Source: an optimization exercise on an open RTL-to-GDS flow (aim: small area, a short achievable clock period and few clock cycles). Production flows keep margins and buffers that such runs may drop.
Only simulation tests tie the RTL to the original design; equivalence was not proved.
Not every run is shown, and edits may drop behaviour that the tests do not exercise.

Run 1, M2 wires:
Scale: 4 px per um.
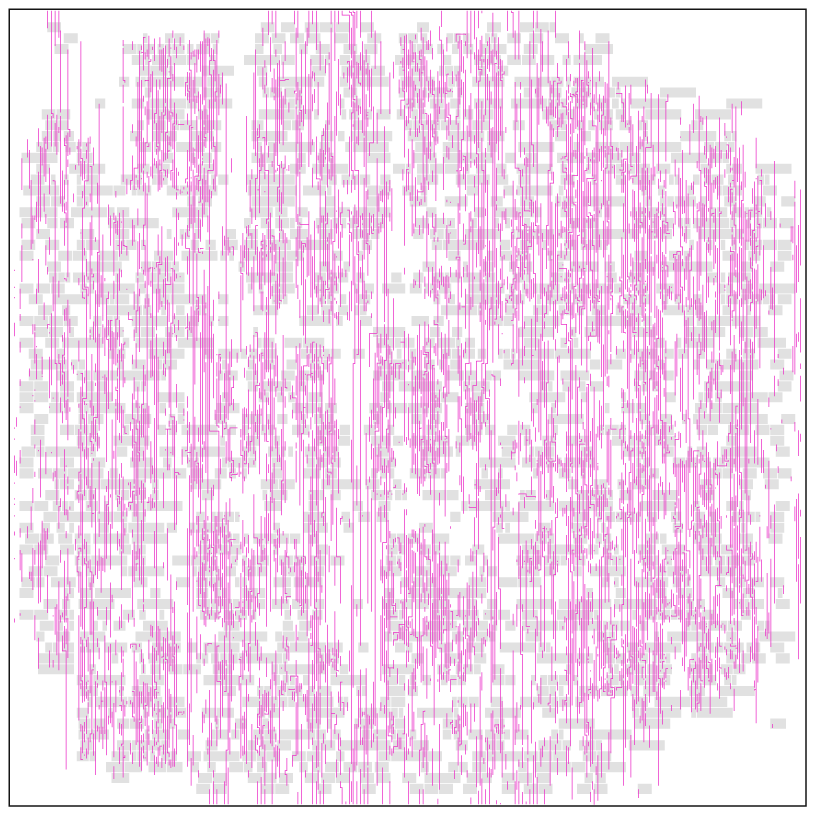
Run 1, clock nets:
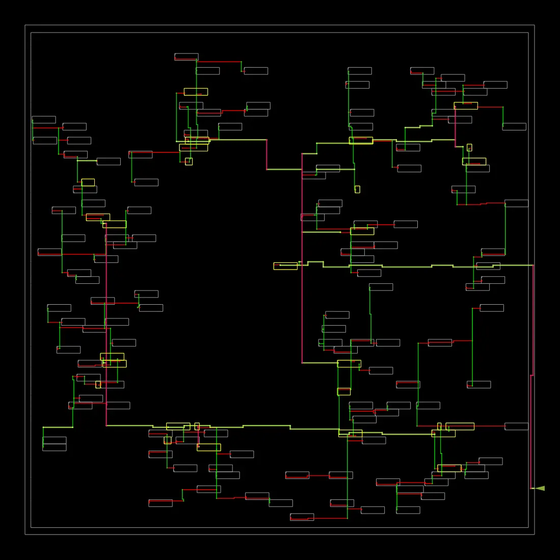
Run 1, hierarchy map of the flops:
Scale: 3 px per um. Other cells in grey.
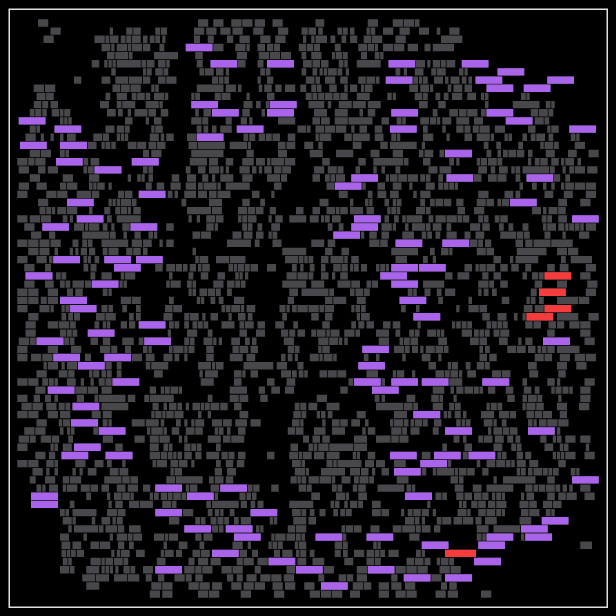
==> flow/design.v <==
module  IP(input [1:64] in,
		   output [1:32] L_i_var,
		   output [1:32] R_i_var);	
assign  {L_i_var, R_i_var} = {in[58],in[50],in[42],in[34],in[26],in[18],in[10],in[2],
						              		  in[60],in[52],in[44],in[36],in[28],in[20],in[12],in[4],
					               			  in[62],in[54],in[46],in[38],in[30],in[22],in[14],in[6],
							                in[64],in[56],in[48],in[40],in[32],in[24],in[16],in[8],
								              in[57],in[49],in[41],in[33],in[25],in[17],in[9],in[1],
								              in[59],in[51],in[43],in[35],in[27],in[19],in[11],in[3],
								              in[61],in[53],in[45],in[37],in[29],in[21],in[13],in[5],
								              in[63],in[55],in[47],in[39],in[31],in[23],in[15],in[7]};
endmodule 
module IP_ni(input [1:64] in,
			       output [1:64] out);
	assign   out = {in[40],in[8],in[48],in[16],in[56],in[24],in[64],in[32],
				         	in[39],in[7],in[47],in[15],in[55],in[23],in[63],in[31],
					        in[38],in[6],in[46],in[14],in[54],in[22],in[62],in[30],
				          in[37],in[5],in[45],in[13],in[53],in[21],in[61],in[29],
					        in[36],in[4],in[44],in[12],in[52],in[20],in[60],in[28],
					        in[35],in[3],in[43],in[11],in[51],in[19],in[59],in[27],
				         	in[34],in[2],in[42],in[10],in[50],in[18],in[58],in[26],
				         	in[33],in[1],in[41],in[9],in[49],in[17],in[57],in[25]};
endmodule 
module pc_1(input [1:64] key_i,
	          output [1:28] C0,
	          output [1:28] D0);
assign     C0={key_i[57],key_i[49],key_i[41],key_i[33],key_i[25],key_i[17],key_i[9],
				       key_i[1],key_i[58],key_i[50],key_i[42],key_i[34],key_i[26],key_i[18],
				       key_i[10],key_i[2],key_i[59],key_i[51],key_i[43],key_i[35],key_i[27],
				       key_i[19],key_i[11],key_i[3],key_i[60],key_i[52],key_i[44],key_i[36]};
assign         D0={key_i[63],key_i[55],key_i[47],key_i[39],key_i[31],key_i[33],key_i[15],
				           key_i[7],key_i[62],key_i[54],key_i[46],key_i[38],key_i[30],key_i[22],
				           key_i[14],key_i[6],key_i[61],key_i[53],key_i[45],key_i[37],key_i[29],
				           key_i[21],key_i[13],key_i[5],key_i[28],key_i[20],key_i[12],key_i[4]};
endmodule
module s1(stage1_input,stage1_output);
input [5:0] stage1_input;
output [3:0] stage1_output;
reg [3:0] stage1_output;
always @(  stage1_input)
begin
   case(stage1_input)					 
	    0: stage1_output = 4'd14; 
        1: stage1_output = 4'd0; 
        2: stage1_output = 4'd4; 
        3: stage1_output = 4'd15; 
        4: stage1_output = 4'd13; 
        5: stage1_output = 4'd7; 
        6: stage1_output = 4'd1; 
        7: stage1_output = 4'd4; 
        8: stage1_output = 4'd2; 
        9: stage1_output = 4'd14; 
        10: stage1_output = 4'd15; 
        11: stage1_output = 4'd2; 
        12: stage1_output = 4'd11; 
        13: stage1_output = 4'd13; 
        14: stage1_output = 4'd8; 
        15: stage1_output = 4'd1; 
        16: stage1_output = 4'd3; 
        17: stage1_output = 4'd10; 
        18: stage1_output = 4'd10; 
        19: stage1_output = 4'd6; 
        20: stage1_output = 4'd6; 
        21: stage1_output = 4'd12; 
        22: stage1_output = 4'd12; 
        23: stage1_output = 4'd11; 
        24: stage1_output = 4'd5; 
        25: stage1_output = 4'd9; 
        26: stage1_output = 4'd9; 
        27: stage1_output = 4'd5; 
        28: stage1_output = 4'd0; 
        29: stage1_output = 4'd3; 
        30: stage1_output = 4'd7; 
        31: stage1_output = 4'd8; 
        32: stage1_output = 4'd4; 
        33: stage1_output = 4'd15; 
        34: stage1_output = 4'd1; 
        35: stage1_output = 4'd12; 
        36: stage1_output = 4'd14; 
        37: stage1_output = 4'd8; 
        38: stage1_output = 4'd8; 
        39: stage1_output = 4'd2; 
        40: stage1_output = 4'd13; 
        41: stage1_output = 4'd4; 
        42: stage1_output = 4'd6; 
        43: stage1_output = 4'd9; 
        44: stage1_output = 4'd2; 
        45: stage1_output = 4'd1; 
        46: stage1_output = 4'd11; 
        47: stage1_output = 4'd7; 
        48: stage1_output = 4'd15; 
        49: stage1_output = 4'd5; 
        50: stage1_output = 4'd12; 
        51: stage1_output = 4'd11; 
        52: stage1_output = 4'd9; 
        53: stage1_output = 4'd3; 
        54: stage1_output = 4'd7; 
        55: stage1_output = 4'd14; 
        56: stage1_output = 4'd3; 
        57: stage1_output = 4'd10; 
        58: stage1_output = 4'd10; 
        59: stage1_output = 4'd0; 
        60: stage1_output = 4'd5; 
        61: stage1_output = 4'd6; 
        62: stage1_output = 4'd0; 
        63: stage1_output = 4'd13;   
   endcase
end
endmodule
module s2(stage1_input,stage1_output);
input [5:0] stage1_input;
output [3:0] stage1_output;
reg [3:0] stage1_output;
always @( stage1_input)
begin
   case(stage1_input)			 
        0: stage1_output = 4'd15; 
        1: stage1_output = 4'd3; 
        2: stage1_output = 4'd1; 
        3: stage1_output = 4'd13; 
        4: stage1_output = 4'd8; 
        5: stage1_output = 4'd4; 
        6: stage1_output = 4'd14; 
        7: stage1_output = 4'd7; 
        8: stage1_output = 4'd6; 
        9: stage1_output = 4'd15; 
        10: stage1_output = 4'd11; 
        11: stage1_output = 4'd2; 
        12: stage1_output = 4'd3; 
        13: stage1_output = 4'd8; 
        14: stage1_output = 4'd4; 
        15: stage1_output = 4'd14; 
        16: stage1_output = 4'd9; 
        17: stage1_output = 4'd12; 
        18: stage1_output = 4'd7; 
        19: stage1_output = 4'd0; 
        20: stage1_output = 4'd2; 
        21: stage1_output = 4'd1; 
        22: stage1_output = 4'd13; 
        23: stage1_output = 4'd10; 
        24: stage1_output = 4'd12; 
        25: stage1_output = 4'd6; 
        26: stage1_output = 4'd0; 
        27: stage1_output = 4'd9; 
        28: stage1_output = 4'd5; 
        29: stage1_output = 4'd11; 
        30: stage1_output = 4'd10; 
        31: stage1_output = 4'd5; 
        32: stage1_output = 4'd0; 
        33: stage1_output = 4'd13; 
        34: stage1_output = 4'd14; 
        35: stage1_output = 4'd8; 
        36: stage1_output = 4'd7; 
        37: stage1_output = 4'd10; 
        38: stage1_output = 4'd11; 
        39: stage1_output = 4'd1; 
        40: stage1_output = 4'd10; 
        41: stage1_output = 4'd3; 
        42: stage1_output = 4'd4; 
        43: stage1_output = 4'd15; 
        44: stage1_output = 4'd13; 
        45: stage1_output = 4'd4; 
        46: stage1_output = 4'd1; 
        47: stage1_output = 4'd2; 
        48: stage1_output = 4'd5; 
        49: stage1_output = 4'd11; 
        50: stage1_output = 4'd8; 
        51: stage1_output = 4'd6; 
        52: stage1_output = 4'd12; 
        53: stage1_output = 4'd7; 
        54: stage1_output = 4'd6; 
        55: stage1_output = 4'd12; 
        56: stage1_output = 4'd9; 
        57: stage1_output = 4'd0; 
        58: stage1_output = 4'd3; 
        59: stage1_output = 4'd5; 
        60: stage1_output = 4'd2; 
        61: stage1_output = 4'd14; 
        62: stage1_output = 4'd15; 
        63: stage1_output = 4'd9;   
  endcase
end
endmodule 
module s3(stage1_input,stage1_output);
input [5:0] stage1_input;
output [3:0] stage1_output;
reg [3:0] stage1_output;
always @(  stage1_input)
begin
   case(stage1_input)   			 
        0: stage1_output = 4'd10 ; 
        1: stage1_output = 4'd13 ; 
        2: stage1_output = 4'd0 ; 
        3: stage1_output = 4'd7 ; 
        4: stage1_output = 4'd9 ; 
        5: stage1_output = 4'd0 ; 
        6: stage1_output = 4'd14 ; 
        7: stage1_output = 4'd9 ; 
        8: stage1_output = 4'd6 ; 
        9: stage1_output = 4'd3 ; 
        10: stage1_output = 4'd3 ; 
        11: stage1_output = 4'd4 ; 
        12: stage1_output = 4'd15 ; 
        13: stage1_output = 4'd6 ; 
        14: stage1_output = 4'd5 ; 
        15: stage1_output = 4'd10 ; 
        16: stage1_output = 4'd1 ; 
        17: stage1_output = 4'd2 ; 
        18: stage1_output = 4'd13 ; 
        19: stage1_output = 4'd8 ; 
        20: stage1_output = 4'd12 ; 
        21: stage1_output = 4'd5 ; 
        22: stage1_output = 4'd7 ; 
        23: stage1_output = 4'd14 ; 
        24: stage1_output = 4'd11 ; 
        25: stage1_output = 4'd12 ; 
        26: stage1_output = 4'd4 ; 
        27: stage1_output = 4'd11 ; 
        28: stage1_output = 4'd2 ; 
        29: stage1_output = 4'd15 ; 
        30: stage1_output = 4'd8 ; 
        31: stage1_output = 4'd1 ; 
        32: stage1_output = 4'd13 ; 
        33: stage1_output = 4'd1 ; 
        34: stage1_output = 4'd6 ; 
        35: stage1_output = 4'd10 ; 
        36: stage1_output = 4'd4 ; 
        37: stage1_output = 4'd13 ; 
        38: stage1_output = 4'd9 ; 
        39: stage1_output = 4'd0 ; 
        40: stage1_output = 4'd8 ; 
        41: stage1_output = 4'd6 ; 
        42: stage1_output = 4'd15 ; 
        43: stage1_output = 4'd9 ; 
        44: stage1_output = 4'd3 ; 
        45: stage1_output = 4'd8 ; 
        46: stage1_output = 4'd0 ; 
        47: stage1_output = 4'd7 ; 
        48: stage1_output = 4'd11 ; 
        49: stage1_output = 4'd4 ; 
        50: stage1_output = 4'd1 ; 
        51: stage1_output = 4'd15 ; 
        52: stage1_output = 4'd2 ; 
        53: stage1_output = 4'd14 ; 
        54: stage1_output = 4'd12 ; 
        55: stage1_output = 4'd3 ; 
        56: stage1_output = 4'd5 ; 
        57: stage1_output = 4'd11 ; 
        58: stage1_output = 4'd10 ; 
        59: stage1_output = 4'd5 ; 
        60: stage1_output = 4'd14 ; 
        61: stage1_output = 4'd2 ; 
        62: stage1_output = 4'd7 ; 
        63: stage1_output = 4'd12 ; 
   endcase
end
endmodule
module s4(stage1_input,stage1_output);
input [5:0] stage1_input;
output [3:0] stage1_output;
reg [3:0] stage1_output;
always @(  stage1_input)
begin
   case(stage1_input)			 
        0: stage1_output = 4'd7; 
        1: stage1_output = 4'd13; 
        2: stage1_output = 4'd13; 
        3: stage1_output = 4'd8; 
        4: stage1_output = 4'd14; 
        5: stage1_output = 4'd11; 
        6: stage1_output = 4'd3; 
        7: stage1_output = 4'd5; 
        8: stage1_output = 4'd0; 
        9: stage1_output = 4'd6; 
        10: stage1_output = 4'd6; 
        11: stage1_output = 4'd15; 
        12: stage1_output = 4'd9; 
        13: stage1_output = 4'd0; 
        14: stage1_output = 4'd10; 
        15: stage1_output = 4'd3; 
        16: stage1_output = 4'd1; 
        17: stage1_output = 4'd4; 
        18: stage1_output = 4'd2; 
        19: stage1_output = 4'd7; 
        20: stage1_output = 4'd8; 
        21: stage1_output = 4'd2; 
        22: stage1_output = 4'd5; 
        23: stage1_output = 4'd12; 
        24: stage1_output = 4'd11; 
        25: stage1_output = 4'd1; 
        26: stage1_output = 4'd12; 
        27: stage1_output = 4'd10; 
        28: stage1_output = 4'd4; 
        29: stage1_output = 4'd14; 
        30: stage1_output = 4'd15; 
        31: stage1_output = 4'd9; 
        32: stage1_output = 4'd10; 
        33: stage1_output = 4'd3; 
        34: stage1_output = 4'd6; 
        35: stage1_output = 4'd15; 
        36: stage1_output = 4'd9; 
        37: stage1_output = 4'd0; 
        38: stage1_output = 4'd0; 
        39: stage1_output = 4'd6; 
        40: stage1_output = 4'd12; 
        41: stage1_output = 4'd10; 
        42: stage1_output = 4'd11; 
        43: stage1_output = 4'd1; 
        44: stage1_output = 4'd7; 
        45: stage1_output = 4'd13; 
        46: stage1_output = 4'd13; 
        47: stage1_output = 4'd8; 
        48: stage1_output = 4'd15; 
        49: stage1_output = 4'd9; 
        50: stage1_output = 4'd1; 
        51: stage1_output = 4'd4; 
        52: stage1_output = 4'd3; 
        53: stage1_output = 4'd5; 
        54: stage1_output = 4'd14; 
        55: stage1_output = 4'd11; 
        56: stage1_output = 4'd5; 
        57: stage1_output = 4'd12; 
        58: stage1_output = 4'd2; 
        59: stage1_output = 4'd7; 
        60: stage1_output = 4'd8; 
        61: stage1_output = 4'd2; 
        62: stage1_output = 4'd4; 
        63: stage1_output = 4'd14; 
   endcase
end
endmodule
module s5(stage1_input,stage1_output);
input [5:0] stage1_input;
output [3:0] stage1_output;
reg [3:0] stage1_output;
always @(  stage1_input)
begin
   case(stage1_input)			 
        0: stage1_output = 4'd2; 
        1: stage1_output = 4'd14; 
        2: stage1_output = 4'd12; 
        3: stage1_output = 4'd11; 
        4: stage1_output = 4'd4; 
        5: stage1_output = 4'd2; 
        6: stage1_output = 4'd1; 
        7: stage1_output = 4'd12; 
        8: stage1_output = 4'd7; 
        9: stage1_output = 4'd4; 
        10: stage1_output = 4'd10; 
        11: stage1_output = 4'd7; 
        12: stage1_output = 4'd11; 
        13: stage1_output = 4'd13; 
        14: stage1_output = 4'd6; 
        15: stage1_output = 4'd1; 
        16: stage1_output = 4'd8; 
        17: stage1_output = 4'd5; 
        18: stage1_output = 4'd5; 
        19: stage1_output = 4'd0; 
        20: stage1_output = 4'd3; 
        21: stage1_output = 4'd15; 
        22: stage1_output = 4'd15; 
        23: stage1_output = 4'd10; 
        24: stage1_output = 4'd13; 
        25: stage1_output = 4'd3; 
        26: stage1_output = 4'd0; 
        27: stage1_output = 4'd9; 
        28: stage1_output = 4'd14; 
        29: stage1_output = 4'd8; 
        30: stage1_output = 4'd9; 
        31: stage1_output = 4'd6; 
        32: stage1_output = 4'd4; 
        33: stage1_output = 4'd11; 
        34: stage1_output = 4'd2; 
        35: stage1_output = 4'd8; 
        36: stage1_output = 4'd1; 
        37: stage1_output = 4'd12; 
        38: stage1_output = 4'd11; 
        39: stage1_output = 4'd7; 
        40: stage1_output = 4'd10; 
        41: stage1_output = 4'd1; 
        42: stage1_output = 4'd13; 
        43: stage1_output = 4'd14; 
        44: stage1_output = 4'd7; 
        45: stage1_output = 4'd2; 
        46: stage1_output = 4'd8; 
        47: stage1_output = 4'd13; 
        48: stage1_output = 4'd15; 
        49: stage1_output = 4'd6; 
        50: stage1_output = 4'd9; 
        51: stage1_output = 4'd15; 
        52: stage1_output = 4'd12; 
        53: stage1_output = 4'd0; 
        54: stage1_output = 4'd5; 
        55: stage1_output = 4'd9; 
        56: stage1_output = 4'd6; 
        57: stage1_output = 4'd10; 
        58: stage1_output = 4'd3; 
        59: stage1_output = 4'd4; 
        60: stage1_output = 4'd0; 
        61: stage1_output = 4'd5; 
        62: stage1_output = 4'd14; 
        63: stage1_output = 4'd3; 
   endcase
end
endmodule 
module s6(stage1_input,stage1_output);
input [5:0] stage1_input;
output [3:0] stage1_output;
reg [3:0] stage1_output;
always @(  stage1_input)
begin
   case(stage1_input)			 
        0: stage1_output = 4'd12; 
        1: stage1_output = 4'd10; 
        2: stage1_output = 4'd1; 
        3: stage1_output = 4'd15; 
        4: stage1_output = 4'd10; 
        5: stage1_output = 4'd4; 
        6: stage1_output = 4'd15; 
        7: stage1_output = 4'd2; 
        8: stage1_output = 4'd9; 
        9: stage1_output = 4'd7; 
        10: stage1_output = 4'd2; 
        11: stage1_output = 4'd12; 
        12: stage1_output = 4'd6; 
        13: stage1_output = 4'd9; 
        14: stage1_output = 4'd8; 
        15: stage1_output = 4'd5; 
        16: stage1_output = 4'd0; 
        17: stage1_output = 4'd6; 
        18: stage1_output = 4'd13; 
        19: stage1_output = 4'd1; 
        20: stage1_output = 4'd3; 
        21: stage1_output = 4'd13; 
        22: stage1_output = 4'd4; 
        23: stage1_output = 4'd14; 
        24: stage1_output = 4'd14; 
        25: stage1_output = 4'd0; 
        26: stage1_output = 4'd7; 
        27: stage1_output = 4'd11; 
        28: stage1_output = 4'd5; 
        29: stage1_output = 4'd3; 
        30: stage1_output = 4'd11; 
        31: stage1_output = 4'd8; 
        32: stage1_output = 4'd9; 
        33: stage1_output = 4'd4; 
        34: stage1_output = 4'd14; 
        35: stage1_output = 4'd3; 
        36: stage1_output = 4'd15; 
        37: stage1_output = 4'd2; 
        38: stage1_output = 4'd5; 
        39: stage1_output = 4'd12; 
        40: stage1_output = 4'd2; 
        41: stage1_output = 4'd9; 
        42: stage1_output = 4'd8; 
        43: stage1_output = 4'd5; 
        44: stage1_output = 4'd12; 
        45: stage1_output = 4'd15; 
        46: stage1_output = 4'd3; 
        47: stage1_output = 4'd10; 
        48: stage1_output = 4'd7; 
        49: stage1_output = 4'd11; 
        50: stage1_output = 4'd0; 
        51: stage1_output = 4'd14; 
        52: stage1_output = 4'd4; 
        53: stage1_output = 4'd1; 
        54: stage1_output = 4'd10; 
        55: stage1_output = 4'd7; 
        56: stage1_output = 4'd1; 
        57: stage1_output = 4'd6; 
        58: stage1_output = 4'd13; 
        59: stage1_output = 4'd0; 
        60: stage1_output = 4'd11; 
        61: stage1_output = 4'd8; 
        62: stage1_output = 4'd6; 
        63: stage1_output = 4'd13; 
   endcase
end
endmodule
module s7(stage1_input,stage1_output);
input [5:0] stage1_input;
output [3:0] stage1_output;
reg [3:0] stage1_output;
always @(  stage1_input)
begin
   case(stage1_input)			 
        0: stage1_output = 4'd4; 
        1: stage1_output = 4'd13; 
        2: stage1_output = 4'd11; 
        3: stage1_output = 4'd0; 
        4: stage1_output = 4'd2; 
        5: stage1_output = 4'd11; 
        6: stage1_output = 4'd14; 
        7: stage1_output = 4'd7; 
        8: stage1_output = 4'd15; 
        9: stage1_output = 4'd4; 
        10: stage1_output = 4'd0; 
        11: stage1_output = 4'd9; 
        12: stage1_output = 4'd8; 
        13: stage1_output = 4'd1; 
        14: stage1_output = 4'd13; 
        15: stage1_output = 4'd10; 
        16: stage1_output = 4'd3; 
        17: stage1_output = 4'd14; 
        18: stage1_output = 4'd12; 
        19: stage1_output = 4'd3; 
        20: stage1_output = 4'd9; 
        21: stage1_output = 4'd5; 
        22: stage1_output = 4'd7; 
        23: stage1_output = 4'd12; 
        24: stage1_output = 4'd5; 
        25: stage1_output = 4'd2; 
        26: stage1_output = 4'd10; 
        27: stage1_output = 4'd15; 
        28: stage1_output = 4'd6; 
        29: stage1_output = 4'd8; 
        30: stage1_output = 4'd1; 
        31: stage1_output = 4'd6; 
        32: stage1_output = 4'd1; 
        33: stage1_output = 4'd6; 
        34: stage1_output = 4'd4; 
        35: stage1_output = 4'd11; 
        36: stage1_output = 4'd11; 
        37: stage1_output = 4'd13; 
        38: stage1_output = 4'd13; 
        39: stage1_output = 4'd8; 
        40: stage1_output = 4'd12; 
        41: stage1_output = 4'd1; 
        42: stage1_output = 4'd3; 
        43: stage1_output = 4'd4; 
        44: stage1_output = 4'd7; 
        45: stage1_output = 4'd10; 
        46: stage1_output = 4'd14; 
        47: stage1_output = 4'd7; 
        48: stage1_output = 4'd10; 
        49: stage1_output = 4'd9; 
        50: stage1_output = 4'd15; 
        51: stage1_output = 4'd5; 
        52: stage1_output = 4'd6; 
        53: stage1_output = 4'd0; 
        54: stage1_output = 4'd8; 
        55: stage1_output = 4'd15; 
        56: stage1_output = 4'd0; 
        57: stage1_output = 4'd14; 
        58: stage1_output = 4'd5; 
        59: stage1_output = 4'd2; 
        60: stage1_output = 4'd9; 
        61: stage1_output = 4'd3; 
        62: stage1_output = 4'd2; 
        63: stage1_output = 4'd12; 
   endcase
end
endmodule
module s8(stage1_input,stage1_output);
input [5:0] stage1_input;
output [3:0] stage1_output;
reg [3:0] stage1_output;
always @(stage1_input)
begin
   case(stage1_input)			 
        0: stage1_output = 4'd13; 
        1: stage1_output = 4'd1; 
        2: stage1_output = 4'd2; 
        3: stage1_output = 4'd15; 
        4: stage1_output = 4'd8; 
        5: stage1_output = 4'd13; 
        6: stage1_output = 4'd4; 
        7: stage1_output = 4'd8; 
        8: stage1_output = 4'd6; 
        9: stage1_output = 4'd10; 
        10: stage1_output = 4'd15; 
        11: stage1_output = 4'd3; 
        12: stage1_output = 4'd11; 
        13: stage1_output = 4'd7; 
        14: stage1_output = 4'd1; 
        15: stage1_output = 4'd4; 
        16: stage1_output = 4'd10; 
        17: stage1_output = 4'd12; 
        18: stage1_output = 4'd9; 
        19: stage1_output = 4'd5; 
        20: stage1_output = 4'd3; 
        21: stage1_output = 4'd6; 
        22: stage1_output = 4'd14; 
        23: stage1_output = 4'd11; 
        24: stage1_output = 4'd5; 
        25: stage1_output = 4'd0; 
        26: stage1_output = 4'd0; 
        27: stage1_output = 4'd14; 
        28: stage1_output = 4'd12; 
        29: stage1_output = 4'd9; 
        30: stage1_output = 4'd7; 
        31: stage1_output = 4'd2; 
        32: stage1_output = 4'd7; 
        33: stage1_output = 4'd2; 
        34: stage1_output = 4'd11; 
        35: stage1_output = 4'd1; 
        36: stage1_output = 4'd4; 
        37: stage1_output = 4'd14; 
        38: stage1_output = 4'd1; 
        39: stage1_output = 4'd7; 
        40: stage1_output = 4'd9; 
        41: stage1_output = 4'd4; 
        42: stage1_output = 4'd12; 
        43: stage1_output = 4'd10; 
        44: stage1_output = 4'd14; 
        45: stage1_output = 4'd8; 
        46: stage1_output = 4'd2; 
        47: stage1_output = 4'd13; 
        48: stage1_output = 4'd0; 
        49: stage1_output = 4'd15; 
        50: stage1_output = 4'd6; 
        51: stage1_output = 4'd12; 
        52: stage1_output = 4'd10; 
        53: stage1_output = 4'd9; 
        54: stage1_output = 4'd13; 
        55: stage1_output = 4'd0; 
        56: stage1_output = 4'd15; 
        57: stage1_output = 4'd3; 
        58: stage1_output = 4'd3; 
        59: stage1_output = 4'd5; 
        60: stage1_output = 4'd5; 
        61: stage1_output = 4'd6; 
        62: stage1_output = 4'd8; 
        63: stage1_output = 4'd11; 
   endcase
end
endmodule
module key_get(input [1:56] pre_key,
			   input des_mode,
               input [3:0] inter_num,
               output wire [1:48] new_key,
               output reg [1:56] out_key);
  reg pre_key_0, pre_key_1;
  reg [1:56] pre_key_var;
  always @(*)
  begin
  pre_key_0 = 1'b0;
  pre_key_1 = 1'b0;
  pre_key_var = pre_key;
  if(des_mode == 1'b0)
	  begin
		case(inter_num)
		 4'd0, 4'd1, 4'd8, 4'd15:
		 begin
		   pre_key_var = pre_key;
		   pre_key_0 = pre_key_var[1];
		   pre_key_var[1:28] =  pre_key_var[1:28] << 1;
		   pre_key_var[28] = pre_key_0;
		   pre_key_0 = pre_key_var[29];
		   pre_key_var[29:56] =  pre_key_var[29:56] << 1;
		   pre_key_var[56] = pre_key_0;  
		 end     
		4'd2, 4'd3, 4'd4, 4'd5, 4'd6, 4'd7, 4'd9, 4'd10, 4'd11, 4'd12, 4'd13, 4'd14:
		 begin
		   pre_key_var = pre_key;
		   {pre_key_1, pre_key_0} = pre_key_var[1:2];
		   pre_key_var[1:28] =  pre_key_var[1:28] << 2;
		   pre_key_var[27:28] = {pre_key_1, pre_key_0};
		   {pre_key_1, pre_key_0} = pre_key_var[29:30];
		   pre_key_var[29:56] =  pre_key_var[29:56] << 2;
		   pre_key_var[55:56] = {pre_key_1, pre_key_0};  
		end  
	  endcase
	  end
	else
	begin
	    case(inter_num)
			4'd0: pre_key_var = pre_key;
			4'd1, 4'd8, 4'd15:
			begin
			   pre_key_var = pre_key;
			   pre_key_0 = pre_key_var[28];
			   pre_key_var[1:28] =  pre_key_var[1:28] >> 1;
			   pre_key_var[1] = pre_key_0;
			   pre_key_0 = pre_key_var[56];
			   pre_key_var[29:56] =  pre_key_var[29:56] >> 1;
			   pre_key_var[29] = pre_key_0;  
			 end     
			default: 
			 begin   
			   pre_key_var = pre_key;
			   {pre_key_1, pre_key_0} = pre_key_var[27:28];
			   pre_key_var[1:28] =  pre_key_var[1:28] >> 2;
			   pre_key_var[1:2] = {pre_key_1, pre_key_0};
			   {pre_key_1, pre_key_0} = pre_key_var[55:56];
			   pre_key_var[29:56] =  pre_key_var[29:56] >> 2;
			   pre_key_var[29:30] = {pre_key_1, pre_key_0};  
			end  
		endcase
	end
	out_key = pre_key_var;
  end
    assign   new_key  =  {pre_key_var[14],pre_key_var[17],pre_key_var[11],pre_key_var[24],pre_key_var[1],pre_key_var[5],
						  pre_key_var[3],pre_key_var[28],pre_key_var[15],pre_key_var[6],pre_key_var[21],pre_key_var[10],
					      pre_key_var[23],pre_key_var[19],pre_key_var[12],pre_key_var[4],pre_key_var[26],pre_key_var[8],
					      pre_key_var[16],pre_key_var[7],pre_key_var[27],pre_key_var[20],pre_key_var[13],pre_key_var[2],
					      pre_key_var[41],pre_key_var[52],pre_key_var[31],pre_key_var[37],pre_key_var[47],pre_key_var[55],
				          pre_key_var[30],pre_key_var[40],pre_key_var[51],pre_key_var[45],pre_key_var[33],pre_key_var[48],
				          pre_key_var[44],pre_key_var[49],pre_key_var[39],pre_key_var[56],pre_key_var[34],pre_key_var[53],
				          pre_key_var[46],pre_key_var[42],pre_key_var[50],pre_key_var[36],pre_key_var[29],pre_key_var[32]};
endmodule 
module des_f(input clk,
		     input reset,
			 input des_mode,
			 input hold,
		     input [3:0] inter_num_i,
		     input [1:32] R_i,
			 input [1:32] L_i,
			 input [1:56] Key_i,
			 output reg [1:32] R_o,
			 output reg [1:32] L_o,
			 output reg [1:56] Key_o);
	reg [1:32] next_R;
	wire [1:48] expandedR;
	reg [1:56] pre_key;
	reg [1:48] new_key_tmp;
	reg [3:0] inter_num;
	wire [1:32] p;
	reg [1:48] address_s;
	reg [1:32] Soutput;
	wire [1:32] Soutput_wire;
	wire [1:48] new_key;
	wire [1:56] out_key;
	key_get  key_get(.pre_key(pre_key), .des_mode(des_mode), .inter_num(inter_num), .new_key(new_key), .out_key(out_key));
	s1 sbox1(.stage1_input(address_s[1:6]), .stage1_output(Soutput_wire[1:4]));
	s2 sbox2(.stage1_input(address_s[7:12]), .stage1_output(Soutput_wire[5:8]));
	s3 sbox3(.stage1_input(address_s[13:18]), .stage1_output(Soutput_wire[9:12]));
	s4 sbox4(.stage1_input(address_s[19:24]), .stage1_output(Soutput_wire[13:16]));
	s5 sbox5(.stage1_input(address_s[25:30]), .stage1_output(Soutput_wire[17:20]));
	s6 sbox6(.stage1_input(address_s[31:36]), .stage1_output(Soutput_wire[21:24]));
	s7 sbox7(.stage1_input(address_s[37:42]),  .stage1_output(Soutput_wire[25:28]));
	s8 sbox8(.stage1_input(address_s[43:48]),   .stage1_output(Soutput_wire[29:32]));
	always @(posedge clk or negedge reset)
	begin
		if(reset == 1'b0)
		begin
			R_o <= 32'd0;
			L_o <= 32'd0;
			Key_o <= 56'd0;
		end
		else if(!hold)
		begin
			Key_o <= out_key;
			if(inter_num == 4'b1111)
			begin
			R_o <= R_i;
			L_o <= next_R;			
			end
			else
			begin
			R_o <= next_R;
			L_o <= R_i;
			end			
		end
	end
	assign   expandedR  ={R_i[32],R_i[1],R_i[2],R_i[3],R_i[4],R_i[5],
			              		 	R_i[4],R_i[5],R_i[6],R_i[7],R_i[8],R_i[9],
					              R_i[8],R_i[9],R_i[10],R_i[11],R_i[12],R_i[13],
					              R_i[12],R_i[13],R_i[14],R_i[15],R_i[16],R_i[17],
				              		R_i[16],R_i[17],R_i[18],R_i[19],R_i[20],R_i[21],
				               	R_i[20],R_i[21],R_i[22],R_i[23],R_i[24],R_i[25],
				              		R_i[24],R_i[25],R_i[26],R_i[27],R_i[28],R_i[29],
				              		R_i[28],R_i[29],R_i[30],R_i[31],R_i[32],R_i[1]};
	assign    p = {Soutput[16],Soutput[7],Soutput[20],Soutput[21],
				         Soutput[29],Soutput[12],Soutput[28],Soutput[17],
			           Soutput[1],Soutput[15],Soutput[23],Soutput[26],
				         Soutput[5],Soutput[18],Soutput[31],Soutput[10],
			           Soutput[2],Soutput[8],Soutput[24],Soutput[14],
				         Soutput[32],Soutput[27],Soutput[3],Soutput[9],
				         Soutput[19],Soutput[13],Soutput[30],Soutput[6],
				         Soutput[22],Soutput[11],Soutput[4],Soutput[25]};  
	always @(*)
	begin
	pre_key = Key_i;
	inter_num = inter_num_i;
	new_key_tmp = new_key;
	address_s = new_key_tmp ^ expandedR;
	Soutput = Soutput_wire;
	next_R = (L_i^p); 
	end
endmodule
module contrl(output [1:64] data_o_var_t,
			        output reg [3:0] inter_num_curr,
		          output reg [1:56] Key_i_var_out,
		          output reg [1:32] R_i, L_i,
		          output reg ready_o,
		          input [1:32] L_o,
		          input [1:32] R_o,
		          input [1:32] R_i_var, L_i_var,
			        input [1:56] Key_o,
		          input [1:28] C0, D0,
		          input clk, reset, des_enable);
  reg [3:0] inter_num_next;
	assign data_o_var_t = (ready_o == 1'b1)?{L_o,R_o}:64'h0000000000000000;
	always @(posedge clk or negedge reset)
		if(reset == 1'b0)
			begin  
				inter_num_curr <= 4'd0; 
			end
		else  if(des_enable)
				begin
				if(ready_o == 1'b0)
					inter_num_curr <= inter_num_next;
				end
	always @(posedge clk or negedge reset)
		  begin
			if(reset == 1'b0)	ready_o <= 1'b0;
			else if(inter_num_curr == 4'd15)  ready_o <= 1'b1;
				 else ready_o <= 1'b0;
		  end
		always @(*)	
		    begin
				R_i = R_o;
				L_i = L_o;
				Key_i_var_out = Key_o;
				inter_num_next = inter_num_curr;
				case(inter_num_curr)
				4'd0:begin
						 R_i = R_i_var;
						 L_i = L_i_var;
						 Key_i_var_out = {C0, D0};
						 inter_num_next = 4'd1;
					   end
				4'd1: begin
						R_i = R_o;
						L_i = L_o;
						Key_i_var_out = Key_o;
						inter_num_next = 4'd2;
						end
				4'd2: begin
						R_i = R_o;
						L_i = L_o;
						Key_i_var_out = Key_o;
						inter_num_next = 4'd3;
						end
				4'd3: begin
						R_i = R_o;
						L_i = L_o;
						Key_i_var_out = Key_o;
						inter_num_next = 4'd4;
						end
				4'd4: begin
						R_i = R_o;
						L_i = L_o;
						Key_i_var_out = Key_o;
						inter_num_next = 4'd5;
						end
				4'd5: begin
						R_i = R_o;
						L_i = L_o;
						Key_i_var_out = Key_o;
						inter_num_next = 4'd6;
						end
				4'd6: begin
						R_i = R_o;
						L_i = L_o;
						Key_i_var_out = Key_o;
						inter_num_next = 4'd7;
						end						
				4'd7: begin
						R_i = R_o;
						L_i = L_o;
						Key_i_var_out = Key_o;
						inter_num_next = 4'd8;
						end
				4'd8: begin
						R_i = R_o;
						L_i = L_o;
						Key_i_var_out = Key_o;
						inter_num_next = 4'd9;
						end
				4'd9: begin
						R_i = R_o;
						L_i = L_o;
						Key_i_var_out = Key_o;
						inter_num_next = 4'd10;
						end
				4'd10: begin
						R_i = R_o;
						L_i = L_o;
						Key_i_var_out = Key_o;
						inter_num_next = 4'd11;
						end	
				4'd11: begin
						R_i = R_o;
						L_i = L_o;
						Key_i_var_out = Key_o;
						inter_num_next = 4'd12;
						end
				4'd12: begin
						R_i = R_o;
						L_i = L_o;
						Key_i_var_out = Key_o;
						inter_num_next = 4'd13;
						end	
				4'd13: begin
						R_i = R_o;
						L_i = L_o;
						Key_i_var_out = Key_o;
						inter_num_next = 4'd14;
						end						
				4'd14: begin
						R_i = R_o;
						L_i = L_o;
						Key_i_var_out = Key_o;
						inter_num_next = 4'd15;
						end
				4'd15:if(ready_o == 1'b0)
				      begin
					    R_i = R_o;  
					    L_i = L_o;
					    Key_i_var_out = Key_o;
					   end
			  endcase
		end
endmodule
module  des(input clk,
			    input des_enable,
			    input reset,
			    input des_mode,
		        input [1:64] data_i,
		        input [1:64] key_i,
			    output wire [1:64] data_o,
				output ready_o);
	wire [3:0] inter_num_curr;
	wire [1:32] R_i_var, L_i_var;
	wire [1:56] Key_i_var_out;
	wire [1:64] data_o_var_t;
	wire [1:32] R_i, L_i;
	wire [1:32] R_o, L_o;
	wire [1:56] Key_o;
	wire [1:28] C0, D0;
	IP IP1(.in(data_i), 
	       .L_i_var(L_i_var),
	       .R_i_var(R_i_var));
	IP_ni	IP_ni(.in(data_o_var_t), 
	            .out(data_o));	
	pc_1 pc_1(.key_i(key_i), 
	          .C0(C0), 
	          .D0(D0));
	des_f  des_f1(.clk(clk), 
	              .reset(reset),
				        .des_mode(des_mode),
				        .hold(ready_o),
	              .inter_num_i(inter_num_curr),
	              .R_i(R_i), 
				        .L_i(L_i), 
				        .Key_i(Key_i_var_out), 
			       	  .R_o(R_o), .L_o(L_o), 
				        .Key_o(Key_o)); 
	contrl contrl1(.data_o_var_t(data_o_var_t),
				         .inter_num_curr(inter_num_curr),
		             .Key_i_var_out(Key_i_var_out),
		             .R_i(R_i),
		             .L_i(L_i),
		             .ready_o(ready_o),
		             .L_o(L_o),
		             .R_o(R_o),
		             .R_i_var(R_i_var),
		             .L_i_var(L_i_var),
			           .Key_o(Key_o),
		             .C0(C0),
		             .D0(D0),
		             .clk(clk),
		             .reset(reset),
					       .des_enable(des_enable));
endmodule	
==> flow/run.sh <==
#!/bin/bash
# synth_recipe.tcl (not shown) runs the flow's synth.tcl, then flattens the netlist and writes it again
# the make line also repeats each setting of config.mk as NAME=value (left out here)
make -C /OpenROAD-flow-scripts/flow DESIGN_CONFIG=/design/flow/config.mk WORK_HOME=/design/flow/orfs CLKGATE_MAP_FILE= SYNTH_SCRIPT=/design/flow/synth_recipe.tcl finish
==> flow/config.mk <==
export PLATFORM = sky130hd
export DESIGN_NAME = des
export DESIGN_NICKNAME = des
export VERILOG_FILES = /design/flow/design.v
export SDC_FILE = /design/flow/constraint.sdc
export NUM_CORES = 4
export LEC_CHECK = 0
export CAP_MARGIN = 20
export CORE_MARGIN = 2
export CORE_UTILIZATION = 40
export PLACE_DENSITY = 0.6
export SLEW_MARGIN = 20
==> flow/constraint.sdc <==
create_clock -name core_clock -period 5.0 [get_ports {clk}]
set_input_delay 1.0000 -clock core_clock [delete_from_list [all_inputs] [get_ports {clk}]]
set_output_delay 1.0000 -clock core_clock [all_outputs]
set_load 0.01 [all_outputs]
==> out/metrics.yaml, run 1 <==
dpl.hpwl_um: 45300
yosysTopAreaCell: "dfrtp_1"
tightest_slew_ns: 1.10
synth_flop_cell: "dfrtp_1"
cts_sinks: 125
track_usage_pct: 30.7
biggestRegsByFlops: "des_f1.Key_o: 56 flops, des_f1.L_o: 32 flops, des_f1.R_o: 32 flops"
drt_iter0_markers: 1622
timing.final.crit_period_ns: 4.76
die_h_um: 199
seq_share_pct: 16.6
ys_top_cells_by_count: "nand2_1 (261), o21ai_0 (133), a21oi_1 (127)"
drive_above_1_share_pct: 13.5
ant_nets: 0
drc: 0
post_drt_wl_per_cell_um: 22.6
ioPinCount: 197
multi_input_area_share_pct: 58.9
dominant-cell-class: "multi-input combinational cells"
synth_top_family_by_area: "compound AO/OA/AOI/OAI gates"
synth_edf_count: 0
finalCritPeriodShare_pct: 95.1
critPathMostFrequentCell: "buf_4"
synth_cell_types: 96
cts_buffer_depth: 2
maxUsedRoutingLayer: "met4"
hp-class: "primary input to asynchronous set/reset pin"
arrival_ns: 5.08
status: "finished clean"
grt_use_met1_pct: 44.3
multi_input_cells: 1621
synth.area.top_cells: "dfrtp_1 (21%), nand2_1 (6.5%), mux2i_1 (6.4%), o21ai_0 (4.4%), a21oi_1 (4.2%)"
synthXorXnorAreaFrac_pct: 6.84
via_per_inst: 6.22
worstSetupPathType: "flop to flop"
seq_area_frac_synth_pct: 20.6
port_buffers: 187
clk_pin_slew_worst_paths_ns: 0.06
yosys.area_share.adder_pct: 4.15
netlist_area_um2: 15200
setup_viol: 0
globalRoute.totalOverflow: 0
cts_root_buf: "clkbuf_16"
synthMuxAreaShare_pct: 10.4
ys_warn_count: 11
n_all_inverters: 47
synth_compound_area_share_pct: 29.9
grt_max_degree: 83
yosysTopAreaCellShare_pct: 20.6
Testbench counts for the RTL of run 1, summed over its fixed seeds: cycles 40,800.
Notes on 'M2 wires' above:
nets with wire on the layer	1,914
main direction	vertical
longest straight run	110 um
wire length on this layer	27.1 mm
share of all routed wire	45%
via count: 16,742
wirelength, routed: 60,700 um
routing usage on met2: 47.2%

Notes on 'clock nets' above:
number of buffers created by CTS: 17
clock latency (worst-skew pair): 0.46 ns
clk_buf instances: 20

Notes on 'hierarchy map of the flops' above:
colour	scope	sequential cells	where
red	contrl1	5	middle right
purple	des_f1	120	spread over the die
final non-filler cell total: 2,691
Util after Layout: 50.3%
total die area: 39,500 um2

[run 1: through the flow]
stage | setup WS, ns | hold WS, ns | cell area (um2) | instances | util, %
finish | 0.245 | 0.494 | 18900 | 2691 | 50.3
global route | 0.0279 | 0.517 | 18900 | 2690 | 50.3
global placement | 0.0390 | 0.486 | 18300 | 2662 | 48.8
CTS | 0.149 | 0.490 | 18800 | 2690 | 50.3
floorplan | 0.139 | 0.459 | 15200 | 1961 | -
detailed placement | -0.0411 | 0.499 | 18300 | 2662 | 48.8
[run 1: final timing paths]
| kind | endpoint | slack [ns] |
|---|---|---|
| hold reg to reg | des_f1.Key_o[45] | 0.51 |
| setup / recovery | des_f1.L_o[27] | 0.24 |
| setup reg to reg | des_f1.L_o[27] | 0.24 |
| min in group core_clock | des_f1.Key_o[45] | 0.51 |
| max in group asynchronous | des_f1.L_o[21] | 3.46 |
| hold / removal | des_f1.Key_o[22] | 0.49 |
[run 1: worst max-delay path: cells and delay by family, from the launching register on]
family	cells	cell delay, ns
xor+xnor	1	0.32
fa+ha+maj	1	0.29
buf+inv	4	0.85
flops	1	0.50
compound gates	5	1.18
simple gates	6	1.50
Run 1, layout detail:
Window x 74 to 124, y 35 to 85 um. Cells in grey, sequential cells in the stronger grey; small squares are vias.
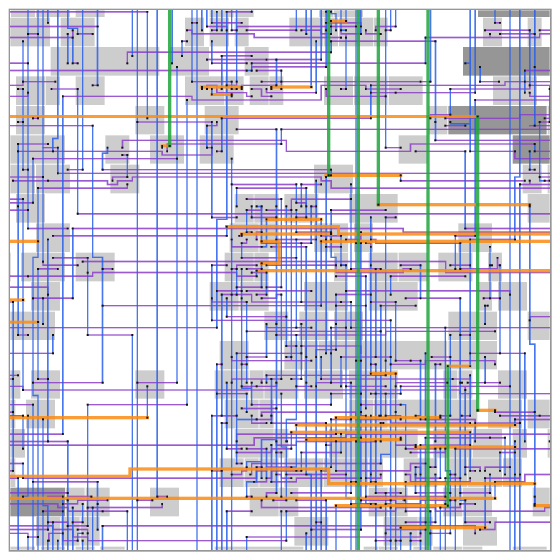

==> run 2: changes to the inputs <==
--- a/flow/design.v
+++ b/flow/design.v
@@ -626,342 +626,103 @@
 end
 endmodule
-module key_get(input [1:56] pre_key,
-			   input des_mode,
-               input [3:0] inter_num,
-               output wire [1:48] new_key,
-               output reg [1:56] out_key);
-  reg pre_key_0, pre_key_1;
-  reg [1:56] pre_key_var;
-  always @(*)
-  begin
-  pre_key_0 = 1'b0;
-  pre_key_1 = 1'b0;
-  pre_key_var = pre_key;
-  if(des_mode == 1'b0)
-	  begin
-		case(inter_num)
-		 4'd0, 4'd1, 4'd8, 4'd15:
-		 begin
-		   pre_key_var = pre_key;
-		   pre_key_0 = pre_key_var[1];
-		   pre_key_var[1:28] =  pre_key_var[1:28] << 1;
-		   pre_key_var[28] = pre_key_0;
-		   pre_key_0 = pre_key_var[29];
-		   pre_key_var[29:56] =  pre_key_var[29:56] << 1;
-		   pre_key_var[56] = pre_key_0;  
-		 end     
-		4'd2, 4'd3, 4'd4, 4'd5, 4'd6, 4'd7, 4'd9, 4'd10, 4'd11, 4'd12, 4'd13, 4'd14:
-		 begin
-		   pre_key_var = pre_key;
-		   {pre_key_1, pre_key_0} = pre_key_var[1:2];
-		   pre_key_var[1:28] =  pre_key_var[1:28] << 2;
-		   pre_key_var[27:28] = {pre_key_1, pre_key_0};
-		   {pre_key_1, pre_key_0} = pre_key_var[29:30];
-		   pre_key_var[29:56] =  pre_key_var[29:56] << 2;
-		   pre_key_var[55:56] = {pre_key_1, pre_key_0};  
-		end  
-	  endcase
-	  end
-	else
-	begin
-	    case(inter_num)
-			4'd0: pre_key_var = pre_key;
-			4'd1, 4'd8, 4'd15:
-			begin
-			   pre_key_var = pre_key;
-			   pre_key_0 = pre_key_var[28];
-			   pre_key_var[1:28] =  pre_key_var[1:28] >> 1;
-			   pre_key_var[1] = pre_key_0;
-			   pre_key_0 = pre_key_var[56];
-			   pre_key_var[29:56] =  pre_key_var[29:56] >> 1;
-			   pre_key_var[29] = pre_key_0;  
-			 end     
-			default: 
-			 begin   
-			   pre_key_var = pre_key;
-			   {pre_key_1, pre_key_0} = pre_key_var[27:28];
-			   pre_key_var[1:28] =  pre_key_var[1:28] >> 2;
-			   pre_key_var[1:2] = {pre_key_1, pre_key_0};
-			   {pre_key_1, pre_key_0} = pre_key_var[55:56];
-			   pre_key_var[29:56] =  pre_key_var[29:56] >> 2;
-			   pre_key_var[29:30] = {pre_key_1, pre_key_0};  
-			end  
-		endcase
-	end
-	out_key = pre_key_var;
-  end
-    assign   new_key  =  {pre_key_var[14],pre_key_var[17],pre_key_var[11],pre_key_var[24],pre_key_var[1],pre_key_var[5],
-						  pre_key_var[3],pre_key_var[28],pre_key_var[15],pre_key_var[6],pre_key_var[21],pre_key_var[10],
-					      pre_key_var[23],pre_key_var[19],pre_key_var[12],pre_key_var[4],pre_key_var[26],pre_key_var[8],
-					      pre_key_var[16],pre_key_var[7],pre_key_var[27],pre_key_var[20],pre_key_var[13],pre_key_var[2],
-					      pre_key_var[41],pre_key_var[52],pre_key_var[31],pre_key_var[37],pre_key_var[47],pre_key_var[55],
-				          pre_key_var[30],pre_key_var[40],pre_key_var[51],pre_key_var[45],pre_key_var[33],pre_key_var[48],
-				          pre_key_var[44],pre_key_var[49],pre_key_var[39],pre_key_var[56],pre_key_var[34],pre_key_var[53],
-				          pre_key_var[46],pre_key_var[42],pre_key_var[50],pre_key_var[36],pre_key_var[29],pre_key_var[32]};
-endmodule 
-module des_f(input clk,
-		     input reset,
-			 input des_mode,
-			 input hold,
-		     input [3:0] inter_num_i,
-		     input [1:32] R_i,
-			 input [1:32] L_i,
-			 input [1:56] Key_i,
-			 output reg [1:32] R_o,
-			 output reg [1:32] L_o,
-			 output reg [1:56] Key_o);
-	reg [1:32] next_R;
-	wire [1:48] expandedR;
-	reg [1:56] pre_key;
-	reg [1:48] new_key_tmp;
-	reg [3:0] inter_num;
-	wire [1:32] p;
-	reg [1:48] address_s;
-	reg [1:32] Soutput;
-	wire [1:32] Soutput_wire;
-	wire [1:48] new_key;
-	wire [1:56] out_key;
-	key_get  key_get(.pre_key(pre_key), .des_mode(des_mode), .inter_num(inter_num), .new_key(new_key), .out_key(out_key));
-	s1 sbox1(.stage1_input(address_s[1:6]), .stage1_output(Soutput_wire[1:4]));
-	s2 sbox2(.stage1_input(address_s[7:12]), .stage1_output(Soutput_wire[5:8]));
-	s3 sbox3(.stage1_input(address_s[13:18]), .stage1_output(Soutput_wire[9:12]));
-	s4 sbox4(.stage1_input(address_s[19:24]), .stage1_output(Soutput_wire[13:16]));
-	s5 sbox5(.stage1_input(address_s[25:30]), .stage1_output(Soutput_wire[17:20]));
-	s6 sbox6(.stage1_input(address_s[31:36]), .stage1_output(Soutput_wire[21:24]));
-	s7 sbox7(.stage1_input(address_s[37:42]),  .stage1_output(Soutput_wire[25:28]));
-	s8 sbox8(.stage1_input(address_s[43:48]),   .stage1_output(Soutput_wire[29:32]));
-	always @(posedge clk or negedge reset)
-	begin
-		if(reset == 1'b0)
-		begin
-			R_o <= 32'd0;
-			L_o <= 32'd0;
-			Key_o <= 56'd0;
-		end
-		else if(!hold)
-		begin
-			Key_o <= out_key;
-			if(inter_num == 4'b1111)
-			begin
-			R_o <= R_i;
-			L_o <= next_R;			
-			end
-			else
-			begin
-			R_o <= next_R;
-			L_o <= R_i;
-			end			
-		end
-	end
-	assign   expandedR  ={R_i[32],R_i[1],R_i[2],R_i[3],R_i[4],R_i[5],
-			              		 	R_i[4],R_i[5],R_i[6],R_i[7],R_i[8],R_i[9],
-					              R_i[8],R_i[9],R_i[10],R_i[11],R_i[12],R_i[13],
-					              R_i[12],R_i[13],R_i[14],R_i[15],R_i[16],R_i[17],
-				              		R_i[16],R_i[17],R_i[18],R_i[19],R_i[20],R_i[21],
-				               	R_i[20],R_i[21],R_i[22],R_i[23],R_i[24],R_i[25],
-				              		R_i[24],R_i[25],R_i[26],R_i[27],R_i[28],R_i[29],
-				              		R_i[28],R_i[29],R_i[30],R_i[31],R_i[32],R_i[1]};
-	assign    p = {Soutput[16],Soutput[7],Soutput[20],Soutput[21],
-				         Soutput[29],Soutput[12],Soutput[28],Soutput[17],
-			           Soutput[1],Soutput[15],Soutput[23],Soutput[26],
-				         Soutput[5],Soutput[18],Soutput[31],Soutput[10],
-			           Soutput[2],Soutput[8],Soutput[24],Soutput[14],
-				         Soutput[32],Soutput[27],Soutput[3],Soutput[9],
-				         Soutput[19],Soutput[13],Soutput[30],Soutput[6],
-				         Soutput[22],Soutput[11],Soutput[4],Soutput[25]};  
-	always @(*)
-	begin
-	pre_key = Key_i;
-	inter_num = inter_num_i;
-	new_key_tmp = new_key;
-	address_s = new_key_tmp ^ expandedR;
-	Soutput = Soutput_wire;
-	next_R = (L_i^p); 
-	end
+module key_get(input [1:56] K,
+               input [1:28] C0, D0,
+               input des_mode,
+               input idle,
+               input [3:0] cnt,
+               output [1:56] K_next);
+	wire one = (cnt == 4'd0) || (cnt == 4'd7) || (cnt == 4'd14);
+	wire [1:28] C = K[1:28];
+	wire [1:28] D = K[29:56];
+	wire [1:56] load = des_mode ? {C0, D0} : {C0[2:28], C0[1], D0[2:28], D0[1]};
+	wire [1:56] rl1 = {C[2:28], C[1], D[2:28], D[1]};
+	wire [1:56] rl2 = {C[3:28], C[1:2], D[3:28], D[1:2]};
+	wire [1:56] rr1 = {C[28], C[1:27], D[28], D[1:27]};
+	wire [1:56] rr2 = {C[27:28], C[1:26], D[27:28], D[1:26]};
+	assign K_next = idle ? load :
+	                des_mode ? (one ? rr1 : rr2) : (one ? rl1 : rl2);
 endmodule
-module contrl(output [1:64] data_o_var_t,
-			        output reg [3:0] inter_num_curr,
-		          output reg [1:56] Key_i_var_out,
-		          output reg [1:32] R_i, L_i,
-		          output reg ready_o,
-		          input [1:32] L_o,
-		          input [1:32] R_o,
-		          input [1:32] R_i_var, L_i_var,
-			        input [1:56] Key_o,
-		          input [1:28] C0, D0,
-		          input clk, reset, des_enable);
-  reg [3:0] inter_num_next;
-	assign data_o_var_t = (ready_o == 1'b1)?{L_o,R_o}:64'h0000000000000000;
-	always @(posedge clk or negedge reset)
-		if(reset == 1'b0)
-			begin  
-				inter_num_curr <= 4'd0; 
-			end
-		else  if(des_enable)
-				begin
-				if(ready_o == 1'b0)
-					inter_num_curr <= inter_num_next;
-				end
+module des_f(input [1:32] R,
+             input [1:56] K,
+             output [1:32] f);
+	wire [1:48] expandedR = {R[32],R[1],R[2],R[3],R[4],R[5],
+	                         R[4],R[5],R[6],R[7],R[8],R[9],
+	                         R[8],R[9],R[10],R[11],R[12],R[13],
+	                         R[12],R[13],R[14],R[15],R[16],R[17],
+	                         R[16],R[17],R[18],R[19],R[20],R[21],
+	                         R[20],R[21],R[22],R[23],R[24],R[25],
+	                         R[24],R[25],R[26],R[27],R[28],R[29],
+	                         R[28],R[29],R[30],R[31],R[32],R[1]};
+	wire [1:48] subkey = {K[14],K[17],K[11],K[24],K[1],K[5],
+	                      K[3],K[28],K[15],K[6],K[21],K[10],
+	                      K[23],K[19],K[12],K[4],K[26],K[8],
+	                      K[16],K[7],K[27],K[20],K[13],K[2],
+	                      K[41],K[52],K[31],K[37],K[47],K[55],
+	                      K[30],K[40],K[51],K[45],K[33],K[48],
+	                      K[44],K[49],K[39],K[56],K[34],K[53],
+	                      K[46],K[42],K[50],K[36],K[29],K[32]};
+	wire [1:48] a = expandedR ^ subkey;
+	wire [1:32] s;
+	s1 sbox1(.stage1_input(a[1:6]),   .stage1_output(s[1:4]));
+	s2 sbox2(.stage1_input(a[7:12]),  .stage1_output(s[5:8]));
+	s3 sbox3(.stage1_input(a[13:18]), .stage1_output(s[9:12]));
+	s4 sbox4(.stage1_input(a[19:24]), .stage1_output(s[13:16]));
+	s5 sbox5(.stage1_input(a[25:30]), .stage1_output(s[17:20]));
+	s6 sbox6(.stage1_input(a[31:36]), .stage1_output(s[21:24]));
+	s7 sbox7(.stage1_input(a[37:42]), .stage1_output(s[25:28]));
+	s8 sbox8(.stage1_input(a[43:48]), .stage1_output(s[29:32]));
+	assign f = {s[16],s[7],s[20],s[21],s[29],s[12],s[28],s[17],
+	            s[1],s[15],s[23],s[26],s[5],s[18],s[31],s[10],
+	            s[2],s[8],s[24],s[14],s[32],s[27],s[3],s[9],
+	            s[19],s[13],s[30],s[6],s[22],s[11],s[4],s[25]};
+endmodule
+module contrl(input clk,
+              input reset,
+              input des_enable,
+              input idle,
+              input last,
+              output reg active,
+              output reg ready_o);
 	always @(posedge clk or negedge reset)
-		  begin
-			if(reset == 1'b0)	ready_o <= 1'b0;
-			else if(inter_num_curr == 4'd15)  ready_o <= 1'b1;
-				 else ready_o <= 1'b0;
-		  end
-		always @(*)	
-		    begin
-				R_i = R_o;
-				L_i = L_o;
-				Key_i_var_out = Key_o;
-				inter_num_next = inter_num_curr;
-				case(inter_num_curr)
-				4'd0:begin
-						 R_i = R_i_var;
-						 L_i = L_i_var;
-						 Key_i_var_out = {C0, D0};
-						 inter_num_next = 4'd1;
-					   end
-				4'd1: begin
-						R_i = R_o;
-						L_i = L_o;
-						Key_i_var_out = Key_o;
-						inter_num_next = 4'd2;
-						end
-				4'd2: begin
-						R_i = R_o;
-						L_i = L_o;
-						Key_i_var_out = Key_o;
-						inter_num_next = 4'd3;
-						end
-				4'd3: begin
-						R_i = R_o;
-						L_i = L_o;
-						Key_i_var_out = Key_o;
-						inter_num_next = 4'd4;
-						end
-				4'd4: begin
-						R_i = R_o;
-						L_i = L_o;
-						Key_i_var_out = Key_o;
-						inter_num_next = 4'd5;
-						end
-				4'd5: begin
-						R_i = R_o;
-						L_i = L_o;
-						Key_i_var_out = Key_o;
-						inter_num_next = 4'd6;
-						end
-				4'd6: begin
-						R_i = R_o;
-						L_i = L_o;
-						Key_i_var_out = Key_o;
-						inter_num_next = 4'd7;
-						end						
-				4'd7: begin
-						R_i = R_o;
-						L_i = L_o;
-						Key_i_var_out = Key_o;
-						inter_num_next = 4'd8;
-						end
-				4'd8: begin
-						R_i = R_o;
-						L_i = L_o;
-						Key_i_var_out = Key_o;
-						inter_num_next = 4'd9;
-						end
-				4'd9: begin
-						R_i = R_o;
-						L_i = L_o;
-						Key_i_var_out = Key_o;
-						inter_num_next = 4'd10;
-						end
-				4'd10: begin
-						R_i = R_o;
-						L_i = L_o;
-						Key_i_var_out = Key_o;
-						inter_num_next = 4'd11;
-						end	
-				4'd11: begin
-						R_i = R_o;
-						L_i = L_o;
-						Key_i_var_out = Key_o;
-						inter_num_next = 4'd12;
-						end
-				4'd12: begin
-						R_i = R_o;
-						L_i = L_o;
-						Key_i_var_out = Key_o;
-						inter_num_next = 4'd13;
-						end	
-				4'd13: begin
-						R_i = R_o;
-						L_i = L_o;
-						Key_i_var_out = Key_o;
-						inter_num_next = 4'd14;
-						end						
-				4'd14: begin
-						R_i = R_o;
-						L_i = L_o;
-						Key_i_var_out = Key_o;
-						inter_num_next = 4'd15;
-						end
-				4'd15:if(ready_o == 1'b0)
-				      begin
-					    R_i = R_o;  
-					    L_i = L_o;
-					    Key_i_var_out = Key_o;
-					   end
-			  endcase
+		if (reset == 1'b0) begin
+			active <= 1'b0;
+			ready_o <= 1'b0;
+		end else begin
+			active <= idle ? des_enable : (active & ~last);
+			ready_o <= ready_o | (active & last);
 		end
 endmodule
 module  des(input clk,
-			    input des_enable,
-			    input reset,
-			    input des_mode,
-		        input [1:64] data_i,
-		        input [1:64] key_i,
-			    output wire [1:64] data_o,
-				output ready_o);
-	wire [3:0] inter_num_curr;
-	wire [1:32] R_i_var, L_i_var;
-	wire [1:56] Key_i_var_out;
-	wire [1:64] data_o_var_t;
-	wire [1:32] R_i, L_i;
-	wire [1:32] R_o, L_o;
-	wire [1:56] Key_o;
+            input des_enable,
+            input reset,
+            input des_mode,
+            input [1:64] data_i,
+            input [1:64] key_i,
+            output wire [1:64] data_o,
+            output reg ready_o);
+	wire [1:32] L_i_var, R_i_var;
 	wire [1:28] C0, D0;
-	IP IP1(.in(data_i), 
-	       .L_i_var(L_i_var),
-	       .R_i_var(R_i_var));
-	IP_ni	IP_ni(.in(data_o_var_t), 
-	            .out(data_o));	
-	pc_1 pc_1(.key_i(key_i), 
-	          .C0(C0), 
-	          .D0(D0));
-	des_f  des_f1(.clk(clk), 
-	              .reset(reset),
-				        .des_mode(des_mode),
-				        .hold(ready_o),
-	              .inter_num_i(inter_num_curr),
-	              .R_i(R_i), 
-				        .L_i(L_i), 
-				        .Key_i(Key_i_var_out), 
-			       	  .R_o(R_o), .L_o(L_o), 
-				        .Key_o(Key_o)); 
-	contrl contrl1(.data_o_var_t(data_o_var_t),
-				         .inter_num_curr(inter_num_curr),
-		             .Key_i_var_out(Key_i_var_out),
-		             .R_i(R_i),
-		             .L_i(L_i),
-		             .ready_o(ready_o),
-		             .L_o(L_o),
-		             .R_o(R_o),
-		             .R_i_var(R_i_var),
-		             .L_i_var(L_i_var),
-			           .Key_o(Key_o),
-		             .C0(C0),
-		             .D0(D0),
-		             .clk(clk),
-		             .reset(reset),
-					       .des_enable(des_enable));
-endmodule	
+	wire [1:32] f;
+	wire [1:56] Key_next;
+	reg [1:32] L, R;
+	reg [1:56] K;
+	reg active;
+	reg [3:0] cnt;
+	wire idle = ~active & ~ready_o;
+	wire last = (cnt == 4'd15);
+	IP IP1(.in(data_i), .L_i_var(L_i_var), .R_i_var(R_i_var));
+	IP_ni IP_ni(.in({R, L}), .out(data_o));
+	pc_1 pc_1(.key_i(key_i), .C0(C0), .D0(D0));
+	des_f des_f1(.R(R), .K(K), .f(f));
+	key_get key_get(.K(K), .C0(C0), .D0(D0), .des_mode(des_mode), .idle(idle),
+	                .cnt(cnt), .K_next(Key_next));
+	wire [1:32] L_sel = idle ? R_i_var : (ready_o ? R : L);
+	always @(posedge clk) begin
+		R <= L_sel ^ (f & {32{active}});
+		L <= idle ? L_i_var : (ready_o ? L : R);
+		K <= Key_next;
+		cnt <= active ? cnt + 4'd1 : 4'd0;
+	end
+	contrl contrl1(.clk(clk), .reset(reset), .des_enable(des_enable), .idle(idle),
+	               .last(last), .active(active), .ready_o(ready_o));
+endmodule
Run 2, layout detail:
Window x 67 to 117, y 30 to 80 um. Cells in grey, sequential cells in the stronger grey; small squares are vias.
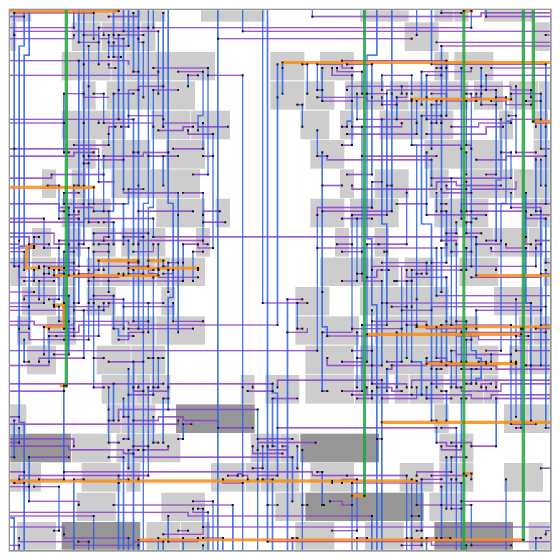
colour	layer
purple	M1
orange	M3
green	M4
blue	M2
cells with their middle in the window	157
sequential cells in the window	6
most frequent	nand2_1 (23), nor2_1 (13), ha_1 (12)
netlist names of flops here include	R (5), L (1)

Run 2, M2 wires:
Scale: 4 px per um.
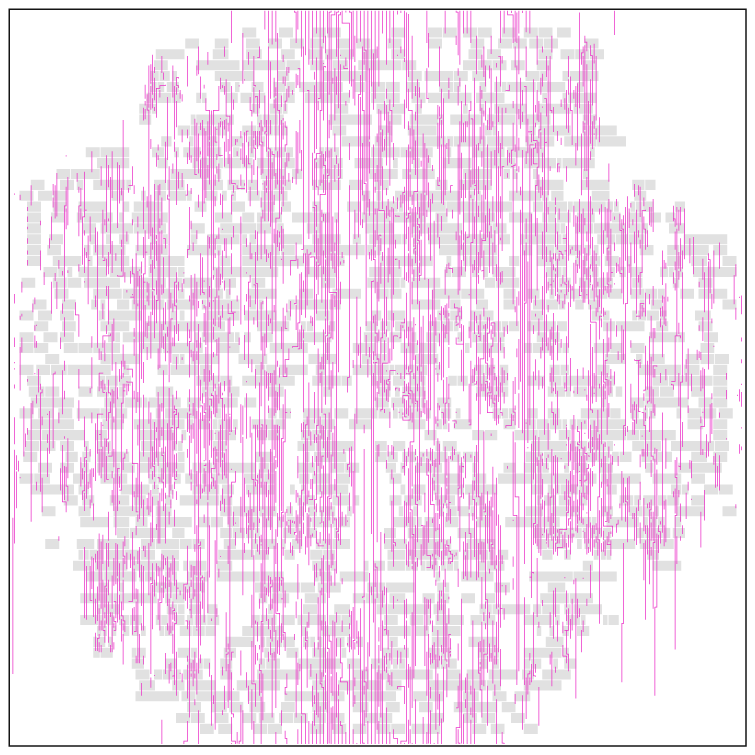
longest straight run	76.5 um
nets with wire on the layer	1,410
share of all routed wire	47%
main direction	vertical
wire length on this layer	19,300 um
routing usage on met2: 39.5%
wirelength, routed: 41,200 um

Run 2, signal wires by layer:
Scale: 3 px per um. Only two layers are drawn.
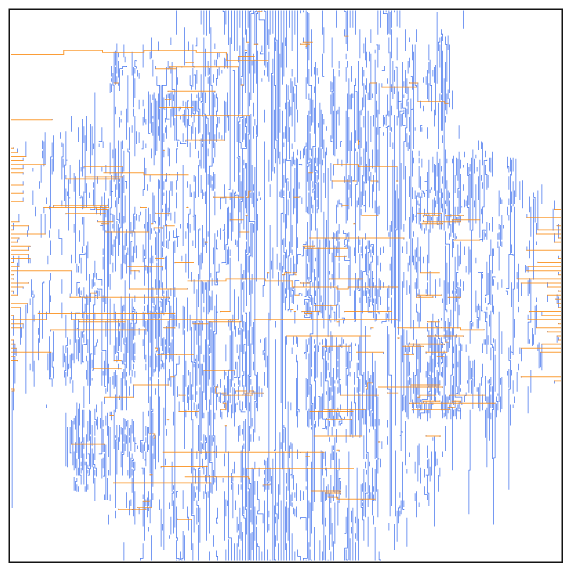
colour	layer	wire length
orange	M3	2,040 um
blue	M2	19,300 um
via count: 11,673
gr usage total: 24.3%
WL/cell: 21.1 um

==> run 2 against run 1 <==
Effect of this change: hold slack lost 0.045 ns; global-route usage shrank 6.3 points; critical path type unchanged; highest routed layer unchanged.
==> out/metrics.yaml, run 2 <==
timing.final.crit_period_ns: 3.47  # -1.28 ns
largest_reg_flops: 56
crit_fanout: 10
fin_ws_ns: 1.53  # +1.28 ns
drt_iter0_markers: 1205  # -26%
timing.hold.ws_ns: 0.449  # -0.0445 ns
utilization_pct: 49.5  # -0.79 points
grtUsageMet3_pct: 3.94
cp-end-kind: "flop"
grt_max_degree: 74  # -11%
multi_input_area_um2: 9490
worstSkewPairLatency_ns: 0.44  # -0.02 ns
cts_root_buf: "clkbuf_16"
seq_area_frac_synth_pct: 22.1  # +1.5 points
avgSynthCellArea_um2: 9.20
ys_warn_count: 10  # -1
nNetsFinal: 1728
dieWidth_um: 184
synth.area.top_cells: "mux4_2 (14%), dfxtp_1 (14%), mux2i_1 (7.9%), edfxtp_1 (7.4%), ha_1 (6.0%)"
crit_end: "R[17]"
globalRoute.totalOverflow: 0  # unchanged
finalCritPeriodShare_pct: 69.4  # -26 points
crit_buf_inv: 2  # -2
die-area_um2: 33800  # -15%
tightest_slew_ns: 1.15  # +0.0489 ns
post-place-ws_ns: 1.58  # +1.63 ns
required_ns: 5.35
fin_setup_tns_ns: 0
path_delay_family: "XOR/XNOR gates"
cts_buffer_depth: 2  # unchanged
ys_top_cells_by_count: "nor2_1 (138), nand2_1 (104), mux2i_1 (102)"
yosysMostFrequentCell: "nor2_1"
n_antenna_cell: 0
arrival_ns: 3.83  # -1.25 ns
ctsHoldBuffers: 0
holdPathEnd: "cnt[0]"
port_buffers: 187  # unchanged
yosysTopAreaCellShare_pct: 14.3  # -6.3 points
hold_start: "cnt[0]"
maxUsedRoutingLayer: "met4"
hold_path_depth: 1
slew_viol_final: 0
slew-limit-headroom_pct: 22.6
grt_pass1_vias: 11221
worst-path-stages: 10  # -7
start_util_pct: 40.8
synth_edf_count: 32  # +32
via_per_inst: 5.99  # -3.7%
worstSetupPathType: "flop to flop"
rsz0062_at_grt: "no"
gp_congestion: 0.925
clk_pin_slew_worst_paths_ns: 0.06  # about the same
skew_ns: 0.0107
reg2reg_slack_ns: 1.53  # +1.28 ns
critPathMostFrequentCell: "xnor2_1"
hp-class: "flop to flop"
ioPinCount: 197  # unchanged
syn_nets: 1600
status: "finished clean"
startpoint: "R[5]"
cts_sinks: 126  # +0.80%
numCtsBuffers: 17  # unchanged
nFillCells: 2941
grt_use_met1_pct: 31.7  # -13 points
cts_repair_resize_count: 0
cts-htree-levels: 4
postSynthCellCount: 1406
post-place-cells: 1917  # -28%
place_area_um2: 15100  # -17%
final_cell_count_no_fill: 1949  # -28%
start_kind: "flop"
netlist_area_um2: 12900  # -15%
regMostFlops: "K"
firstDrtPassIters: 7
drc: 0  # unchanged
synth_flop_cell: "dfxtp_1"
rr_endpoint: "R[17]"
critPathMaxStageDelay_ns: 0.77
max_freq_ghz: 0.288
biggestRegsByFlops: "K: 56 flops, L: 32 flops, R: 32 flops"
setup_viol: 0  # unchanged
cts_setup_buffers: 0
ff2ff_path_depth: 10
yosysTopAreaCell: "mux4_2"
dpl.hpwl_um: 30300  # -33%
drive_above_1_share_pct: 14.3  # +0.75 points
cts_tree: "yes"
cp_cell_sequence: "xnor2_1, inv_1, ha_1, clkinv_1, xnor2_1, mux4_2, nor2_1, a31oi_1, xor2_1, a32oi_1"
wirelength_met1_um: 18000
die_h_um: 184  # -7.5%
ant_nets: 0  # unchanged
synth_cell_types: 74  # -23%
final_cell_area_um2: 15700  # -17%
crit_slowest_cell: "xnor2_1"
layout_commonest_cell: "clkdlybuf4s50_1"
ys_ff_latch: 126
Testbench counts for the RTL of run 2, summed over its fixed seeds: cycles 43,200.
-- run 2: changes by cell type after synthesis, sizes merged, moves of 46 or more --
cell	previous run	this run
mux4	15	84
nand2	261	104
o21ai	137	36
dfxtp	0	92
and2	69	4
nand3	78	32
dfrtp	125	2
-- run 2: layout make-up --
cell class / instances / area share, %
Multi-Input combinational cell: 1129 / 60.4
Tap cell: 402 / 3.20
Inverter: 45 / 1.08
Sequential cell: 126 / 18.2
Timing Repair Buffer: 215 / 13.3
Clock buffer: 18 / 2.87
Clock inverter: 14 / 0.916
-- run 2: logic make-up (layout without fill, tap and decap cells) --
| family | Yosys count | after routing | synth area share (%) |
|---|---|---|---|
| compound gates | 330 | 330 | 17.3 |
| xor+xnor | 160 | 160 | 11.8 |
| fa+ha+maj | 62 | 62 | 6.00 |
| buf+inv | 151 | 292 | 4.76 |
| flops | 126 | 126 | 22.1 |
| mux | 233 | 233 | 26.7 |
| simple gates | 344 | 344 | 11.4 |
==> run 3: changes to the inputs <==
--- a/flow/config.mk
+++ b/flow/config.mk
@@ -6,7 +6,9 @@
 export NUM_CORES = 4
 export LEC_CHECK = 0
+export ABC_CLOCK_PERIOD_IN_PS = 2000
 export CAP_MARGIN = 20
 export CORE_MARGIN = 2
 export CORE_UTILIZATION = 40
 export PLACE_DENSITY = 0.6
+export SETUP_SLACK_MARGIN = 3.0
 export SLEW_MARGIN = 20
Run 3, clock nets:
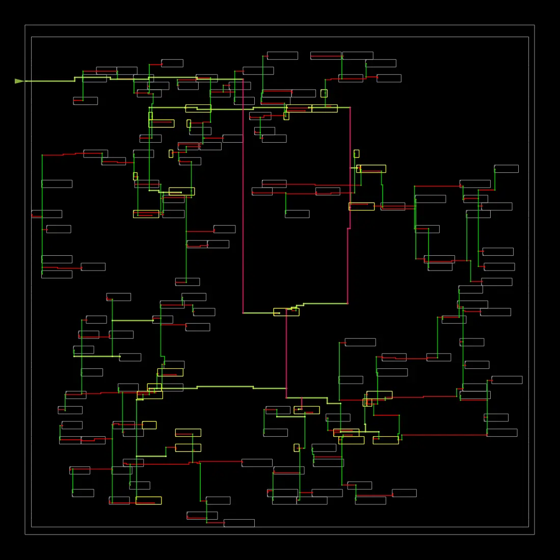
Setup Skew: 0.0178 ns
clock latency (worst-skew pair): 0.45 ns

Run 3, signal wires by layer:
Scale: 3 px per um. Only two layers are drawn.
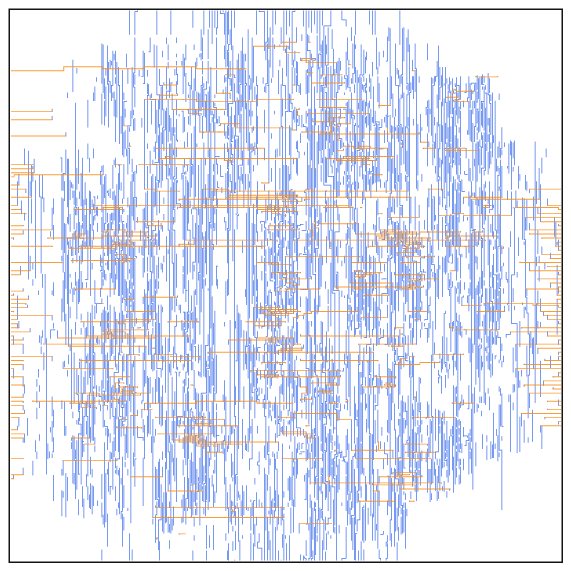
colour	layer	wire length
orange	M3	4,000 um
blue	M2	23.9 mm
WL/cell: 22.6 um
gr usage total: 27.8%
via count: 13,539
wirelength, routed: 50,400 um

==> run 3 against run 2 <==
Effect of this change: sequential share of layout area down 3.2 points; still clean on timing, DRC and antenna; global-route usage up 3.5 points; critical endpoint is now R[11]; largest cell class unchanged; final area up 30%; utilization up 15 points; critical path depth down 2.
==> out/metrics.yaml, run 3 <==
critPathMaxStageDelay_ns: 0.53  # -0.24 ns
timing.hold.ws_ns: 0.461  # +0.0116 ns
drt_iter0_markers: 1447  # +20%
core_um2: 31700
ioPinCount: 197  # unchanged
die-area_um2: 33800  # unchanged
crit_slowest_cell: "mux4_2"
hp-class: "flop to flop"
grt_use_met2_pct: 44.6  # +5.1 points
arrival_ns: 2.84  # -0.99 ns
grtUsageMet3_pct: 5.39  # +1.4 points
dieWidth_um: 184  # unchanged
dpl.hpwl_um: 30100  # -0.72%
numCtsBuffers: 17  # unchanged
async_flop_share_pct: 1.59
grt_pass1_vias: 12407  # +11%
start_kind: "flop"
drc: 0  # unchanged
ff2ff_path_depth: 8  # -2
reg2reg_from: "K[48]"
slew-limit-headroom_pct: 54.2  # +32 points
synth.area.top_cells: "mux4_2 (14%), dfxtp_1 (14%), mux2i_1 (7.9%), edfxtp_1 (7.4%), ha_1 (6.0%)"
place_area_um2: 15700  # +3.7%
netlist_area_um2: 12900  # unchanged
busiest_layer: "met2"
avgSynthCellArea_um2: 9.20  # unchanged
max_freq_ghz: 0.397  # +38%
cts_buffer_depth: 2  # unchanged
layout_commonest_cell: "buf_4"
hold_path_depth: 1  # unchanged
ys_ff_latch: 126  # unchanged
tightest_slew_ns: 0.686  # -0.467 ns
synth_cell_types: 74  # unchanged
nNetsFinal: 2009  # +16%
post-place-cells: 1912  # -0.26%
gp_congestion: 0.931  # +0.57%
largest_reg_flops: 56  # unchanged
required_ns: 5.32  # -0.03 ns
biggestRegsByFlops: "K: 56 flops, L: 32 flops, R: 32 flops"
ys_warn_count: 10  # unchanged
crit_end: "R[11]"
setup_viol: 0  # unchanged
wl_met3_um: 4000
clk_pin_slew_worst_paths_ns: 0.06  # about the same
drive_above_1_share_pct: 47.5  # +33 points
grt_pass1_wl_um: 71500
nFillCells: 2425  # -18%
globalRoute.totalOverflow: 0  # unchanged
postSynthCellCount: 1406  # unchanged
firstDrtPassIters: 6  # -1
ys_top_cells_by_count: "nor2_1 (138), nand2_1 (104), mux2i_1 (102)"
cp_cell_sequence: "xor2_4, buf_6, ha_4, mux4_2, mux4_2, nand2_2, xor2_2, a22oi_2"
cp-end-kind: "flop"
crit_fanout: 5  # -5
cts_root_buf: "clkbuf_16"
synthMuxAreaShare_pct: 26.7  # unchanged
synthXorXnorAreaFrac_pct: 11.8  # unchanged
critPathMostFrequentCell: "mux4_2"
final_cell_area_um2: 20400  # +30%
synthToLayoutAreaGrowth_pct: 58.1
grt_max_degree: 78  # +5.4%
status: "finished clean"
yosys.area_share.adder_pct: 6.00  # unchanged
yosys.area_share.simple_pct: 11.4  # unchanged
post-place-ws_ns: 2.00  # +0.418 ns
synth_flop_cell: "dfxtp_1"
timing.final.crit_period_ns: 2.52  # -0.951 ns
via_per_inst: 6.07  # +1.3%
holdPathEnd: "cnt[0]"
synth_top_family_by_area: "multiplexers"
ant_nets: 0  # unchanged
port_buffers: 187  # unchanged
yosysTopAreaCellShare_pct: 14.3  # unchanged
cts_tree: "yes"
die_h_um: 184  # unchanged
fin_ws_ns: 2.48  # +0.951 ns
yosysTopAreaCell: "mux4_2"
hold_start: "cnt[0]"
wirelength_met1_um: 20800  # +15%
synth_compound_area_share_pct: 17.3  # unchanged
slew_viol_final: 0  # unchanged
worstSetupPathType: "flop to flop"
reg2reg_slack_ns: 2.48  # +0.95 ns
cts_sinks: 126  # unchanged
synth_edf_count: 32  # unchanged
final_cell_count_no_fill: 2231  # +14%
utilization_pct: 64.5  # +15 points
seq_area_frac_synth_pct: 22.1  # unchanged
rr_endpoint: "R[11]"
regMostFlops: "K"
finalCritPeriodShare_pct: 50.4  # -19 points
startpoint: "K[48]"
maxUsedRoutingLayer: "met4"
grt_use_met1_pct: 37.0  # +5.2 points
start_util_pct: 40.8  # unchanged
yosysMostFrequentCell: "nor2_1"
fin_setup_tns_ns: 0  # unchanged
cts-htree-levels: 4  # unchanged
rsz0062_at_grt: "yes"
syn_nets: 1600  # unchanged
Run 3, layout detail:
Window x 67 to 117, y 30 to 80 um. Cells in grey, sequential cells in the stronger grey; small squares are vias.
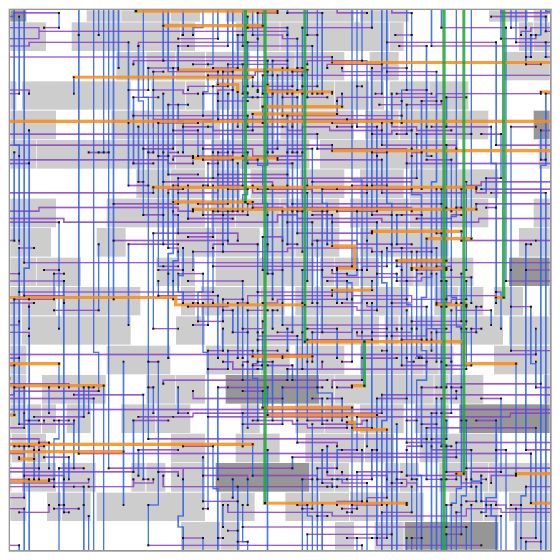
colour	layer
purple	M1
blue	M2
green	M4
orange	M3
netlist names of flops here include	R (4)
most frequent	buf_4 (20), nand2_1 (16), buf_6 (13)
cells with their middle in the window	163
sequential cells in the window	4

## run 3: repair_timing
item	4_1_cts	5_1_grt
setup buffers	191	84
cloned	5	6
gates resized for setup	529	208
hold buffers	0	0
pin swaps	71	79
endpoints found under the setup margin	186	145
## run 3: worst max-delay path, delay by kind of cell, from the launching register on
family / cells / cell delay [ns]
buf+inv: 1 / 0.15
mux: 2 / 0.98
fa+ha+maj: 1 / 0.21
flops: 1 / 0.40
simple gates: 1 / 0.11
compound gates: 1 / 0.09
xor+xnor: 2 / 0.43
## run 3: layout make-up
type / instances / area, um2 / share of cell area, %
multi-input combinational: 1132 / 11500 / 56.4
timing repair buffer: 493 / 4580 / 22.4
sequential: 126 / 3060 / 15.0
clock buffer: 27 / 526 / 2.57
tap: 402 / 503 / 2.46
inverter: 45 / 219 / 1.07
clock inverter: 5 / 26.3 / 0.129
antenna: 1 / 2.50 / 0.0122
==> run 4: changes to the inputs <==
==> flow/config.mk (replaced) <==
export PLATFORM = sky130hd
export DESIGN_NAME = des
export DESIGN_NICKNAME = des
export VERILOG_FILES = /design/flow/design.v
export SDC_FILE = /design/flow/constraint.sdc
export NUM_CORES = 4
export LEC_CHECK = 0
export ABC_CLOCK_PERIOD_IN_PS = 1500
export CAP_MARGIN = 20
export CORE_MARGIN = 2
export CORE_UTILIZATION = 60
export PLACE_DENSITY = 0.7
export SETUP_SLACK_MARGIN = 3.2
export SLEW_MARGIN = 20
==> run 4 against run 3 <==
Effect of this change: the run now fails in global routing (5_1_grt); synthesized area is the same; synthesized cell count stayed put.
==> out/metrics.yaml, run 4 <==
ys_top_cells_by_count: "nor2_1 (138), nand2_1 (104), mux2i_1 (102)"
yosysMostFrequentCell: "nor2_1"
dpl.hpwl_um: 28600  # -5.0%
ys_warn_count: 10  # unchanged
async_flop_share_pct: 1.59  # unchanged
synth_edf_count: 32  # unchanged
crit_endpoint: "R[27]$_DFF_P_/D"
yosysTopAreaCell: "mux4_2"
cts_sinks: 126  # unchanged
synth.area.top_cells: "mux4_2 (14%), dfxtp_1 (14%), mux2i_1 (7.9%), edfxtp_1 (7.4%), ha_1 (6.0%)"
yosysTopAreaCellShare_pct: 14.3  # unchanged
cts-htree-levels: 4  # unchanged
numCtsBuffers: 17  # unchanged
post-place-ws_ns: 2.06  # +0.0579 ns
stop_stage: "global routing (5_1_grt)"
avgSynthCellArea_um2: 9.20  # unchanged
worst-ep-kind: "register input"
ys_ff_latch: 126  # unchanged
netlist_area_um2: 12900  # unchanged
ctsHoldBuffers: 0  # unchanged
error: "[ERROR GRT-0232] Routing congestion too high. Check the congestion heatmap in the GUI."
cts_setup_buffers: 214  # +12%
track_usage_pct: 106
die_h_um: 151  # -18%
grt_max_degree: 79
start_util_pct: 61.3  # +21 points
dieWidth_um: 151  # -18%
status: "did not finish"
syn_nets: 1600  # unchanged
globalRoute.totalOverflow: 2183
port_buffers: 187  # unchanged
gp_congestion: 0.960  # +3.1%
postSynthCellCount: 1406  # unchanged
synth_cell_types: 74  # unchanged
seq_area_frac_synth_pct: 22.1  # unchanged
num_rows: 53
cts_buffer_depth: 2  # unchanged
ioPinCount: 197  # unchanged
cts_root_buf: "clkbuf_16"
synth_flop_cell: "dfxtp_1"
cts_repair_resize_count: 577  # +9.1%
## run 4: cell counts after synthesis
No cell type changed its count.
## run 4: per-layer routing
metal  global-route usage, %  GRT overflow
met2                     134          1522
met4                     121           522
met5                    71.1             5
met3                    86.3            75
met1                    92.7            59
## run 4: worst max-delay path by stage
| stage | cells past startpoint | startpoint | slack (ns) | to |
|---|---|---|---|---|
| CTS | 9 | R[21] | 2.54 | R[3] |
| detailed placement | 5 | des_mode | 2.06 | K[19] |
| global placement | 7 | K[33] | 2.11 | R[11] |
| floorplan | 9 | R[25] | 2.58 | R[11] |
## run 4: kinds of logic after synthesis
logic type	count (synthesis)	synth area share [%]
and+or+nand+nor	344	11.4
adders and majority gates	62	6.00
muxes	233	26.7
xor gates and xnor gates	160	11.8
DFF	126	22.1
buffers and inverters	151	4.76
AOI/OAI and AO/OA	330	17.3
## run 4: through the flow
stage               hold WS [ns]  util, %  instance area (um2)  instances
global placement           0.430     73.4                15500       1783
floorplan                  0.415        -                13900       1406
detailed placement         0.435     73.5                15500       1784
CTS                        0.456     91.5                19300       2041
==> run 5: a larger rewrite; changed files in full <==
==> flow/design.v <==
module  IP(input [1:64] in,
		   output [1:32] L_i_var,
		   output [1:32] R_i_var);	
assign  {L_i_var, R_i_var} = {in[58],in[50],in[42],in[34],in[26],in[18],in[10],in[2],
						              		  in[60],in[52],in[44],in[36],in[28],in[20],in[12],in[4],
					               			  in[62],in[54],in[46],in[38],in[30],in[22],in[14],in[6],
							                in[64],in[56],in[48],in[40],in[32],in[24],in[16],in[8],
								              in[57],in[49],in[41],in[33],in[25],in[17],in[9],in[1],
								              in[59],in[51],in[43],in[35],in[27],in[19],in[11],in[3],
								              in[61],in[53],in[45],in[37],in[29],in[21],in[13],in[5],
								              in[63],in[55],in[47],in[39],in[31],in[23],in[15],in[7]};
endmodule 
module IP_ni(input [1:64] in,
			       output [1:64] out);
	assign   out = {in[40],in[8],in[48],in[16],in[56],in[24],in[64],in[32],
				         	in[39],in[7],in[47],in[15],in[55],in[23],in[63],in[31],
					        in[38],in[6],in[46],in[14],in[54],in[22],in[62],in[30],
				          in[37],in[5],in[45],in[13],in[53],in[21],in[61],in[29],
					        in[36],in[4],in[44],in[12],in[52],in[20],in[60],in[28],
					        in[35],in[3],in[43],in[11],in[51],in[19],in[59],in[27],
				         	in[34],in[2],in[42],in[10],in[50],in[18],in[58],in[26],
				         	in[33],in[1],in[41],in[9],in[49],in[17],in[57],in[25]};
endmodule 
module pc_1(input [1:64] key_i,
	          output [1:28] C0,
	          output [1:28] D0);
assign     C0={key_i[57],key_i[49],key_i[41],key_i[33],key_i[25],key_i[17],key_i[9],
				       key_i[1],key_i[58],key_i[50],key_i[42],key_i[34],key_i[26],key_i[18],
				       key_i[10],key_i[2],key_i[59],key_i[51],key_i[43],key_i[35],key_i[27],
				       key_i[19],key_i[11],key_i[3],key_i[60],key_i[52],key_i[44],key_i[36]};
assign         D0={key_i[63],key_i[55],key_i[47],key_i[39],key_i[31],key_i[33],key_i[15],
				           key_i[7],key_i[62],key_i[54],key_i[46],key_i[38],key_i[30],key_i[22],
				           key_i[14],key_i[6],key_i[61],key_i[53],key_i[45],key_i[37],key_i[29],
				           key_i[21],key_i[13],key_i[5],key_i[28],key_i[20],key_i[12],key_i[4]};
endmodule
module s1_core ( 
    x5, x4, x3, x2, x1, x0,
    y3, y2, y1, y0  );
  input  x5, x4, x3, x2, x1, x0;
  output y3, y2, y1, y0;
  wire new_n11, new_n12, new_n13, new_n14, new_n15, new_n16, new_n17,
    new_n18, new_n19, new_n20, new_n21, new_n22, new_n23, new_n24, new_n25,
    new_n26, new_n27, new_n28, new_n29, new_n30, new_n31, new_n32, new_n33,
    new_n34, new_n35, new_n36, new_n37, new_n38, new_n39, new_n40, new_n41,
    new_n42, new_n43, new_n44, new_n45, new_n46, new_n47, new_n48, new_n49,
    new_n50, new_n51, new_n52, new_n54, new_n55, new_n56, new_n57, new_n58,
    new_n59, new_n60, new_n61, new_n62, new_n63, new_n64, new_n65, new_n66,
    new_n67, new_n68, new_n69, new_n70, new_n71, new_n72, new_n73, new_n74,
    new_n75, new_n76, new_n77, new_n78, new_n79, new_n80, new_n81, new_n83,
    new_n84, new_n85, new_n86, new_n87, new_n88, new_n89, new_n90, new_n91,
    new_n92, new_n93, new_n94, new_n95, new_n96, new_n97, new_n98, new_n99,
    new_n100, new_n101, new_n102, new_n103, new_n104, new_n106, new_n107,
    new_n108, new_n109, new_n110, new_n111, new_n112, new_n113, new_n114,
    new_n115, new_n116, new_n117, new_n118, new_n119, new_n120, new_n121,
    new_n122, new_n123, new_n124;
  assign new_n11 = x1 & ~x0;
  assign new_n12 = ~x1 & x0;
  assign new_n13 = ~new_n11 & ~new_n12;
  assign new_n14 = ~x5 & x3;
  assign new_n15 = ~x2 & new_n14;
  assign new_n16 = ~x4 & x2;
  assign new_n17 = ~x5 & x2;
  assign new_n18 = ~x4 & new_n17;
  assign new_n19 = x1 & ~new_n18;
  assign new_n20 = ~x0 & ~new_n19;
  assign new_n21 = new_n16 & ~new_n20;
  assign new_n22 = ~new_n15 & ~new_n21;
  assign new_n23 = new_n13 & ~new_n22;
  assign new_n24 = x2 & ~x1;
  assign new_n25 = x4 & ~x2;
  assign new_n26 = ~new_n16 & ~new_n25;
  assign new_n27 = ~new_n13 & new_n26;
  assign new_n28 = ~new_n24 & ~new_n27;
  assign new_n29 = x3 & ~new_n28;
  assign new_n30 = ~x5 & ~x4;
  assign new_n31 = new_n29 & ~new_n30;
  assign new_n32 = x5 & ~x0;
  assign new_n33 = ~x5 & x0;
  assign new_n34 = ~new_n32 & ~new_n33;
  assign new_n35 = new_n26 & ~new_n34;
  assign new_n36 = x5 & ~x3;
  assign new_n37 = x4 & ~new_n12;
  assign new_n38 = ~x2 & x0;
  assign new_n39 = x1 & ~new_n38;
  assign new_n40 = new_n37 & ~new_n39;
  assign new_n41 = new_n36 & ~new_n40;
  assign new_n42 = new_n35 & new_n41;
  assign new_n43 = ~x4 & ~x3;
  assign new_n44 = ~new_n36 & ~new_n43;
  assign new_n45 = x5 & ~x4;
  assign new_n46 = ~new_n32 & ~new_n45;
  assign new_n47 = ~new_n13 & new_n46;
  assign new_n48 = ~new_n44 & new_n47;
  assign new_n49 = ~new_n36 & new_n40;
  assign new_n50 = ~new_n48 & ~new_n49;
  assign new_n51 = ~new_n42 & new_n50;
  assign new_n52 = ~new_n31 & new_n51;
  assign y3 = ~new_n23 & new_n52;
  assign new_n54 = ~new_n36 & ~new_n45;
  assign new_n55 = x2 & ~new_n14;
  assign new_n56 = new_n54 & new_n55;
  assign new_n57 = ~x2 & ~new_n54;
  assign new_n58 = ~x0 & new_n43;
  assign new_n59 = ~new_n57 & ~new_n58;
  assign new_n60 = ~new_n56 & new_n59;
  assign new_n61 = x0 & new_n18;
  assign new_n62 = ~x1 & ~new_n61;
  assign new_n63 = new_n60 & new_n62;
  assign new_n64 = x5 & x2;
  assign new_n65 = ~new_n43 & new_n64;
  assign new_n66 = x1 & x0;
  assign new_n67 = new_n43 & ~new_n64;
  assign new_n68 = new_n66 & ~new_n67;
  assign new_n69 = ~new_n65 & new_n68;
  assign new_n70 = ~x5 & ~new_n38;
  assign new_n71 = ~new_n13 & new_n70;
  assign new_n72 = ~new_n28 & new_n71;
  assign new_n73 = x4 & new_n36;
  assign new_n74 = new_n11 & ~new_n73;
  assign new_n75 = ~new_n72 & new_n74;
  assign new_n76 = ~new_n69 & ~new_n75;
  assign new_n77 = ~new_n63 & new_n76;
  assign new_n78 = ~x2 & new_n29;
  assign new_n79 = ~new_n15 & ~new_n33;
  assign new_n80 = new_n40 & ~new_n79;
  assign new_n81 = ~new_n78 & ~new_n80;
  assign y2 = new_n77 | ~new_n81;
  assign new_n83 = ~x3 & new_n11;
  assign new_n84 = ~new_n60 & new_n83;
  assign new_n85 = ~new_n14 & new_n35;
  assign new_n86 = ~x1 & ~new_n85;
  assign new_n87 = new_n38 & new_n45;
  assign new_n88 = new_n19 & ~new_n87;
  assign new_n89 = ~new_n86 & ~new_n88;
  assign new_n90 = ~new_n37 & ~new_n87;
  assign new_n91 = ~x0 & ~new_n24;
  assign new_n92 = ~new_n64 & new_n91;
  assign new_n93 = x3 & ~new_n92;
  assign new_n94 = ~new_n90 & new_n93;
  assign new_n95 = ~x2 & new_n36;
  assign new_n96 = ~new_n16 & ~new_n95;
  assign new_n97 = new_n12 & ~new_n67;
  assign new_n98 = ~new_n96 & new_n97;
  assign new_n99 = ~new_n94 & ~new_n98;
  assign new_n100 = ~new_n89 & new_n99;
  assign new_n101 = ~new_n84 & new_n100;
  assign new_n102 = new_n17 & new_n58;
  assign new_n103 = new_n14 & new_n25;
  assign new_n104 = ~new_n102 & ~new_n103;
  assign y1 = new_n101 & new_n104;
  assign new_n106 = new_n95 & new_n101;
  assign new_n107 = x5 & ~new_n25;
  assign new_n108 = new_n66 & new_n107;
  assign new_n109 = ~x2 & ~x1;
  assign new_n110 = new_n32 & new_n109;
  assign new_n111 = ~new_n108 & ~new_n110;
  assign new_n112 = ~new_n21 & new_n111;
  assign new_n113 = ~new_n72 & new_n112;
  assign new_n114 = x3 & ~new_n113;
  assign new_n115 = x4 & ~x0;
  assign new_n116 = ~new_n17 & new_n115;
  assign new_n117 = ~new_n18 & ~new_n73;
  assign new_n118 = ~new_n116 & new_n117;
  assign new_n119 = ~x1 & ~new_n118;
  assign new_n120 = ~x3 & x1;
  assign new_n121 = new_n35 & new_n120;
  assign new_n122 = new_n104 & ~new_n121;
  assign new_n123 = ~new_n119 & new_n122;
  assign new_n124 = ~new_n114 & new_n123;
  assign y0 = new_n106 | ~new_n124;
endmodule
module s1(input [5:0] stage1_input, output [3:0] stage1_output);
  s1_core c(.x5(stage1_input[5]), .x4(stage1_input[4]), .x3(stage1_input[3]), .x2(stage1_input[2]), .x1(stage1_input[1]), .x0(stage1_input[0]),
    .y3(stage1_output[3]), .y2(stage1_output[2]), .y1(stage1_output[1]), .y0(stage1_output[0]));
endmodule
module s2_core ( 
    x5, x4, x3, x2, x1, x0,
    y3, y2, y1, y0  );
  input  x5, x4, x3, x2, x1, x0;
  output y3, y2, y1, y0;
  wire new_n11, new_n12, new_n13, new_n14, new_n15, new_n16, new_n17,
    new_n18, new_n19, new_n20, new_n21, new_n22, new_n23, new_n24, new_n25,
    new_n26, new_n27, new_n28, new_n29, new_n30, new_n31, new_n32, new_n33,
    new_n34, new_n35, new_n36, new_n37, new_n38, new_n39, new_n40, new_n41,
    new_n42, new_n43, new_n44, new_n45, new_n46, new_n47, new_n48, new_n49,
    new_n50, new_n51, new_n52, new_n53, new_n54, new_n55, new_n56, new_n57,
    new_n58, new_n59, new_n60, new_n61, new_n62, new_n63, new_n64, new_n65,
    new_n66, new_n67, new_n68, new_n70, new_n71, new_n72, new_n73, new_n74,
    new_n75, new_n76, new_n77, new_n78, new_n79, new_n80, new_n81, new_n82,
    new_n83, new_n85, new_n86, new_n87, new_n88, new_n89, new_n90, new_n91,
    new_n92, new_n93, new_n94, new_n95, new_n96, new_n97, new_n98, new_n99,
    new_n100, new_n101, new_n102, new_n103, new_n104, new_n105, new_n106,
    new_n108, new_n109, new_n110, new_n111, new_n112, new_n113, new_n114,
    new_n115, new_n116, new_n117, new_n118, new_n119, new_n120, new_n121,
    new_n122;
  assign new_n11 = x5 & ~x0;
  assign new_n12 = ~x2 & ~x1;
  assign new_n13 = new_n11 & ~new_n12;
  assign new_n14 = x4 & ~x0;
  assign new_n15 = ~x5 & ~x1;
  assign new_n16 = x5 & x1;
  assign new_n17 = ~new_n15 & ~new_n16;
  assign new_n18 = new_n14 & new_n17;
  assign new_n19 = ~new_n14 & ~new_n17;
  assign new_n20 = x2 & ~new_n19;
  assign new_n21 = ~new_n18 & new_n20;
  assign new_n22 = new_n13 & ~new_n21;
  assign new_n23 = x4 & x2;
  assign new_n24 = ~x1 & ~new_n23;
  assign new_n25 = ~x5 & ~x4;
  assign new_n26 = new_n24 & ~new_n25;
  assign new_n27 = ~new_n11 & new_n26;
  assign new_n28 = ~x5 & x2;
  assign new_n29 = ~x0 & new_n28;
  assign new_n30 = x1 & new_n29;
  assign new_n31 = ~new_n27 & ~new_n30;
  assign new_n32 = ~new_n22 & new_n31;
  assign new_n33 = ~x3 & ~new_n32;
  assign new_n34 = ~x4 & x0;
  assign new_n35 = ~new_n14 & ~new_n34;
  assign new_n36 = ~x3 & ~new_n35;
  assign new_n37 = ~x1 & ~new_n14;
  assign new_n38 = ~x3 & x1;
  assign new_n39 = x0 & ~new_n38;
  assign new_n40 = ~new_n37 & ~new_n39;
  assign new_n41 = ~new_n17 & ~new_n40;
  assign new_n42 = ~new_n36 & new_n41;
  assign new_n43 = x3 & ~x0;
  assign new_n44 = new_n25 & ~new_n43;
  assign new_n45 = new_n42 & new_n44;
  assign new_n46 = ~new_n28 & new_n34;
  assign new_n47 = x4 & x0;
  assign new_n48 = x1 & ~new_n47;
  assign new_n49 = ~new_n37 & ~new_n48;
  assign new_n50 = ~x0 & ~new_n23;
  assign new_n51 = x3 & ~new_n50;
  assign new_n52 = ~new_n24 & new_n51;
  assign new_n53 = ~new_n49 & new_n52;
  assign new_n54 = ~new_n46 & new_n53;
  assign new_n55 = new_n26 & new_n43;
  assign new_n56 = ~new_n54 & ~new_n55;
  assign new_n57 = ~new_n45 & new_n56;
  assign new_n58 = ~new_n33 & new_n57;
  assign new_n59 = ~x5 & x3;
  assign new_n60 = x1 & new_n35;
  assign new_n61 = new_n59 & ~new_n60;
  assign new_n62 = new_n47 & ~new_n59;
  assign new_n63 = x2 & ~new_n62;
  assign new_n64 = ~x2 & ~new_n34;
  assign new_n65 = ~new_n59 & new_n64;
  assign new_n66 = x1 & ~new_n65;
  assign new_n67 = ~new_n63 & new_n66;
  assign new_n68 = ~new_n61 & new_n67;
  assign y3 = ~new_n58 | new_n68;
  assign new_n70 = ~x5 & new_n49;
  assign new_n71 = new_n17 & ~new_n21;
  assign new_n72 = new_n46 & ~new_n71;
  assign new_n73 = ~new_n70 & ~new_n72;
  assign new_n74 = ~x3 & ~new_n73;
  assign new_n75 = ~new_n36 & new_n71;
  assign new_n76 = ~x1 & new_n23;
  assign new_n77 = ~x2 & ~x0;
  assign new_n78 = ~x4 & new_n77;
  assign new_n79 = ~new_n76 & ~new_n78;
  assign new_n80 = new_n22 & new_n79;
  assign new_n81 = x2 & new_n42;
  assign new_n82 = ~new_n80 & ~new_n81;
  assign new_n83 = ~new_n75 & new_n82;
  assign y2 = ~new_n74 & new_n83;
  assign new_n85 = ~x5 & ~x3;
  assign new_n86 = new_n14 & new_n85;
  assign new_n87 = new_n58 & new_n86;
  assign new_n88 = x5 & ~x3;
  assign new_n89 = x0 & new_n88;
  assign new_n90 = x5 & ~new_n89;
  assign new_n91 = ~new_n79 & new_n90;
  assign new_n92 = new_n12 & ~new_n88;
  assign new_n93 = ~new_n38 & ~new_n92;
  assign new_n94 = new_n47 & ~new_n93;
  assign new_n95 = ~x4 & x2;
  assign new_n96 = x5 & ~new_n95;
  assign new_n97 = ~new_n29 & ~new_n96;
  assign new_n98 = ~x3 & ~new_n17;
  assign new_n99 = ~new_n97 & new_n98;
  assign new_n100 = ~new_n94 & ~new_n99;
  assign new_n101 = ~new_n91 & new_n100;
  assign new_n102 = ~x1 & ~new_n77;
  assign new_n103 = new_n61 & ~new_n102;
  assign new_n104 = ~new_n30 & ~new_n39;
  assign new_n105 = new_n95 & ~new_n104;
  assign new_n106 = ~new_n103 & ~new_n105;
  assign y0 = new_n101 & new_n106;
  assign new_n108 = ~x4 & x3;
  assign new_n109 = ~x5 & new_n108;
  assign new_n110 = y0 & new_n109;
  assign new_n111 = ~x3 & new_n21;
  assign new_n112 = ~new_n14 & ~new_n62;
  assign new_n113 = new_n92 & new_n112;
  assign new_n114 = x4 & ~x3;
  assign new_n115 = ~new_n108 & ~new_n114;
  assign new_n116 = new_n13 & new_n115;
  assign new_n117 = new_n64 & new_n89;
  assign new_n118 = ~new_n116 & ~new_n117;
  assign new_n119 = ~new_n113 & new_n118;
  assign new_n120 = ~new_n53 & new_n119;
  assign new_n121 = ~new_n111 & new_n120;
  assign new_n122 = ~new_n110 & new_n121;
  assign y1 = new_n87 | ~new_n122;
endmodule
module s2(input [5:0] stage1_input, output [3:0] stage1_output);
  s2_core c(.x5(stage1_input[5]), .x4(stage1_input[4]), .x3(stage1_input[3]), .x2(stage1_input[2]), .x1(stage1_input[1]), .x0(stage1_input[0]),
    .y3(stage1_output[3]), .y2(stage1_output[2]), .y1(stage1_output[1]), .y0(stage1_output[0]));
endmodule
module s3_core ( 
    x5, x4, x3, x2, x1, x0,
    y3, y2, y1, y0  );
  input  x5, x4, x3, x2, x1, x0;
  output y3, y2, y1, y0;
  wire new_n11, new_n12, new_n13, new_n14, new_n15, new_n16, new_n17,
    new_n18, new_n19, new_n20, new_n21, new_n22, new_n23, new_n24, new_n25,
    new_n26, new_n27, new_n28, new_n29, new_n30, new_n31, new_n32, new_n33,
    new_n34, new_n35, new_n36, new_n37, new_n38, new_n39, new_n40, new_n41,
    new_n42, new_n43, new_n44, new_n45, new_n46, new_n47, new_n48, new_n49,
    new_n50, new_n51, new_n52, new_n53, new_n54, new_n55, new_n57, new_n58,
    new_n59, new_n60, new_n61, new_n62, new_n63, new_n64, new_n65, new_n66,
    new_n67, new_n68, new_n69, new_n70, new_n71, new_n72, new_n73, new_n75,
    new_n76, new_n77, new_n78, new_n79, new_n80, new_n81, new_n82, new_n83,
    new_n84, new_n85, new_n86, new_n87, new_n88, new_n89, new_n90, new_n91,
    new_n92, new_n93, new_n94, new_n95, new_n96, new_n98, new_n99,
    new_n100, new_n101, new_n102, new_n103, new_n104, new_n105, new_n106,
    new_n107, new_n108;
  assign new_n11 = x3 & x1;
  assign new_n12 = ~x3 & ~x1;
  assign new_n13 = ~new_n11 & ~new_n12;
  assign new_n14 = x5 & new_n13;
  assign new_n15 = ~x5 & new_n11;
  assign new_n16 = x5 & ~x1;
  assign new_n17 = ~x5 & x1;
  assign new_n18 = ~new_n16 & ~new_n17;
  assign new_n19 = x2 & ~new_n11;
  assign new_n20 = new_n18 & new_n19;
  assign new_n21 = ~new_n15 & ~new_n20;
  assign new_n22 = ~new_n14 & new_n21;
  assign new_n23 = ~x2 & ~x0;
  assign new_n24 = ~x4 & new_n11;
  assign new_n25 = x4 & ~new_n11;
  assign new_n26 = ~new_n24 & ~new_n25;
  assign new_n27 = x3 & ~new_n17;
  assign new_n28 = new_n26 & new_n27;
  assign new_n29 = new_n23 & ~new_n28;
  assign new_n30 = ~new_n22 & new_n29;
  assign new_n31 = x4 & x3;
  assign new_n32 = new_n16 & ~new_n31;
  assign new_n33 = ~x5 & x4;
  assign new_n34 = ~new_n11 & ~new_n33;
  assign new_n35 = ~new_n32 & new_n34;
  assign new_n36 = x2 & ~x0;
  assign new_n37 = ~new_n13 & new_n33;
  assign new_n38 = new_n36 & ~new_n37;
  assign new_n39 = ~new_n35 & new_n38;
  assign new_n40 = ~new_n30 & ~new_n39;
  assign new_n41 = ~new_n28 & ~new_n32;
  assign new_n42 = ~x2 & x0;
  assign new_n43 = ~new_n41 & new_n42;
  assign new_n44 = ~new_n18 & ~new_n31;
  assign new_n45 = x2 & x0;
  assign new_n46 = new_n18 & new_n31;
  assign new_n47 = new_n45 & ~new_n46;
  assign new_n48 = ~new_n44 & new_n47;
  assign new_n49 = x4 & ~new_n12;
  assign new_n50 = ~x4 & new_n12;
  assign new_n51 = ~x5 & ~x2;
  assign new_n52 = ~new_n50 & new_n51;
  assign new_n53 = ~new_n49 & new_n52;
  assign new_n54 = ~new_n48 & ~new_n53;
  assign new_n55 = ~new_n43 & new_n54;
  assign y3 = new_n40 & new_n55;
  assign new_n57 = ~x3 & ~new_n54;
  assign new_n58 = x1 & ~new_n36;
  assign new_n59 = ~new_n12 & ~new_n58;
  assign new_n60 = ~x4 & new_n42;
  assign new_n61 = x4 & ~x0;
  assign new_n62 = ~new_n60 & ~new_n61;
  assign new_n63 = x5 & ~new_n62;
  assign new_n64 = ~x5 & new_n62;
  assign new_n65 = ~new_n63 & ~new_n64;
  assign new_n66 = new_n59 & new_n65;
  assign new_n67 = ~new_n59 & ~new_n65;
  assign new_n68 = ~new_n66 & ~new_n67;
  assign new_n69 = ~new_n57 & new_n68;
  assign new_n70 = x4 & x2;
  assign new_n71 = ~new_n60 & ~new_n70;
  assign new_n72 = ~x5 & ~x3;
  assign new_n73 = ~new_n71 & new_n72;
  assign y2 = new_n69 | new_n73;
  assign new_n75 = ~new_n41 & new_n61;
  assign new_n76 = ~new_n33 & new_n42;
  assign new_n77 = ~x1 & new_n36;
  assign new_n78 = ~new_n76 & ~new_n77;
  assign new_n79 = ~new_n12 & ~new_n78;
  assign new_n80 = new_n17 & new_n36;
  assign new_n81 = ~x5 & ~x1;
  assign new_n82 = x4 & new_n45;
  assign new_n83 = ~new_n81 & new_n82;
  assign new_n84 = ~new_n80 & ~new_n83;
  assign new_n85 = ~new_n79 & new_n84;
  assign new_n86 = ~new_n11 & ~new_n85;
  assign new_n87 = new_n24 & ~new_n36;
  assign new_n88 = x3 & new_n81;
  assign new_n89 = ~new_n87 & ~new_n88;
  assign new_n90 = ~new_n42 & ~new_n89;
  assign new_n91 = ~x4 & new_n23;
  assign new_n92 = new_n18 & new_n91;
  assign new_n93 = new_n37 & new_n42;
  assign new_n94 = ~new_n92 & ~new_n93;
  assign new_n95 = ~new_n90 & new_n94;
  assign new_n96 = ~new_n86 & new_n95;
  assign y1 = new_n75 | ~new_n96;
  assign new_n98 = ~x4 & x0;
  assign new_n99 = ~new_n61 & ~new_n98;
  assign new_n100 = new_n22 & ~new_n99;
  assign new_n101 = ~new_n75 & new_n100;
  assign new_n102 = new_n21 & ~new_n79;
  assign new_n103 = new_n99 & ~new_n102;
  assign new_n104 = new_n28 & new_n36;
  assign new_n105 = ~new_n16 & new_n26;
  assign new_n106 = new_n29 & ~new_n105;
  assign new_n107 = ~new_n104 & ~new_n106;
  assign new_n108 = ~new_n103 & new_n107;
  assign y0 = new_n101 | ~new_n108;
endmodule
module s3(input [5:0] stage1_input, output [3:0] stage1_output);
  s3_core c(.x5(stage1_input[5]), .x4(stage1_input[4]), .x3(stage1_input[3]), .x2(stage1_input[2]), .x1(stage1_input[1]), .x0(stage1_input[0]),
    .y3(stage1_output[3]), .y2(stage1_output[2]), .y1(stage1_output[1]), .y0(stage1_output[0]));
endmodule
module s4_core ( 
    x5, x4, x3, x2, x1, x0,
    y3, y2, y1, y0  );
  input  x5, x4, x3, x2, x1, x0;
  output y3, y2, y1, y0;
  wire new_n11, new_n12, new_n13, new_n14, new_n15, new_n16, new_n17,
    new_n18, new_n19, new_n20, new_n21, new_n22, new_n23, new_n24, new_n25,
    new_n26, new_n27, new_n28, new_n29, new_n30, new_n31, new_n32, new_n33,
    new_n34, new_n35, new_n36, new_n37, new_n38, new_n39, new_n40, new_n41,
    new_n42, new_n43, new_n44, new_n45, new_n46, new_n47, new_n48, new_n49,
    new_n50, new_n51, new_n52, new_n53, new_n54, new_n55, new_n56, new_n57,
    new_n58, new_n59, new_n60, new_n61, new_n62, new_n63, new_n64, new_n65,
    new_n66, new_n68, new_n69, new_n70, new_n71, new_n72, new_n73, new_n74,
    new_n75, new_n76, new_n77, new_n78, new_n79, new_n80, new_n81, new_n82,
    new_n83, new_n84, new_n85, new_n87, new_n88, new_n89, new_n90, new_n91,
    new_n92, new_n93, new_n94, new_n95, new_n96, new_n97, new_n98, new_n99,
    new_n100, new_n101, new_n102, new_n103, new_n104, new_n105, new_n106,
    new_n107, new_n108, new_n109, new_n110, new_n112, new_n113, new_n114,
    new_n115, new_n116, new_n117;
  assign new_n11 = x1 & x0;
  assign new_n12 = x5 & new_n11;
  assign new_n13 = x3 & ~new_n12;
  assign new_n14 = ~x1 & ~x0;
  assign new_n15 = ~x5 & new_n14;
  assign new_n16 = ~x3 & ~new_n15;
  assign new_n17 = ~new_n13 & ~new_n16;
  assign new_n18 = x2 & new_n17;
  assign new_n19 = x4 & ~x2;
  assign new_n20 = x1 & new_n19;
  assign new_n21 = new_n13 & new_n20;
  assign new_n22 = ~x4 & x2;
  assign new_n23 = ~new_n19 & ~new_n22;
  assign new_n24 = x5 & ~x2;
  assign new_n25 = new_n14 & new_n24;
  assign new_n26 = x3 & ~x1;
  assign new_n27 = ~new_n25 & ~new_n26;
  assign new_n28 = new_n23 & ~new_n27;
  assign new_n29 = ~new_n21 & ~new_n28;
  assign new_n30 = ~new_n18 & new_n29;
  assign new_n31 = x4 & x2;
  assign new_n32 = ~x1 & new_n31;
  assign new_n33 = new_n30 & new_n32;
  assign new_n34 = x5 & x4;
  assign new_n35 = ~x5 & ~x4;
  assign new_n36 = ~new_n34 & ~new_n35;
  assign new_n37 = x2 & new_n36;
  assign new_n38 = new_n26 & new_n37;
  assign new_n39 = x3 & ~x2;
  assign new_n40 = ~new_n36 & new_n39;
  assign new_n41 = ~new_n38 & ~new_n40;
  assign new_n42 = ~x0 & ~new_n41;
  assign new_n43 = ~x1 & x0;
  assign new_n44 = ~x4 & x3;
  assign new_n45 = ~new_n19 & ~new_n44;
  assign new_n46 = x5 & ~new_n45;
  assign new_n47 = ~x5 & new_n45;
  assign new_n48 = ~new_n46 & ~new_n47;
  assign new_n49 = new_n43 & new_n48;
  assign new_n50 = ~x3 & ~new_n23;
  assign new_n51 = x1 & new_n50;
  assign new_n52 = ~x5 & x2;
  assign new_n53 = new_n11 & new_n52;
  assign new_n54 = ~x4 & new_n53;
  assign new_n55 = ~new_n51 & ~new_n54;
  assign new_n56 = ~new_n49 & new_n55;
  assign new_n57 = ~x2 & new_n17;
  assign new_n58 = x3 & ~new_n34;
  assign new_n59 = ~new_n24 & ~new_n52;
  assign new_n60 = ~x3 & new_n59;
  assign new_n61 = ~new_n58 & ~new_n60;
  assign new_n62 = x1 & ~x0;
  assign new_n63 = new_n61 & new_n62;
  assign new_n64 = ~new_n57 & ~new_n63;
  assign new_n65 = new_n56 & new_n64;
  assign new_n66 = ~new_n42 & new_n65;
  assign y3 = ~new_n33 & new_n66;
  assign new_n68 = ~new_n50 & ~new_n61;
  assign new_n69 = new_n11 & ~new_n68;
  assign new_n70 = ~x4 & ~x3;
  assign new_n71 = new_n25 & ~new_n70;
  assign new_n72 = ~new_n38 & ~new_n71;
  assign new_n73 = ~x2 & new_n62;
  assign new_n74 = ~new_n15 & ~new_n73;
  assign new_n75 = new_n70 & ~new_n74;
  assign new_n76 = x0 & new_n40;
  assign new_n77 = ~new_n75 & ~new_n76;
  assign new_n78 = new_n72 & new_n77;
  assign new_n79 = new_n43 & new_n60;
  assign new_n80 = ~new_n37 & new_n79;
  assign new_n81 = x3 & new_n59;
  assign new_n82 = ~new_n31 & ~new_n81;
  assign new_n83 = new_n62 & ~new_n82;
  assign new_n84 = ~new_n80 & ~new_n83;
  assign new_n85 = new_n78 & new_n84;
  assign y2 = new_n69 | ~new_n85;
  assign new_n87 = ~x3 & new_n37;
  assign new_n88 = x3 & new_n23;
  assign new_n89 = x5 & ~x3;
  assign new_n90 = ~new_n70 & ~new_n89;
  assign new_n91 = ~new_n81 & new_n90;
  assign new_n92 = ~new_n88 & ~new_n91;
  assign new_n93 = ~x1 & ~new_n92;
  assign new_n94 = ~new_n87 & ~new_n93;
  assign new_n95 = ~x0 & ~new_n94;
  assign new_n96 = ~x3 & ~x2;
  assign new_n97 = x1 & new_n96;
  assign new_n98 = ~new_n36 & new_n97;
  assign new_n99 = new_n19 & new_n43;
  assign new_n100 = ~new_n44 & new_n53;
  assign new_n101 = ~new_n99 & ~new_n100;
  assign new_n102 = ~new_n98 & new_n101;
  assign new_n103 = ~new_n35 & new_n62;
  assign new_n104 = new_n81 & new_n103;
  assign new_n105 = x2 & new_n43;
  assign new_n106 = ~new_n12 & ~new_n105;
  assign new_n107 = new_n44 & ~new_n106;
  assign new_n108 = ~new_n79 & ~new_n107;
  assign new_n109 = ~new_n104 & new_n108;
  assign new_n110 = new_n102 & new_n109;
  assign y1 = ~new_n95 & new_n110;
  assign new_n112 = ~new_n87 & ~new_n98;
  assign new_n113 = x0 & ~new_n112;
  assign new_n114 = new_n48 & new_n62;
  assign new_n115 = new_n43 & new_n91;
  assign new_n116 = ~new_n114 & ~new_n115;
  assign new_n117 = new_n30 & new_n116;
  assign y0 = ~new_n113 & new_n117;
endmodule
module s4(input [5:0] stage1_input, output [3:0] stage1_output);
  s4_core c(.x5(stage1_input[5]), .x4(stage1_input[4]), .x3(stage1_input[3]), .x2(stage1_input[2]), .x1(stage1_input[1]), .x0(stage1_input[0]),
    .y3(stage1_output[3]), .y2(stage1_output[2]), .y1(stage1_output[1]), .y0(stage1_output[0]));
endmodule
module s5_core ( 
    x5, x4, x3, x2, x1, x0,
    y3, y2, y1, y0  );
  input  x5, x4, x3, x2, x1, x0;
  output y3, y2, y1, y0;
  wire new_n11, new_n12, new_n13, new_n14, new_n15, new_n16, new_n17,
    new_n18, new_n19, new_n20, new_n21, new_n22, new_n23, new_n24, new_n25,
    new_n26, new_n27, new_n28, new_n29, new_n30, new_n31, new_n32, new_n33,
    new_n34, new_n35, new_n36, new_n37, new_n38, new_n39, new_n40, new_n41,
    new_n42, new_n43, new_n44, new_n45, new_n46, new_n47, new_n48, new_n49,
    new_n50, new_n51, new_n52, new_n53, new_n54, new_n55, new_n56, new_n57,
    new_n58, new_n60, new_n61, new_n62, new_n63, new_n64, new_n65, new_n66,
    new_n67, new_n68, new_n69, new_n70, new_n71, new_n72, new_n73, new_n74,
    new_n75, new_n76, new_n77, new_n78, new_n79, new_n80, new_n81, new_n82,
    new_n83, new_n84, new_n85, new_n86, new_n87, new_n88, new_n89, new_n90,
    new_n91, new_n93, new_n94, new_n95, new_n96, new_n97, new_n98, new_n99,
    new_n100, new_n101, new_n102, new_n103, new_n104, new_n105, new_n106,
    new_n107, new_n108, new_n109, new_n110, new_n111, new_n112, new_n113,
    new_n114, new_n115, new_n117, new_n118, new_n119, new_n120, new_n121,
    new_n122, new_n123, new_n124, new_n125, new_n126, new_n127, new_n128,
    new_n129, new_n130, new_n131, new_n132, new_n133, new_n134, new_n135,
    new_n136, new_n137;
  assign new_n11 = ~x3 & x1;
  assign new_n12 = x3 & ~x1;
  assign new_n13 = ~new_n11 & ~new_n12;
  assign new_n14 = x5 & new_n13;
  assign new_n15 = x5 & ~x0;
  assign new_n16 = x2 & ~x0;
  assign new_n17 = new_n15 & ~new_n16;
  assign new_n18 = ~new_n14 & ~new_n17;
  assign new_n19 = ~x3 & ~x0;
  assign new_n20 = ~x4 & ~new_n19;
  assign new_n21 = x4 & ~x3;
  assign new_n22 = ~x0 & new_n21;
  assign new_n23 = ~new_n20 & ~new_n22;
  assign new_n24 = ~new_n18 & ~new_n23;
  assign new_n25 = x4 & x1;
  assign new_n26 = ~x4 & ~x1;
  assign new_n27 = ~new_n25 & ~new_n26;
  assign new_n28 = ~x5 & ~x2;
  assign new_n29 = ~x0 & new_n28;
  assign new_n30 = new_n27 & new_n29;
  assign new_n31 = x5 & ~x4;
  assign new_n32 = x2 & x0;
  assign new_n33 = ~new_n31 & new_n32;
  assign new_n34 = new_n11 & new_n33;
  assign new_n35 = ~new_n30 & ~new_n34;
  assign new_n36 = ~x2 & x0;
  assign new_n37 = ~x4 & new_n36;
  assign new_n38 = ~x3 & new_n37;
  assign new_n39 = x1 & new_n15;
  assign new_n40 = x2 & ~new_n21;
  assign new_n41 = new_n39 & new_n40;
  assign new_n42 = ~new_n38 & ~new_n41;
  assign new_n43 = new_n35 & new_n42;
  assign new_n44 = ~new_n24 & new_n43;
  assign new_n45 = ~x3 & x0;
  assign new_n46 = new_n25 & ~new_n45;
  assign new_n47 = ~x5 & ~new_n46;
  assign new_n48 = x4 & new_n36;
  assign new_n49 = ~new_n14 & new_n48;
  assign new_n50 = ~new_n47 & new_n49;
  assign new_n51 = ~x1 & x0;
  assign new_n52 = x1 & ~x0;
  assign new_n53 = ~new_n51 & ~new_n52;
  assign new_n54 = x4 & ~new_n53;
  assign new_n55 = ~new_n12 & ~new_n54;
  assign new_n56 = ~x5 & x2;
  assign new_n57 = ~new_n55 & new_n56;
  assign new_n58 = ~new_n50 & ~new_n57;
  assign y3 = ~new_n44 | ~new_n58;
  assign new_n60 = new_n12 & new_n16;
  assign new_n61 = ~new_n12 & ~new_n16;
  assign new_n62 = new_n31 & ~new_n61;
  assign new_n63 = ~new_n60 & new_n62;
  assign new_n64 = new_n13 & new_n29;
  assign new_n65 = ~new_n17 & ~new_n37;
  assign new_n66 = new_n11 & ~new_n65;
  assign new_n67 = ~new_n64 & ~new_n66;
  assign new_n68 = ~new_n63 & new_n67;
  assign new_n69 = x5 & x2;
  assign new_n70 = x4 & new_n12;
  assign new_n71 = new_n16 & ~new_n70;
  assign new_n72 = new_n21 & ~new_n36;
  assign new_n73 = ~new_n16 & ~new_n25;
  assign new_n74 = ~new_n72 & new_n73;
  assign new_n75 = ~new_n71 & ~new_n74;
  assign new_n76 = new_n69 & new_n75;
  assign new_n77 = ~x4 & x2;
  assign new_n78 = new_n53 & new_n77;
  assign new_n79 = ~new_n54 & ~new_n78;
  assign new_n80 = ~x3 & new_n56;
  assign new_n81 = new_n79 & new_n80;
  assign new_n82 = ~new_n76 & ~new_n81;
  assign new_n83 = x3 & ~new_n69;
  assign new_n84 = ~new_n79 & new_n83;
  assign new_n85 = ~x5 & x4;
  assign new_n86 = x5 & ~new_n25;
  assign new_n87 = ~new_n85 & ~new_n86;
  assign new_n88 = ~new_n27 & ~new_n87;
  assign new_n89 = new_n36 & new_n88;
  assign new_n90 = ~new_n84 & ~new_n89;
  assign new_n91 = new_n82 & new_n90;
  assign y2 = new_n68 & new_n91;
  assign new_n93 = ~x0 & new_n87;
  assign new_n94 = new_n25 & new_n32;
  assign new_n95 = ~new_n93 & ~new_n94;
  assign new_n96 = x3 & ~new_n95;
  assign new_n97 = ~x5 & new_n53;
  assign new_n98 = ~x4 & ~new_n97;
  assign new_n99 = ~x2 & ~new_n85;
  assign new_n100 = ~new_n46 & new_n99;
  assign new_n101 = ~new_n98 & new_n100;
  assign new_n102 = ~new_n13 & new_n36;
  assign new_n103 = new_n13 & ~new_n36;
  assign new_n104 = new_n31 & ~new_n103;
  assign new_n105 = ~new_n102 & new_n104;
  assign new_n106 = ~new_n101 & ~new_n105;
  assign new_n107 = new_n12 & new_n48;
  assign new_n108 = ~new_n38 & ~new_n56;
  assign new_n109 = x3 & x0;
  assign new_n110 = ~x1 & ~new_n19;
  assign new_n111 = ~new_n109 & new_n110;
  assign new_n112 = ~new_n21 & ~new_n111;
  assign new_n113 = ~new_n108 & ~new_n112;
  assign new_n114 = ~new_n107 & ~new_n113;
  assign new_n115 = new_n106 & new_n114;
  assign y1 = new_n96 | ~new_n115;
  assign new_n117 = new_n33 & ~new_n85;
  assign new_n118 = ~new_n39 & ~new_n97;
  assign new_n119 = ~x2 & ~new_n118;
  assign new_n120 = ~new_n117 & ~new_n119;
  assign new_n121 = ~x3 & ~new_n37;
  assign new_n122 = ~new_n120 & ~new_n121;
  assign new_n123 = new_n75 & ~new_n106;
  assign new_n124 = ~new_n37 & ~new_n78;
  assign new_n125 = new_n88 & ~new_n124;
  assign new_n126 = ~new_n13 & new_n71;
  assign new_n127 = x2 & new_n12;
  assign new_n128 = ~new_n16 & ~new_n51;
  assign new_n129 = new_n85 & ~new_n128;
  assign new_n130 = ~new_n127 & new_n129;
  assign new_n131 = x5 & new_n32;
  assign new_n132 = ~new_n22 & ~new_n131;
  assign new_n133 = x1 & ~new_n132;
  assign new_n134 = ~new_n130 & ~new_n133;
  assign new_n135 = ~new_n126 & new_n134;
  assign new_n136 = ~new_n125 & new_n135;
  assign new_n137 = ~new_n123 & new_n136;
  assign y0 = new_n122 | ~new_n137;
endmodule
module s5(input [5:0] stage1_input, output [3:0] stage1_output);
  s5_core c(.x5(stage1_input[5]), .x4(stage1_input[4]), .x3(stage1_input[3]), .x2(stage1_input[2]), .x1(stage1_input[1]), .x0(stage1_input[0]),
    .y3(stage1_output[3]), .y2(stage1_output[2]), .y1(stage1_output[1]), .y0(stage1_output[0]));
endmodule
module s6_core ( 
    x5, x4, x3, x2, x1, x0,
    y3, y2, y1, y0  );
  input  x5, x4, x3, x2, x1, x0;
  output y3, y2, y1, y0;
  wire new_n11, new_n12, new_n13, new_n14, new_n15, new_n16, new_n17,
    new_n18, new_n19, new_n20, new_n21, new_n22, new_n23, new_n24, new_n25,
    new_n26, new_n27, new_n28, new_n29, new_n30, new_n31, new_n32, new_n33,
    new_n34, new_n35, new_n36, new_n37, new_n38, new_n39, new_n40, new_n41,
    new_n42, new_n43, new_n44, new_n45, new_n46, new_n47, new_n48, new_n49,
    new_n50, new_n51, new_n52, new_n54, new_n55, new_n56, new_n57, new_n58,
    new_n59, new_n60, new_n61, new_n62, new_n63, new_n64, new_n65, new_n66,
    new_n67, new_n68, new_n69, new_n70, new_n71, new_n72, new_n73, new_n74,
    new_n75, new_n76, new_n77, new_n78, new_n79, new_n80, new_n81, new_n82,
    new_n83, new_n84, new_n86, new_n87, new_n88, new_n89, new_n90, new_n91,
    new_n92, new_n93, new_n94, new_n95, new_n96, new_n97, new_n98, new_n99,
    new_n100, new_n101, new_n102, new_n103, new_n104, new_n105, new_n106,
    new_n107, new_n108, new_n109, new_n110, new_n111, new_n112, new_n113,
    new_n114, new_n115, new_n116, new_n118, new_n119, new_n120, new_n121,
    new_n122, new_n123, new_n124, new_n125, new_n126, new_n127, new_n128;
  assign new_n11 = x1 & ~x0;
  assign new_n12 = x4 & ~x3;
  assign new_n13 = x2 & ~x1;
  assign new_n14 = x3 & ~x1;
  assign new_n15 = x5 & x0;
  assign new_n16 = ~x5 & ~x0;
  assign new_n17 = ~new_n15 & ~new_n16;
  assign new_n18 = new_n14 & new_n17;
  assign new_n19 = ~new_n13 & ~new_n18;
  assign new_n20 = ~new_n12 & new_n19;
  assign new_n21 = ~new_n11 & ~new_n20;
  assign new_n22 = x5 & x2;
  assign new_n23 = ~x5 & ~x2;
  assign new_n24 = ~new_n22 & ~new_n23;
  assign new_n25 = new_n11 & ~new_n12;
  assign new_n26 = ~new_n24 & ~new_n25;
  assign new_n27 = ~new_n21 & new_n26;
  assign new_n28 = x3 & x0;
  assign new_n29 = ~x4 & ~x1;
  assign new_n30 = new_n28 & new_n29;
  assign new_n31 = x0 & new_n12;
  assign new_n32 = ~new_n25 & ~new_n31;
  assign new_n33 = ~new_n30 & new_n32;
  assign new_n34 = new_n24 & ~new_n33;
  assign new_n35 = ~x4 & x2;
  assign new_n36 = x4 & ~x2;
  assign new_n37 = ~new_n35 & ~new_n36;
  assign new_n38 = x1 & x0;
  assign new_n39 = new_n37 & new_n38;
  assign new_n40 = ~x4 & ~x3;
  assign new_n41 = ~new_n36 & ~new_n40;
  assign new_n42 = ~x1 & ~x0;
  assign new_n43 = ~new_n41 & new_n42;
  assign new_n44 = ~new_n39 & ~new_n43;
  assign new_n45 = x4 & new_n28;
  assign new_n46 = ~x4 & ~x0;
  assign new_n47 = ~new_n45 & ~new_n46;
  assign new_n48 = ~new_n44 & ~new_n47;
  assign new_n49 = x5 & x3;
  assign new_n50 = new_n13 & new_n49;
  assign new_n51 = ~new_n48 & ~new_n50;
  assign new_n52 = ~new_n34 & new_n51;
  assign y3 = new_n27 | ~new_n52;
  assign new_n54 = ~x5 & x3;
  assign new_n55 = x2 & new_n54;
  assign new_n56 = ~new_n33 & new_n55;
  assign new_n57 = x4 & new_n42;
  assign new_n58 = new_n49 & new_n57;
  assign new_n59 = ~new_n56 & ~new_n58;
  assign new_n60 = ~x4 & ~x2;
  assign new_n61 = x5 & ~x3;
  assign new_n62 = new_n60 & ~new_n61;
  assign new_n63 = ~new_n60 & new_n61;
  assign new_n64 = ~new_n62 & ~new_n63;
  assign new_n65 = ~new_n35 & ~new_n64;
  assign new_n66 = ~x3 & ~x1;
  assign new_n67 = ~x0 & ~new_n66;
  assign new_n68 = new_n65 & new_n67;
  assign new_n69 = ~new_n17 & new_n60;
  assign new_n70 = new_n17 & ~new_n60;
  assign new_n71 = ~new_n69 & ~new_n70;
  assign new_n72 = new_n66 & new_n71;
  assign new_n73 = ~x2 & x1;
  assign new_n74 = ~new_n13 & ~new_n73;
  assign new_n75 = ~x4 & new_n49;
  assign new_n76 = new_n74 & new_n75;
  assign new_n77 = ~new_n72 & ~new_n76;
  assign new_n78 = ~new_n68 & new_n77;
  assign new_n79 = new_n59 & new_n78;
  assign new_n80 = new_n38 & ~new_n41;
  assign new_n81 = new_n64 & new_n80;
  assign new_n82 = x5 & ~new_n13;
  assign new_n83 = new_n45 & ~new_n82;
  assign new_n84 = ~new_n81 & ~new_n83;
  assign y2 = new_n79 & new_n84;
  assign new_n86 = ~x3 & ~x2;
  assign new_n87 = ~x0 & new_n86;
  assign new_n88 = ~new_n79 & new_n87;
  assign new_n89 = ~new_n15 & ~new_n61;
  assign new_n90 = ~new_n74 & new_n89;
  assign new_n91 = new_n15 & new_n66;
  assign new_n92 = x4 & ~new_n91;
  assign new_n93 = ~new_n90 & new_n92;
  assign new_n94 = ~new_n31 & ~new_n93;
  assign new_n95 = ~new_n19 & ~new_n94;
  assign new_n96 = new_n42 & ~new_n49;
  assign new_n97 = new_n29 & ~new_n96;
  assign new_n98 = ~new_n71 & new_n97;
  assign new_n99 = new_n11 & new_n12;
  assign new_n100 = ~x3 & x1;
  assign new_n101 = new_n23 & new_n100;
  assign new_n102 = ~new_n99 & ~new_n101;
  assign new_n103 = ~new_n65 & ~new_n102;
  assign new_n104 = x1 & new_n28;
  assign new_n105 = ~new_n96 & ~new_n104;
  assign new_n106 = ~new_n12 & new_n37;
  assign new_n107 = ~new_n105 & new_n106;
  assign new_n108 = ~new_n54 & ~new_n61;
  assign new_n109 = x1 & new_n35;
  assign new_n110 = ~new_n108 & new_n109;
  assign new_n111 = new_n49 & new_n73;
  assign new_n112 = ~new_n110 & ~new_n111;
  assign new_n113 = ~new_n107 & new_n112;
  assign new_n114 = ~new_n103 & new_n113;
  assign new_n115 = ~new_n98 & new_n114;
  assign new_n116 = ~new_n95 & new_n115;
  assign y1 = ~new_n88 & new_n116;
  assign new_n118 = new_n59 & new_n93;
  assign new_n119 = ~new_n23 & new_n46;
  assign new_n120 = ~x4 & ~new_n14;
  assign new_n121 = ~new_n55 & new_n120;
  assign new_n122 = ~new_n119 & ~new_n121;
  assign new_n123 = ~new_n118 & new_n122;
  assign new_n124 = x5 & ~new_n44;
  assign new_n125 = new_n11 & new_n35;
  assign new_n126 = ~new_n54 & new_n125;
  assign new_n127 = ~new_n101 & ~new_n126;
  assign new_n128 = ~new_n124 & new_n127;
  assign y0 = new_n123 | ~new_n128;
endmodule
module s6(input [5:0] stage1_input, output [3:0] stage1_output);
  s6_core c(.x5(stage1_input[5]), .x4(stage1_input[4]), .x3(stage1_input[3]), .x2(stage1_input[2]), .x1(stage1_input[1]), .x0(stage1_input[0]),
    .y3(stage1_output[3]), .y2(stage1_output[2]), .y1(stage1_output[1]), .y0(stage1_output[0]));
endmodule
module s7_core ( 
    x5, x4, x3, x2, x1, x0,
    y3, y2, y1, y0  );
  input  x5, x4, x3, x2, x1, x0;
  output y3, y2, y1, y0;
  wire new_n11, new_n12, new_n13, new_n14, new_n15, new_n16, new_n17,
    new_n18, new_n19, new_n20, new_n21, new_n22, new_n23, new_n24, new_n25,
    new_n26, new_n27, new_n28, new_n29, new_n30, new_n31, new_n32, new_n33,
    new_n34, new_n35, new_n36, new_n37, new_n38, new_n39, new_n40, new_n41,
    new_n42, new_n43, new_n44, new_n45, new_n46, new_n47, new_n48, new_n49,
    new_n50, new_n51, new_n52, new_n53, new_n55, new_n56, new_n57, new_n58,
    new_n59, new_n60, new_n61, new_n62, new_n63, new_n64, new_n65, new_n66,
    new_n67, new_n68, new_n69, new_n70, new_n71, new_n72, new_n73, new_n74,
    new_n75, new_n76, new_n77, new_n78, new_n80, new_n81, new_n82, new_n83,
    new_n84, new_n85, new_n86, new_n87, new_n88, new_n89, new_n90, new_n91,
    new_n92, new_n93, new_n94, new_n95, new_n96, new_n97, new_n98, new_n99,
    new_n100, new_n102, new_n103, new_n104, new_n105, new_n106, new_n107,
    new_n108, new_n109, new_n110, new_n111, new_n112, new_n113, new_n114,
    new_n115, new_n116, new_n117, new_n118, new_n119, new_n120, new_n121,
    new_n122;
  assign new_n11 = x5 & x2;
  assign new_n12 = ~x1 & ~x0;
  assign new_n13 = new_n11 & new_n12;
  assign new_n14 = ~x2 & x1;
  assign new_n15 = x2 & ~x1;
  assign new_n16 = ~new_n14 & ~new_n15;
  assign new_n17 = ~x5 & new_n16;
  assign new_n18 = x5 & ~new_n16;
  assign new_n19 = ~new_n17 & ~new_n18;
  assign new_n20 = x0 & new_n19;
  assign new_n21 = ~new_n13 & ~new_n20;
  assign new_n22 = x3 & ~new_n21;
  assign new_n23 = ~x3 & ~x2;
  assign new_n24 = x3 & x2;
  assign new_n25 = ~x5 & ~new_n24;
  assign new_n26 = ~new_n23 & ~new_n25;
  assign new_n27 = ~x0 & ~new_n17;
  assign new_n28 = ~new_n26 & new_n27;
  assign new_n29 = x0 & new_n16;
  assign new_n30 = ~x3 & new_n29;
  assign new_n31 = x4 & ~new_n30;
  assign new_n32 = ~new_n28 & new_n31;
  assign new_n33 = ~new_n22 & new_n32;
  assign new_n34 = x3 & ~x0;
  assign new_n35 = x2 & new_n34;
  assign new_n36 = ~x2 & ~new_n34;
  assign new_n37 = ~new_n35 & ~new_n36;
  assign new_n38 = x5 & ~new_n37;
  assign new_n39 = ~x3 & x0;
  assign new_n40 = ~x5 & ~new_n39;
  assign new_n41 = ~new_n34 & new_n40;
  assign new_n42 = ~x1 & ~new_n41;
  assign new_n43 = ~new_n38 & new_n42;
  assign new_n44 = x5 & new_n39;
  assign new_n45 = ~new_n35 & ~new_n44;
  assign new_n46 = ~new_n41 & new_n45;
  assign new_n47 = x1 & ~new_n46;
  assign new_n48 = ~x4 & ~new_n47;
  assign new_n49 = ~new_n43 & new_n48;
  assign new_n50 = ~new_n33 & ~new_n49;
  assign new_n51 = x5 & ~x3;
  assign new_n52 = x2 & x1;
  assign new_n53 = new_n51 & new_n52;
  assign y3 = new_n50 | new_n53;
  assign new_n55 = ~new_n25 & ~new_n35;
  assign new_n56 = new_n16 & ~new_n55;
  assign new_n57 = x1 & x0;
  assign new_n58 = ~new_n12 & ~new_n57;
  assign new_n59 = x3 & ~new_n58;
  assign new_n60 = ~x3 & new_n58;
  assign new_n61 = ~new_n59 & ~new_n60;
  assign new_n62 = x5 & ~new_n61;
  assign new_n63 = ~new_n56 & ~new_n62;
  assign new_n64 = ~x4 & ~new_n63;
  assign new_n65 = new_n12 & new_n51;
  assign new_n66 = ~new_n57 & ~new_n65;
  assign new_n67 = x2 & ~new_n66;
  assign new_n68 = ~x5 & x3;
  assign new_n69 = ~new_n57 & new_n68;
  assign new_n70 = ~new_n51 & ~new_n69;
  assign new_n71 = ~new_n11 & new_n58;
  assign new_n72 = new_n70 & new_n71;
  assign new_n73 = ~new_n58 & new_n68;
  assign new_n74 = new_n14 & new_n51;
  assign new_n75 = ~new_n73 & ~new_n74;
  assign new_n76 = ~new_n72 & new_n75;
  assign new_n77 = ~new_n67 & new_n76;
  assign new_n78 = x4 & ~new_n77;
  assign y2 = new_n64 | new_n78;
  assign new_n80 = x1 & ~x0;
  assign new_n81 = ~x2 & ~new_n80;
  assign new_n82 = ~x5 & ~new_n81;
  assign new_n83 = ~new_n14 & new_n61;
  assign new_n84 = new_n14 & ~new_n61;
  assign new_n85 = ~new_n83 & ~new_n84;
  assign new_n86 = ~new_n82 & ~new_n85;
  assign new_n87 = ~new_n23 & ~new_n35;
  assign new_n88 = x1 & ~new_n39;
  assign new_n89 = ~new_n87 & new_n88;
  assign new_n90 = new_n87 & ~new_n88;
  assign new_n91 = ~x5 & ~new_n90;
  assign new_n92 = ~new_n89 & new_n91;
  assign new_n93 = x4 & ~new_n92;
  assign new_n94 = ~new_n86 & new_n93;
  assign new_n95 = ~new_n70 & new_n81;
  assign new_n96 = new_n85 & new_n95;
  assign new_n97 = ~new_n65 & ~new_n70;
  assign new_n98 = ~new_n81 & ~new_n97;
  assign new_n99 = ~x4 & ~new_n98;
  assign new_n100 = ~new_n96 & new_n99;
  assign y1 = ~new_n94 & ~new_n100;
  assign new_n102 = ~x0 & ~new_n19;
  assign new_n103 = x5 & ~x4;
  assign new_n104 = ~x5 & x4;
  assign new_n105 = ~new_n103 & ~new_n104;
  assign new_n106 = new_n15 & new_n105;
  assign new_n107 = ~x5 & new_n14;
  assign new_n108 = ~new_n106 & ~new_n107;
  assign new_n109 = x0 & ~new_n108;
  assign new_n110 = new_n29 & new_n103;
  assign new_n111 = x3 & ~new_n110;
  assign new_n112 = ~new_n109 & new_n111;
  assign new_n113 = ~new_n102 & new_n112;
  assign new_n114 = ~new_n82 & ~new_n108;
  assign new_n115 = ~x0 & ~new_n14;
  assign new_n116 = new_n105 & ~new_n115;
  assign new_n117 = ~new_n114 & new_n116;
  assign new_n118 = ~x0 & new_n14;
  assign new_n119 = ~new_n105 & ~new_n118;
  assign new_n120 = ~new_n29 & new_n119;
  assign new_n121 = ~x3 & ~new_n120;
  assign new_n122 = ~new_n117 & new_n121;
  assign y0 = ~new_n113 & ~new_n122;
endmodule
module s7(input [5:0] stage1_input, output [3:0] stage1_output);
  s7_core c(.x5(stage1_input[5]), .x4(stage1_input[4]), .x3(stage1_input[3]), .x2(stage1_input[2]), .x1(stage1_input[1]), .x0(stage1_input[0]),
    .y3(stage1_output[3]), .y2(stage1_output[2]), .y1(stage1_output[1]), .y0(stage1_output[0]));
endmodule
module s8_core ( 
    x5, x4, x3, x2, x1, x0,
    y3, y2, y1, y0  );
  input  x5, x4, x3, x2, x1, x0;
  output y3, y2, y1, y0;
  wire new_n11, new_n12, new_n13, new_n14, new_n15, new_n16, new_n17,
    new_n18, new_n19, new_n20, new_n21, new_n22, new_n23, new_n24, new_n25,
    new_n26, new_n27, new_n28, new_n29, new_n30, new_n31, new_n32, new_n33,
    new_n34, new_n35, new_n36, new_n37, new_n38, new_n39, new_n40, new_n41,
    new_n42, new_n43, new_n44, new_n45, new_n46, new_n47, new_n48, new_n49,
    new_n50, new_n51, new_n52, new_n53, new_n54, new_n55, new_n56, new_n57,
    new_n58, new_n59, new_n60, new_n61, new_n62, new_n63, new_n64, new_n65,
    new_n67, new_n68, new_n69, new_n70, new_n71, new_n72, new_n73, new_n74,
    new_n75, new_n76, new_n77, new_n78, new_n79, new_n80, new_n81, new_n82,
    new_n83, new_n84, new_n85, new_n86, new_n87, new_n88, new_n89, new_n90,
    new_n91, new_n92, new_n94, new_n95, new_n96, new_n97, new_n98, new_n99,
    new_n100, new_n101, new_n102, new_n103, new_n104, new_n105, new_n106,
    new_n107, new_n108, new_n110, new_n111, new_n112, new_n113, new_n114,
    new_n115, new_n116, new_n117, new_n118, new_n119, new_n120, new_n121,
    new_n122, new_n123, new_n124, new_n125, new_n126;
  assign new_n11 = x5 & x4;
  assign new_n12 = x3 & new_n11;
  assign new_n13 = ~x3 & ~x1;
  assign new_n14 = ~x4 & new_n13;
  assign new_n15 = ~new_n12 & ~new_n14;
  assign new_n16 = ~x3 & x1;
  assign new_n17 = ~x5 & ~x4;
  assign new_n18 = ~new_n11 & ~new_n17;
  assign new_n19 = new_n16 & new_n18;
  assign new_n20 = x4 & new_n19;
  assign new_n21 = new_n15 & ~new_n20;
  assign new_n22 = ~x2 & x0;
  assign new_n23 = ~new_n21 & new_n22;
  assign new_n24 = x1 & ~x0;
  assign new_n25 = ~x1 & x0;
  assign new_n26 = ~new_n24 & ~new_n25;
  assign new_n27 = x3 & ~new_n26;
  assign new_n28 = x4 & ~x2;
  assign new_n29 = new_n27 & new_n28;
  assign new_n30 = x5 & ~x4;
  assign new_n31 = ~x3 & new_n30;
  assign new_n32 = new_n26 & new_n31;
  assign new_n33 = x3 & ~x1;
  assign new_n34 = ~x5 & x2;
  assign new_n35 = ~new_n33 & new_n34;
  assign new_n36 = ~new_n16 & new_n35;
  assign new_n37 = new_n15 & new_n36;
  assign new_n38 = ~new_n32 & ~new_n37;
  assign new_n39 = ~new_n29 & new_n38;
  assign new_n40 = x1 & new_n17;
  assign new_n41 = x5 & ~x2;
  assign new_n42 = ~x1 & new_n41;
  assign new_n43 = ~new_n40 & ~new_n42;
  assign new_n44 = ~x2 & ~x0;
  assign new_n45 = ~new_n11 & ~new_n44;
  assign new_n46 = new_n33 & ~new_n45;
  assign new_n47 = new_n43 & ~new_n46;
  assign new_n48 = ~x3 & ~x0;
  assign new_n49 = x3 & x0;
  assign new_n50 = ~new_n48 & ~new_n49;
  assign new_n51 = ~new_n43 & new_n50;
  assign new_n52 = ~new_n47 & ~new_n51;
  assign new_n53 = ~x4 & x2;
  assign new_n54 = ~x2 & new_n11;
  assign new_n55 = ~new_n53 & ~new_n54;
  assign new_n56 = new_n24 & ~new_n55;
  assign new_n57 = x2 & x0;
  assign new_n58 = x3 & ~new_n17;
  assign new_n59 = new_n57 & ~new_n58;
  assign new_n60 = x5 & x1;
  assign new_n61 = ~x3 & ~new_n60;
  assign new_n62 = new_n59 & ~new_n61;
  assign new_n63 = ~new_n56 & ~new_n62;
  assign new_n64 = ~new_n52 & new_n63;
  assign new_n65 = new_n39 & new_n64;
  assign y3 = ~new_n23 & new_n65;
  assign new_n67 = ~x1 & ~new_n54;
  assign new_n68 = new_n52 & new_n67;
  assign new_n69 = ~new_n26 & new_n34;
  assign new_n70 = x4 & ~new_n57;
  assign new_n71 = ~new_n48 & new_n70;
  assign new_n72 = ~new_n69 & ~new_n71;
  assign new_n73 = x4 & ~x0;
  assign new_n74 = new_n13 & new_n73;
  assign new_n75 = ~new_n35 & ~new_n74;
  assign new_n76 = new_n55 & ~new_n75;
  assign new_n77 = new_n27 & ~new_n59;
  assign new_n78 = ~new_n76 & new_n77;
  assign new_n79 = ~new_n72 & ~new_n78;
  assign new_n80 = ~new_n44 & ~new_n57;
  assign new_n81 = ~x4 & ~new_n16;
  assign new_n82 = ~new_n33 & new_n81;
  assign new_n83 = ~new_n80 & new_n82;
  assign new_n84 = x5 & new_n53;
  assign new_n85 = new_n26 & new_n84;
  assign new_n86 = ~new_n11 & ~new_n22;
  assign new_n87 = x5 & x0;
  assign new_n88 = new_n16 & ~new_n87;
  assign new_n89 = ~new_n86 & new_n88;
  assign new_n90 = ~new_n85 & ~new_n89;
  assign new_n91 = ~new_n83 & new_n90;
  assign new_n92 = ~new_n79 & new_n91;
  assign y2 = new_n68 | ~new_n92;
  assign new_n94 = ~new_n18 & ~new_n73;
  assign new_n95 = new_n33 & new_n94;
  assign new_n96 = ~x3 & new_n41;
  assign new_n97 = ~new_n26 & new_n96;
  assign new_n98 = ~new_n12 & ~new_n31;
  assign new_n99 = new_n44 & ~new_n98;
  assign new_n100 = ~new_n97 & ~new_n99;
  assign new_n101 = ~new_n95 & new_n100;
  assign new_n102 = x1 & new_n49;
  assign new_n103 = new_n55 & new_n102;
  assign new_n104 = new_n101 & ~new_n103;
  assign new_n105 = ~x2 & new_n40;
  assign new_n106 = new_n50 & new_n84;
  assign new_n107 = ~new_n105 & ~new_n106;
  assign new_n108 = ~new_n76 & new_n107;
  assign y1 = ~new_n104 | ~new_n108;
  assign new_n110 = ~x2 & ~new_n104;
  assign new_n111 = ~new_n50 & new_n60;
  assign new_n112 = ~new_n110 & new_n111;
  assign new_n113 = x2 & ~x0;
  assign new_n114 = new_n39 & ~new_n113;
  assign new_n115 = ~new_n101 & ~new_n114;
  assign new_n116 = new_n13 & new_n94;
  assign new_n117 = ~new_n19 & ~new_n116;
  assign new_n118 = ~new_n113 & ~new_n117;
  assign new_n119 = ~new_n27 & ~new_n74;
  assign new_n120 = new_n34 & ~new_n119;
  assign new_n121 = new_n46 & ~new_n94;
  assign new_n122 = ~new_n48 & new_n105;
  assign new_n123 = ~new_n121 & ~new_n122;
  assign new_n124 = ~new_n120 & new_n123;
  assign new_n125 = ~new_n118 & new_n124;
  assign new_n126 = ~new_n115 & new_n125;
  assign y0 = new_n112 | ~new_n126;
endmodule
module s8(input [5:0] stage1_input, output [3:0] stage1_output);
  s8_core c(.x5(stage1_input[5]), .x4(stage1_input[4]), .x3(stage1_input[3]), .x2(stage1_input[2]), .x1(stage1_input[1]), .x0(stage1_input[0]),
    .y3(stage1_output[3]), .y2(stage1_output[2]), .y1(stage1_output[1]), .y0(stage1_output[0]));
endmodule
module key_get(input [1:56] K,
               input [1:28] C0, D0,
               input des_mode,
               input idle,
               input one_l, one_r, two_l, two_r,
               output [1:56] K_next);
	wire [1:28] C = K[1:28];
	wire [1:28] D = K[29:56];
	wire [1:56] load = des_mode ? {C0, D0} : {C0[2:28], C0[1], D0[2:28], D0[1]};
	wire [1:56] rl1 = {C[2:28], C[1], D[2:28], D[1]};
	wire [1:56] rl2 = {C[3:28], C[1:2], D[3:28], D[1:2]};
	wire [1:56] rr1 = {C[28], C[1:27], D[28], D[1:27]};
	wire [1:56] rr2 = {C[27:28], C[1:26], D[27:28], D[1:26]};
	assign K_next = idle ? load :
	                (rl1 & {56{one_l}}) | (rl2 & {56{two_l}}) |
	                (rr1 & {56{one_r}}) | (rr2 & {56{two_r}});
endmodule
module des_f(input [1:48] A,
             output [1:32] f);
	wire [1:32] s;
	s1 sbox1(.stage1_input(A[1:6]),   .stage1_output(s[1:4]));
	s2 sbox2(.stage1_input(A[7:12]),  .stage1_output(s[5:8]));
	s3 sbox3(.stage1_input(A[13:18]), .stage1_output(s[9:12]));
	s4 sbox4(.stage1_input(A[19:24]), .stage1_output(s[13:16]));
	s5 sbox5(.stage1_input(A[25:30]), .stage1_output(s[17:20]));
	s6 sbox6(.stage1_input(A[31:36]), .stage1_output(s[21:24]));
	s7 sbox7(.stage1_input(A[37:42]), .stage1_output(s[25:28]));
	s8 sbox8(.stage1_input(A[43:48]), .stage1_output(s[29:32]));
	assign f = {s[16],s[7],s[20],s[21],s[29],s[12],s[28],s[17],
	            s[1],s[15],s[23],s[26],s[5],s[18],s[31],s[10],
	            s[2],s[8],s[24],s[14],s[32],s[27],s[3],s[9],
	            s[19],s[13],s[30],s[6],s[22],s[11],s[4],s[25]};
endmodule
module contrl(input clk,
              input reset,
              input des_enable,
              input des_mode,
              output reg idle,
              output reg active,
              output reg ready_o,
              output reg one_l,
              output reg one_r,
              output reg two_l,
              output reg two_r);
	reg [3:0] cnt;
	wire last = (cnt == 4'd15);
	wire [3:0] cnt_n = active ? cnt + 4'd1 : 4'd0;
	wire one_n = (cnt_n == 4'd0) || (cnt_n == 4'd7) || (cnt_n == 4'd14);
	always @(posedge clk or negedge reset)
		if (reset == 1'b0) begin
			idle <= 1'b1;
			active <= 1'b0;
			ready_o <= 1'b0;
		end else begin
			idle <= idle & ~des_enable;
			active <= idle ? des_enable : (active & ~last);
			ready_o <= ready_o | (active & last);
		end
	always @(posedge clk) begin
		cnt <= cnt_n;
		one_l <= one_n & ~des_mode;
		one_r <= one_n & des_mode;
		two_l <= ~one_n & ~des_mode;
		two_r <= ~one_n & des_mode;
	end
endmodule
module  des(input clk,
            input des_enable,
            input reset,
            input des_mode,
            input [1:64] data_i,
            input [1:64] key_i,
            output wire [1:64] data_o,
            output reg ready_o);
	wire [1:32] L_i_var, R_i_var;
	wire [1:28] C0, D0;
	wire [1:32] f;
	wire [1:56] Key_next;
	reg [1:32] L, R;
	reg [1:48] A;
	reg [1:56] K;
	wire idle, active, one_l, one_r, two_l, two_r;
	IP IP1(.in(data_i), .L_i_var(L_i_var), .R_i_var(R_i_var));
	IP_ni IP_ni(.in({R, L}), .out(data_o));
	pc_1 pc_1(.key_i(key_i), .C0(C0), .D0(D0));
	des_f des_f1(.A(A), .f(f));
	key_get key_get(.K(K), .C0(C0), .D0(D0), .des_mode(des_mode), .idle(idle),
	                .one_l(one_l), .one_r(one_r), .two_l(two_l), .two_r(two_r),
	                .K_next(Key_next));
	wire [1:32] L_sel = idle ? R_i_var : (ready_o ? R : L);
	wire [1:32] g = f & {32{active}};
	wire [1:32] R_next = L_sel ^ g;
	wire [1:48] A_pre = expand(L_sel) ^ pc2(Key_next);
	always @(posedge clk) begin
		R <= R_next;
		A <= A_pre ^ expand(g);
		L <= idle ? L_i_var : (ready_o ? L : R);
		K <= Key_next;
	end
	contrl contrl1(.clk(clk), .reset(reset), .des_enable(des_enable), .des_mode(des_mode),
	               .idle(idle), .active(active), .ready_o(ready_o),
	               .one_l(one_l), .one_r(one_r), .two_l(two_l), .two_r(two_r));
	function [1:48] expand(input [1:32] x);
		expand = {x[32],x[1],x[2],x[3],x[4],x[5],
		          x[4],x[5],x[6],x[7],x[8],x[9],
		          x[8],x[9],x[10],x[11],x[12],x[13],
		          x[12],x[13],x[14],x[15],x[16],x[17],
		          x[16],x[17],x[18],x[19],x[20],x[21],
		          x[20],x[21],x[22],x[23],x[24],x[25],
		          x[24],x[25],x[26],x[27],x[28],x[29],
		          x[28],x[29],x[30],x[31],x[32],x[1]};
	endfunction
	function [1:48] pc2(input [1:56] k);
		pc2 = {k[14],k[17],k[11],k[24],k[1],k[5],
		       k[3],k[28],k[15],k[6],k[21],k[10],
		       k[23],k[19],k[12],k[4],k[26],k[8],
		       k[16],k[7],k[27],k[20],k[13],k[2],
		       k[41],k[52],k[31],k[37],k[47],k[55],
		       k[30],k[40],k[51],k[45],k[33],k[48],
		       k[44],k[49],k[39],k[56],k[34],k[53],
		       k[46],k[42],k[50],k[36],k[29],k[32]};
	endfunction
endmodule
==> flow/config.mk <==
export PLATFORM = sky130hd
export DESIGN_NAME = des
export DESIGN_NICKNAME = des
export VERILOG_FILES = /design/flow/design.v
export SDC_FILE = /design/flow/constraint.sdc
export NUM_CORES = 4
export LEC_CHECK = 0
export CAP_MARGIN = 20
export CORE_MARGIN = 2
export CORE_UTILIZATION = 40
export PLACE_DENSITY = 0.6
export SETUP_SLACK_MARGIN = 2.4
export SLEW_MARGIN = 20
Run 5, M2 wires:
Scale: 4 px per um.
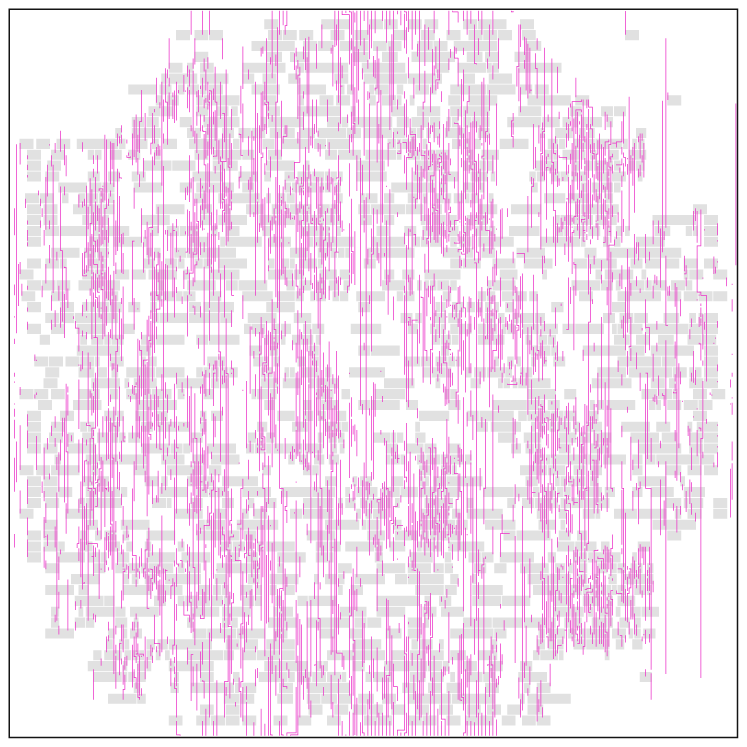
nets with wire on the layer	1,408
main direction	vertical
wire length on this layer	17,300 um
longest straight run	89.4 um
routing usage on met2: 36.6%
wirelength, routed: 38,300 um
via count: 11,520

Run 5, signal wires by layer:
Scale: 3 px per um. Only two layers are drawn.
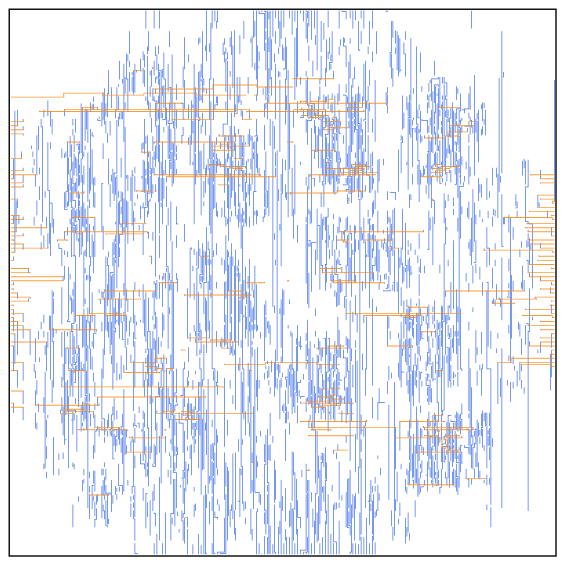
colour	layer	wire length
blue	M2	17,300 um
orange	M3	2,270 um
gr usage total: 22.9%
WL/cell: 19.4 um

==> run 5 against run 4 <==
Effect of this change: now clean on timing, DRC and antenna; synthesized cell count rose by 2.4%; synthesized area fell by 2.3%.
==> out/metrics.yaml, run 5 <==
status: "finished clean"
numCtsBuffers: 17  # unchanged
synth.area.top_cells: "dfxtp_1 (23%), a22o_1 (7.8%), edfxtp_1 (7.6%), mux2i_1 (7.2%), ha_1 (5.5%)"
num_rows: 65  # +23%
yosys.area_share.simple_pct: 15.4  # +4.0 points
globalRoute.totalOverflow: 0
synth_compound_area_share_pct: 24.5  # +7.2 points
postSynthCellCount: 1440  # +2.4%
start_util_pct: 40.3  # -21 points
netlist_area_um2: 12600  # -2.3%
synthMuxAreaShare_pct: 10.5  # -16 points
busiest_layer: "met2"
maxUsedRoutingLayer: "met4"
grt_use_met1_pct: 32.2
cts_root_buf: "clkbuf_16"
dpl.hpwl_um: 27600  # -3.3%
synth_cell_types: 95  # +28%
yosysTopAreaCellShare_pct: 22.8  # +8.5 points
async_flop_share_pct: 1.68  # +0.089 points
layout_common_cells: "clkdlybuf4s50_1 (186), a21oi_1 (123), a22o_1 (113)"
ys_ff_latch: 179  # +42%
ys_warn_count: 2  # -8
synthXorXnorAreaFrac_pct: 7.34  # -4.5 points
grtUsageMet3_pct: 3.77
synth_top_family_by_area: "compound AO/OA/AOI/OAI gates"
biggestRegsByFlops: "K: 56 flops, A: 48 flops"
yosysMostFrequentCell: "dfxtp_1"
ioPinCount: 197  # unchanged
yosys.area_share.adder_pct: 5.79  # -0.21 points
cts_buffer_depth: 2  # unchanged
seq_area_frac_synth_pct: 31.0  # +9.0 points
post-place-ws_ns: 1.87  # -0.191 ns
synth_edf_count: 32  # unchanged
post-place-cells: 1931  # +8.2%
dieWidth_um: 182  # +20%
avgSynthCellArea_um2: 8.77  # -4.6%
syn_nets: 1628  # +1.8%
timing.final.crit_period_ns: 2.57
synth_flop_cell: "dfxtp_1"
ctsHoldBuffers: 0  # unchanged
die_h_um: 182  # +20%
gp_congestion: 0.924  # -3.8%
port_buffers: 187  # unchanged
cts_sinks: 179  # +42%
Testbench counts for the RTL of run 5, summed over its fixed seeds: cycles 43,200.
Run 5, clock nets:
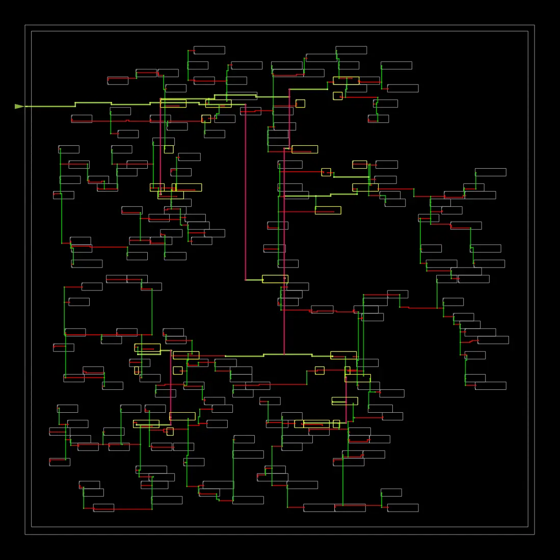
Setup Skew: 0.0130 ns

[run 5: timing repair]
action,4_1_cts,5_1_grt
buffers inserted,2,10
endpoints found under the setup margin,37,46
gates resized for setup,35,42
pin swaps,6,10
[run 5: worst min path at each step]
stage	from	end	slack [ns]
global route	contrl1.cnt[0]	contrl1.cnt[0]	0.55
floorplan	contrl1.cnt[0]	contrl1.cnt[0]	0.45
global placement	contrl1.cnt[0]	contrl1.cnt[0]	0.48
detailed placement	contrl1.cnt[0]	contrl1.cnt[0]	0.48
finish	contrl1.cnt[0]	contrl1.cnt[0]	0.50
CTS	contrl1.cnt[0]	contrl1.cnt[0]	0.50
[run 5: final cells by class]
| cell class | instances | area share (%) |
|---|---|---|
| multi-input cells | 1101 | 53.1 |
| flip-flops and latches | 179 | 25.6 |
| repair buffers | 209 | 13.2 |
| well taps | 402 | 3.23 |
| clock buffers | 19 | 2.91 |
| inverters | 52 | 1.28 |
| clock inverters | 13 | 0.611 |
==> run 6: changes to the inputs <==
--- a/flow/config.mk
+++ b/flow/config.mk
@@ -10,4 +10,4 @@
 export CORE_UTILIZATION = 40
 export PLACE_DENSITY = 0.6
-export SETUP_SLACK_MARGIN = 2.4
+export SETUP_SLACK_MARGIN = 2.8
 export SLEW_MARGIN = 20
==> run 6 against run 5 <==
Effect of this change: synthesized cell count unchanged; largest cell class unchanged; final area up 9.0%; critical path type unchanged; critical endpoint is now A[16]; highest routed layer unchanged; global-route usage grew 0.67 points.
==> out/metrics.yaml, run 6 <==
avgSynthCellArea_um2: 8.77  # unchanged
dpl.hpwl_um: 27700  # +0.28%
syn_nets: 1628  # unchanged
yosys.area_share.adder_pct: 5.79  # unchanged
num_rows: 65  # unchanged
cts_setup_buffers: 53  # +51
netlist_area_um2: 12600  # unchanged
n_all_buffers: 279  # +33%
synth_compound_area_share_pct: 24.5  # unchanged
dominant-cell-class: "multi-input combinational cells"
ctsHoldBuffers: 0  # unchanged
yosysMostFrequentCell: "dfxtp_1"
synthMuxAreaShare_pct: 10.5  # unchanged
max_cap_violations: 0
largest_reg_flops: 56
ys_ff_latch: 179  # unchanged
biggestRegsByFlops: "K: 56 flops, A: 48 flops"
cts_buffer_depth: 2  # unchanged
maxUsedRoutingLayer: "met4"
layout_commonest_cell: "clkdlybuf4s50_1"
finalCritPeriodShare_pct: 44.5
synth_edf_count: 32  # unchanged
post_drt_wl_per_cell_um: 20.1  # +3.8%
gp_congestion: 0.923  # about the same
grt_use_met2_pct: 37.1  # +0.44 points
synth.area.top_cells: "dfxtp_1 (23%), a22o_1 (7.8%), edfxtp_1 (7.6%), mux2i_1 (7.2%), ha_1 (5.5%)"
grtUsageMet3_pct: 3.63  # -0.14 points
yosys.area_share.simple_pct: 15.4  # unchanged
synth_cell_types: 95  # unchanged
cts_repair_resize_count: 225  # +540%
busiest_layer: "met2"
grt_pass1_wl_um: 61800
n_all_inverters: 52  # unchanged
layout_common_cells: "clkdlybuf4s50_1 (121), a21oi_1 (118), a22o_1 (113)"
multi_input_cells: 1101  # unchanged
slew-limit-headroom_pct: 45.5
async_flop_share_pct: 1.68  # unchanged
die_h_um: 182  # unchanged
ys_top_cells_by_count: "dfxtp_1 (144), a21oi_1 (123), a22o_1 (113)"
synth_top_family_by_area: "compound AO/OA/AOI/OAI gates"
post-place-ws_ns: 2.19  # +0.326 ns
grt_use_met1_pct: 33.0  # +0.81 points
seq_area_frac_synth_pct: 31.0  # unchanged
buf_share_pct: 15.2  # +2.0 points
crit_fanout: 3
status: "finished clean"
postSynthCellCount: 1440  # unchanged
dieWidth_um: 182  # unchanged
track_usage_pct: 23.6  # +0.67 points
multi_input_area_share_pct: 52.9  # -0.13 points
cp-end-kind: "flop"
wirelength_met1_um: 18600
synthXorXnorAreaFrac_pct: 7.34  # unchanged
seq_share_pct: 24.1  # -1.5 points
grt_pass1_vias: 11217
drt_iter0_markers: 987
start_util_pct: 40.3  # unchanged
ys_warn_count: 2  # unchanged
yosysTopAreaCellShare_pct: 22.8  # unchanged
cts_root_buf: "clkbuf_16"
path_delay_family: "compound AO/OA/AOI/OAI gates"
timing.final.crit_period_ns: 2.22  # -0.346 ns
synth_flop_cell: "dfxtp_1"
final-clk-cell-share_pct: 3.43  # -0.098 points
worstSetupPathType: "flop to flop"
n_antenna_cell: 1
globalRoute.totalOverflow: 0  # unchanged
nWellTaps: 402  # unchanged
post-place-cells: 1929  # -0.10%
final_cell_area_um2: 16900
seqCellArea_um2: 4090
numCtsBuffers: 17  # unchanged
[run 6: cell counts after synthesis]
Identical to the previous run, type by type.
[run 6: worst register-to-register path, cell delays in order (launching register included)]
cell	delay, ns
dfxtp_4	0.36
inv_1	0.10
ha_4	0.20
xnor2_2	0.17
o22a_1	0.24
a311oi_2	0.26
o221a_2	0.24
o41ai_2	0.09
xnor2_2	0.30
xor2_1	0.20
[run 6: cells by family after synthesis]
family / count (synthesis)
mux: 128
xor+xnor: 99
buf+inv: 160
fa+ha+maj: 59
compound gates: 436
simple gates: 379
flops: 179
[run 6: worst paths after layout]
check / from / end / cells after the start
max in group asynchronous: reset / contrl1.idle / 1
min: contrl1.cnt[0] / contrl1.cnt[0] / 1
max: A[32] / A[16] / 9
max reg2reg: A[32] / A[16] / 9
min reg2reg: contrl1.cnt[0] / contrl1.cnt[0] / 1
min in group asynchronous: reset / contrl1.ready_o / 1
Run 6, port wiring:
Scale: 4 px per um.
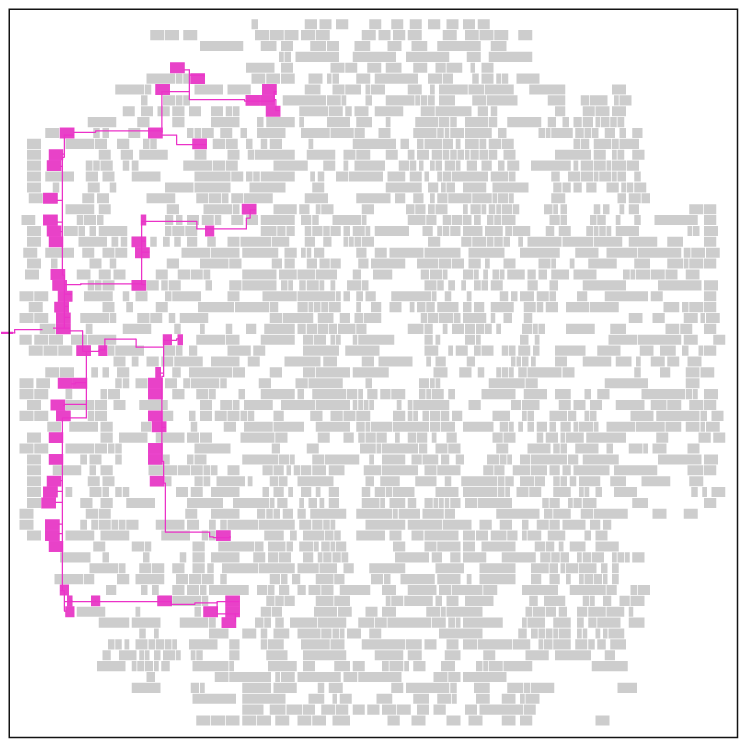
colour	port	bits	direction	edge	end cells	buffers	wire
magenta	des_mode	1	input	left	62	1	492 um
I/O pin total: 197
IO Port Bufs: 187

Run 6, M2 wires:
Scale: 4 px per um.
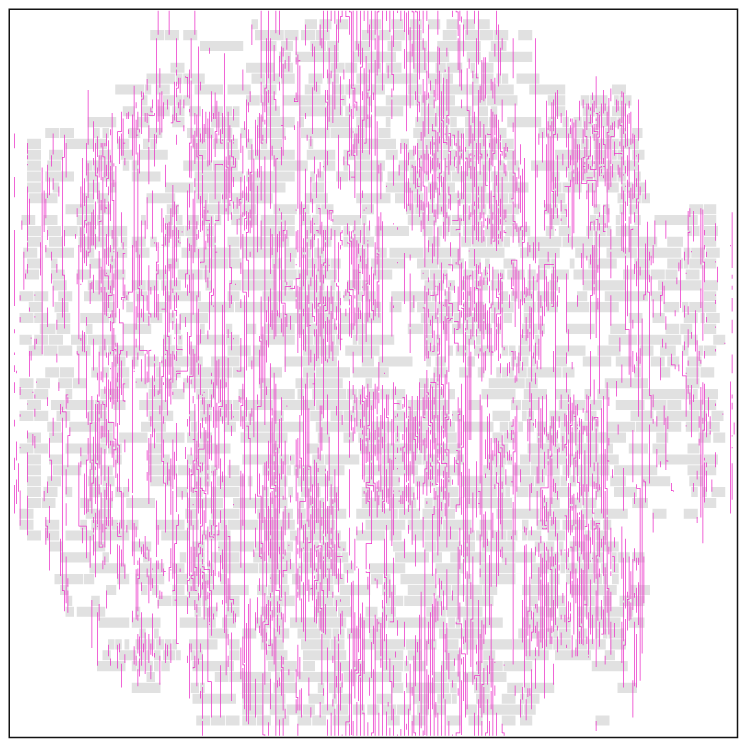
share of all routed wire	46%
longest straight run	145 um
via count: 12,026
wirelength, routed: 41,200 um

Run 6, clock nets:
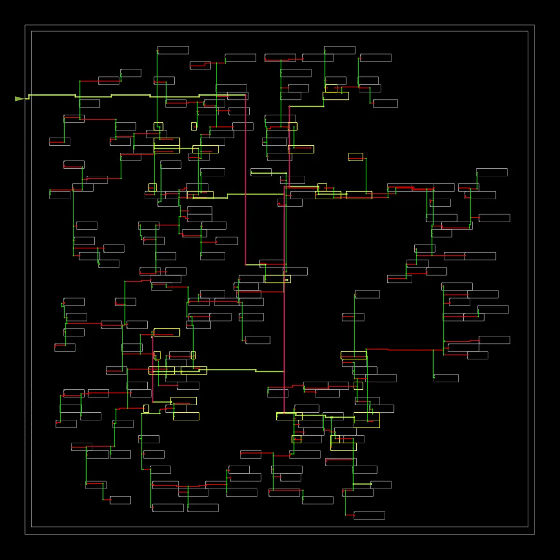
clock sink count: 179
clk_buf instances: 21
Setup Skew: 0.0171 ns
FFs & Latches: 179

==> run 7: changes to the inputs <==
--- a/flow/config.mk
+++ b/flow/config.mk
@@ -10,4 +10,5 @@
 export CORE_UTILIZATION = 40
 export PLACE_DENSITY = 0.6
-export SETUP_SLACK_MARGIN = 2.8
+export SETUP_SLACK_MARGIN = 3.0
 export SLEW_MARGIN = 20
+export TNS_END_PERCENT = 0
Run 7, port wiring:
Scale: 4 px per um.
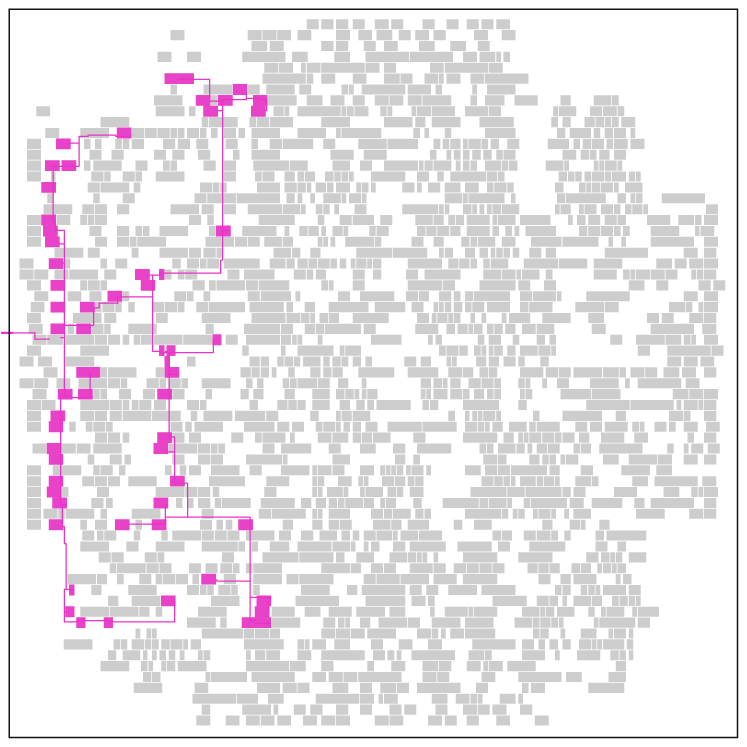
colour	port	bits	direction	edge	end cells	buffers	wire
magenta	des_mode	1	input	left	62	1	522 um

Run 7, clock nets:
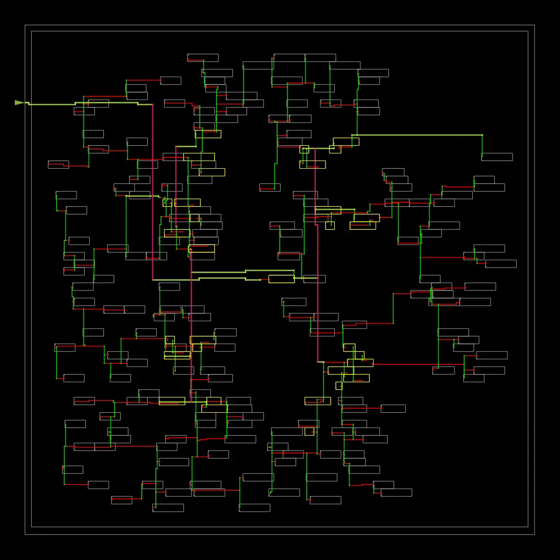
clk_buf instances: 20
Setup Skew: 0.0112 ns

==> run 7 against run 6 <==
Effect of this change: sequential share of layout area is 0.97 points higher; final area is 4.5% lower; first-iteration DRC count grew 17%; clock skew fell by 0.0059 ns; utilization is 2.4 points lower; non-clock buffer count fell by 45; worst setup slack got worse by 0.022 ns; synthesized area did not move; critical path depth down 1.
==> out/metrics.yaml, run 7 <==
status: "finished clean"
cts_sinks: 179  # unchanged
ctsHoldBuffers: 0  # unchanged
synth_cell_types: 95  # unchanged
grtUsageMet3_pct: 3.41  # -0.22 points
hp-class: "flop to flop"
grt_use_met1_pct: 32.6  # -0.41 points
wl_met3_um: 2360
nFillCells: 2872
finalCritPeriodShare_pct: 44.9  # +0.43 points
num_rows: 65  # unchanged
post-place-cells: 1930  # +0.052%
biggestRegsByFlops: "K: 56 flops, A: 48 flops"
yosysTopAreaCell: "dfxtp_1"
ioPinCount: 197  # unchanged
ys_ff_latch: 179  # unchanged
final_cell_area_um2: 16200  # -4.5%
postSynthCellCount: 1440  # unchanged
synth_edf_count: 32  # unchanged
layout_common_cells: "clkdlybuf4s50_1 (121), a21oi_1 (120), a22o_1 (113)"
drt_iter0_markers: 1156  # +17%
wirelength_met1_um: 18300  # -2.1%
worstSetupPathType: "flop to flop"
slew-limit-headroom_pct: 55.4  # +9.8 points
seq_area_frac_synth_pct: 31.0  # unchanged
syn_nets: 1628  # unchanged
yosysTopAreaCellShare_pct: 22.8  # unchanged
crit_slowest_cell: "dfxtp_2"
die-area_um2: 33000
dieWidth_um: 182  # unchanged
ys_warn_count: 2  # unchanged
synthMuxAreaShare_pct: 10.5  # unchanged
yosysMostFrequentCell: "dfxtp_1"
ant_nets: 0
drc: 0
crit_fanout: 13  # +10
avgSynthCellArea_um2: 8.77  # unchanged
synth.area.top_cells: "dfxtp_1 (23%), a22o_1 (7.8%), edfxtp_1 (7.6%), mux2i_1 (7.2%), ha_1 (5.5%)"
maxUsedRoutingLayer: "met4"
synthXorXnorAreaFrac_pct: 7.34  # unchanged
regMostFlops: "K"
cts_root_buf: "clkbuf_16"
dpl.hpwl_um: 27400  # -1.0%
post-place-ws_ns: 2.18  # -0.00971 ns
max_cap_violations: 0  # unchanged
synth_top_family_by_area: "compound AO/OA/AOI/OAI gates"
setup_viol: 0
required_ns: 5.30
yosys.area_share.simple_pct: 15.4  # unchanged
cp_cell_sequence: "mux2_2, a32oi_2, and2_4, nor2_2, o41ai_4, xnor2_2, buf_6, xor2_2"
busiest_layer: "met2"
grt_pass1_vias: 10974  # -2.2%
die_h_um: 182  # unchanged
core_um2: 31300
cts_tree: "yes"
globalRoute.totalOverflow: 0  # unchanged
critPathMaxStageDelay_ns: 0.49
synth_flop_cell: "dfxtp_1"
timing.final.crit_period_ns: 2.25  # +0.0216 ns
place_area_um2: 14700
ys_top_cells_by_count: "dfxtp_1 (144), a21oi_1 (123), a22o_1 (113)"
fin_ws_ns: 2.75
antenna_found_initial: 1
nNetsFinal: 1773
tightest_slew_ns: 0.669
cts_buffer_depth: 2  # unchanged
reg2reg_slack_ns: 2.75
gp_congestion: 0.916  # -0.75%
yosys.area_share.adder_pct: 5.79  # unchanged
track_usage_pct: 23.2  # -0.37 points
cp-end-kind: "flop"
async_flop_share_pct: 1.68  # unchanged
port_buffers: 187  # unchanged
rsz0062_at_grt: "yes"
grt_pass1_wl_um: 61100  # -1.3%
clk_pin_slew_worst_paths_ns: 0.08
post_drt_wl_per_cell_um: 19.8  # -1.9%
synth_compound_area_share_pct: 24.5  # unchanged
via_per_inst: 5.86
largest_reg_flops: 56  # unchanged
layout_commonest_cell: "clkdlybuf4s50_1"
cts_repair_resize_count: 204  # -9.3%
numCtsBuffers: 17  # unchanged
synthToLayoutAreaGrowth_pct: 28.1
final_cell_count_no_fill: 2001
netlist_area_um2: 12600  # unchanged
cts_setup_buffers: 38  # -28%
grt_max_degree: 83
start_util_pct: 40.3  # unchanged
Run 7, M2 wires:
Scale: 4 px per um.
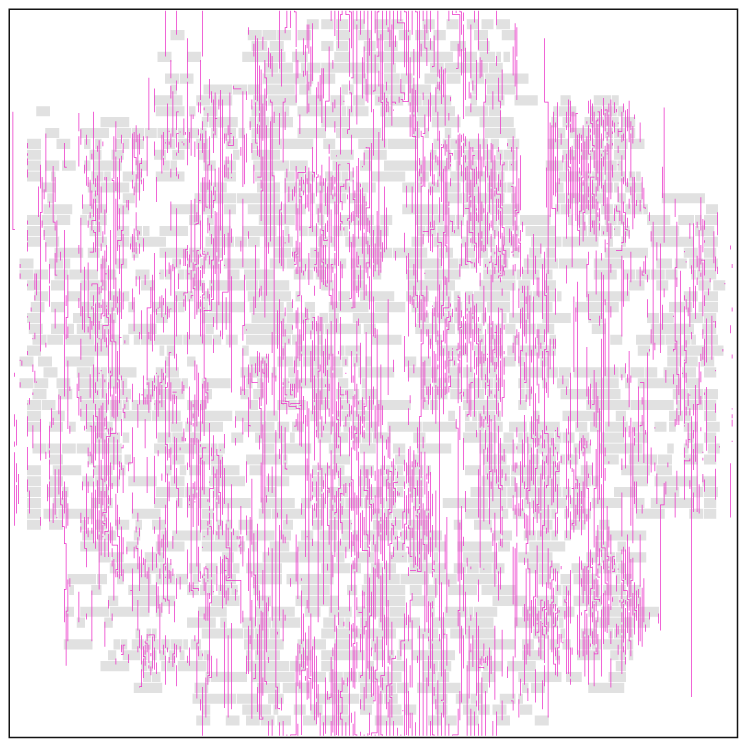
nets with wire on the layer	1,463
main direction	vertical
longest straight run	84.0 um
share of all routed wire	46%
via count: 11,735
wirelength, routed: 39,500 um
routing usage on met2: 37.2%

run 7: final timing paths:
path | start | endpoint | cells past startpoint
worst max-delay path | A[45] | A[30] | 8
worst min-delay path | contrl1.cnt[0] | contrl1.cnt[0] | 1
worst max register to register | A[45] | A[30] | 8
worst min register to register | contrl1.cnt[0] | contrl1.cnt[0] | 1
max in group asynchronous | reset | contrl1.idle | 1
min in group asynchronous | reset | contrl1.active | 1
run 7: cell type report:
| type | count | area (um2) | area share [%] |
|---|---|---|---|
| clock buffer | 20 | 489 | 3.02 |
| antenna | 1 | 2.50 | 0.0155 |
| inverter | 52 | 203 | 1.25 |
| clock inverter | 12 | 129 | 0.796 |
| multi-input combinational | 1101 | 8590 | 53.1 |
| sequential | 179 | 4060 | 25.1 |
| timing repair buffer | 234 | 2210 | 13.7 |
| tap | 402 | 503 | 3.11 |
run 7: critical path, delay by kind of cell, from the launching register on:
family	cells	cell delay (ns)
XOR/XNOR	2	0.29
buffers and inverters	1	0.15
AO/OA/AOI/OAI	2	0.56
multiplexers	1	0.38
flip-flops	1	0.49
AND/OR/NAND/NOR	2	0.24
==> run 8: changes to the inputs <==
--- a/flow/design.v
+++ b/flow/design.v
@@ -1183,4 +1183,5 @@
               input des_mode,
               output reg idle,
+              output reg first,
               output reg active,
               output reg ready_o,
@@ -1205,4 +1206,5 @@
 	always @(posedge clk) begin
 		cnt <= cnt_n;
+		first <= idle;
 		one_l <= one_n & ~des_mode;
 		one_r <= one_n & des_mode;
@@ -1226,5 +1228,5 @@
 	reg [1:48] A;
 	reg [1:56] K;
-	wire idle, active, one_l, one_r, two_l, two_r;
+	wire idle, first, active, one_l, one_r, two_l, two_r;
 	IP IP1(.in(data_i), .L_i_var(L_i_var), .R_i_var(R_i_var));
 	IP_ni IP_ni(.in({R, L}), .out(data_o));
@@ -1234,5 +1236,5 @@
 	                .one_l(one_l), .one_r(one_r), .two_l(two_l), .two_r(two_r),
 	                .K_next(Key_next));
-	wire [1:32] L_sel = idle ? R_i_var : (ready_o ? R : L);
+	wire [1:32] L_sel = idle ? R_i_var : first ? L_i_var : (ready_o ? R : L);
 	wire [1:32] g = f & {32{active}};
 	wire [1:32] R_next = L_sel ^ g;
@@ -1241,9 +1243,9 @@
 		R <= R_next;
 		A <= A_pre ^ expand(g);
-		L <= idle ? L_i_var : (ready_o ? L : R);
+		if (!ready_o) L <= R;
 		K <= Key_next;
 	end
 	contrl contrl1(.clk(clk), .reset(reset), .des_enable(des_enable), .des_mode(des_mode),
-	               .idle(idle), .active(active), .ready_o(ready_o),
+	               .idle(idle), .first(first), .active(active), .ready_o(ready_o),
 	               .one_l(one_l), .one_r(one_r), .two_l(two_l), .two_r(two_r));
 	function [1:48] expand(input [1:32] x);
--- a/flow/config.mk
+++ b/flow/config.mk
@@ -12,3 +12,2 @@
 export SETUP_SLACK_MARGIN = 3.0
 export SLEW_MARGIN = 20
-export TNS_END_PERCENT = 0
Run 8, port wiring:
Scale: 4 px per um.
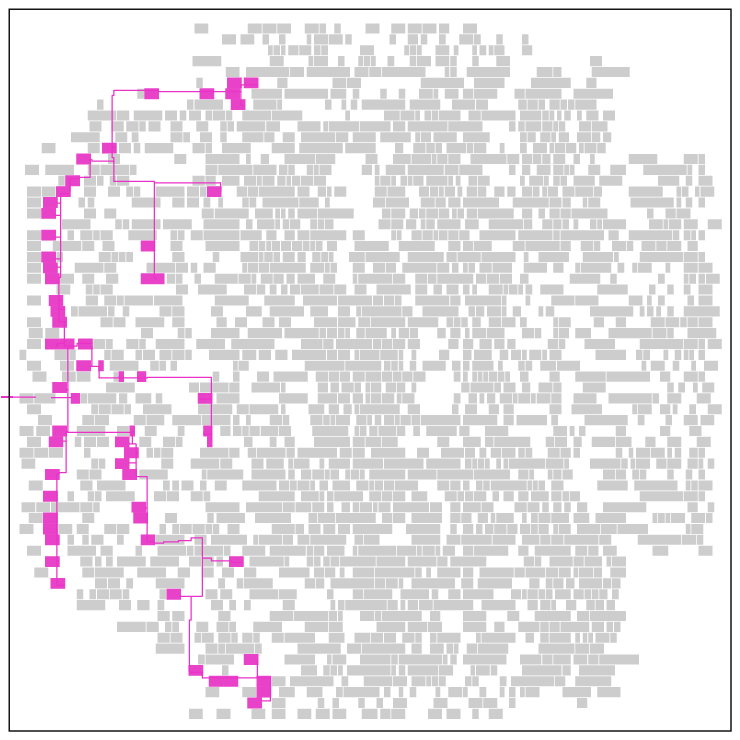
colour	port	bits	direction	edge	end cells	buffers	wire
magenta	des_mode	1	input	left	62	1	494 um

Run 8, M2 wires:
Scale: 4 px per um.
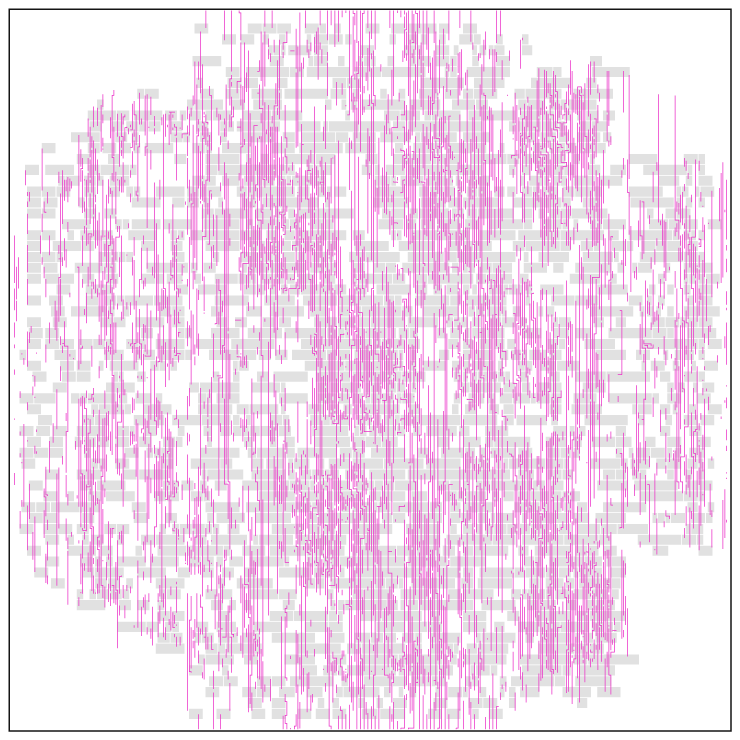
main direction	vertical
share of all routed wire	46%
wire length on this layer	20.8 mm
longest straight run	80.9 um
nets with wire on the layer	1,615
via count: 12,644
routing usage on met2: 40.7%

Run 8, layout detail:
Window x 65 to 115, y 29 to 79 um. Cells in grey, sequential cells in the stronger grey; small squares are vias.
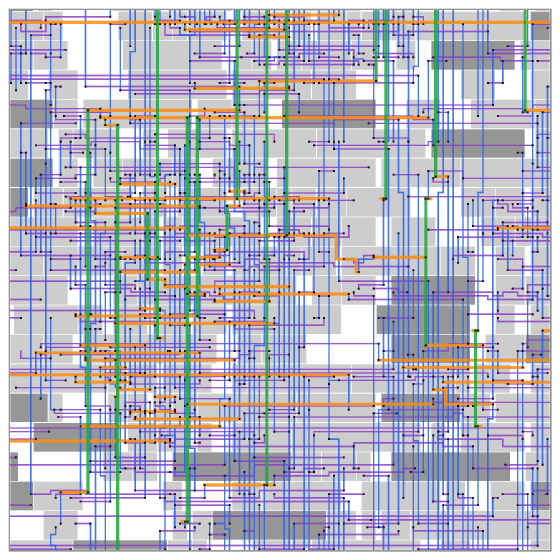
colour	layer
purple	M1
green	M4
orange	M3
blue	M2
sequential cells in the window	12
most frequent	buf_4 (21), nand2_1 (9), xor2_1 (8)
cells with their middle in the window	179
netlist names of flops here include	A (6), R (2)

==> run 8 against run 7 <==
Effect of this change: critical path type unchanged; still clean on timing, DRC and antenna; die area fell by 1.8%; synthesized cell count rose by 1.7%; sequential cell count rose by 1; hold slack got worse by 0.070 ns; via count rose by 7.7%; synthesized area fell by 1.9%; final area rose by 9.2%; highest routed layer unchanged.
==> out/metrics.yaml, run 8 <==
start_util_pct: 40.5  # +0.18 points
antenna_found_initial: 1  # unchanged
largest_reg_flops: 56  # unchanged
die-area_um2: 32400  # -1.8%
layout_commonest_cell: "buf_4"
clk_pin_slew_worst_paths_ns: 0.07  # about the same
firstDrtPassIters: 6
grt_pass1_vias: 11682  # +6.5%
setup_viol: 0  # unchanged
nFillCells: 2639  # -8.1%
port_buffers: 187  # unchanged
n_antenna_cell: 0  # -1
async_flop_share_pct: 1.67  # -0.0093 points
ioPinCount: 197  # unchanged
status: "finished clean"
n_all_inverters: 56  # +7.7%
timing.final.crit_period_ns: 2.41  # +0.169 ns
max_cap_violations: 0  # unchanged
yosysTopAreaCellShare_pct: 23.4  # +0.59 points
seqCellArea_um2: 4150  # +2.3%
nFlopsAndLatches: 180  # +0.56%
regMostFlops: "K"
wirelength_met1_um: 19700  # +8.0%
seq_area_frac_synth_pct: 31.8  # +0.75 points
crit_end: "A[30]"
synth_edf_count: 32  # unchanged
reg2reg_from: "A[43]"
tightest_slew_ns: 0.677  # +0.00764 ns
avgSynthCellArea_um2: 8.47  # -3.5%
nNetsFinal: 1907  # +7.6%
worstSetupPathType: "flop to flop"
slew-limit-headroom_pct: 54.9  # -0.51 points
crit_fanout: 7  # -6
post_drt_wl_per_cell_um: 21.0  # +6.3%
buf_share_pct: 17.3  # +3.6 points
grtUsageMet3_pct: 4.37  # +0.96 points
synth_cell_types: 83  # -13%
netlist_area_um2: 12400  # -1.9%
post-place-cells: 1945  # +0.78%
num_rows: 64  # -1.5%
finalCritPeriodShare_pct: 48.3  # +3.4 points
required_ns: 5.33  # +0.03 ns
cts_sinks: 180  # +0.56%
cts_setup_buffers: 90  # +140%
synth.area.top_cells: "dfxtp_1 (23%), a22o_1 (8.0%), edfxtp_1 (7.8%), mux2i_1 (7.1%), ha_1 (5.7%)"
synthToLayoutAreaGrowth_pct: 42.6
ys_ff_latch: 180  # +0.56%
dpl.hpwl_um: 27700  # +1.1%
place_area_um2: 14600  # -0.79%
post-place-ws_ns: 2.09  # -0.0992 ns
numCtsBuffers: 17  # unchanged
ys_top_cells_by_count: "dfxtp_1 (145), a21oi_1 (134), a22o_1 (113)"
startpoint: "A[43]"
cp-end-kind: "flop"
cts_tree: "yes"
final_cell_area_um2: 17700  # +9.2%
final_cell_count_no_fill: 2128  # +6.3%
biggestRegsByFlops: "K: 56 flops, A: 48 flops"
wl_met3_um: 3150  # +34%
yosysTopAreaCell: "dfxtp_1"
die_h_um: 180  # -0.91%
skew_ns: 0.0119  # +0.000692 ns
clockBufferCount: 21  # +5.0%
multi_input_cells: 1113  # +1.1%
drt_iter0_markers: 1339  # +16%
dominant-cell-class: "multi-input combinational cells"
maxUsedRoutingLayer: "met4"
via_per_inst: 5.94  # +1.3%
grt_use_met1_pct: 35.1  # +2.5 points
multi_input_area_um2: 9150  # +6.6%
synth_flop_cell: "dfxtp_1"
yosysMostFrequentCell: "dfxtp_1"
core_um2: 30600  # -2.3%
grt_max_degree: 63  # -24%
ys_warn_count: 2  # unchanged
busiest_layer: "met2"
routed_wl_um: 44700  # +13%
nWellTaps: 396  # -1.5%
seq_share_pct: 23.5  # -1.6 points
reg2reg_slack_ns: 2.59  # -0.17 ns
gp_congestion: 0.921  # +0.48%
grt_pass1_wl_um: 66100  # +8.2%
hp-class: "flop to flop"
ff2ff_path_depth: 9  # +1
n_all_buffers: 351  # +50%
syn_nets: 1652  # +1.5%
cts_repair_resize_count: 524  # +160%
rsz0062_at_grt: "yes"
fin_ws_ns: 2.59  # -0.169 ns
drc: 0  # unchanged
Testbench counts for the RTL of run 8, summed over its fixed seeds: cycles 43,200.
==> run 8: cell types whose count changed in the layout (fill, tap and decap cells not counted), sizes merged, moves of 9 or more <==
cell         delta
xor2            -9
nand2          +15
o21ai          +26
xnor2          +14
buf           +178
a21oi          +10
dlygate4sd2    -63
mux2           -28
inv             -9
==> run 8: worst max-delay path: stages, from the launching register on <==
cell and delay, ns:
dfxtp_4 0.41, inv_2 0.07, ha_4 0.23, or4_4 0.49
a31oi_1 0.17, nor3_1 0.11, o41ai_4 0.32, xnor2_2 0.16
buf_6 0.14, xor2_2 0.21
==> run 8: worst min path at each step <==
stage | startpoint | end | slack (ns) | cells past startpoint
floorplan | contrl1.idle | contrl1.first | 0.39 | 0
global placement | R[15] | L[15] | 0.44 | 0
detailed placement | R[17] | L[17] | 0.45 | 0
CTS | R[8] | L[8] | 0.44 | 0
global route | R[19] | L[19] | 0.45 | 0
finish | R[8] | L[8] | 0.44 | 0
==> run 8: kinds of logic after synthesis <==
logic type	after synthesis	synth area share [%]
simple gates	386	15.6
fa+ha+maj	58	5.81
buf+inv	171	5.72
mux	97	7.95
xor+xnor	104	7.47
flops	180	31.8
compound gates	468	25.6
==> run 9: changes to the inputs <==
--- a/flow/config.mk
+++ b/flow/config.mk
@@ -10,4 +10,4 @@
 export CORE_UTILIZATION = 40
 export PLACE_DENSITY = 0.6
-export SETUP_SLACK_MARGIN = 3.0
+export SETUP_SLACK_MARGIN = 2.8
 export SLEW_MARGIN = 20
Run 9, port wiring:
Scale: 4 px per um.
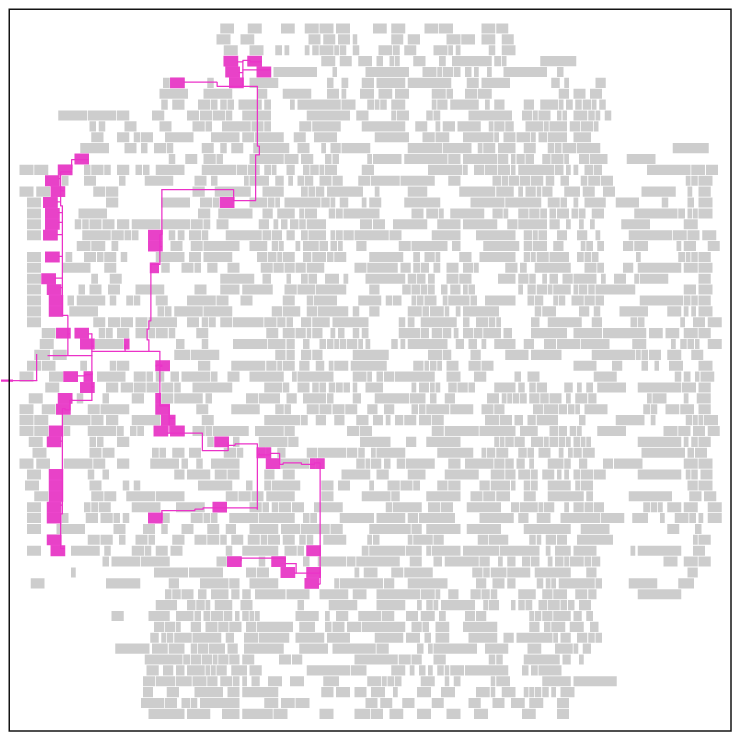
colour	port	bits	direction	edge	end cells	buffers	wire
magenta	des_mode	1	input	left	62	1	495 um

Run 9, M2 wires:
Scale: 4 px per um.
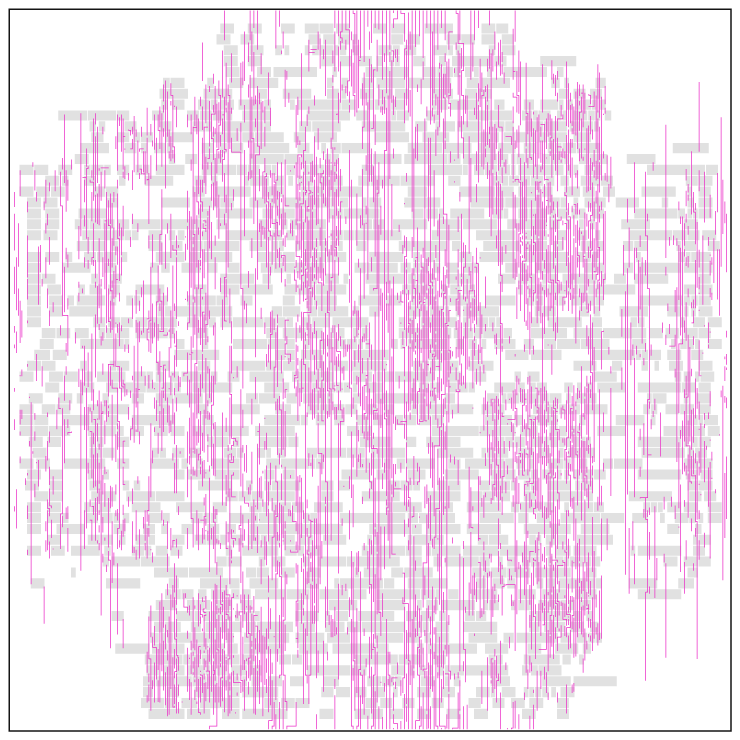
share of all routed wire	46%
nets with wire on the layer	1,493
wire length on this layer	19,200 um
longest straight run	96.9 um
via count: 12,092
wirelength, routed: 41,600 um

Run 9, clock nets:
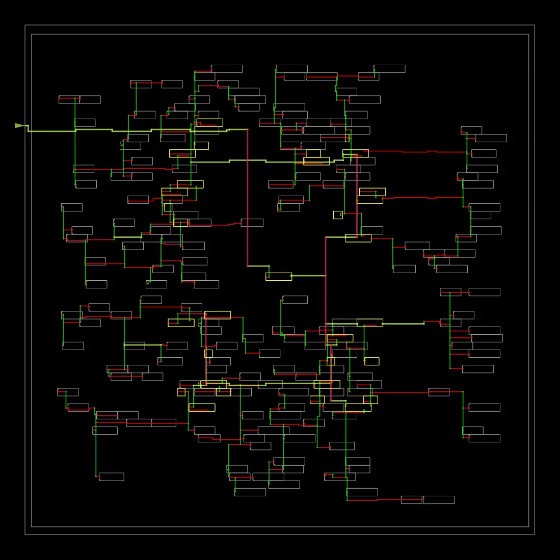
clk_buf instances: 26
Setup Skew: 0.0127 ns
FFs & Latches: 180

==> run 9 against run 8 <==
Effect of this change: still clean; final area fell by 4.8%; utilization down 2.8 points; sequential cell count did not move; die area stayed put; cell count shrank 3.0%; first-iteration DRC count decreased by 13%.
==> out/metrics.yaml, run 9 <==
status: "finished clean"
hold_start: "R[6]"
gp_congestion: 0.915  # -0.68%
yosys.area_share.simple_pct: 15.6  # unchanged
grt_use_met1_pct: 33.5  # -1.6 points
crit_fanout: 3  # -4
critPathMostFrequentCell: "buf_4"
n_antenna_cell: 0  # unchanged
synth_flop_cell: "dfxtp_1"
synthToLayoutAreaGrowth_pct: 35.7
synthXorXnorAreaFrac_pct: 7.47  # unchanged
netlist_area_um2: 12400  # unchanged
port_buffers: 187  # unchanged
async_flop_share_pct: 1.67  # unchanged
hold_path_depth: 0  # unchanged
wl_met3_um: 2550  # -19%
synth_edf_count: 32  # unchanged
max_cap_violations: 0  # unchanged
cp-end-kind: "flop"
ioPinCount: 197  # unchanged
path_delay_family: "simple AND/OR/NAND/NOR gates"
post-place-cells: 1944  # -0.051%
regMostFlops: "K"
biggestRegsByFlops: "K: 56 flops, A: 48 flops"
final_cell_area_um2: 16800  # -4.8%
grt_pass1_vias: 10945  # -6.3%
numCtsBuffers: 17  # unchanged
dpl.hpwl_um: 27900  # +0.58%
worst-path-stages: 10  # +1
worstSetupPathType: "flop to flop"
yosysMostFrequentCell: "dfxtp_1"
largest_reg_flops: 56  # unchanged
startpoint: "A[48]"
busiest_layer: "met2"
maxUsedRoutingLayer: "met4"
holdPathEnd: "L[6]"
avgSynthCellArea_um2: 8.47  # unchanged
crit_end: "A[6]"
final_cell_count_no_fill: 2065  # -3.0%
cp_cell_sequence: "inv_6, ha_4, nor2_4, and3_4, a311oi_4, buf_4, nand4_1, xnor2_2, buf_4, xor2_1"
grt_pass1_wl_um: 61800  # -6.4%
num_rows: 64  # unchanged
syn_nets: 1652  # unchanged
rsz0062_at_grt: "yes"
drc: 0  # unchanged
seq_area_frac_synth_pct: 31.8  # unchanged
yosys.area_share.adder_pct: 5.81  # unchanged
synthMuxAreaShare_pct: 7.95  # unchanged
post-place-ws_ns: 1.90  # -0.187 ns
reg2reg_slack_ns: 2.65  # +0.06 ns
synth.area.top_cells: "dfxtp_1 (23%), a22o_1 (8.0%), edfxtp_1 (7.8%), mux2i_1 (7.1%), ha_1 (5.7%)"
grt_use_met2_pct: 38.0  # -2.7 points
drt_iter0_markers: 1168  # -13%
die_h_um: 180  # unchanged
synth_cell_types: 83  # unchanged
reg2reg_from: "A[48]"
grtUsageMet3_pct: 3.50  # -0.87 points
yosysTopAreaCell: "dfxtp_1"
place_area_um2: 14400  # -1.3%
nNetsFinal: 1845  # -3.3%
hp-class: "flop to flop"
setup_viol: 0  # unchanged
via_per_inst: 5.86  # -1.4%
crit_slowest_cell: "dfxtp_4"
nFillCells: 2765  # +4.8%
required_ns: 5.31  # -0.02 ns
slew-limit-headroom_pct: 55.8  # +0.92 points
post_drt_wl_per_cell_um: 20.2  # -4.0%
core_um2: 30600  # unchanged
ys_warn_count: 2  # unchanged
ys_top_cells_by_count: "dfxtp_1 (145), a21oi_1 (134), a22o_1 (113)"
ff2ff_path_depth: 10  # +1
grt_max_degree: 63  # unchanged
crit_buf_inv: 3  # +1
ys_ff_latch: 180  # unchanged
wirelength_met1_um: 18800  # -4.5%
cts_tree: "yes"
run 9: repair_timing:
| item | 4_1_cts | 5_1_grt |
|---|---|---|
| gates cloned | 1 | 0 |
| resized for setup | 260 | 92 |
| setup endpoints to repair | 151 | 58 |
| pin swaps | 50 | 40 |
| buffers inserted | 51 | 38 |
run 9: layout make-up:
type / instances / area (um2) / area share [%]
Multi-Input combinational cell: 1113 / 8710 / 51.7
Sequential cell: 180 / 4100 / 24.4
Timing Repair Buffer: 289 / 2680 / 15.9
Clock buffer: 26 / 551 / 3.27
Tap cell: 396 / 495 / 2.94
Inverter: 56 / 251 / 1.49
Clock inverter: 5 / 38.8 / 0.231
Run 9, signal wires by layer:
Scale: 3 px per um. Only two layers are drawn.
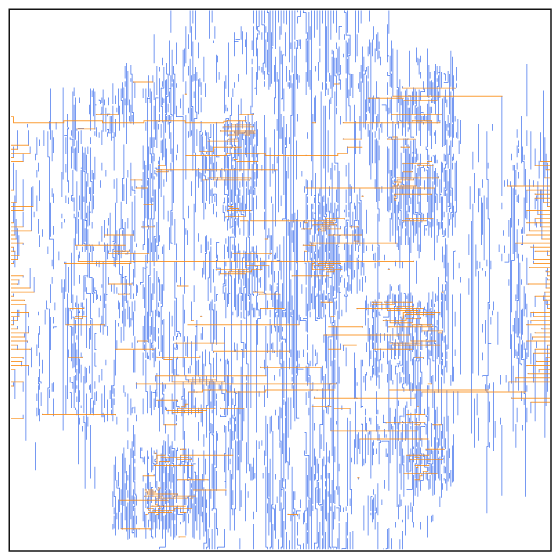

==> run 10: changes to the inputs <==
--- a/flow/config.mk
+++ b/flow/config.mk
@@ -8,6 +8,6 @@
 export CAP_MARGIN = 20
 export CORE_MARGIN = 2
-export CORE_UTILIZATION = 40
-export PLACE_DENSITY = 0.6
+export CORE_UTILIZATION = 50
+export PLACE_DENSITY = 0.65
 export SETUP_SLACK_MARGIN = 2.8
 export SLEW_MARGIN = 20
Run 10, signal wires by layer:
Scale: 4 px per um. Only two layers are drawn.
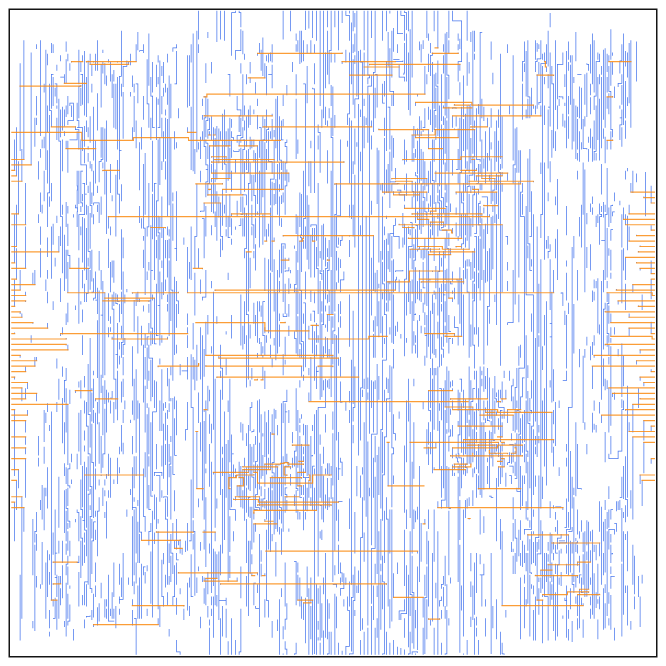
colour	layer	wire length
orange	M3	2,700 um
blue	M2	19,200 um
gr usage total: 29.8%
wirelength, routed: 41,000 um
WL/cell: 20.6 um
via count: 12,089

Run 10, port wiring:
Scale: 4 px per um.
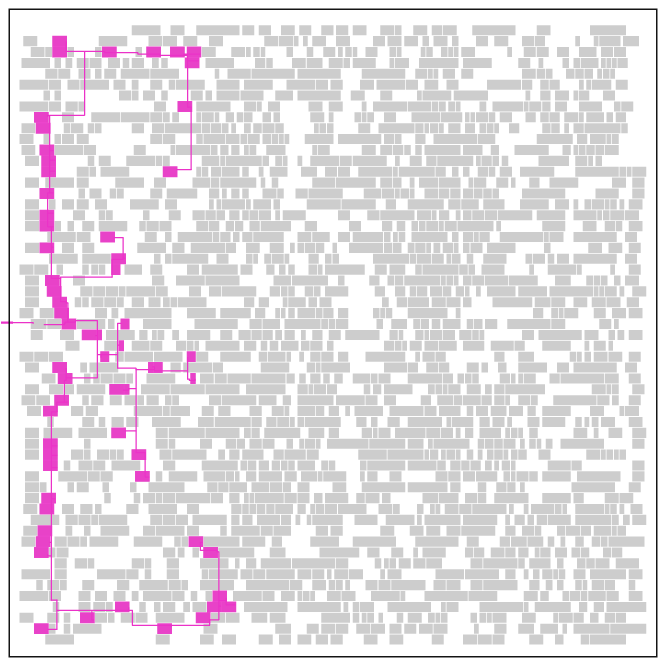
colour	port	bits	direction	edge	end cells	buffers	wire
magenta	des_mode	1	input	left	62	1	478 um

==> run 10 against run 9 <==
Effect of this change: routed wire length fell by 1.5%; utilization up 14 points; global-route usage is 6.0 points higher; final area is 0.56% lower; clock-buffer cell count decreased by 5; synthesized cell count stayed put; clock skew is 0.00059 ns higher; critical endpoint is now A[32]; largest cell class unchanged.
==> out/metrics.yaml, run 10 <==
synthToLayoutAreaGrowth_pct: 35.0
slew-limit-headroom_pct: 55.3  # -0.45 points
path_delay_family: "simple AND/OR/NAND/NOR gates"
startpoint: "A[43]"
seqCellArea_um2: 4110  # +0.27%
setup_viol: 0  # unchanged
wirelength_met1_um: 18200  # -3.5%
buf_share_pct: 16.0  # +0.082 points
gp_congestion: 0.947  # +3.6%
ys_top_cells_by_count: "dfxtp_1 (145), a21oi_1 (134), a22o_1 (113)"
required_ns: 5.33  # +0.02 ns
regMostFlops: "K"
grt_max_degree: 66  # +4.8%
hold_path_depth: 0  # unchanged
ys_ff_latch: 180  # unchanged
grt_use_met2_pct: 47.7  # +9.7 points
syn_nets: 1652  # unchanged
nNetsFinal: 1840  # -0.27%
biggestRegsByFlops: "K: 56 flops, A: 48 flops"
multi_input_area_um2: 8710  # about the same
dpl.hpwl_um: 26600  # -4.6%
synth_flop_cell: "dfxtp_1"
dominant-cell-class: "multi-input combinational cells"
ff2ff_path_depth: 8  # -2
clk_pin_slew_worst_paths_ns: 0.07
num_rows: 57  # -11%
cts_root_buf: "clkbuf_16"
multi_input_area_share_pct: 52.0  # +0.30 points
nFillCells: 2056  # -26%
place_area_um2: 14300  # -0.59%
post-place-cells: 1871  # -3.8%
ioPinCount: 197  # unchanged
ys_warn_count: 2  # unchanged
multi_input_cells: 1113  # unchanged
synth.area.top_cells: "dfxtp_1 (23%), a22o_1 (8.0%), edfxtp_1 (7.8%), mux2i_1 (7.1%), ha_1 (5.7%)"
async_flop_share_pct: 1.67  # unchanged
seq_area_frac_synth_pct: 31.8  # unchanged
cp_cell_sequence: "inv_4, ha_4, or4_4, a31oi_1, nor3_1, o41ai_2, xnor2_2, xor2_1"
worst-path-stages: 8  # -2
crit_slowest_cell: "or4_4"
yosysMostFrequentCell: "dfxtp_1"
hold_start: "R[4]"
numCtsBuffers: 17  # unchanged
port_buffers: 187  # unchanged
die_h_um: 161  # -10%
wl_met3_um: 2700  # +5.8%
max_freq_ghz: 0.436
rsz0062_at_grt: "yes"
hp-class: "flop to flop"
max_cap_violations: 0  # unchanged
n_antenna_cell: 2  # +2
crit_fanout: 7  # +4
grt_pass1_wl_um: 61800  # about the same
grtUsageMet3_pct: 4.60  # +1.1 points
grt_use_met1_pct: 41.6  # +8.1 points
busiest_layer: "met2"
reg2reg_from: "A[43]"
avgSynthCellArea_um2: 8.47  # unchanged
post-place-ws_ns: 1.95  # +0.0518 ns
yosysTopAreaCell: "dfxtp_1"
timing.hold.ws_ns: 0.453
fin_setup_tns_ns: 0
netlist_area_um2: 12400  # unchanged
grt_pass1_vias: 11217  # +2.5%
worstSkewPairLatency_ns: 0.44
n_all_buffers: 284  # -1.7%
final_cell_count_no_fill: 1991  # -3.6%
largest_reg_flops: 56  # unchanged
nFlopsAndLatches: 180  # unchanged
n_all_inverters: 56  # unchanged
drt_iter0_markers: 1112  # -4.8%
core_um2: 24300  # -20%
layout_common_cells: "a21oi_1 (130), clkdlybuf4s50_1 (121), a22o_1 (113)"
crit_buf_inv: 1  # -2
final-clk-cell-share_pct: 3.34  # -0.16 points
synth_cell_types: 83  # unchanged
finalCritPeriodShare_pct: 45.9
cp-end-kind: "flop"
final_cell_area_um2: 16700  # -0.56%
status: "finished clean"
nWellTaps: 324  # -18%
cts_tree: "yes"
drc: 0  # unchanged
via_per_inst: 6.07  # +3.7%
critPathMaxStageDelay_ns: 0.48
worstSetupPathType: "flop to flop"
maxUsedRoutingLayer: "met4"
synth_edf_count: 32  # unchanged
seq_share_pct: 24.6  # +0.20 points
Run 10, clock nets:
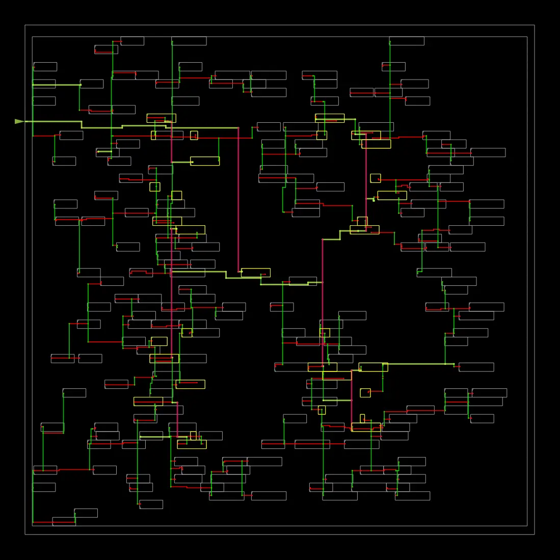
Setup Skew: 0.0133 ns
clk_buf instances: 21

==> run 10: final timing paths <==
check | endpoint | slack (ns)
setup / recovery | A[32] | 2.70
max in group asynchronous | contrl1.idle | 4.03
min in group asynchronous | contrl1.active | 0.75
hold / removal | L[4] | 0.45
setup reg to reg | A[32] | 2.70
hold reg to reg | L[4] | 0.45
==> run 10: cells by family after synthesis <==
group                      after synthesis  share of synthesized area [%]
buffers and inverters                  171                           5.72
adders and majority gates               58                           5.81
and+or+nand+nor                        386                           15.6
muxes                                   97                           7.95
AOI/OAI and AO/OA                      468                           25.6
DFF                                    180                           31.8
xor gates and xnor gates               104                           7.47
==> run 10: what timing repair did <==
item,in CTS,in global routing
buffers inserted,54,31
resized for setup,258,118
gates cloned,1,0
endpoints found under the setup margin,173,52
pin swaps,54,61
==> run 11: changes to the inputs <==
--- a/flow/config.mk
+++ b/flow/config.mk
@@ -8,6 +8,7 @@
 export CAP_MARGIN = 20
 export CORE_MARGIN = 2
-export CORE_UTILIZATION = 50
-export PLACE_DENSITY = 0.65
-export SETUP_SLACK_MARGIN = 2.8
+export CORE_UTILIZATION = 40
+export PLACE_DENSITY = 0.6
+export SETUP_SLACK_MARGIN = 3.0
 export SLEW_MARGIN = 20
+export TNS_END_PERCENT = 0
==> run 11 against run 10 <==
Effect of this change: via count shrank 2.2%; sequential share of layout area grew 1.3 points; fmax shrank 4.1%; global-route usage shrank 6.0 points; synthesized area is the same; critical path type unchanged; critical endpoint is now A[16]; largest cell class unchanged; highest routed layer unchanged.
==> out/metrics.yaml, run 11 <==
status: "finished clean"
layout_common_cells: "a21oi_1 (133), clkdlybuf4s50_1 (125), a22o_1 (113)"
finalCritPeriodShare_pct: 47.9  # +2.0 points
fin_setup_tns_ns: 0  # unchanged
grtUsageMet3_pct: 3.23  # -1.4 points
dpl.hpwl_um: 28300  # +6.2%
final_cell_count_no_fill: 2007  # +0.80%
timing.hold.ws_ns: 0.455  # +0.00113 ns
post-place-ws_ns: 1.88  # -0.0696 ns
clk_pin_slew_worst_paths_ns: 0.08  # about the same
synth_cell_types: 83  # unchanged
skew_ns: 0.0150  # +0.00167 ns
reg2reg_from: "A[33]"
required_ns: 5.30  # -0.03 ns
drc: 0  # unchanged
setup_viol: 0  # unchanged
crit_fanout: 5  # -2
ys_ff_latch: 180  # unchanged
yosys.area_share.simple_pct: 15.6  # unchanged
grt_max_degree: 63  # -4.5%
final_cell_area_um2: 15600  # -6.6%
seq_area_frac_synth_pct: 31.8  # unchanged
post-place-cells: 1944  # +3.9%
synth_top_family_by_area: "compound AO/OA/AOI/OAI gates"
port_buffers: 187  # unchanged
wirelength_met1_um: 18700  # +3.0%
worstSkewPairLatency_ns: 0.44  # about the same
numCtsBuffers: 17  # unchanged
synth_compound_area_share_pct: 25.6  # unchanged
worstSetupPathType: "flop to flop"
biggestRegsByFlops: "K: 56 flops, A: 48 flops"
rsz0062_at_grt: "yes"
synthXorXnorAreaFrac_pct: 7.47  # unchanged
ys_top_cells_by_count: "dfxtp_1 (145), a21oi_1 (134), a22o_1 (113)"
netlist_area_um2: 12400  # unchanged
cts_tree: "yes"
slew-limit-headroom_pct: 38.9  # -16 points
synthMuxAreaShare_pct: 7.95  # unchanged
busiest_layer: "met2"
ys_warn_count: 2  # unchanged
crit_buf_inv: 2  # +1
core_um2: 30600  # +26%
maxUsedRoutingLayer: "met4"
startpoint: "A[33]"
yosys.area_share.adder_pct: 5.81  # unchanged
hp-class: "flop to flop"
reg2reg_slack_ns: 2.61  # -0.10 ns
grt_pass1_wl_um: 61700  # -0.22%
place_area_um2: 14500  # +1.2%
regMostFlops: "K"
largest_reg_flops: 56  # unchanged
avgSynthCellArea_um2: 8.47  # unchanged
cts_setup_buffers: 29  # -46%
drt_iter0_markers: 1146  # +3.1%
wl_met3_um: 2650  # -1.8%
gp_congestion: 0.918  # -3.1%
max_cap_violations: 0  # unchanged
-- run 11: changes by cell type in the layout (fill, tap and decap cells not counted), sizes merged, moves of 2 or more --
cell	delta
buf	-52
clkinv	+2
clkbuf	-6
clkdlybuf4s15	-3
inv	+2
clkdlybuf4s50	+4
-- run 11: worst min path at each step --
stage / startpoint / to / slack (ns)
after floorplan: contrl1.idle / contrl1.first / 0.39
after global placement: R[17] / L[17] / 0.44
after detailed placement: R[18] / L[18] / 0.45
after CTS: R[18] / L[18] / 0.46
after global routing: R[18] / L[18] / 0.47
final: R[18] / L[18] / 0.45
-- run 11: area by class of cell --
type	instances	area, um2
inverter	56	228
timing repair buffer	229	2140
sequential	180	4050
multi-input combinational	1113	8130
antenna	1	2.50
fill	2952	15000
clock inverter	15	159
clock buffer	17	425
tap	396	495
Run 11, signal wires by layer:
Scale: 3 px per um. Only two layers are drawn.
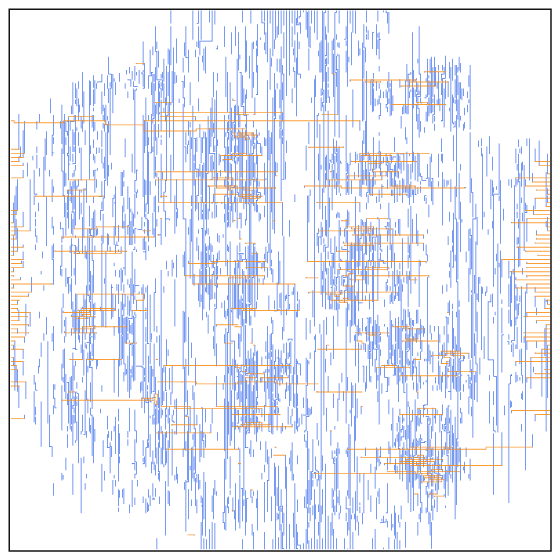
colour	layer	wire length
orange	M3	2,650 um
blue	M2	17,200 um
WL/cell: 19.8 um
gr usage total: 23.8%

Run 11, M2 wires:
Scale: 4 px per um.
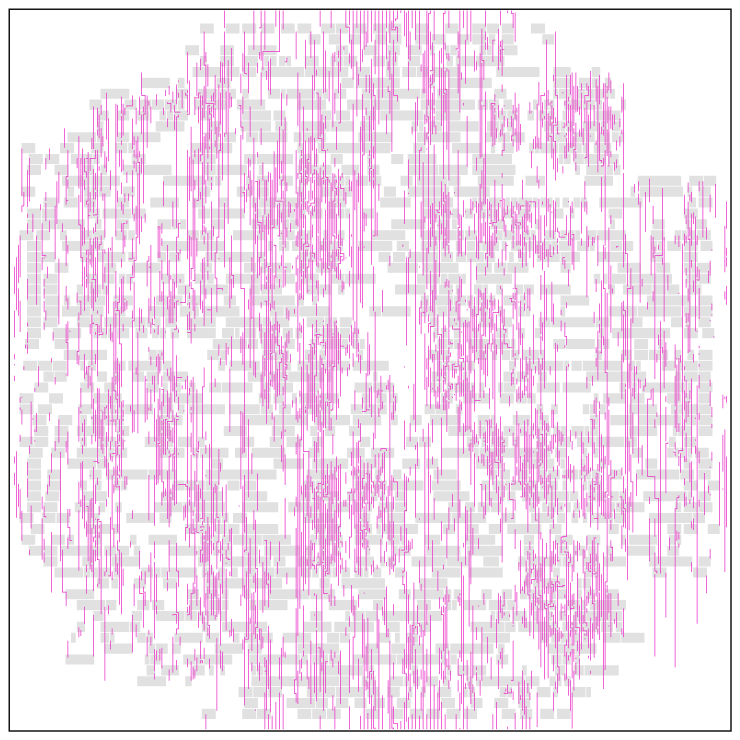
share of all routed wire	43%
main direction	vertical
longest straight run	82.3 um
via count: 11,819
routing usage on met2: 35.6%

Run 11, port wiring:
Scale: 4 px per um.
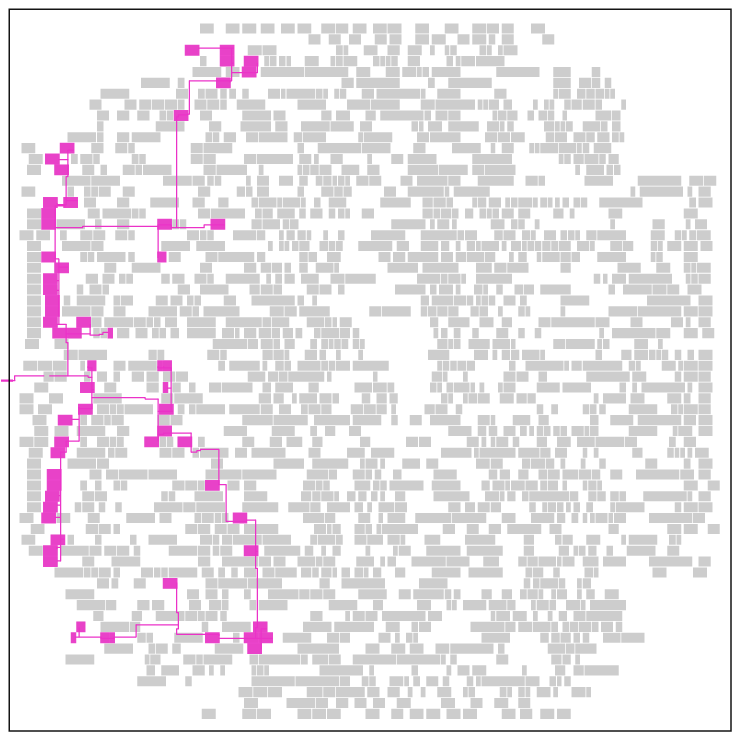
colour	port	bits	direction	edge	end cells	buffers	wire
magenta	des_mode	1	input	left	62	1	508 um

==> run 12: changes to the inputs <==
--- a/flow/design.v
+++ b/flow/design.v
@@ -1225,5 +1225,6 @@
 	wire [1:32] f;
 	wire [1:56] Key_next;
-	reg [1:32] L, R;
+	reg [1:32] L;
+	wire [1:32] R = unexpand(A ^ pc2(K));
 	reg [1:48] A;
 	reg [1:56] K;
@@ -1238,8 +1239,6 @@
 	wire [1:32] L_sel = idle ? R_i_var : first ? L_i_var : (ready_o ? R : L);
 	wire [1:32] g = f & {32{active}};
-	wire [1:32] R_next = L_sel ^ g;
 	wire [1:48] A_pre = expand(L_sel) ^ pc2(Key_next);
 	always @(posedge clk) begin
-		R <= R_next;
 		A <= A_pre ^ expand(g);
 		if (!ready_o) L <= R;
@@ -1259,4 +1258,7 @@
 		          x[28],x[29],x[30],x[31],x[32],x[1]};
 	endfunction
+	function [1:32] unexpand(input [1:48] x);
+		unexpand = {x[2],x[3],x[4],x[5],x[6],x[9],x[10],x[11],x[12],x[15],x[16],x[17],x[18],x[21],x[22],x[23],x[24],x[27],x[28],x[29],x[30],x[33],x[34],x[35],x[36],x[39],x[40],x[41],x[42],x[45],x[46],x[1]};
+	endfunction
 	function [1:48] pc2(input [1:56] k);
 		pc2 = {k[14],k[17],k[11],k[24],k[1],k[5],
--- a/flow/config.mk
+++ b/flow/config.mk
@@ -10,5 +10,4 @@
 export CORE_UTILIZATION = 40
 export PLACE_DENSITY = 0.6
-export SETUP_SLACK_MARGIN = 3.0
+export SETUP_SLACK_MARGIN = 2.8
 export SLEW_MARGIN = 20
-export TNS_END_PERCENT = 0
==> run 12 against run 11 <==
Effect of this change: critical path depth shrank 2; worst setup slack improved by 0.10 ns; fmax rose by 4.4%; routed wire length up 24%; clock skew shrank 0.0042 ns.
==> out/metrics.yaml, run 12 <==
drive_above_1_share_pct: 27.8
ys_ff_latch: 148  # -18%
status: "finished clean"
post-place-ws_ns: 1.95  # +0.0719 ns
numCtsBuffers: 17  # unchanged
largest_reg_flops: 56  # unchanged
seq_area_frac_synth_pct: 26.5  # -5.3 points
core_um2: 30600  # unchanged
finalCritPeriodShare_pct: 45.8  # -2.0 points
layout_commonest_cell: "buf_4"
busiest_layer: "met2"
biggestRegsByFlops: "K: 56 flops, A: 48 flops, L: 32 flops"
clk_pin_slew_worst_paths_ns: 0.07  # about the same
drt_iter0_markers: 1436  # +25%
yosys.area_share.adder_pct: 5.79  # -0.026 points
synth_compound_area_share_pct: 27.8  # +2.2 points
crit_buf_inv: 1  # -1
met2_length_um: 22400
setup_viol: 0  # unchanged
ys_warn_count: 2  # unchanged
grt_max_degree: 77  # +22%
grtUsageMet3_pct: 5.46  # +2.2 points
ff2ff_path_depth: 8
port_buffers: 187  # unchanged
timing.hold.ws_ns: 0.475  # +0.0205 ns
gp_congestion: 0.901  # -1.9%
rsz0062_at_grt: "yes"
netlist_area_um2: 12500  # +0.44%
dpl.hpwl_um: 31700  # +12%
worstSetupPathType: "flop to flop"
grt_pass1_wl_um: 73000  # +18%
vias: 13339  # +13%
cts_buffer_depth: 2
place_area_um2: 14400  # -0.31%
post-place-cells: 1999  # +2.8%
required_ns: 5.34  # +0.04 ns
cts_tree: "yes"
drc: 0  # unchanged
synthXorXnorAreaFrac_pct: 10.1  # +2.6 points
ys_top_cells_by_count: "a21oi_1 (135), nor2_1 (121), dfxtp_1 (113)"
avgSynthCellArea_um2: 8.15  # -3.8%
slew-limit-headroom_pct: 62.9  # +24 points
cts_setup_buffers: 104  # +260%
synth_cell_types: 79  # -4.8%
wirelength_met1_um: 21300  # +14%
maxUsedRoutingLayer: "met4"
crit_fanout: 4  # -1
hp-class: "flop to flop"
ant_nets: 0
n_antenna_cell: 0  # -1
fin_setup_tns_ns: 0  # unchanged
synthMuxAreaShare_pct: 5.44  # -2.5 points
regMostFlops: "K"
synth_top_family_by_area: "compound AO/OA/AOI/OAI gates"
yosys.area_share.simple_pct: 18.6  # +3.0 points
grt_use_met2_pct: 44.7  # +9.1 points
worstSkewPairLatency_ns: 0.43  # about the same
post_drt_wl_per_cell_um: 22.5  # +14%
final_cell_area_um2: 18200  # +16%
track_usage_pct: 28.5  # +4.7 points
final_cell_count_no_fill: 2187  # +9.0%
layout_common_cells: "buf_4 (133), a21oi_1 (127), clkdlybuf4s50_1 (121)"
max_cap_violations: 0  # unchanged
wl_met3_um: 3560  # +34%
Testbench counts for the RTL of run 12, summed over its fixed seeds: cycles 43,200.
run 12: path summary, 6_finish.rpt:
| path | start | endpoint | slack [ns] |
|---|---|---|---|
| setup / recovery | A[48] | A[32] | 2.71 |
| hold / removal | contrl1.cnt[0] | contrl1.cnt[0] | 0.48 |
| setup reg to reg | A[48] | A[32] | 2.71 |
| hold reg to reg | contrl1.cnt[0] | contrl1.cnt[0] | 0.48 |
| max in group asynchronous | reset | contrl1.idle | 4.04 |
| min in group asynchronous | reset | contrl1.active | 0.74 |
run 12: final cells by class:
class                   count  area [um2]
clock buffers              19         453
clock inverters            13         156
fillers                  2623       12400
inverters                  51         239
multi-input cells        1204        9930
flip-flops and latches    148        3610
well taps                 396         495
repair buffers            356        3310
run 12: worst reg2reg max path: stages (launching register included):
cell and delay [ns]:
dfxtp_4 0.37, clkinvlp_4 0.11, ha_4 0.31, nor2_2 0.04, a221oi_2 0.26, a31oi_2 0.10
or4_4 0.56, a31oi_4 0.24, xor2_2 0.21
Run 12, port wiring:
Scale: 4 px per um.
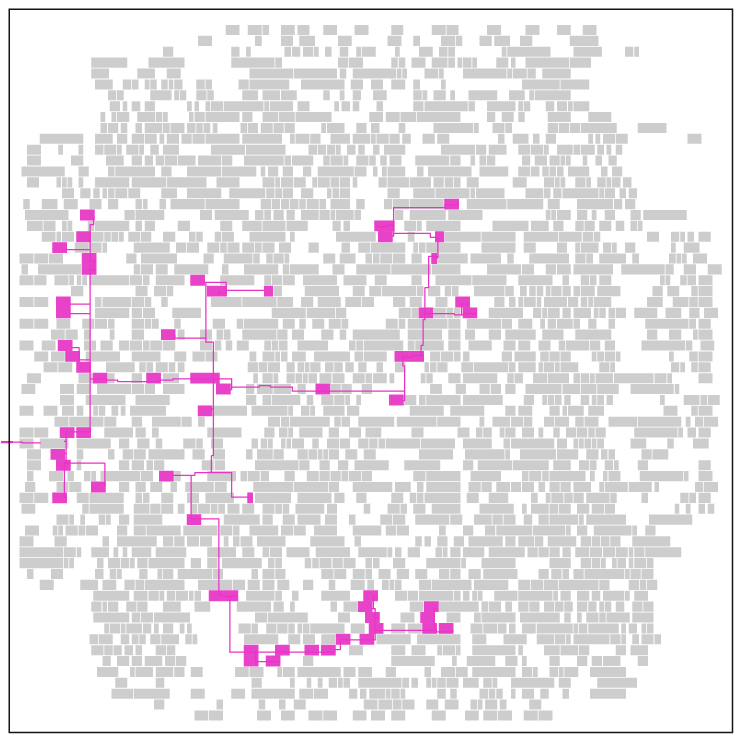
colour	port	bits	direction	edge	end cells	buffers	wire
magenta	des_mode	1	input	left	61	1	577 um

Run 12, clock nets:
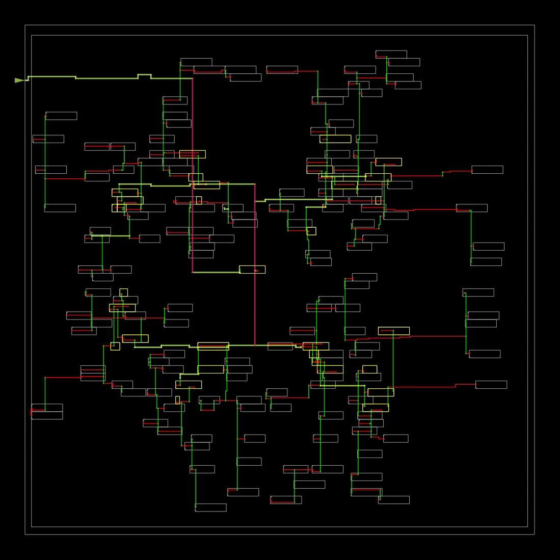
Setup Skew: 0.0108 ns
clock sink count: 148

Run 12, layout detail:
Window x 65 to 115, y 29 to 79 um. Cells in grey, sequential cells in the stronger grey; small squares are vias.
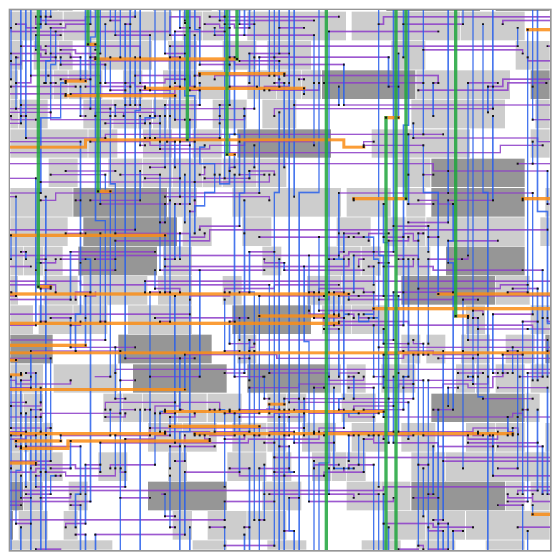
colour	layer
green	M4
blue	M2
orange	M3
purple	M1
sequential cells in the window	17
netlist names of flops here include	K (11), A (6)
most frequent	a21oi_1 (19), a22o_1 (17), buf_4 (16)
cells with their middle in the window	159

==> run 13: changes to the inputs <==
--- a/flow/design.v
+++ b/flow/design.v
@@ -1183,5 +1183,4 @@
               input des_mode,
               output reg idle,
-              output reg first,
               output reg active,
               output reg ready_o,
@@ -1206,5 +1205,4 @@
 	always @(posedge clk) begin
 		cnt <= cnt_n;
-		first <= idle;
 		one_l <= one_n & ~des_mode;
 		one_r <= one_n & des_mode;
@@ -1225,9 +1223,8 @@
 	wire [1:32] f;
 	wire [1:56] Key_next;
-	reg [1:32] L;
-	wire [1:32] R = unexpand(A ^ pc2(K));
+	reg [1:32] L, R;
 	reg [1:48] A;
 	reg [1:56] K;
-	wire idle, first, active, one_l, one_r, two_l, two_r;
+	wire idle, active, one_l, one_r, two_l, two_r;
 	IP IP1(.in(data_i), .L_i_var(L_i_var), .R_i_var(R_i_var));
 	IP_ni IP_ni(.in({R, L}), .out(data_o));
@@ -1237,14 +1234,16 @@
 	                .one_l(one_l), .one_r(one_r), .two_l(two_l), .two_r(two_r),
 	                .K_next(Key_next));
-	wire [1:32] L_sel = idle ? R_i_var : first ? L_i_var : (ready_o ? R : L);
+	wire [1:32] L_sel = idle ? R_i_var : (ready_o ? R : L);
 	wire [1:32] g = f & {32{active}};
+	wire [1:32] R_next = L_sel ^ g;
 	wire [1:48] A_pre = expand(L_sel) ^ pc2(Key_next);
 	always @(posedge clk) begin
+		R <= R_next;
 		A <= A_pre ^ expand(g);
-		if (!ready_o) L <= R;
+		L <= idle ? L_i_var : (ready_o ? L : R);
 		K <= Key_next;
 	end
 	contrl contrl1(.clk(clk), .reset(reset), .des_enable(des_enable), .des_mode(des_mode),
-	               .idle(idle), .first(first), .active(active), .ready_o(ready_o),
+	               .idle(idle), .active(active), .ready_o(ready_o),
 	               .one_l(one_l), .one_r(one_r), .two_l(two_l), .two_r(two_r));
 	function [1:48] expand(input [1:32] x);
@@ -1258,7 +1257,4 @@
 		          x[28],x[29],x[30],x[31],x[32],x[1]};
 	endfunction
-	function [1:32] unexpand(input [1:48] x);
-		unexpand = {x[2],x[3],x[4],x[5],x[6],x[9],x[10],x[11],x[12],x[15],x[16],x[17],x[18],x[21],x[22],x[23],x[24],x[27],x[28],x[29],x[30],x[33],x[34],x[35],x[36],x[39],x[40],x[41],x[42],x[45],x[46],x[1]};
-	endfunction
 	function [1:48] pc2(input [1:56] k);
 		pc2 = {k[14],k[17],k[11],k[24],k[1],k[5],
==> flow/flow/run.sh (new file) <==
#!/bin/bash
# The standard layout, with the port buffers that the standard flow puts on
# every input and output made as sky130_fd_sc_hd__buf_1 cells (plain buffers)
# instead of the delay buffers buffer_ports picks by default.
set -euo pipefail
echo 'export BUFFER_PORTS_ARGS = -buffer_cell sky130_fd_sc_hd__buf_1' >> config.mk
bash standard.sh > standard.log 2>&1
==> flow/standard.sh (new file) <==
#!/bin/bash
# synth_recipe.tcl (not shown) runs the flow's synth.tcl, then flattens the netlist and writes it again
# the make line also repeats each setting of config.mk as NAME=value (left out here)
make -C /OpenROAD-flow-scripts/flow DESIGN_CONFIG=/design/flow/config.mk WORK_HOME=/design/flow/orfs CLKGATE_MAP_FILE= SYNTH_SCRIPT=/design/flow/synth_recipe.tcl "${@:-finish}"
--- a/flow/config.mk
+++ b/flow/config.mk
@@ -10,4 +10,6 @@
 export CORE_UTILIZATION = 40
 export PLACE_DENSITY = 0.6
-export SETUP_SLACK_MARGIN = 2.8
+export SETUP_SLACK_MARGIN = 3.0
 export SLEW_MARGIN = 20
+export TNS_END_PERCENT = 0
+export BUFFER_PORTS_ARGS = -buffer_cell sky130_fd_sc_hd__buf_1
removed: flow/run.sh
Run 13, clock nets:
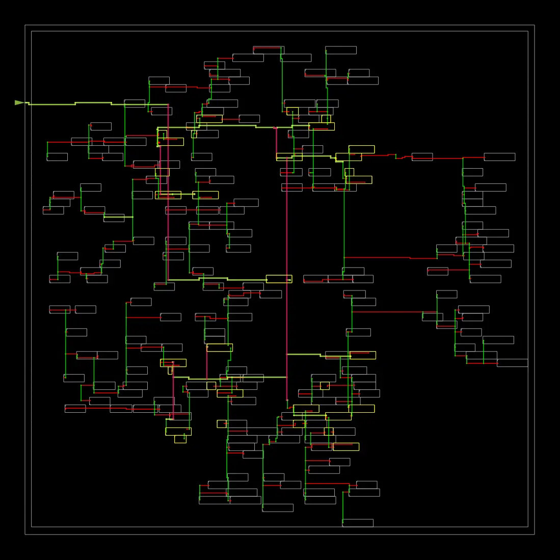
FFs & Latches: 179
clock sink count: 179

Run 13, signal wires by layer:
Scale: 3 px per um. Only two layers are drawn.
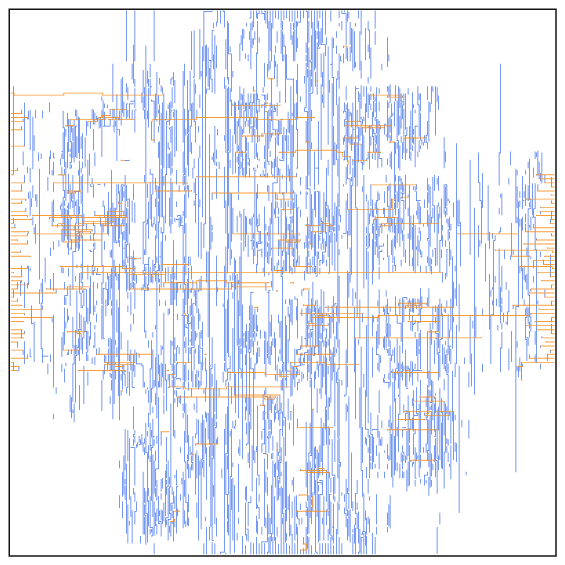
colour	layer	wire length
orange	M3	2,080 um
blue	M2	17,700 um
via count: 11,627
WL/cell: 19.5 um
gr usage total: 23.3%
wirelength, routed: 39,000 um

Run 13, port wiring:
Scale: 4 px per um.
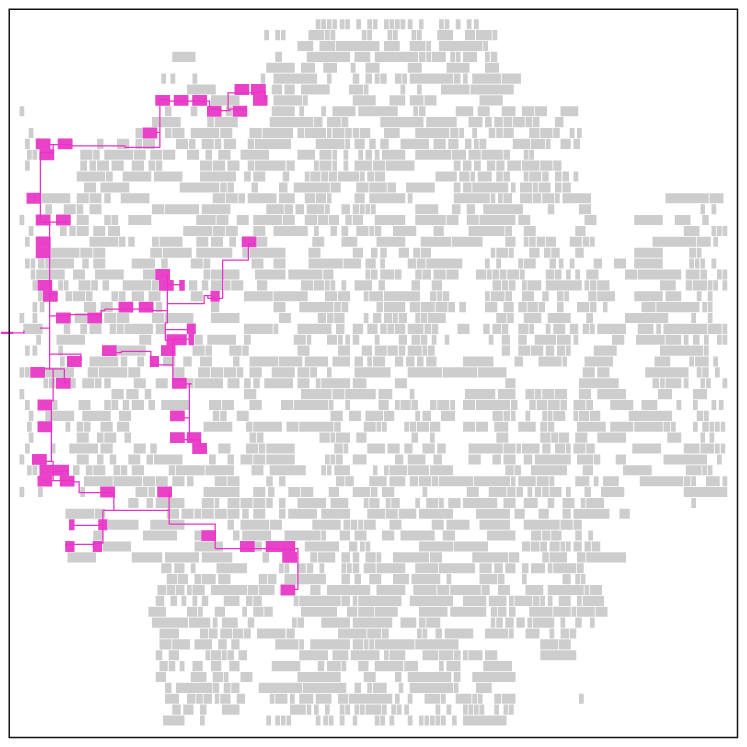
colour	port	bits	direction	edge	end cells	buffers	wire
magenta	des_mode	1	input	left	62	1	500 um

==> run 13 against run 12 <==
Effect of this change: clock-buffer cell count rose by 2; hold slack got worse by 0.12 ns; sequential cell count rose by 31.
==> out/metrics.yaml, run 13 <==
drive_above_1_share_pct: 16.1  # -12 points
busiest_layer: "met2"
largest_reg_flops: 56  # unchanged
hp-class: "primary input to asynchronous set/reset pin"
crit_fanout: 11  # +7
wl_met3_um: 2080  # -42%
seq_area_frac_synth_pct: 31.0  # +4.5 points
ys_top_cells_by_count: "dfxtp_1 (144), a21oi_1 (123), a22o_1 (113)"
grt_pass1_wl_um: 60900  # -17%
post-place-cells: 1932  # -3.4%
buf_share_pct: 7.55  # -11 points
ys_ff_latch: 179  # +21%
biggestRegsByFlops: "K: 56 flops, A: 48 flops"
core_um2: 31300  # +2.4%
grtUsageMet3_pct: 2.99  # -2.5 points
finalCritPeriodShare_pct: 46.5  # +0.68 points
n_all_buffers: 234  # -34%
final_cell_count_no_fill: 2000  # -8.6%
fin_setup_tns_ns: 0  # unchanged
worstSetupPathType: "flop to flop"
dpl.hpwl_um: 27300  # -14%
multi_input_area_share_pct: 56.8  # +2.3 points
wirelength_met1_um: 18300  # -14%
n_all_inverters: 52  # +2.0%
max_cap_violations: 0  # unchanged
dominant-cell-class: "multi-input combinational cells"
port_buffers: 187  # unchanged
final-clk-cell-share_pct: 3.95  # +0.60 points
drt_iter0_markers: 1147  # -20%
status: "finished clean"
n_antenna_cell: 0  # unchanged
ff2ff_path_depth: 9  # +1
seqCellArea_um2: 4040  # +12%
maxUsedRoutingLayer: "met4"
nWellTaps: 402  # +1.5%
skew_ns: 0.0152  # +0.00438 ns
layout_commonest_cell: "buf_1"
clockBufferCount: 21  # +2
met2_length_um: 17700  # -21%
ant_nets: 0  # unchanged
timing.hold.ws_ns: 0.360  # -0.115 ns
grt_max_degree: 73  # -5.2%
regMostFlops: "K"
nFillCells: 3013  # +15%
Testbench counts for the RTL of run 13, summed over its fixed seeds: cycles 43,200.
==> run 13: cell count changes after synthesis, moves of 17 or more <==
cell      delta
o21ai_0     +17
a22oi_1     -30
mux2i_1     +29
mux2_2      +33
nor2b_1     -25
dfxtp_1     +31
a22o_1      +25
clkbuf_1    -19
nor2_1      -45
xor2_1      -24
or3_1       -17
==> run 13: cells by family after synthesis <==
| family | Yosys count | synth area share (%) |
|---|---|---|
| adder cells (fa/ha/maj) | 59 | 5.79 |
| AO/OA/AOI/OAI | 436 | 24.5 |
| AND/OR/NAND/NOR | 379 | 15.4 |
| flip-flops | 179 | 31.0 |
| multiplexers | 128 | 10.5 |
| buffers and inverters | 160 | 5.41 |
| XOR/XNOR | 99 | 7.34 |
==> run 13: final timing paths <==
kind | endpoint | slack [ns] | startpoint
max reg2reg | A[9] | 2.67 | A[14]
min reg2reg | contrl1.cnt[0] | 0.51 | contrl1.cnt[0]
min | contrl1.active | 0.36 | reset
min in group core_clock | contrl1.cnt[0] | 0.51 | contrl1.cnt[0]
max in group asynchronous | contrl1.idle | 4.41 | reset
max | A[9] | 2.67 | A[14]
==> run 14: changes to the inputs <==
--- a/flow/config.mk
+++ b/flow/config.mk
@@ -8,6 +8,6 @@
 export CAP_MARGIN = 20
 export CORE_MARGIN = 2
-export CORE_UTILIZATION = 40
-export PLACE_DENSITY = 0.6
+export CORE_UTILIZATION = 50
+export PLACE_DENSITY = 0.65
 export SETUP_SLACK_MARGIN = 3.0
 export SLEW_MARGIN = 20
Run 14, port wiring:
Scale: 4 px per um.
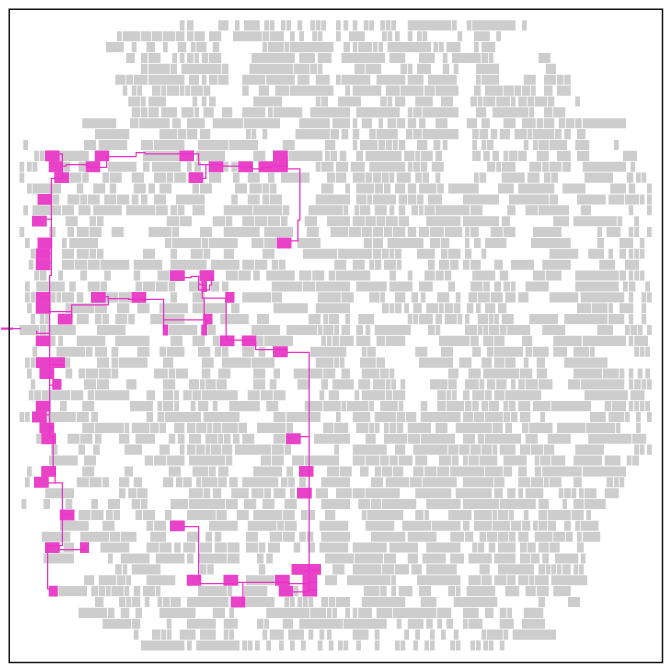
colour	port	bits	direction	edge	end cells	buffers	wire
magenta	des_mode	1	input	left	62	1	494 um

Run 14, clock nets:
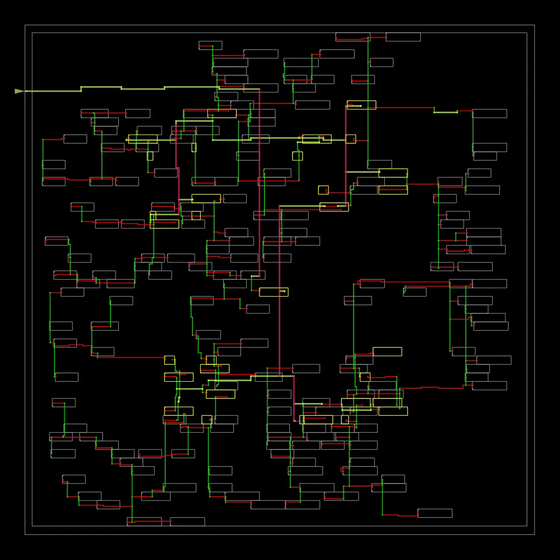
clock latency (worst-skew pair): 0.44 ns
Setup Skew: 0.0116 ns

==> run 14 against run 13 <==
Effect of this change: clock skew is 0.0036 ns lower; clock-buffer cell count stayed put; first-iteration DRC count is 0.44% lower; critical path type unchanged; fmax is 3.6% higher; critical path depth stayed put; synthesized cell count stayed put; utilization is 13 points higher.
==> out/metrics.yaml, run 14 <==
status: "finished clean"
grtUsageMet3_pct: 5.32  # +2.3 points
ff2ff_path_depth: 9  # unchanged
ys_ff_latch: 179  # unchanged
grt_pass1_wl_um: 60000  # -1.5%
regMostFlops: "K"
synthMuxAreaShare_pct: 10.5  # unchanged
core_um2: 25000  # -20%
post-place-cells: 1859  # -3.8%
cts_root_buf: "clkbuf_16"
largest_reg_flops: 56  # unchanged
netlist_area_um2: 12600
drc: 0
finalCritPeriodShare_pct: 44.9  # -1.6 points
cts_sinks: 179  # unchanged
timing.hold.ws_ns: 0.357  # -0.00315 ns
multi_input_area_um2: 8650
biggestRegsByFlops: "K: 56 flops, A: 48 flops"
rr_endpoint: "A[16]"
via_per_inst: 6.14
met2_length_um: 18000  # +1.4%
ys_top_cells_by_count: "dfxtp_1 (144), a21oi_1 (123), a22o_1 (113)"
seqCellArea_um2: 4070  # +0.56%
final_cell_count_no_fill: 1959  # -2.1%
slew_viol_final: 0
wirelength_met1_um: 17300  # -5.3%
fin_setup_tns_ns: 0  # unchanged
layout_commonest_cell: "buf_1"
port_buffers: 187  # unchanged
yosys.area_share.adder_pct: 5.79  # unchanged
nFillCells: 2190  # -27%
drive_above_1_share_pct: 18.7  # +2.5 points
max_freq_ghz: 0.445
seq_area_frac_synth_pct: 31.0  # unchanged
yosys.area_share.simple_pct: 15.4  # unchanged
synth_compound_area_share_pct: 24.5  # unchanged
hp-class: "primary input to asynchronous set/reset pin"
max_cap_violations: 0  # unchanged
reg2reg_from: "A[33]"
die_h_um: 163
synth_top_family_by_area: "compound AO/OA/AOI/OAI gates"
ant_nets: 0  # unchanged
worstSetupPathType: "flop to flop"
synthXorXnorAreaFrac_pct: 7.34  # unchanged
post-place-ws_ns: 2.07
wl_met3_um: 2840  # +37%
maxUsedRoutingLayer: "met5"
grt_max_degree: 66  # -9.6%
busiest_layer: "met2"
crit_fanout: 4  # -7
layout_common_cells: "buf_1 (186), a21oi_1 (122), a22o_1 (113)"
dpl.hpwl_um: 25900  # -5.4%
drt_iter0_markers: 1142  # -0.44%
Run 14, signal wires by layer:
Scale: 4 px per um. Only two layers are drawn.
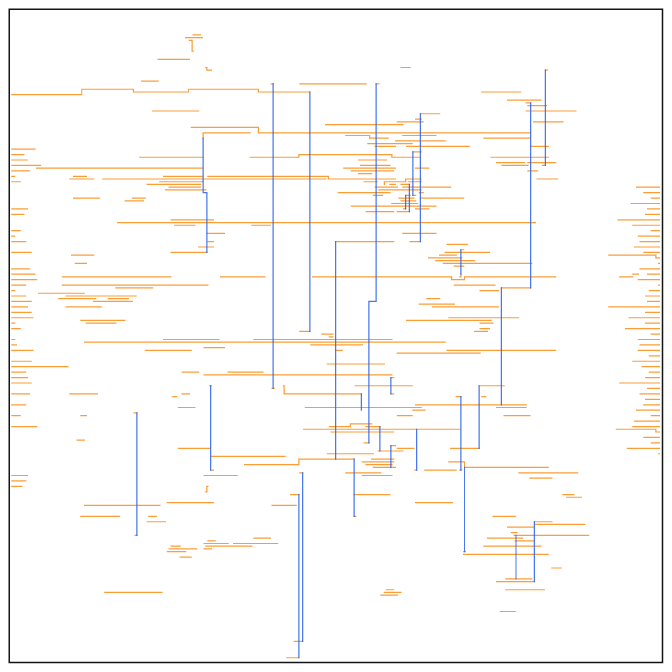
colour	layer	wire length
blue	M4	730 um
orange	M3	2,840 um
gr usage total: 28.5%
WL/cell: 19.8 um
via count: 12,033
wirelength, routed: 38,900 um

==> run 14: worst max-delay path by stage <==
stage / from / endpoint / slack, ns / cells after the start
floorplan: A[17] / A[23] / 2.91 / 11
CTS: A[12] / A[3] / 2.82 / 9
global route: A[41] / A[1] / 2.67 / 10
finish: A[33] / A[16] / 2.75 / 9
detailed placement: A[29] / A[11] / 2.07 / 9
global placement: A[29] / A[11] / 2.08 / 9
==> run 14: cell families (layout without fill, tap and decap cells) <==
kind of cell / after synthesis / count (layout)
and+or+nand+nor: 379 / 379
DFF: 179 / 179
xor gates and xnor gates: 99 / 99
adders and majority gates: 59 / 59
muxes: 128 / 128
buffers and inverters: 160 / 349
AOI/OAI and AO/OA: 436 / 436
==> run 14: layout make-up <==
class	count	share of cell area, %
clock buffer	21	3.16
tap	330	2.70
multi-input combinational	1101	56.6
sequential	179	26.6
timing repair buffer	265	8.92
inverter	52	1.38
clock inverter	11	0.557
==> run 14: timing repair <==
item,CTS,global route
hold endpoints to repair,0,0
setup endpoints to repair,155,137
resized for setup,148,29
pin swaps,49,19
hold buffers,0,0
cloned,0,0
setup buffers,52,16
==> run 15: changes to the inputs <==
--- a/flow/config.mk
+++ b/flow/config.mk
@@ -6,9 +6,10 @@
 export NUM_CORES = 4
 export LEC_CHECK = 0
+export ABC_AREA = 1
 export CAP_MARGIN = 20
 export CORE_MARGIN = 2
 export CORE_UTILIZATION = 50
 export PLACE_DENSITY = 0.65
-export SETUP_SLACK_MARGIN = 3.0
+export SETUP_SLACK_MARGIN = 3.3
 export SLEW_MARGIN = 20
 export TNS_END_PERCENT = 0
==> run 15 against run 14 <==
Effect of this change: worst setup slack better by 0.21 ns; utilization down 3.5 points; sequential share of layout area down 0.93 points; first-iteration DRC count up 23%; clock-buffer cell count down 2; global-route usage up 1.5 points.
==> out/metrics.yaml, run 15 <==
cts_root_buf: "clkbuf_16"
ctsHoldBuffers: 0  # unchanged
layout_common_cells: "nand2_1 (733), inv_1 (204), buf_1 (185)"
slew_viol_final: 0  # unchanged
post-place-cells: 2541  # +37%
synthMuxAreaShare_pct: 0  # -11 points
ys_ff_latch: 179  # unchanged
drc: 0  # unchanged
fin_setup_tns_ns: 0  # unchanged
cts_repair_resize_count: 39  # -74%
grtUsageMet3_pct: 3.73  # -1.6 points
grt_pass1_wl_um: 68000  # +13%
drive_above_1_share_pct: 10.1  # -8.6 points
final_cell_count_no_fill: 2597  # +33%
yosys.area_share.simple_pct: 36.2  # +21 points
core_um2: 26900  # +7.7%
die_h_um: 169  # +3.8%
synthXorXnorAreaFrac_pct: 5.52  # -1.8 points
layout_commonest_cell: "nand2_1"
via_per_inst: 5.52  # -10%
dpl.hpwl_um: 31500  # +22%
timing.hold.ws_ns: 0.380  # +0.0229 ns
wl_met3_um: 3110  # +9.6%
largest_reg_flops: 56  # unchanged
synth_top_family_by_area: "simple AND/OR/NAND/NOR gates"
port_buffers: 187  # unchanged
hp-class: "primary input to asynchronous set/reset pin"
max_cap_violations: 0  # unchanged
met2_length_um: 19900  # +10%
synth_compound_area_share_pct: 13.3  # -11 points
drt_iter0_markers: 1408  # +23%
seq_area_frac_synth_pct: 28.7  # -2.3 points
track_usage_pct: 30.0  # +1.5 points
status: "finished clean"
wirelength_met1_um: 21100  # +22%
ys_top_cells_by_count: "nand2_1 (745), inv_1 (207), nand3_1 (149)"
post_drt_wl_per_cell_um: 17.3  # -13%
busiest_layer: "met2"
maxUsedRoutingLayer: "met4"
ant_nets: 0  # unchanged
run 15: final timing paths:
kind | start | end | slack, ns | cells past startpoint
worst max-delay path | contrl1.ready_o | ready_o | 2.96 | 1
worst min-delay path | reset | contrl1.active | 0.38 | 1
worst max register to register | contrl1.ready_o | A[8] | 2.98 | 6
worst min register to register | contrl1.cnt[3] | contrl1.ready_o | 0.48 | 2
max in group asynchronous | reset | contrl1.idle | 4.38 | 1
min in group core_clock | contrl1.cnt[3] | contrl1.ready_o | 0.48 | 2
run 15: per-stage QoR:
step	instance area, um2	setup WS, ns
after global routing	15500	2.91
final	15500	2.96
after global placement	14300	2.04
after floorplan	13700	3.14
after CTS	15100	2.94
after detailed placement	14300	2.03
run 15: cell type report:
class	count	area, um2
clock inverters	13	114
multi-input cells	1591	8430
clock buffers	19	464
well taps	341	427
repair inverters	2	22.5
flip-flops and latches	179	3990
diodes	1	2.50
repair buffers	217	1140
fillers	2678	11400
inverters	234	932
Run 15, layout detail:
Window x 60 to 110, y 26 to 76 um. Cells in grey, sequential cells in the stronger grey; small squares are vias.
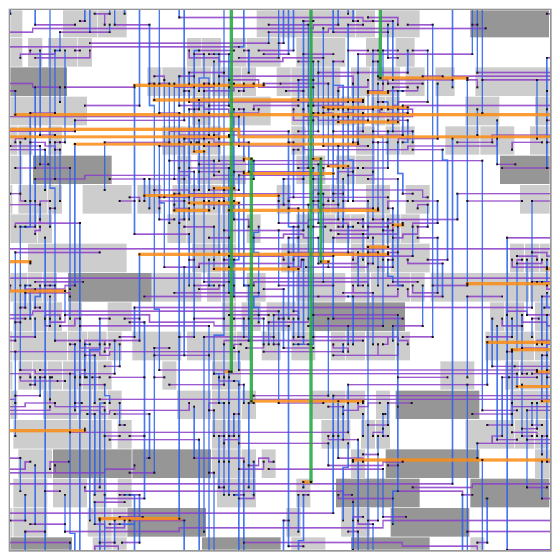
colour	layer
blue	M2
purple	M1
green	M4
orange	M3
sequential cells in the window	14
most frequent	nand2_1 (58), nand3_1 (13)
cells with their middle in the window	196
netlist names of flops here include	A (12), R (2)

Run 15, clock nets:
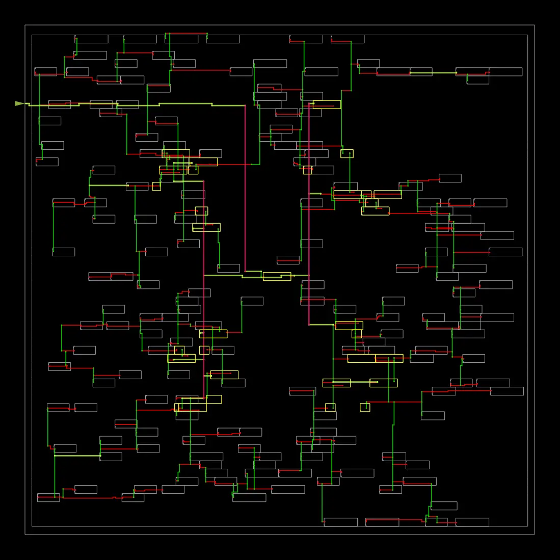
Setup Skew: 0.0166 ns

Run 15, M2 wires:
Scale: 4 px per um.
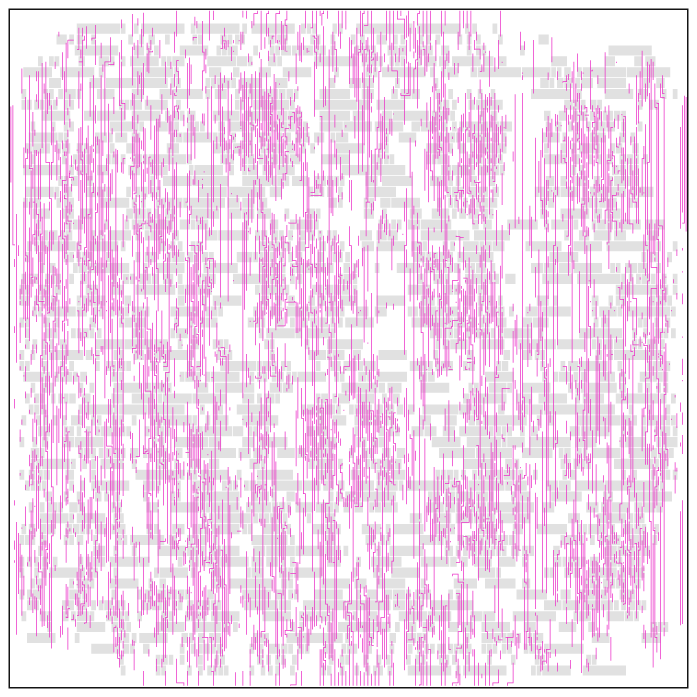
longest straight run	76.2 um
nets with wire on the layer	1,861
share of all routed wire	44%
wire length on this layer	19,900 um
main direction	vertical
routing usage on met2: 47.0%
wirelength, routed: 45,000 um
via count: 14,341

==> run 16: changes to the inputs <==
--- a/flow/config.mk
+++ b/flow/config.mk
@@ -9,6 +9,6 @@
 export CAP_MARGIN = 20
 export CORE_MARGIN = 2
-export CORE_UTILIZATION = 50
-export PLACE_DENSITY = 0.65
+export CORE_UTILIZATION = 55
+export PLACE_DENSITY = 0.7
 export SETUP_SLACK_MARGIN = 3.3
 export SLEW_MARGIN = 20
Run 16, layout detail:
Window x 56 to 106, y 23 to 73 um. Cells in grey, sequential cells in the stronger grey; small squares are vias.
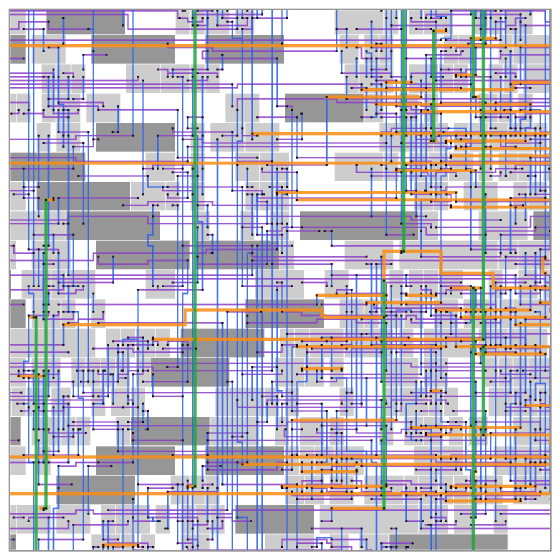
colour	layer
green	M4
purple	M1
orange	M3
blue	M2
cells with their middle in the window	241
netlist names of flops here include	A (13), R (5), L (2)
sequential cells in the window	20
most frequent	nand2_1 (75), inv_1 (20), nand3_1 (17)

Run 16, M2 wires:
Scale: 4 px per um.
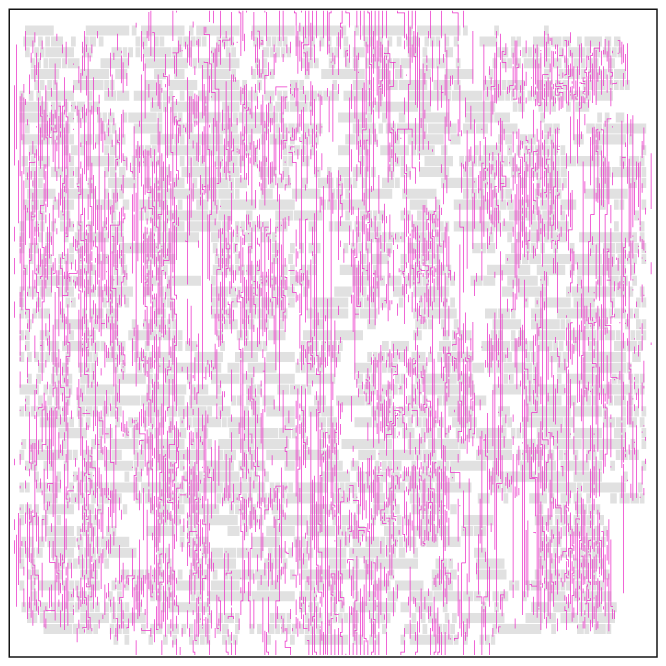
main direction	vertical
share of all routed wire	43%
nets with wire on the layer	1,886
wire length on this layer	18,900 um
via count: 14,516
wirelength, routed: 43,800 um
routing usage on met2: 50.2%

Run 16, signal wires by layer:
Scale: 4 px per um. Only two layers are drawn.
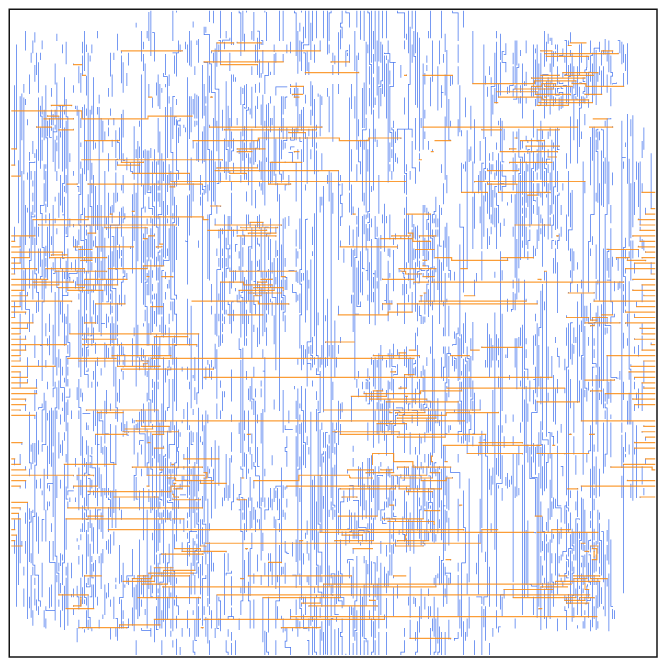
colour	layer	wire length
orange	M3	4,280 um
blue	M2	18,900 um
WL/cell: 17.0 um
gr usage total: 32.9%

==> run 16 against run 15 <==
Effect of this change: still clean on timing, DRC and antenna; first-iteration DRC count is 20% higher; via count grew 1.2%; global-route usage increased by 2.9 points; critical path type unchanged; critical endpoint is now data_o[25].
==> out/metrics.yaml, run 16 <==
clockBufferCount: 21  # +2
drive_above_1_share_pct: 9.21  # -0.86 points
multi_input_area_share_pct: 54.9  # +0.59 points
ys_top_cells_by_count: "nand2_1 (745), inv_1 (207), nand3_1 (149)"
place_area_um2: 14200  # -0.13%
seq_area_frac_synth_pct: 28.7  # unchanged
layout_commonest_cell: "nand2_1"
seqCellArea_um2: 3980  # -0.13%
dpl.hpwl_um: 31400  # -0.18%
via_per_inst: 5.64  # +2.2%
worst-path-stages: 1  # unchanged
slew_viol_final: 0  # unchanged
n_all_buffers: 212  # -2.3%
ys_ff_latch: 179  # unchanged
die_h_um: 162  # -4.5%
cts_root_buf: "clkbuf_16"
multi_input_area_um2: 8370  # -0.61%
ff2ff_path_depth: 7  # +1
hp-class: "primary input to asynchronous set/reset pin"
reg2reg_slack_ns: 2.95  # -0.03 ns
fin_setup_tns_ns: 0  # unchanged
grt_pass1_wl_um: 67900  # -0.13%
final_cell_count_no_fill: 2572  # -0.96%
final_cell_area_um2: 15300  # -1.7%
final-clk-cell-share_pct: 3.73  # +0.0059 points
rr_endpoint: "A[42]"
seq_share_pct: 26.1  # +0.40 points
startpoint: "L[5]"
layout_common_cells: "nand2_1 (738), inv_1 (204), buf_1 (185)"
nFillCells: 2294  # -14%
drt_iter0_markers: 1691  # +20%
drc: 0  # unchanged
status: "finished clean"
port_buffers: 187  # unchanged
nWellTaps: 324  # -5.0%
nFlopsAndLatches: 179  # unchanged
buf_share_pct: 6.58  # -0.75 points
reg2reg_from: "A[35]"
crit_end: "data_o[25]"
skew_ns: 0.0211  # +0.00449 ns
core_um2: 24300  # -9.5%
timing.hold.ws_ns: 0.356  # -0.0239 ns
numCtsBuffers: 17
n_antenna_cell: 0  # -1
ctsHoldBuffers: 0  # unchanged
n_all_inverters: 234  # -0.85%
[run 16: logic make-up after synthesis]
group / synth area share, %
AOI/OAI and AO/OA: 13.3
and+or+nand+nor: 36.2
DFF: 28.7
buffers and inverters: 11.0
adders and majority gates: 5.13
xor gates and xnor gates: 5.52
[run 16: per-layer routing]
metal	up-vias	part of all wire [%]	global-route usage [%]
met3	107	9.8	7.19
met1	6568	43	45.2
met5	-	0	0
li1	7085	-	-
met4	0	3.8	13.4
met2	756	43	50.2
[run 16: timing repair]
action,CTS,global route
resized for setup,36,50
pin swaps,0,7
setup buffers,12,2
setup endpoints to repair,268,206
[run 16: per-stage QoR]
stage | setup WS (ns)
3_5_place_dp | 2.07
2_1_floorplan | 3.14
4_1_cts | 2.93
3_3_place_gp | 2.08
6_report | 2.93
5_1_grt | 2.88
==> run 17: changes to the inputs <==
--- a/flow/config.mk
+++ b/flow/config.mk
@@ -11,5 +11,5 @@
 export CORE_UTILIZATION = 55
 export PLACE_DENSITY = 0.7
-export SETUP_SLACK_MARGIN = 3.3
+export SETUP_SLACK_MARGIN = 3.0
 export SLEW_MARGIN = 20
 export TNS_END_PERCENT = 0
==> run 17 against run 16 <==
Effect of this change: highest routed layer unchanged; critical path depth is 10 higher; final area is 0.94% higher; sequential share of layout area is 0.23 points lower; critical endpoint is now R[26]; first-iteration DRC count is 18% lower; fmax is 1.3% higher.
==> out/metrics.yaml, run 17 <==
grt_max_degree: 82
reg2reg_slack_ns: 2.96  # about the same
wirelength_met1_um: 19400  # +2.4%
dieWidth_um: 162
rr_endpoint: "R[26]"
via_per_inst: 5.55  # -1.7%
crit_end: "R[26]"
seq_area_frac_synth_pct: 28.7  # unchanged
largest_reg_flops: 56
cts_root_buf: "clkbuf_16"
yosysTopAreaCellShare_pct: 21.1
antenna_found_initial: 2
async_flop_share_pct: 1.68
required_ns: 5.32
numCtsBuffers: 17  # unchanged
max_cap_violations: 0
start_kind: "flop"
worst-path-stages: 11  # +10
status: "finished clean"
finalCritPeriodShare_pct: 40.9
globalRoute.totalOverflow: 0
tightest_slew_ns: 0.915
post-place-cells: 2524
startpoint: "A[20]"
fin_setup_tns_ns: 0  # unchanged
synth.area.top_cells: "dfxtp_1 (21%), nand2_1 (20%), edfxtp_1 (7.0%), inv_1 (5.7%), nand3_1 (5.5%)"
cts_sinks: 179
cp-end-kind: "flop"
ys_warn_count: 2
die-area_um2: 26100
cts_buffer_depth: 2
place_area_um2: 14200  # -0.19%
synthToLayoutAreaGrowth_pct: 12.8
cp_cell_sequence: "inv_1, ha_1, nand2_1, inv_1, nand3_1, nand2_1, nand2_1, nand3_1, nor3_1, nand2_2, xor2_1"
ioPinCount: 197
setup_viol: 0
slew-limit-headroom_pct: 38.8
grt_pass1_vias: 12672
layout_commonest_cell: "nand2_1"
path_delay_family: "simple AND/OR/NAND/NOR gates"
nNetsFinal: 2435
final_cell_count_no_fill: 2585  # +0.51%
netlist_area_um2: 13600
hp-class: "primary input to asynchronous set/reset pin"
timing.hold.ws_ns: 0.359  # +0.00333 ns
reg2reg_from: "A[20]"
wl_met3_um: 4020  # -6.2%
critPathMostFrequentCell: "nand2_1"
fin_ws_ns: 2.96  # +0.0260 ns
hold_viol: 0
yosysTopAreaCell: "dfxtp_1"
port_buffers: 187  # unchanged
grt_pass1_wl_um: 65400  # -3.7%
slew_viol_final: 0  # unchanged
critPathMaxStageDelay_ns: 0.41
ys_top_cells_by_count: "nand2_1 (745), inv_1 (207), nand3_1 (149)"
core_um2: 24300  # unchanged
dpl.hpwl_um: 30800  # -2.1%
rsz0062_at_grt: "yes"
grtUsageMet3_pct: 6.37  # -0.82 points
avgSynthCellArea_um2: 6.52
synth_cell_types: 64
skew_ns: 0.0181  # -0.00300 ns
syn_nets: 2283
crit_fanout: 5
ys_ff_latch: 179  # unchanged
gp_congestion: 0.961
drt_iter0_markers: 1394  # -18%
ff2ff_path_depth: 11  # +4
num_rows: 57
busiest_layer: "met2"
final_cell_area_um2: 15400  # +0.94%
grt_use_met1_pct: 43.6  # -1.6 points
maxUsedRoutingLayer: "met4"
drc: 0  # unchanged
crit_slowest_cell: "dfxtp_2"
met2_length_um: 19400  # +2.8%
die_h_um: 162  # unchanged
arrival_ns: 2.36
cts-htree-levels: 4
synth_edf_count: 32
biggestRegsByFlops: "K: 56 flops, A: 48 flops"
postSynthCellCount: 2095
max_freq_ghz: 0.489
yosysMostFrequentCell: "nand2_1"
start_util_pct: 56.1
cts_tree: "yes"
post-place-ws_ns: 2.13  # +0.0595 ns
ant_nets: 0
ctsHoldBuffers: 0  # unchanged
clk_pin_slew_worst_paths_ns: 0.07
layout_common_cells: "nand2_1 (740), inv_1 (203), buf_1 (185)"
drive_above_1_share_pct: 9.69  # +0.49 points
-- run 17: cells by family (layout without fill, tap and decap cells) --
| kind of cell | count (synthesis) | after routing | synth area share [%] |
|---|---|---|---|
| adders and majority gates | 56 | 56 | 5.13 |
| and+or+nand+nor | 1149 | 1149 | 36.2 |
| buffers and inverters | 325 | 489 | 11.0 |
| AOI/OAI and AO/OA | 300 | 300 | 13.3 |
| DFF | 179 | 179 | 28.7 |
| other | 0 | 2 | 0 |
| xor gates and xnor gates | 86 | 86 | 5.52 |
-- run 17: timing repair --
action / CTS / global route
setup endpoints to repair: 163 / 132
pin swaps: 2 / 8
gates cloned: 0 / 4
gates resized for setup: 36 / 65
setup buffers: 8 / 16
-- run 17: area by class of cell --
| type | count | area (um2) |
|---|---|---|
| Clock buffer | 17 | 425 |
| Fill cell | 2324 | 8920 |
| Timing Repair inverter | 2 | 22.5 |
| Sequential cell | 179 | 3980 |
| Multi-Input combinational cell | 1591 | 8360 |
| Tap cell | 324 | 405 |
| Clock inverter | 14 | 145 |
| Antenna cell | 2 | 5.00 |
| Timing Repair Buffer | 222 | 1110 |
| Inverter | 234 | 932 |
Run 17, signal wires by layer:
Scale: 4 px per um. Only two layers are drawn.
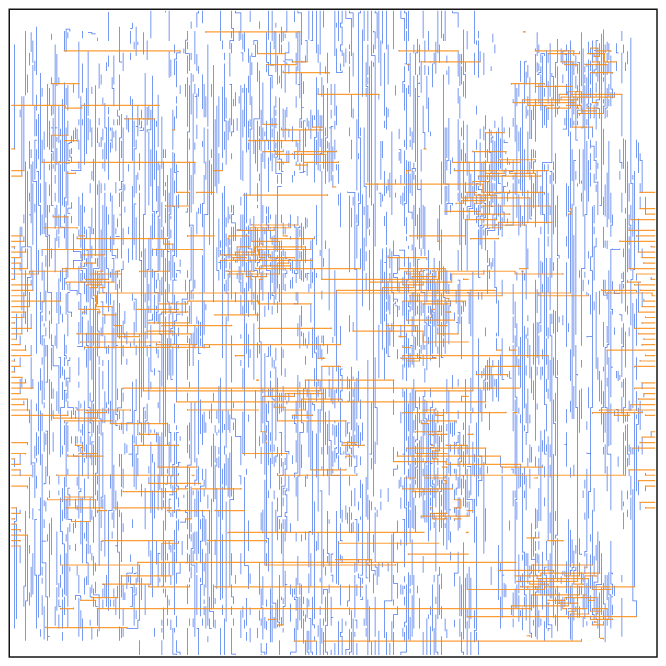
colour	layer	wire length
blue	M2	19,400 um
orange	M3	4,020 um
gr usage total: 31.6%
WL/cell: 17.0 um
via count: 14,340

Run 17, layout detail:
Window x 56 to 106, y 23 to 73 um. Cells in grey, sequential cells in the stronger grey; small squares are vias.
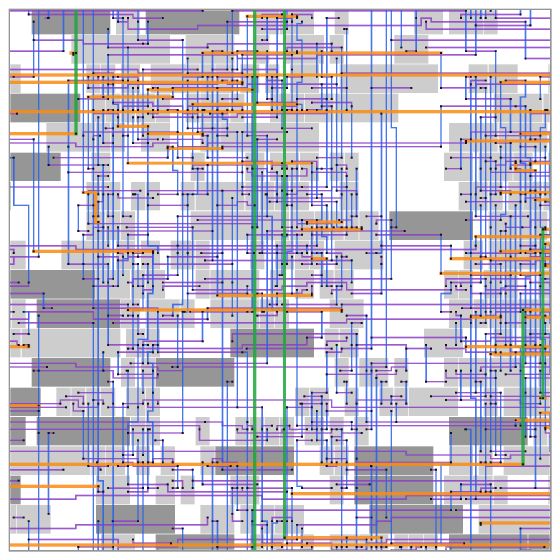
colour	layer
blue	M2
orange	M3
green	M4
purple	M1
cells with their middle in the window	220
most frequent	nand2_1 (69), inv_1 (24), nand3_1 (16)
sequential cells in the window	19
netlist names of flops here include	A (13), R (6)

Run 17, M2 wires:
Scale: 4 px per um.
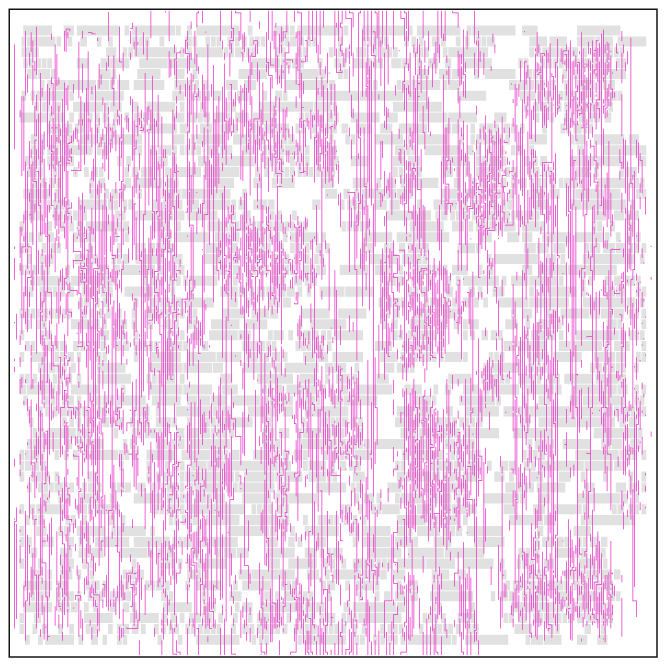
nets with wire on the layer	1,858
main direction	vertical
wire length on this layer	19,400 um
share of all routed wire	44%
routing usage on met2: 49.6%
wirelength, routed: 43,900 um

static timing again, ports no longer ideal:
Ports are ideal in the flow. The routed layouts listed here were re-timed in OpenROAD.
Step 1: set_driving_cell puts a clkbuf_16 on clk and a buf_2 on each other input, an assumption about the parent block.
Step 2 times the ports against the registers' clock, not the clock port: input delays grow and output delays shrink by t, the midpoint of the rising clock arrivals with the driver on.
Slacks: ideal ports / drivers / drivers and shift; pairs: ideal ports / drivers.
run | shift t [ns] | setup WS [ns] | worst slew at a driven data input, ns
run 1 | 0.510 | 0.245 / 0.245 / 0.068 | 0.06
run 2 | 0.489 | 1.528 / 1.528 / 1.528 | 0.09
run 3 | 0.495 | 2.478 / 2.478 / 2.478 | 0.07
run 5 | 0.485 | 2.430 / 2.430 / 2.083 | 0.06
run 6 | 0.477 | 2.776 / 2.776 / 2.342 | 0.06
run 7 | 0.479 | 2.755 / 2.755 / 2.327 | 0.05
run 8 | 0.475 | 2.586 / 2.586 / 2.484 | 0.05
run 9 | 0.475 | 2.650 / 2.650 / 2.390 | 0.05
run 10 | 0.478 | 2.705 / 2.705 / 2.422 | 0.06
run 11 | 0.484 | 2.606 / 2.606 / 2.209 | 0.05
run 12 | 0.475 | 2.708 / 2.679 / 2.328 | 0.06
run 13 | 0.488 | 2.674 / 2.674 / 2.469 | 0.06
run 14 | 0.484 | 2.755 / 2.755 / 2.494 | 0.06
run 15 | 0.477 | 2.962 / 2.912 / 2.617 | 0.06
run 16 | 0.479 | 2.930 / 2.883 / 2.552 | 0.06
run 17 | 0.486 | 2.956 / 2.913 / 2.588 | 0.06
After both steps setup and hold are still met in every run listed. For run 6, which loses most, drivers alone change the setup slack by 0.000 ns; drivers and shift together by -0.434 ns.
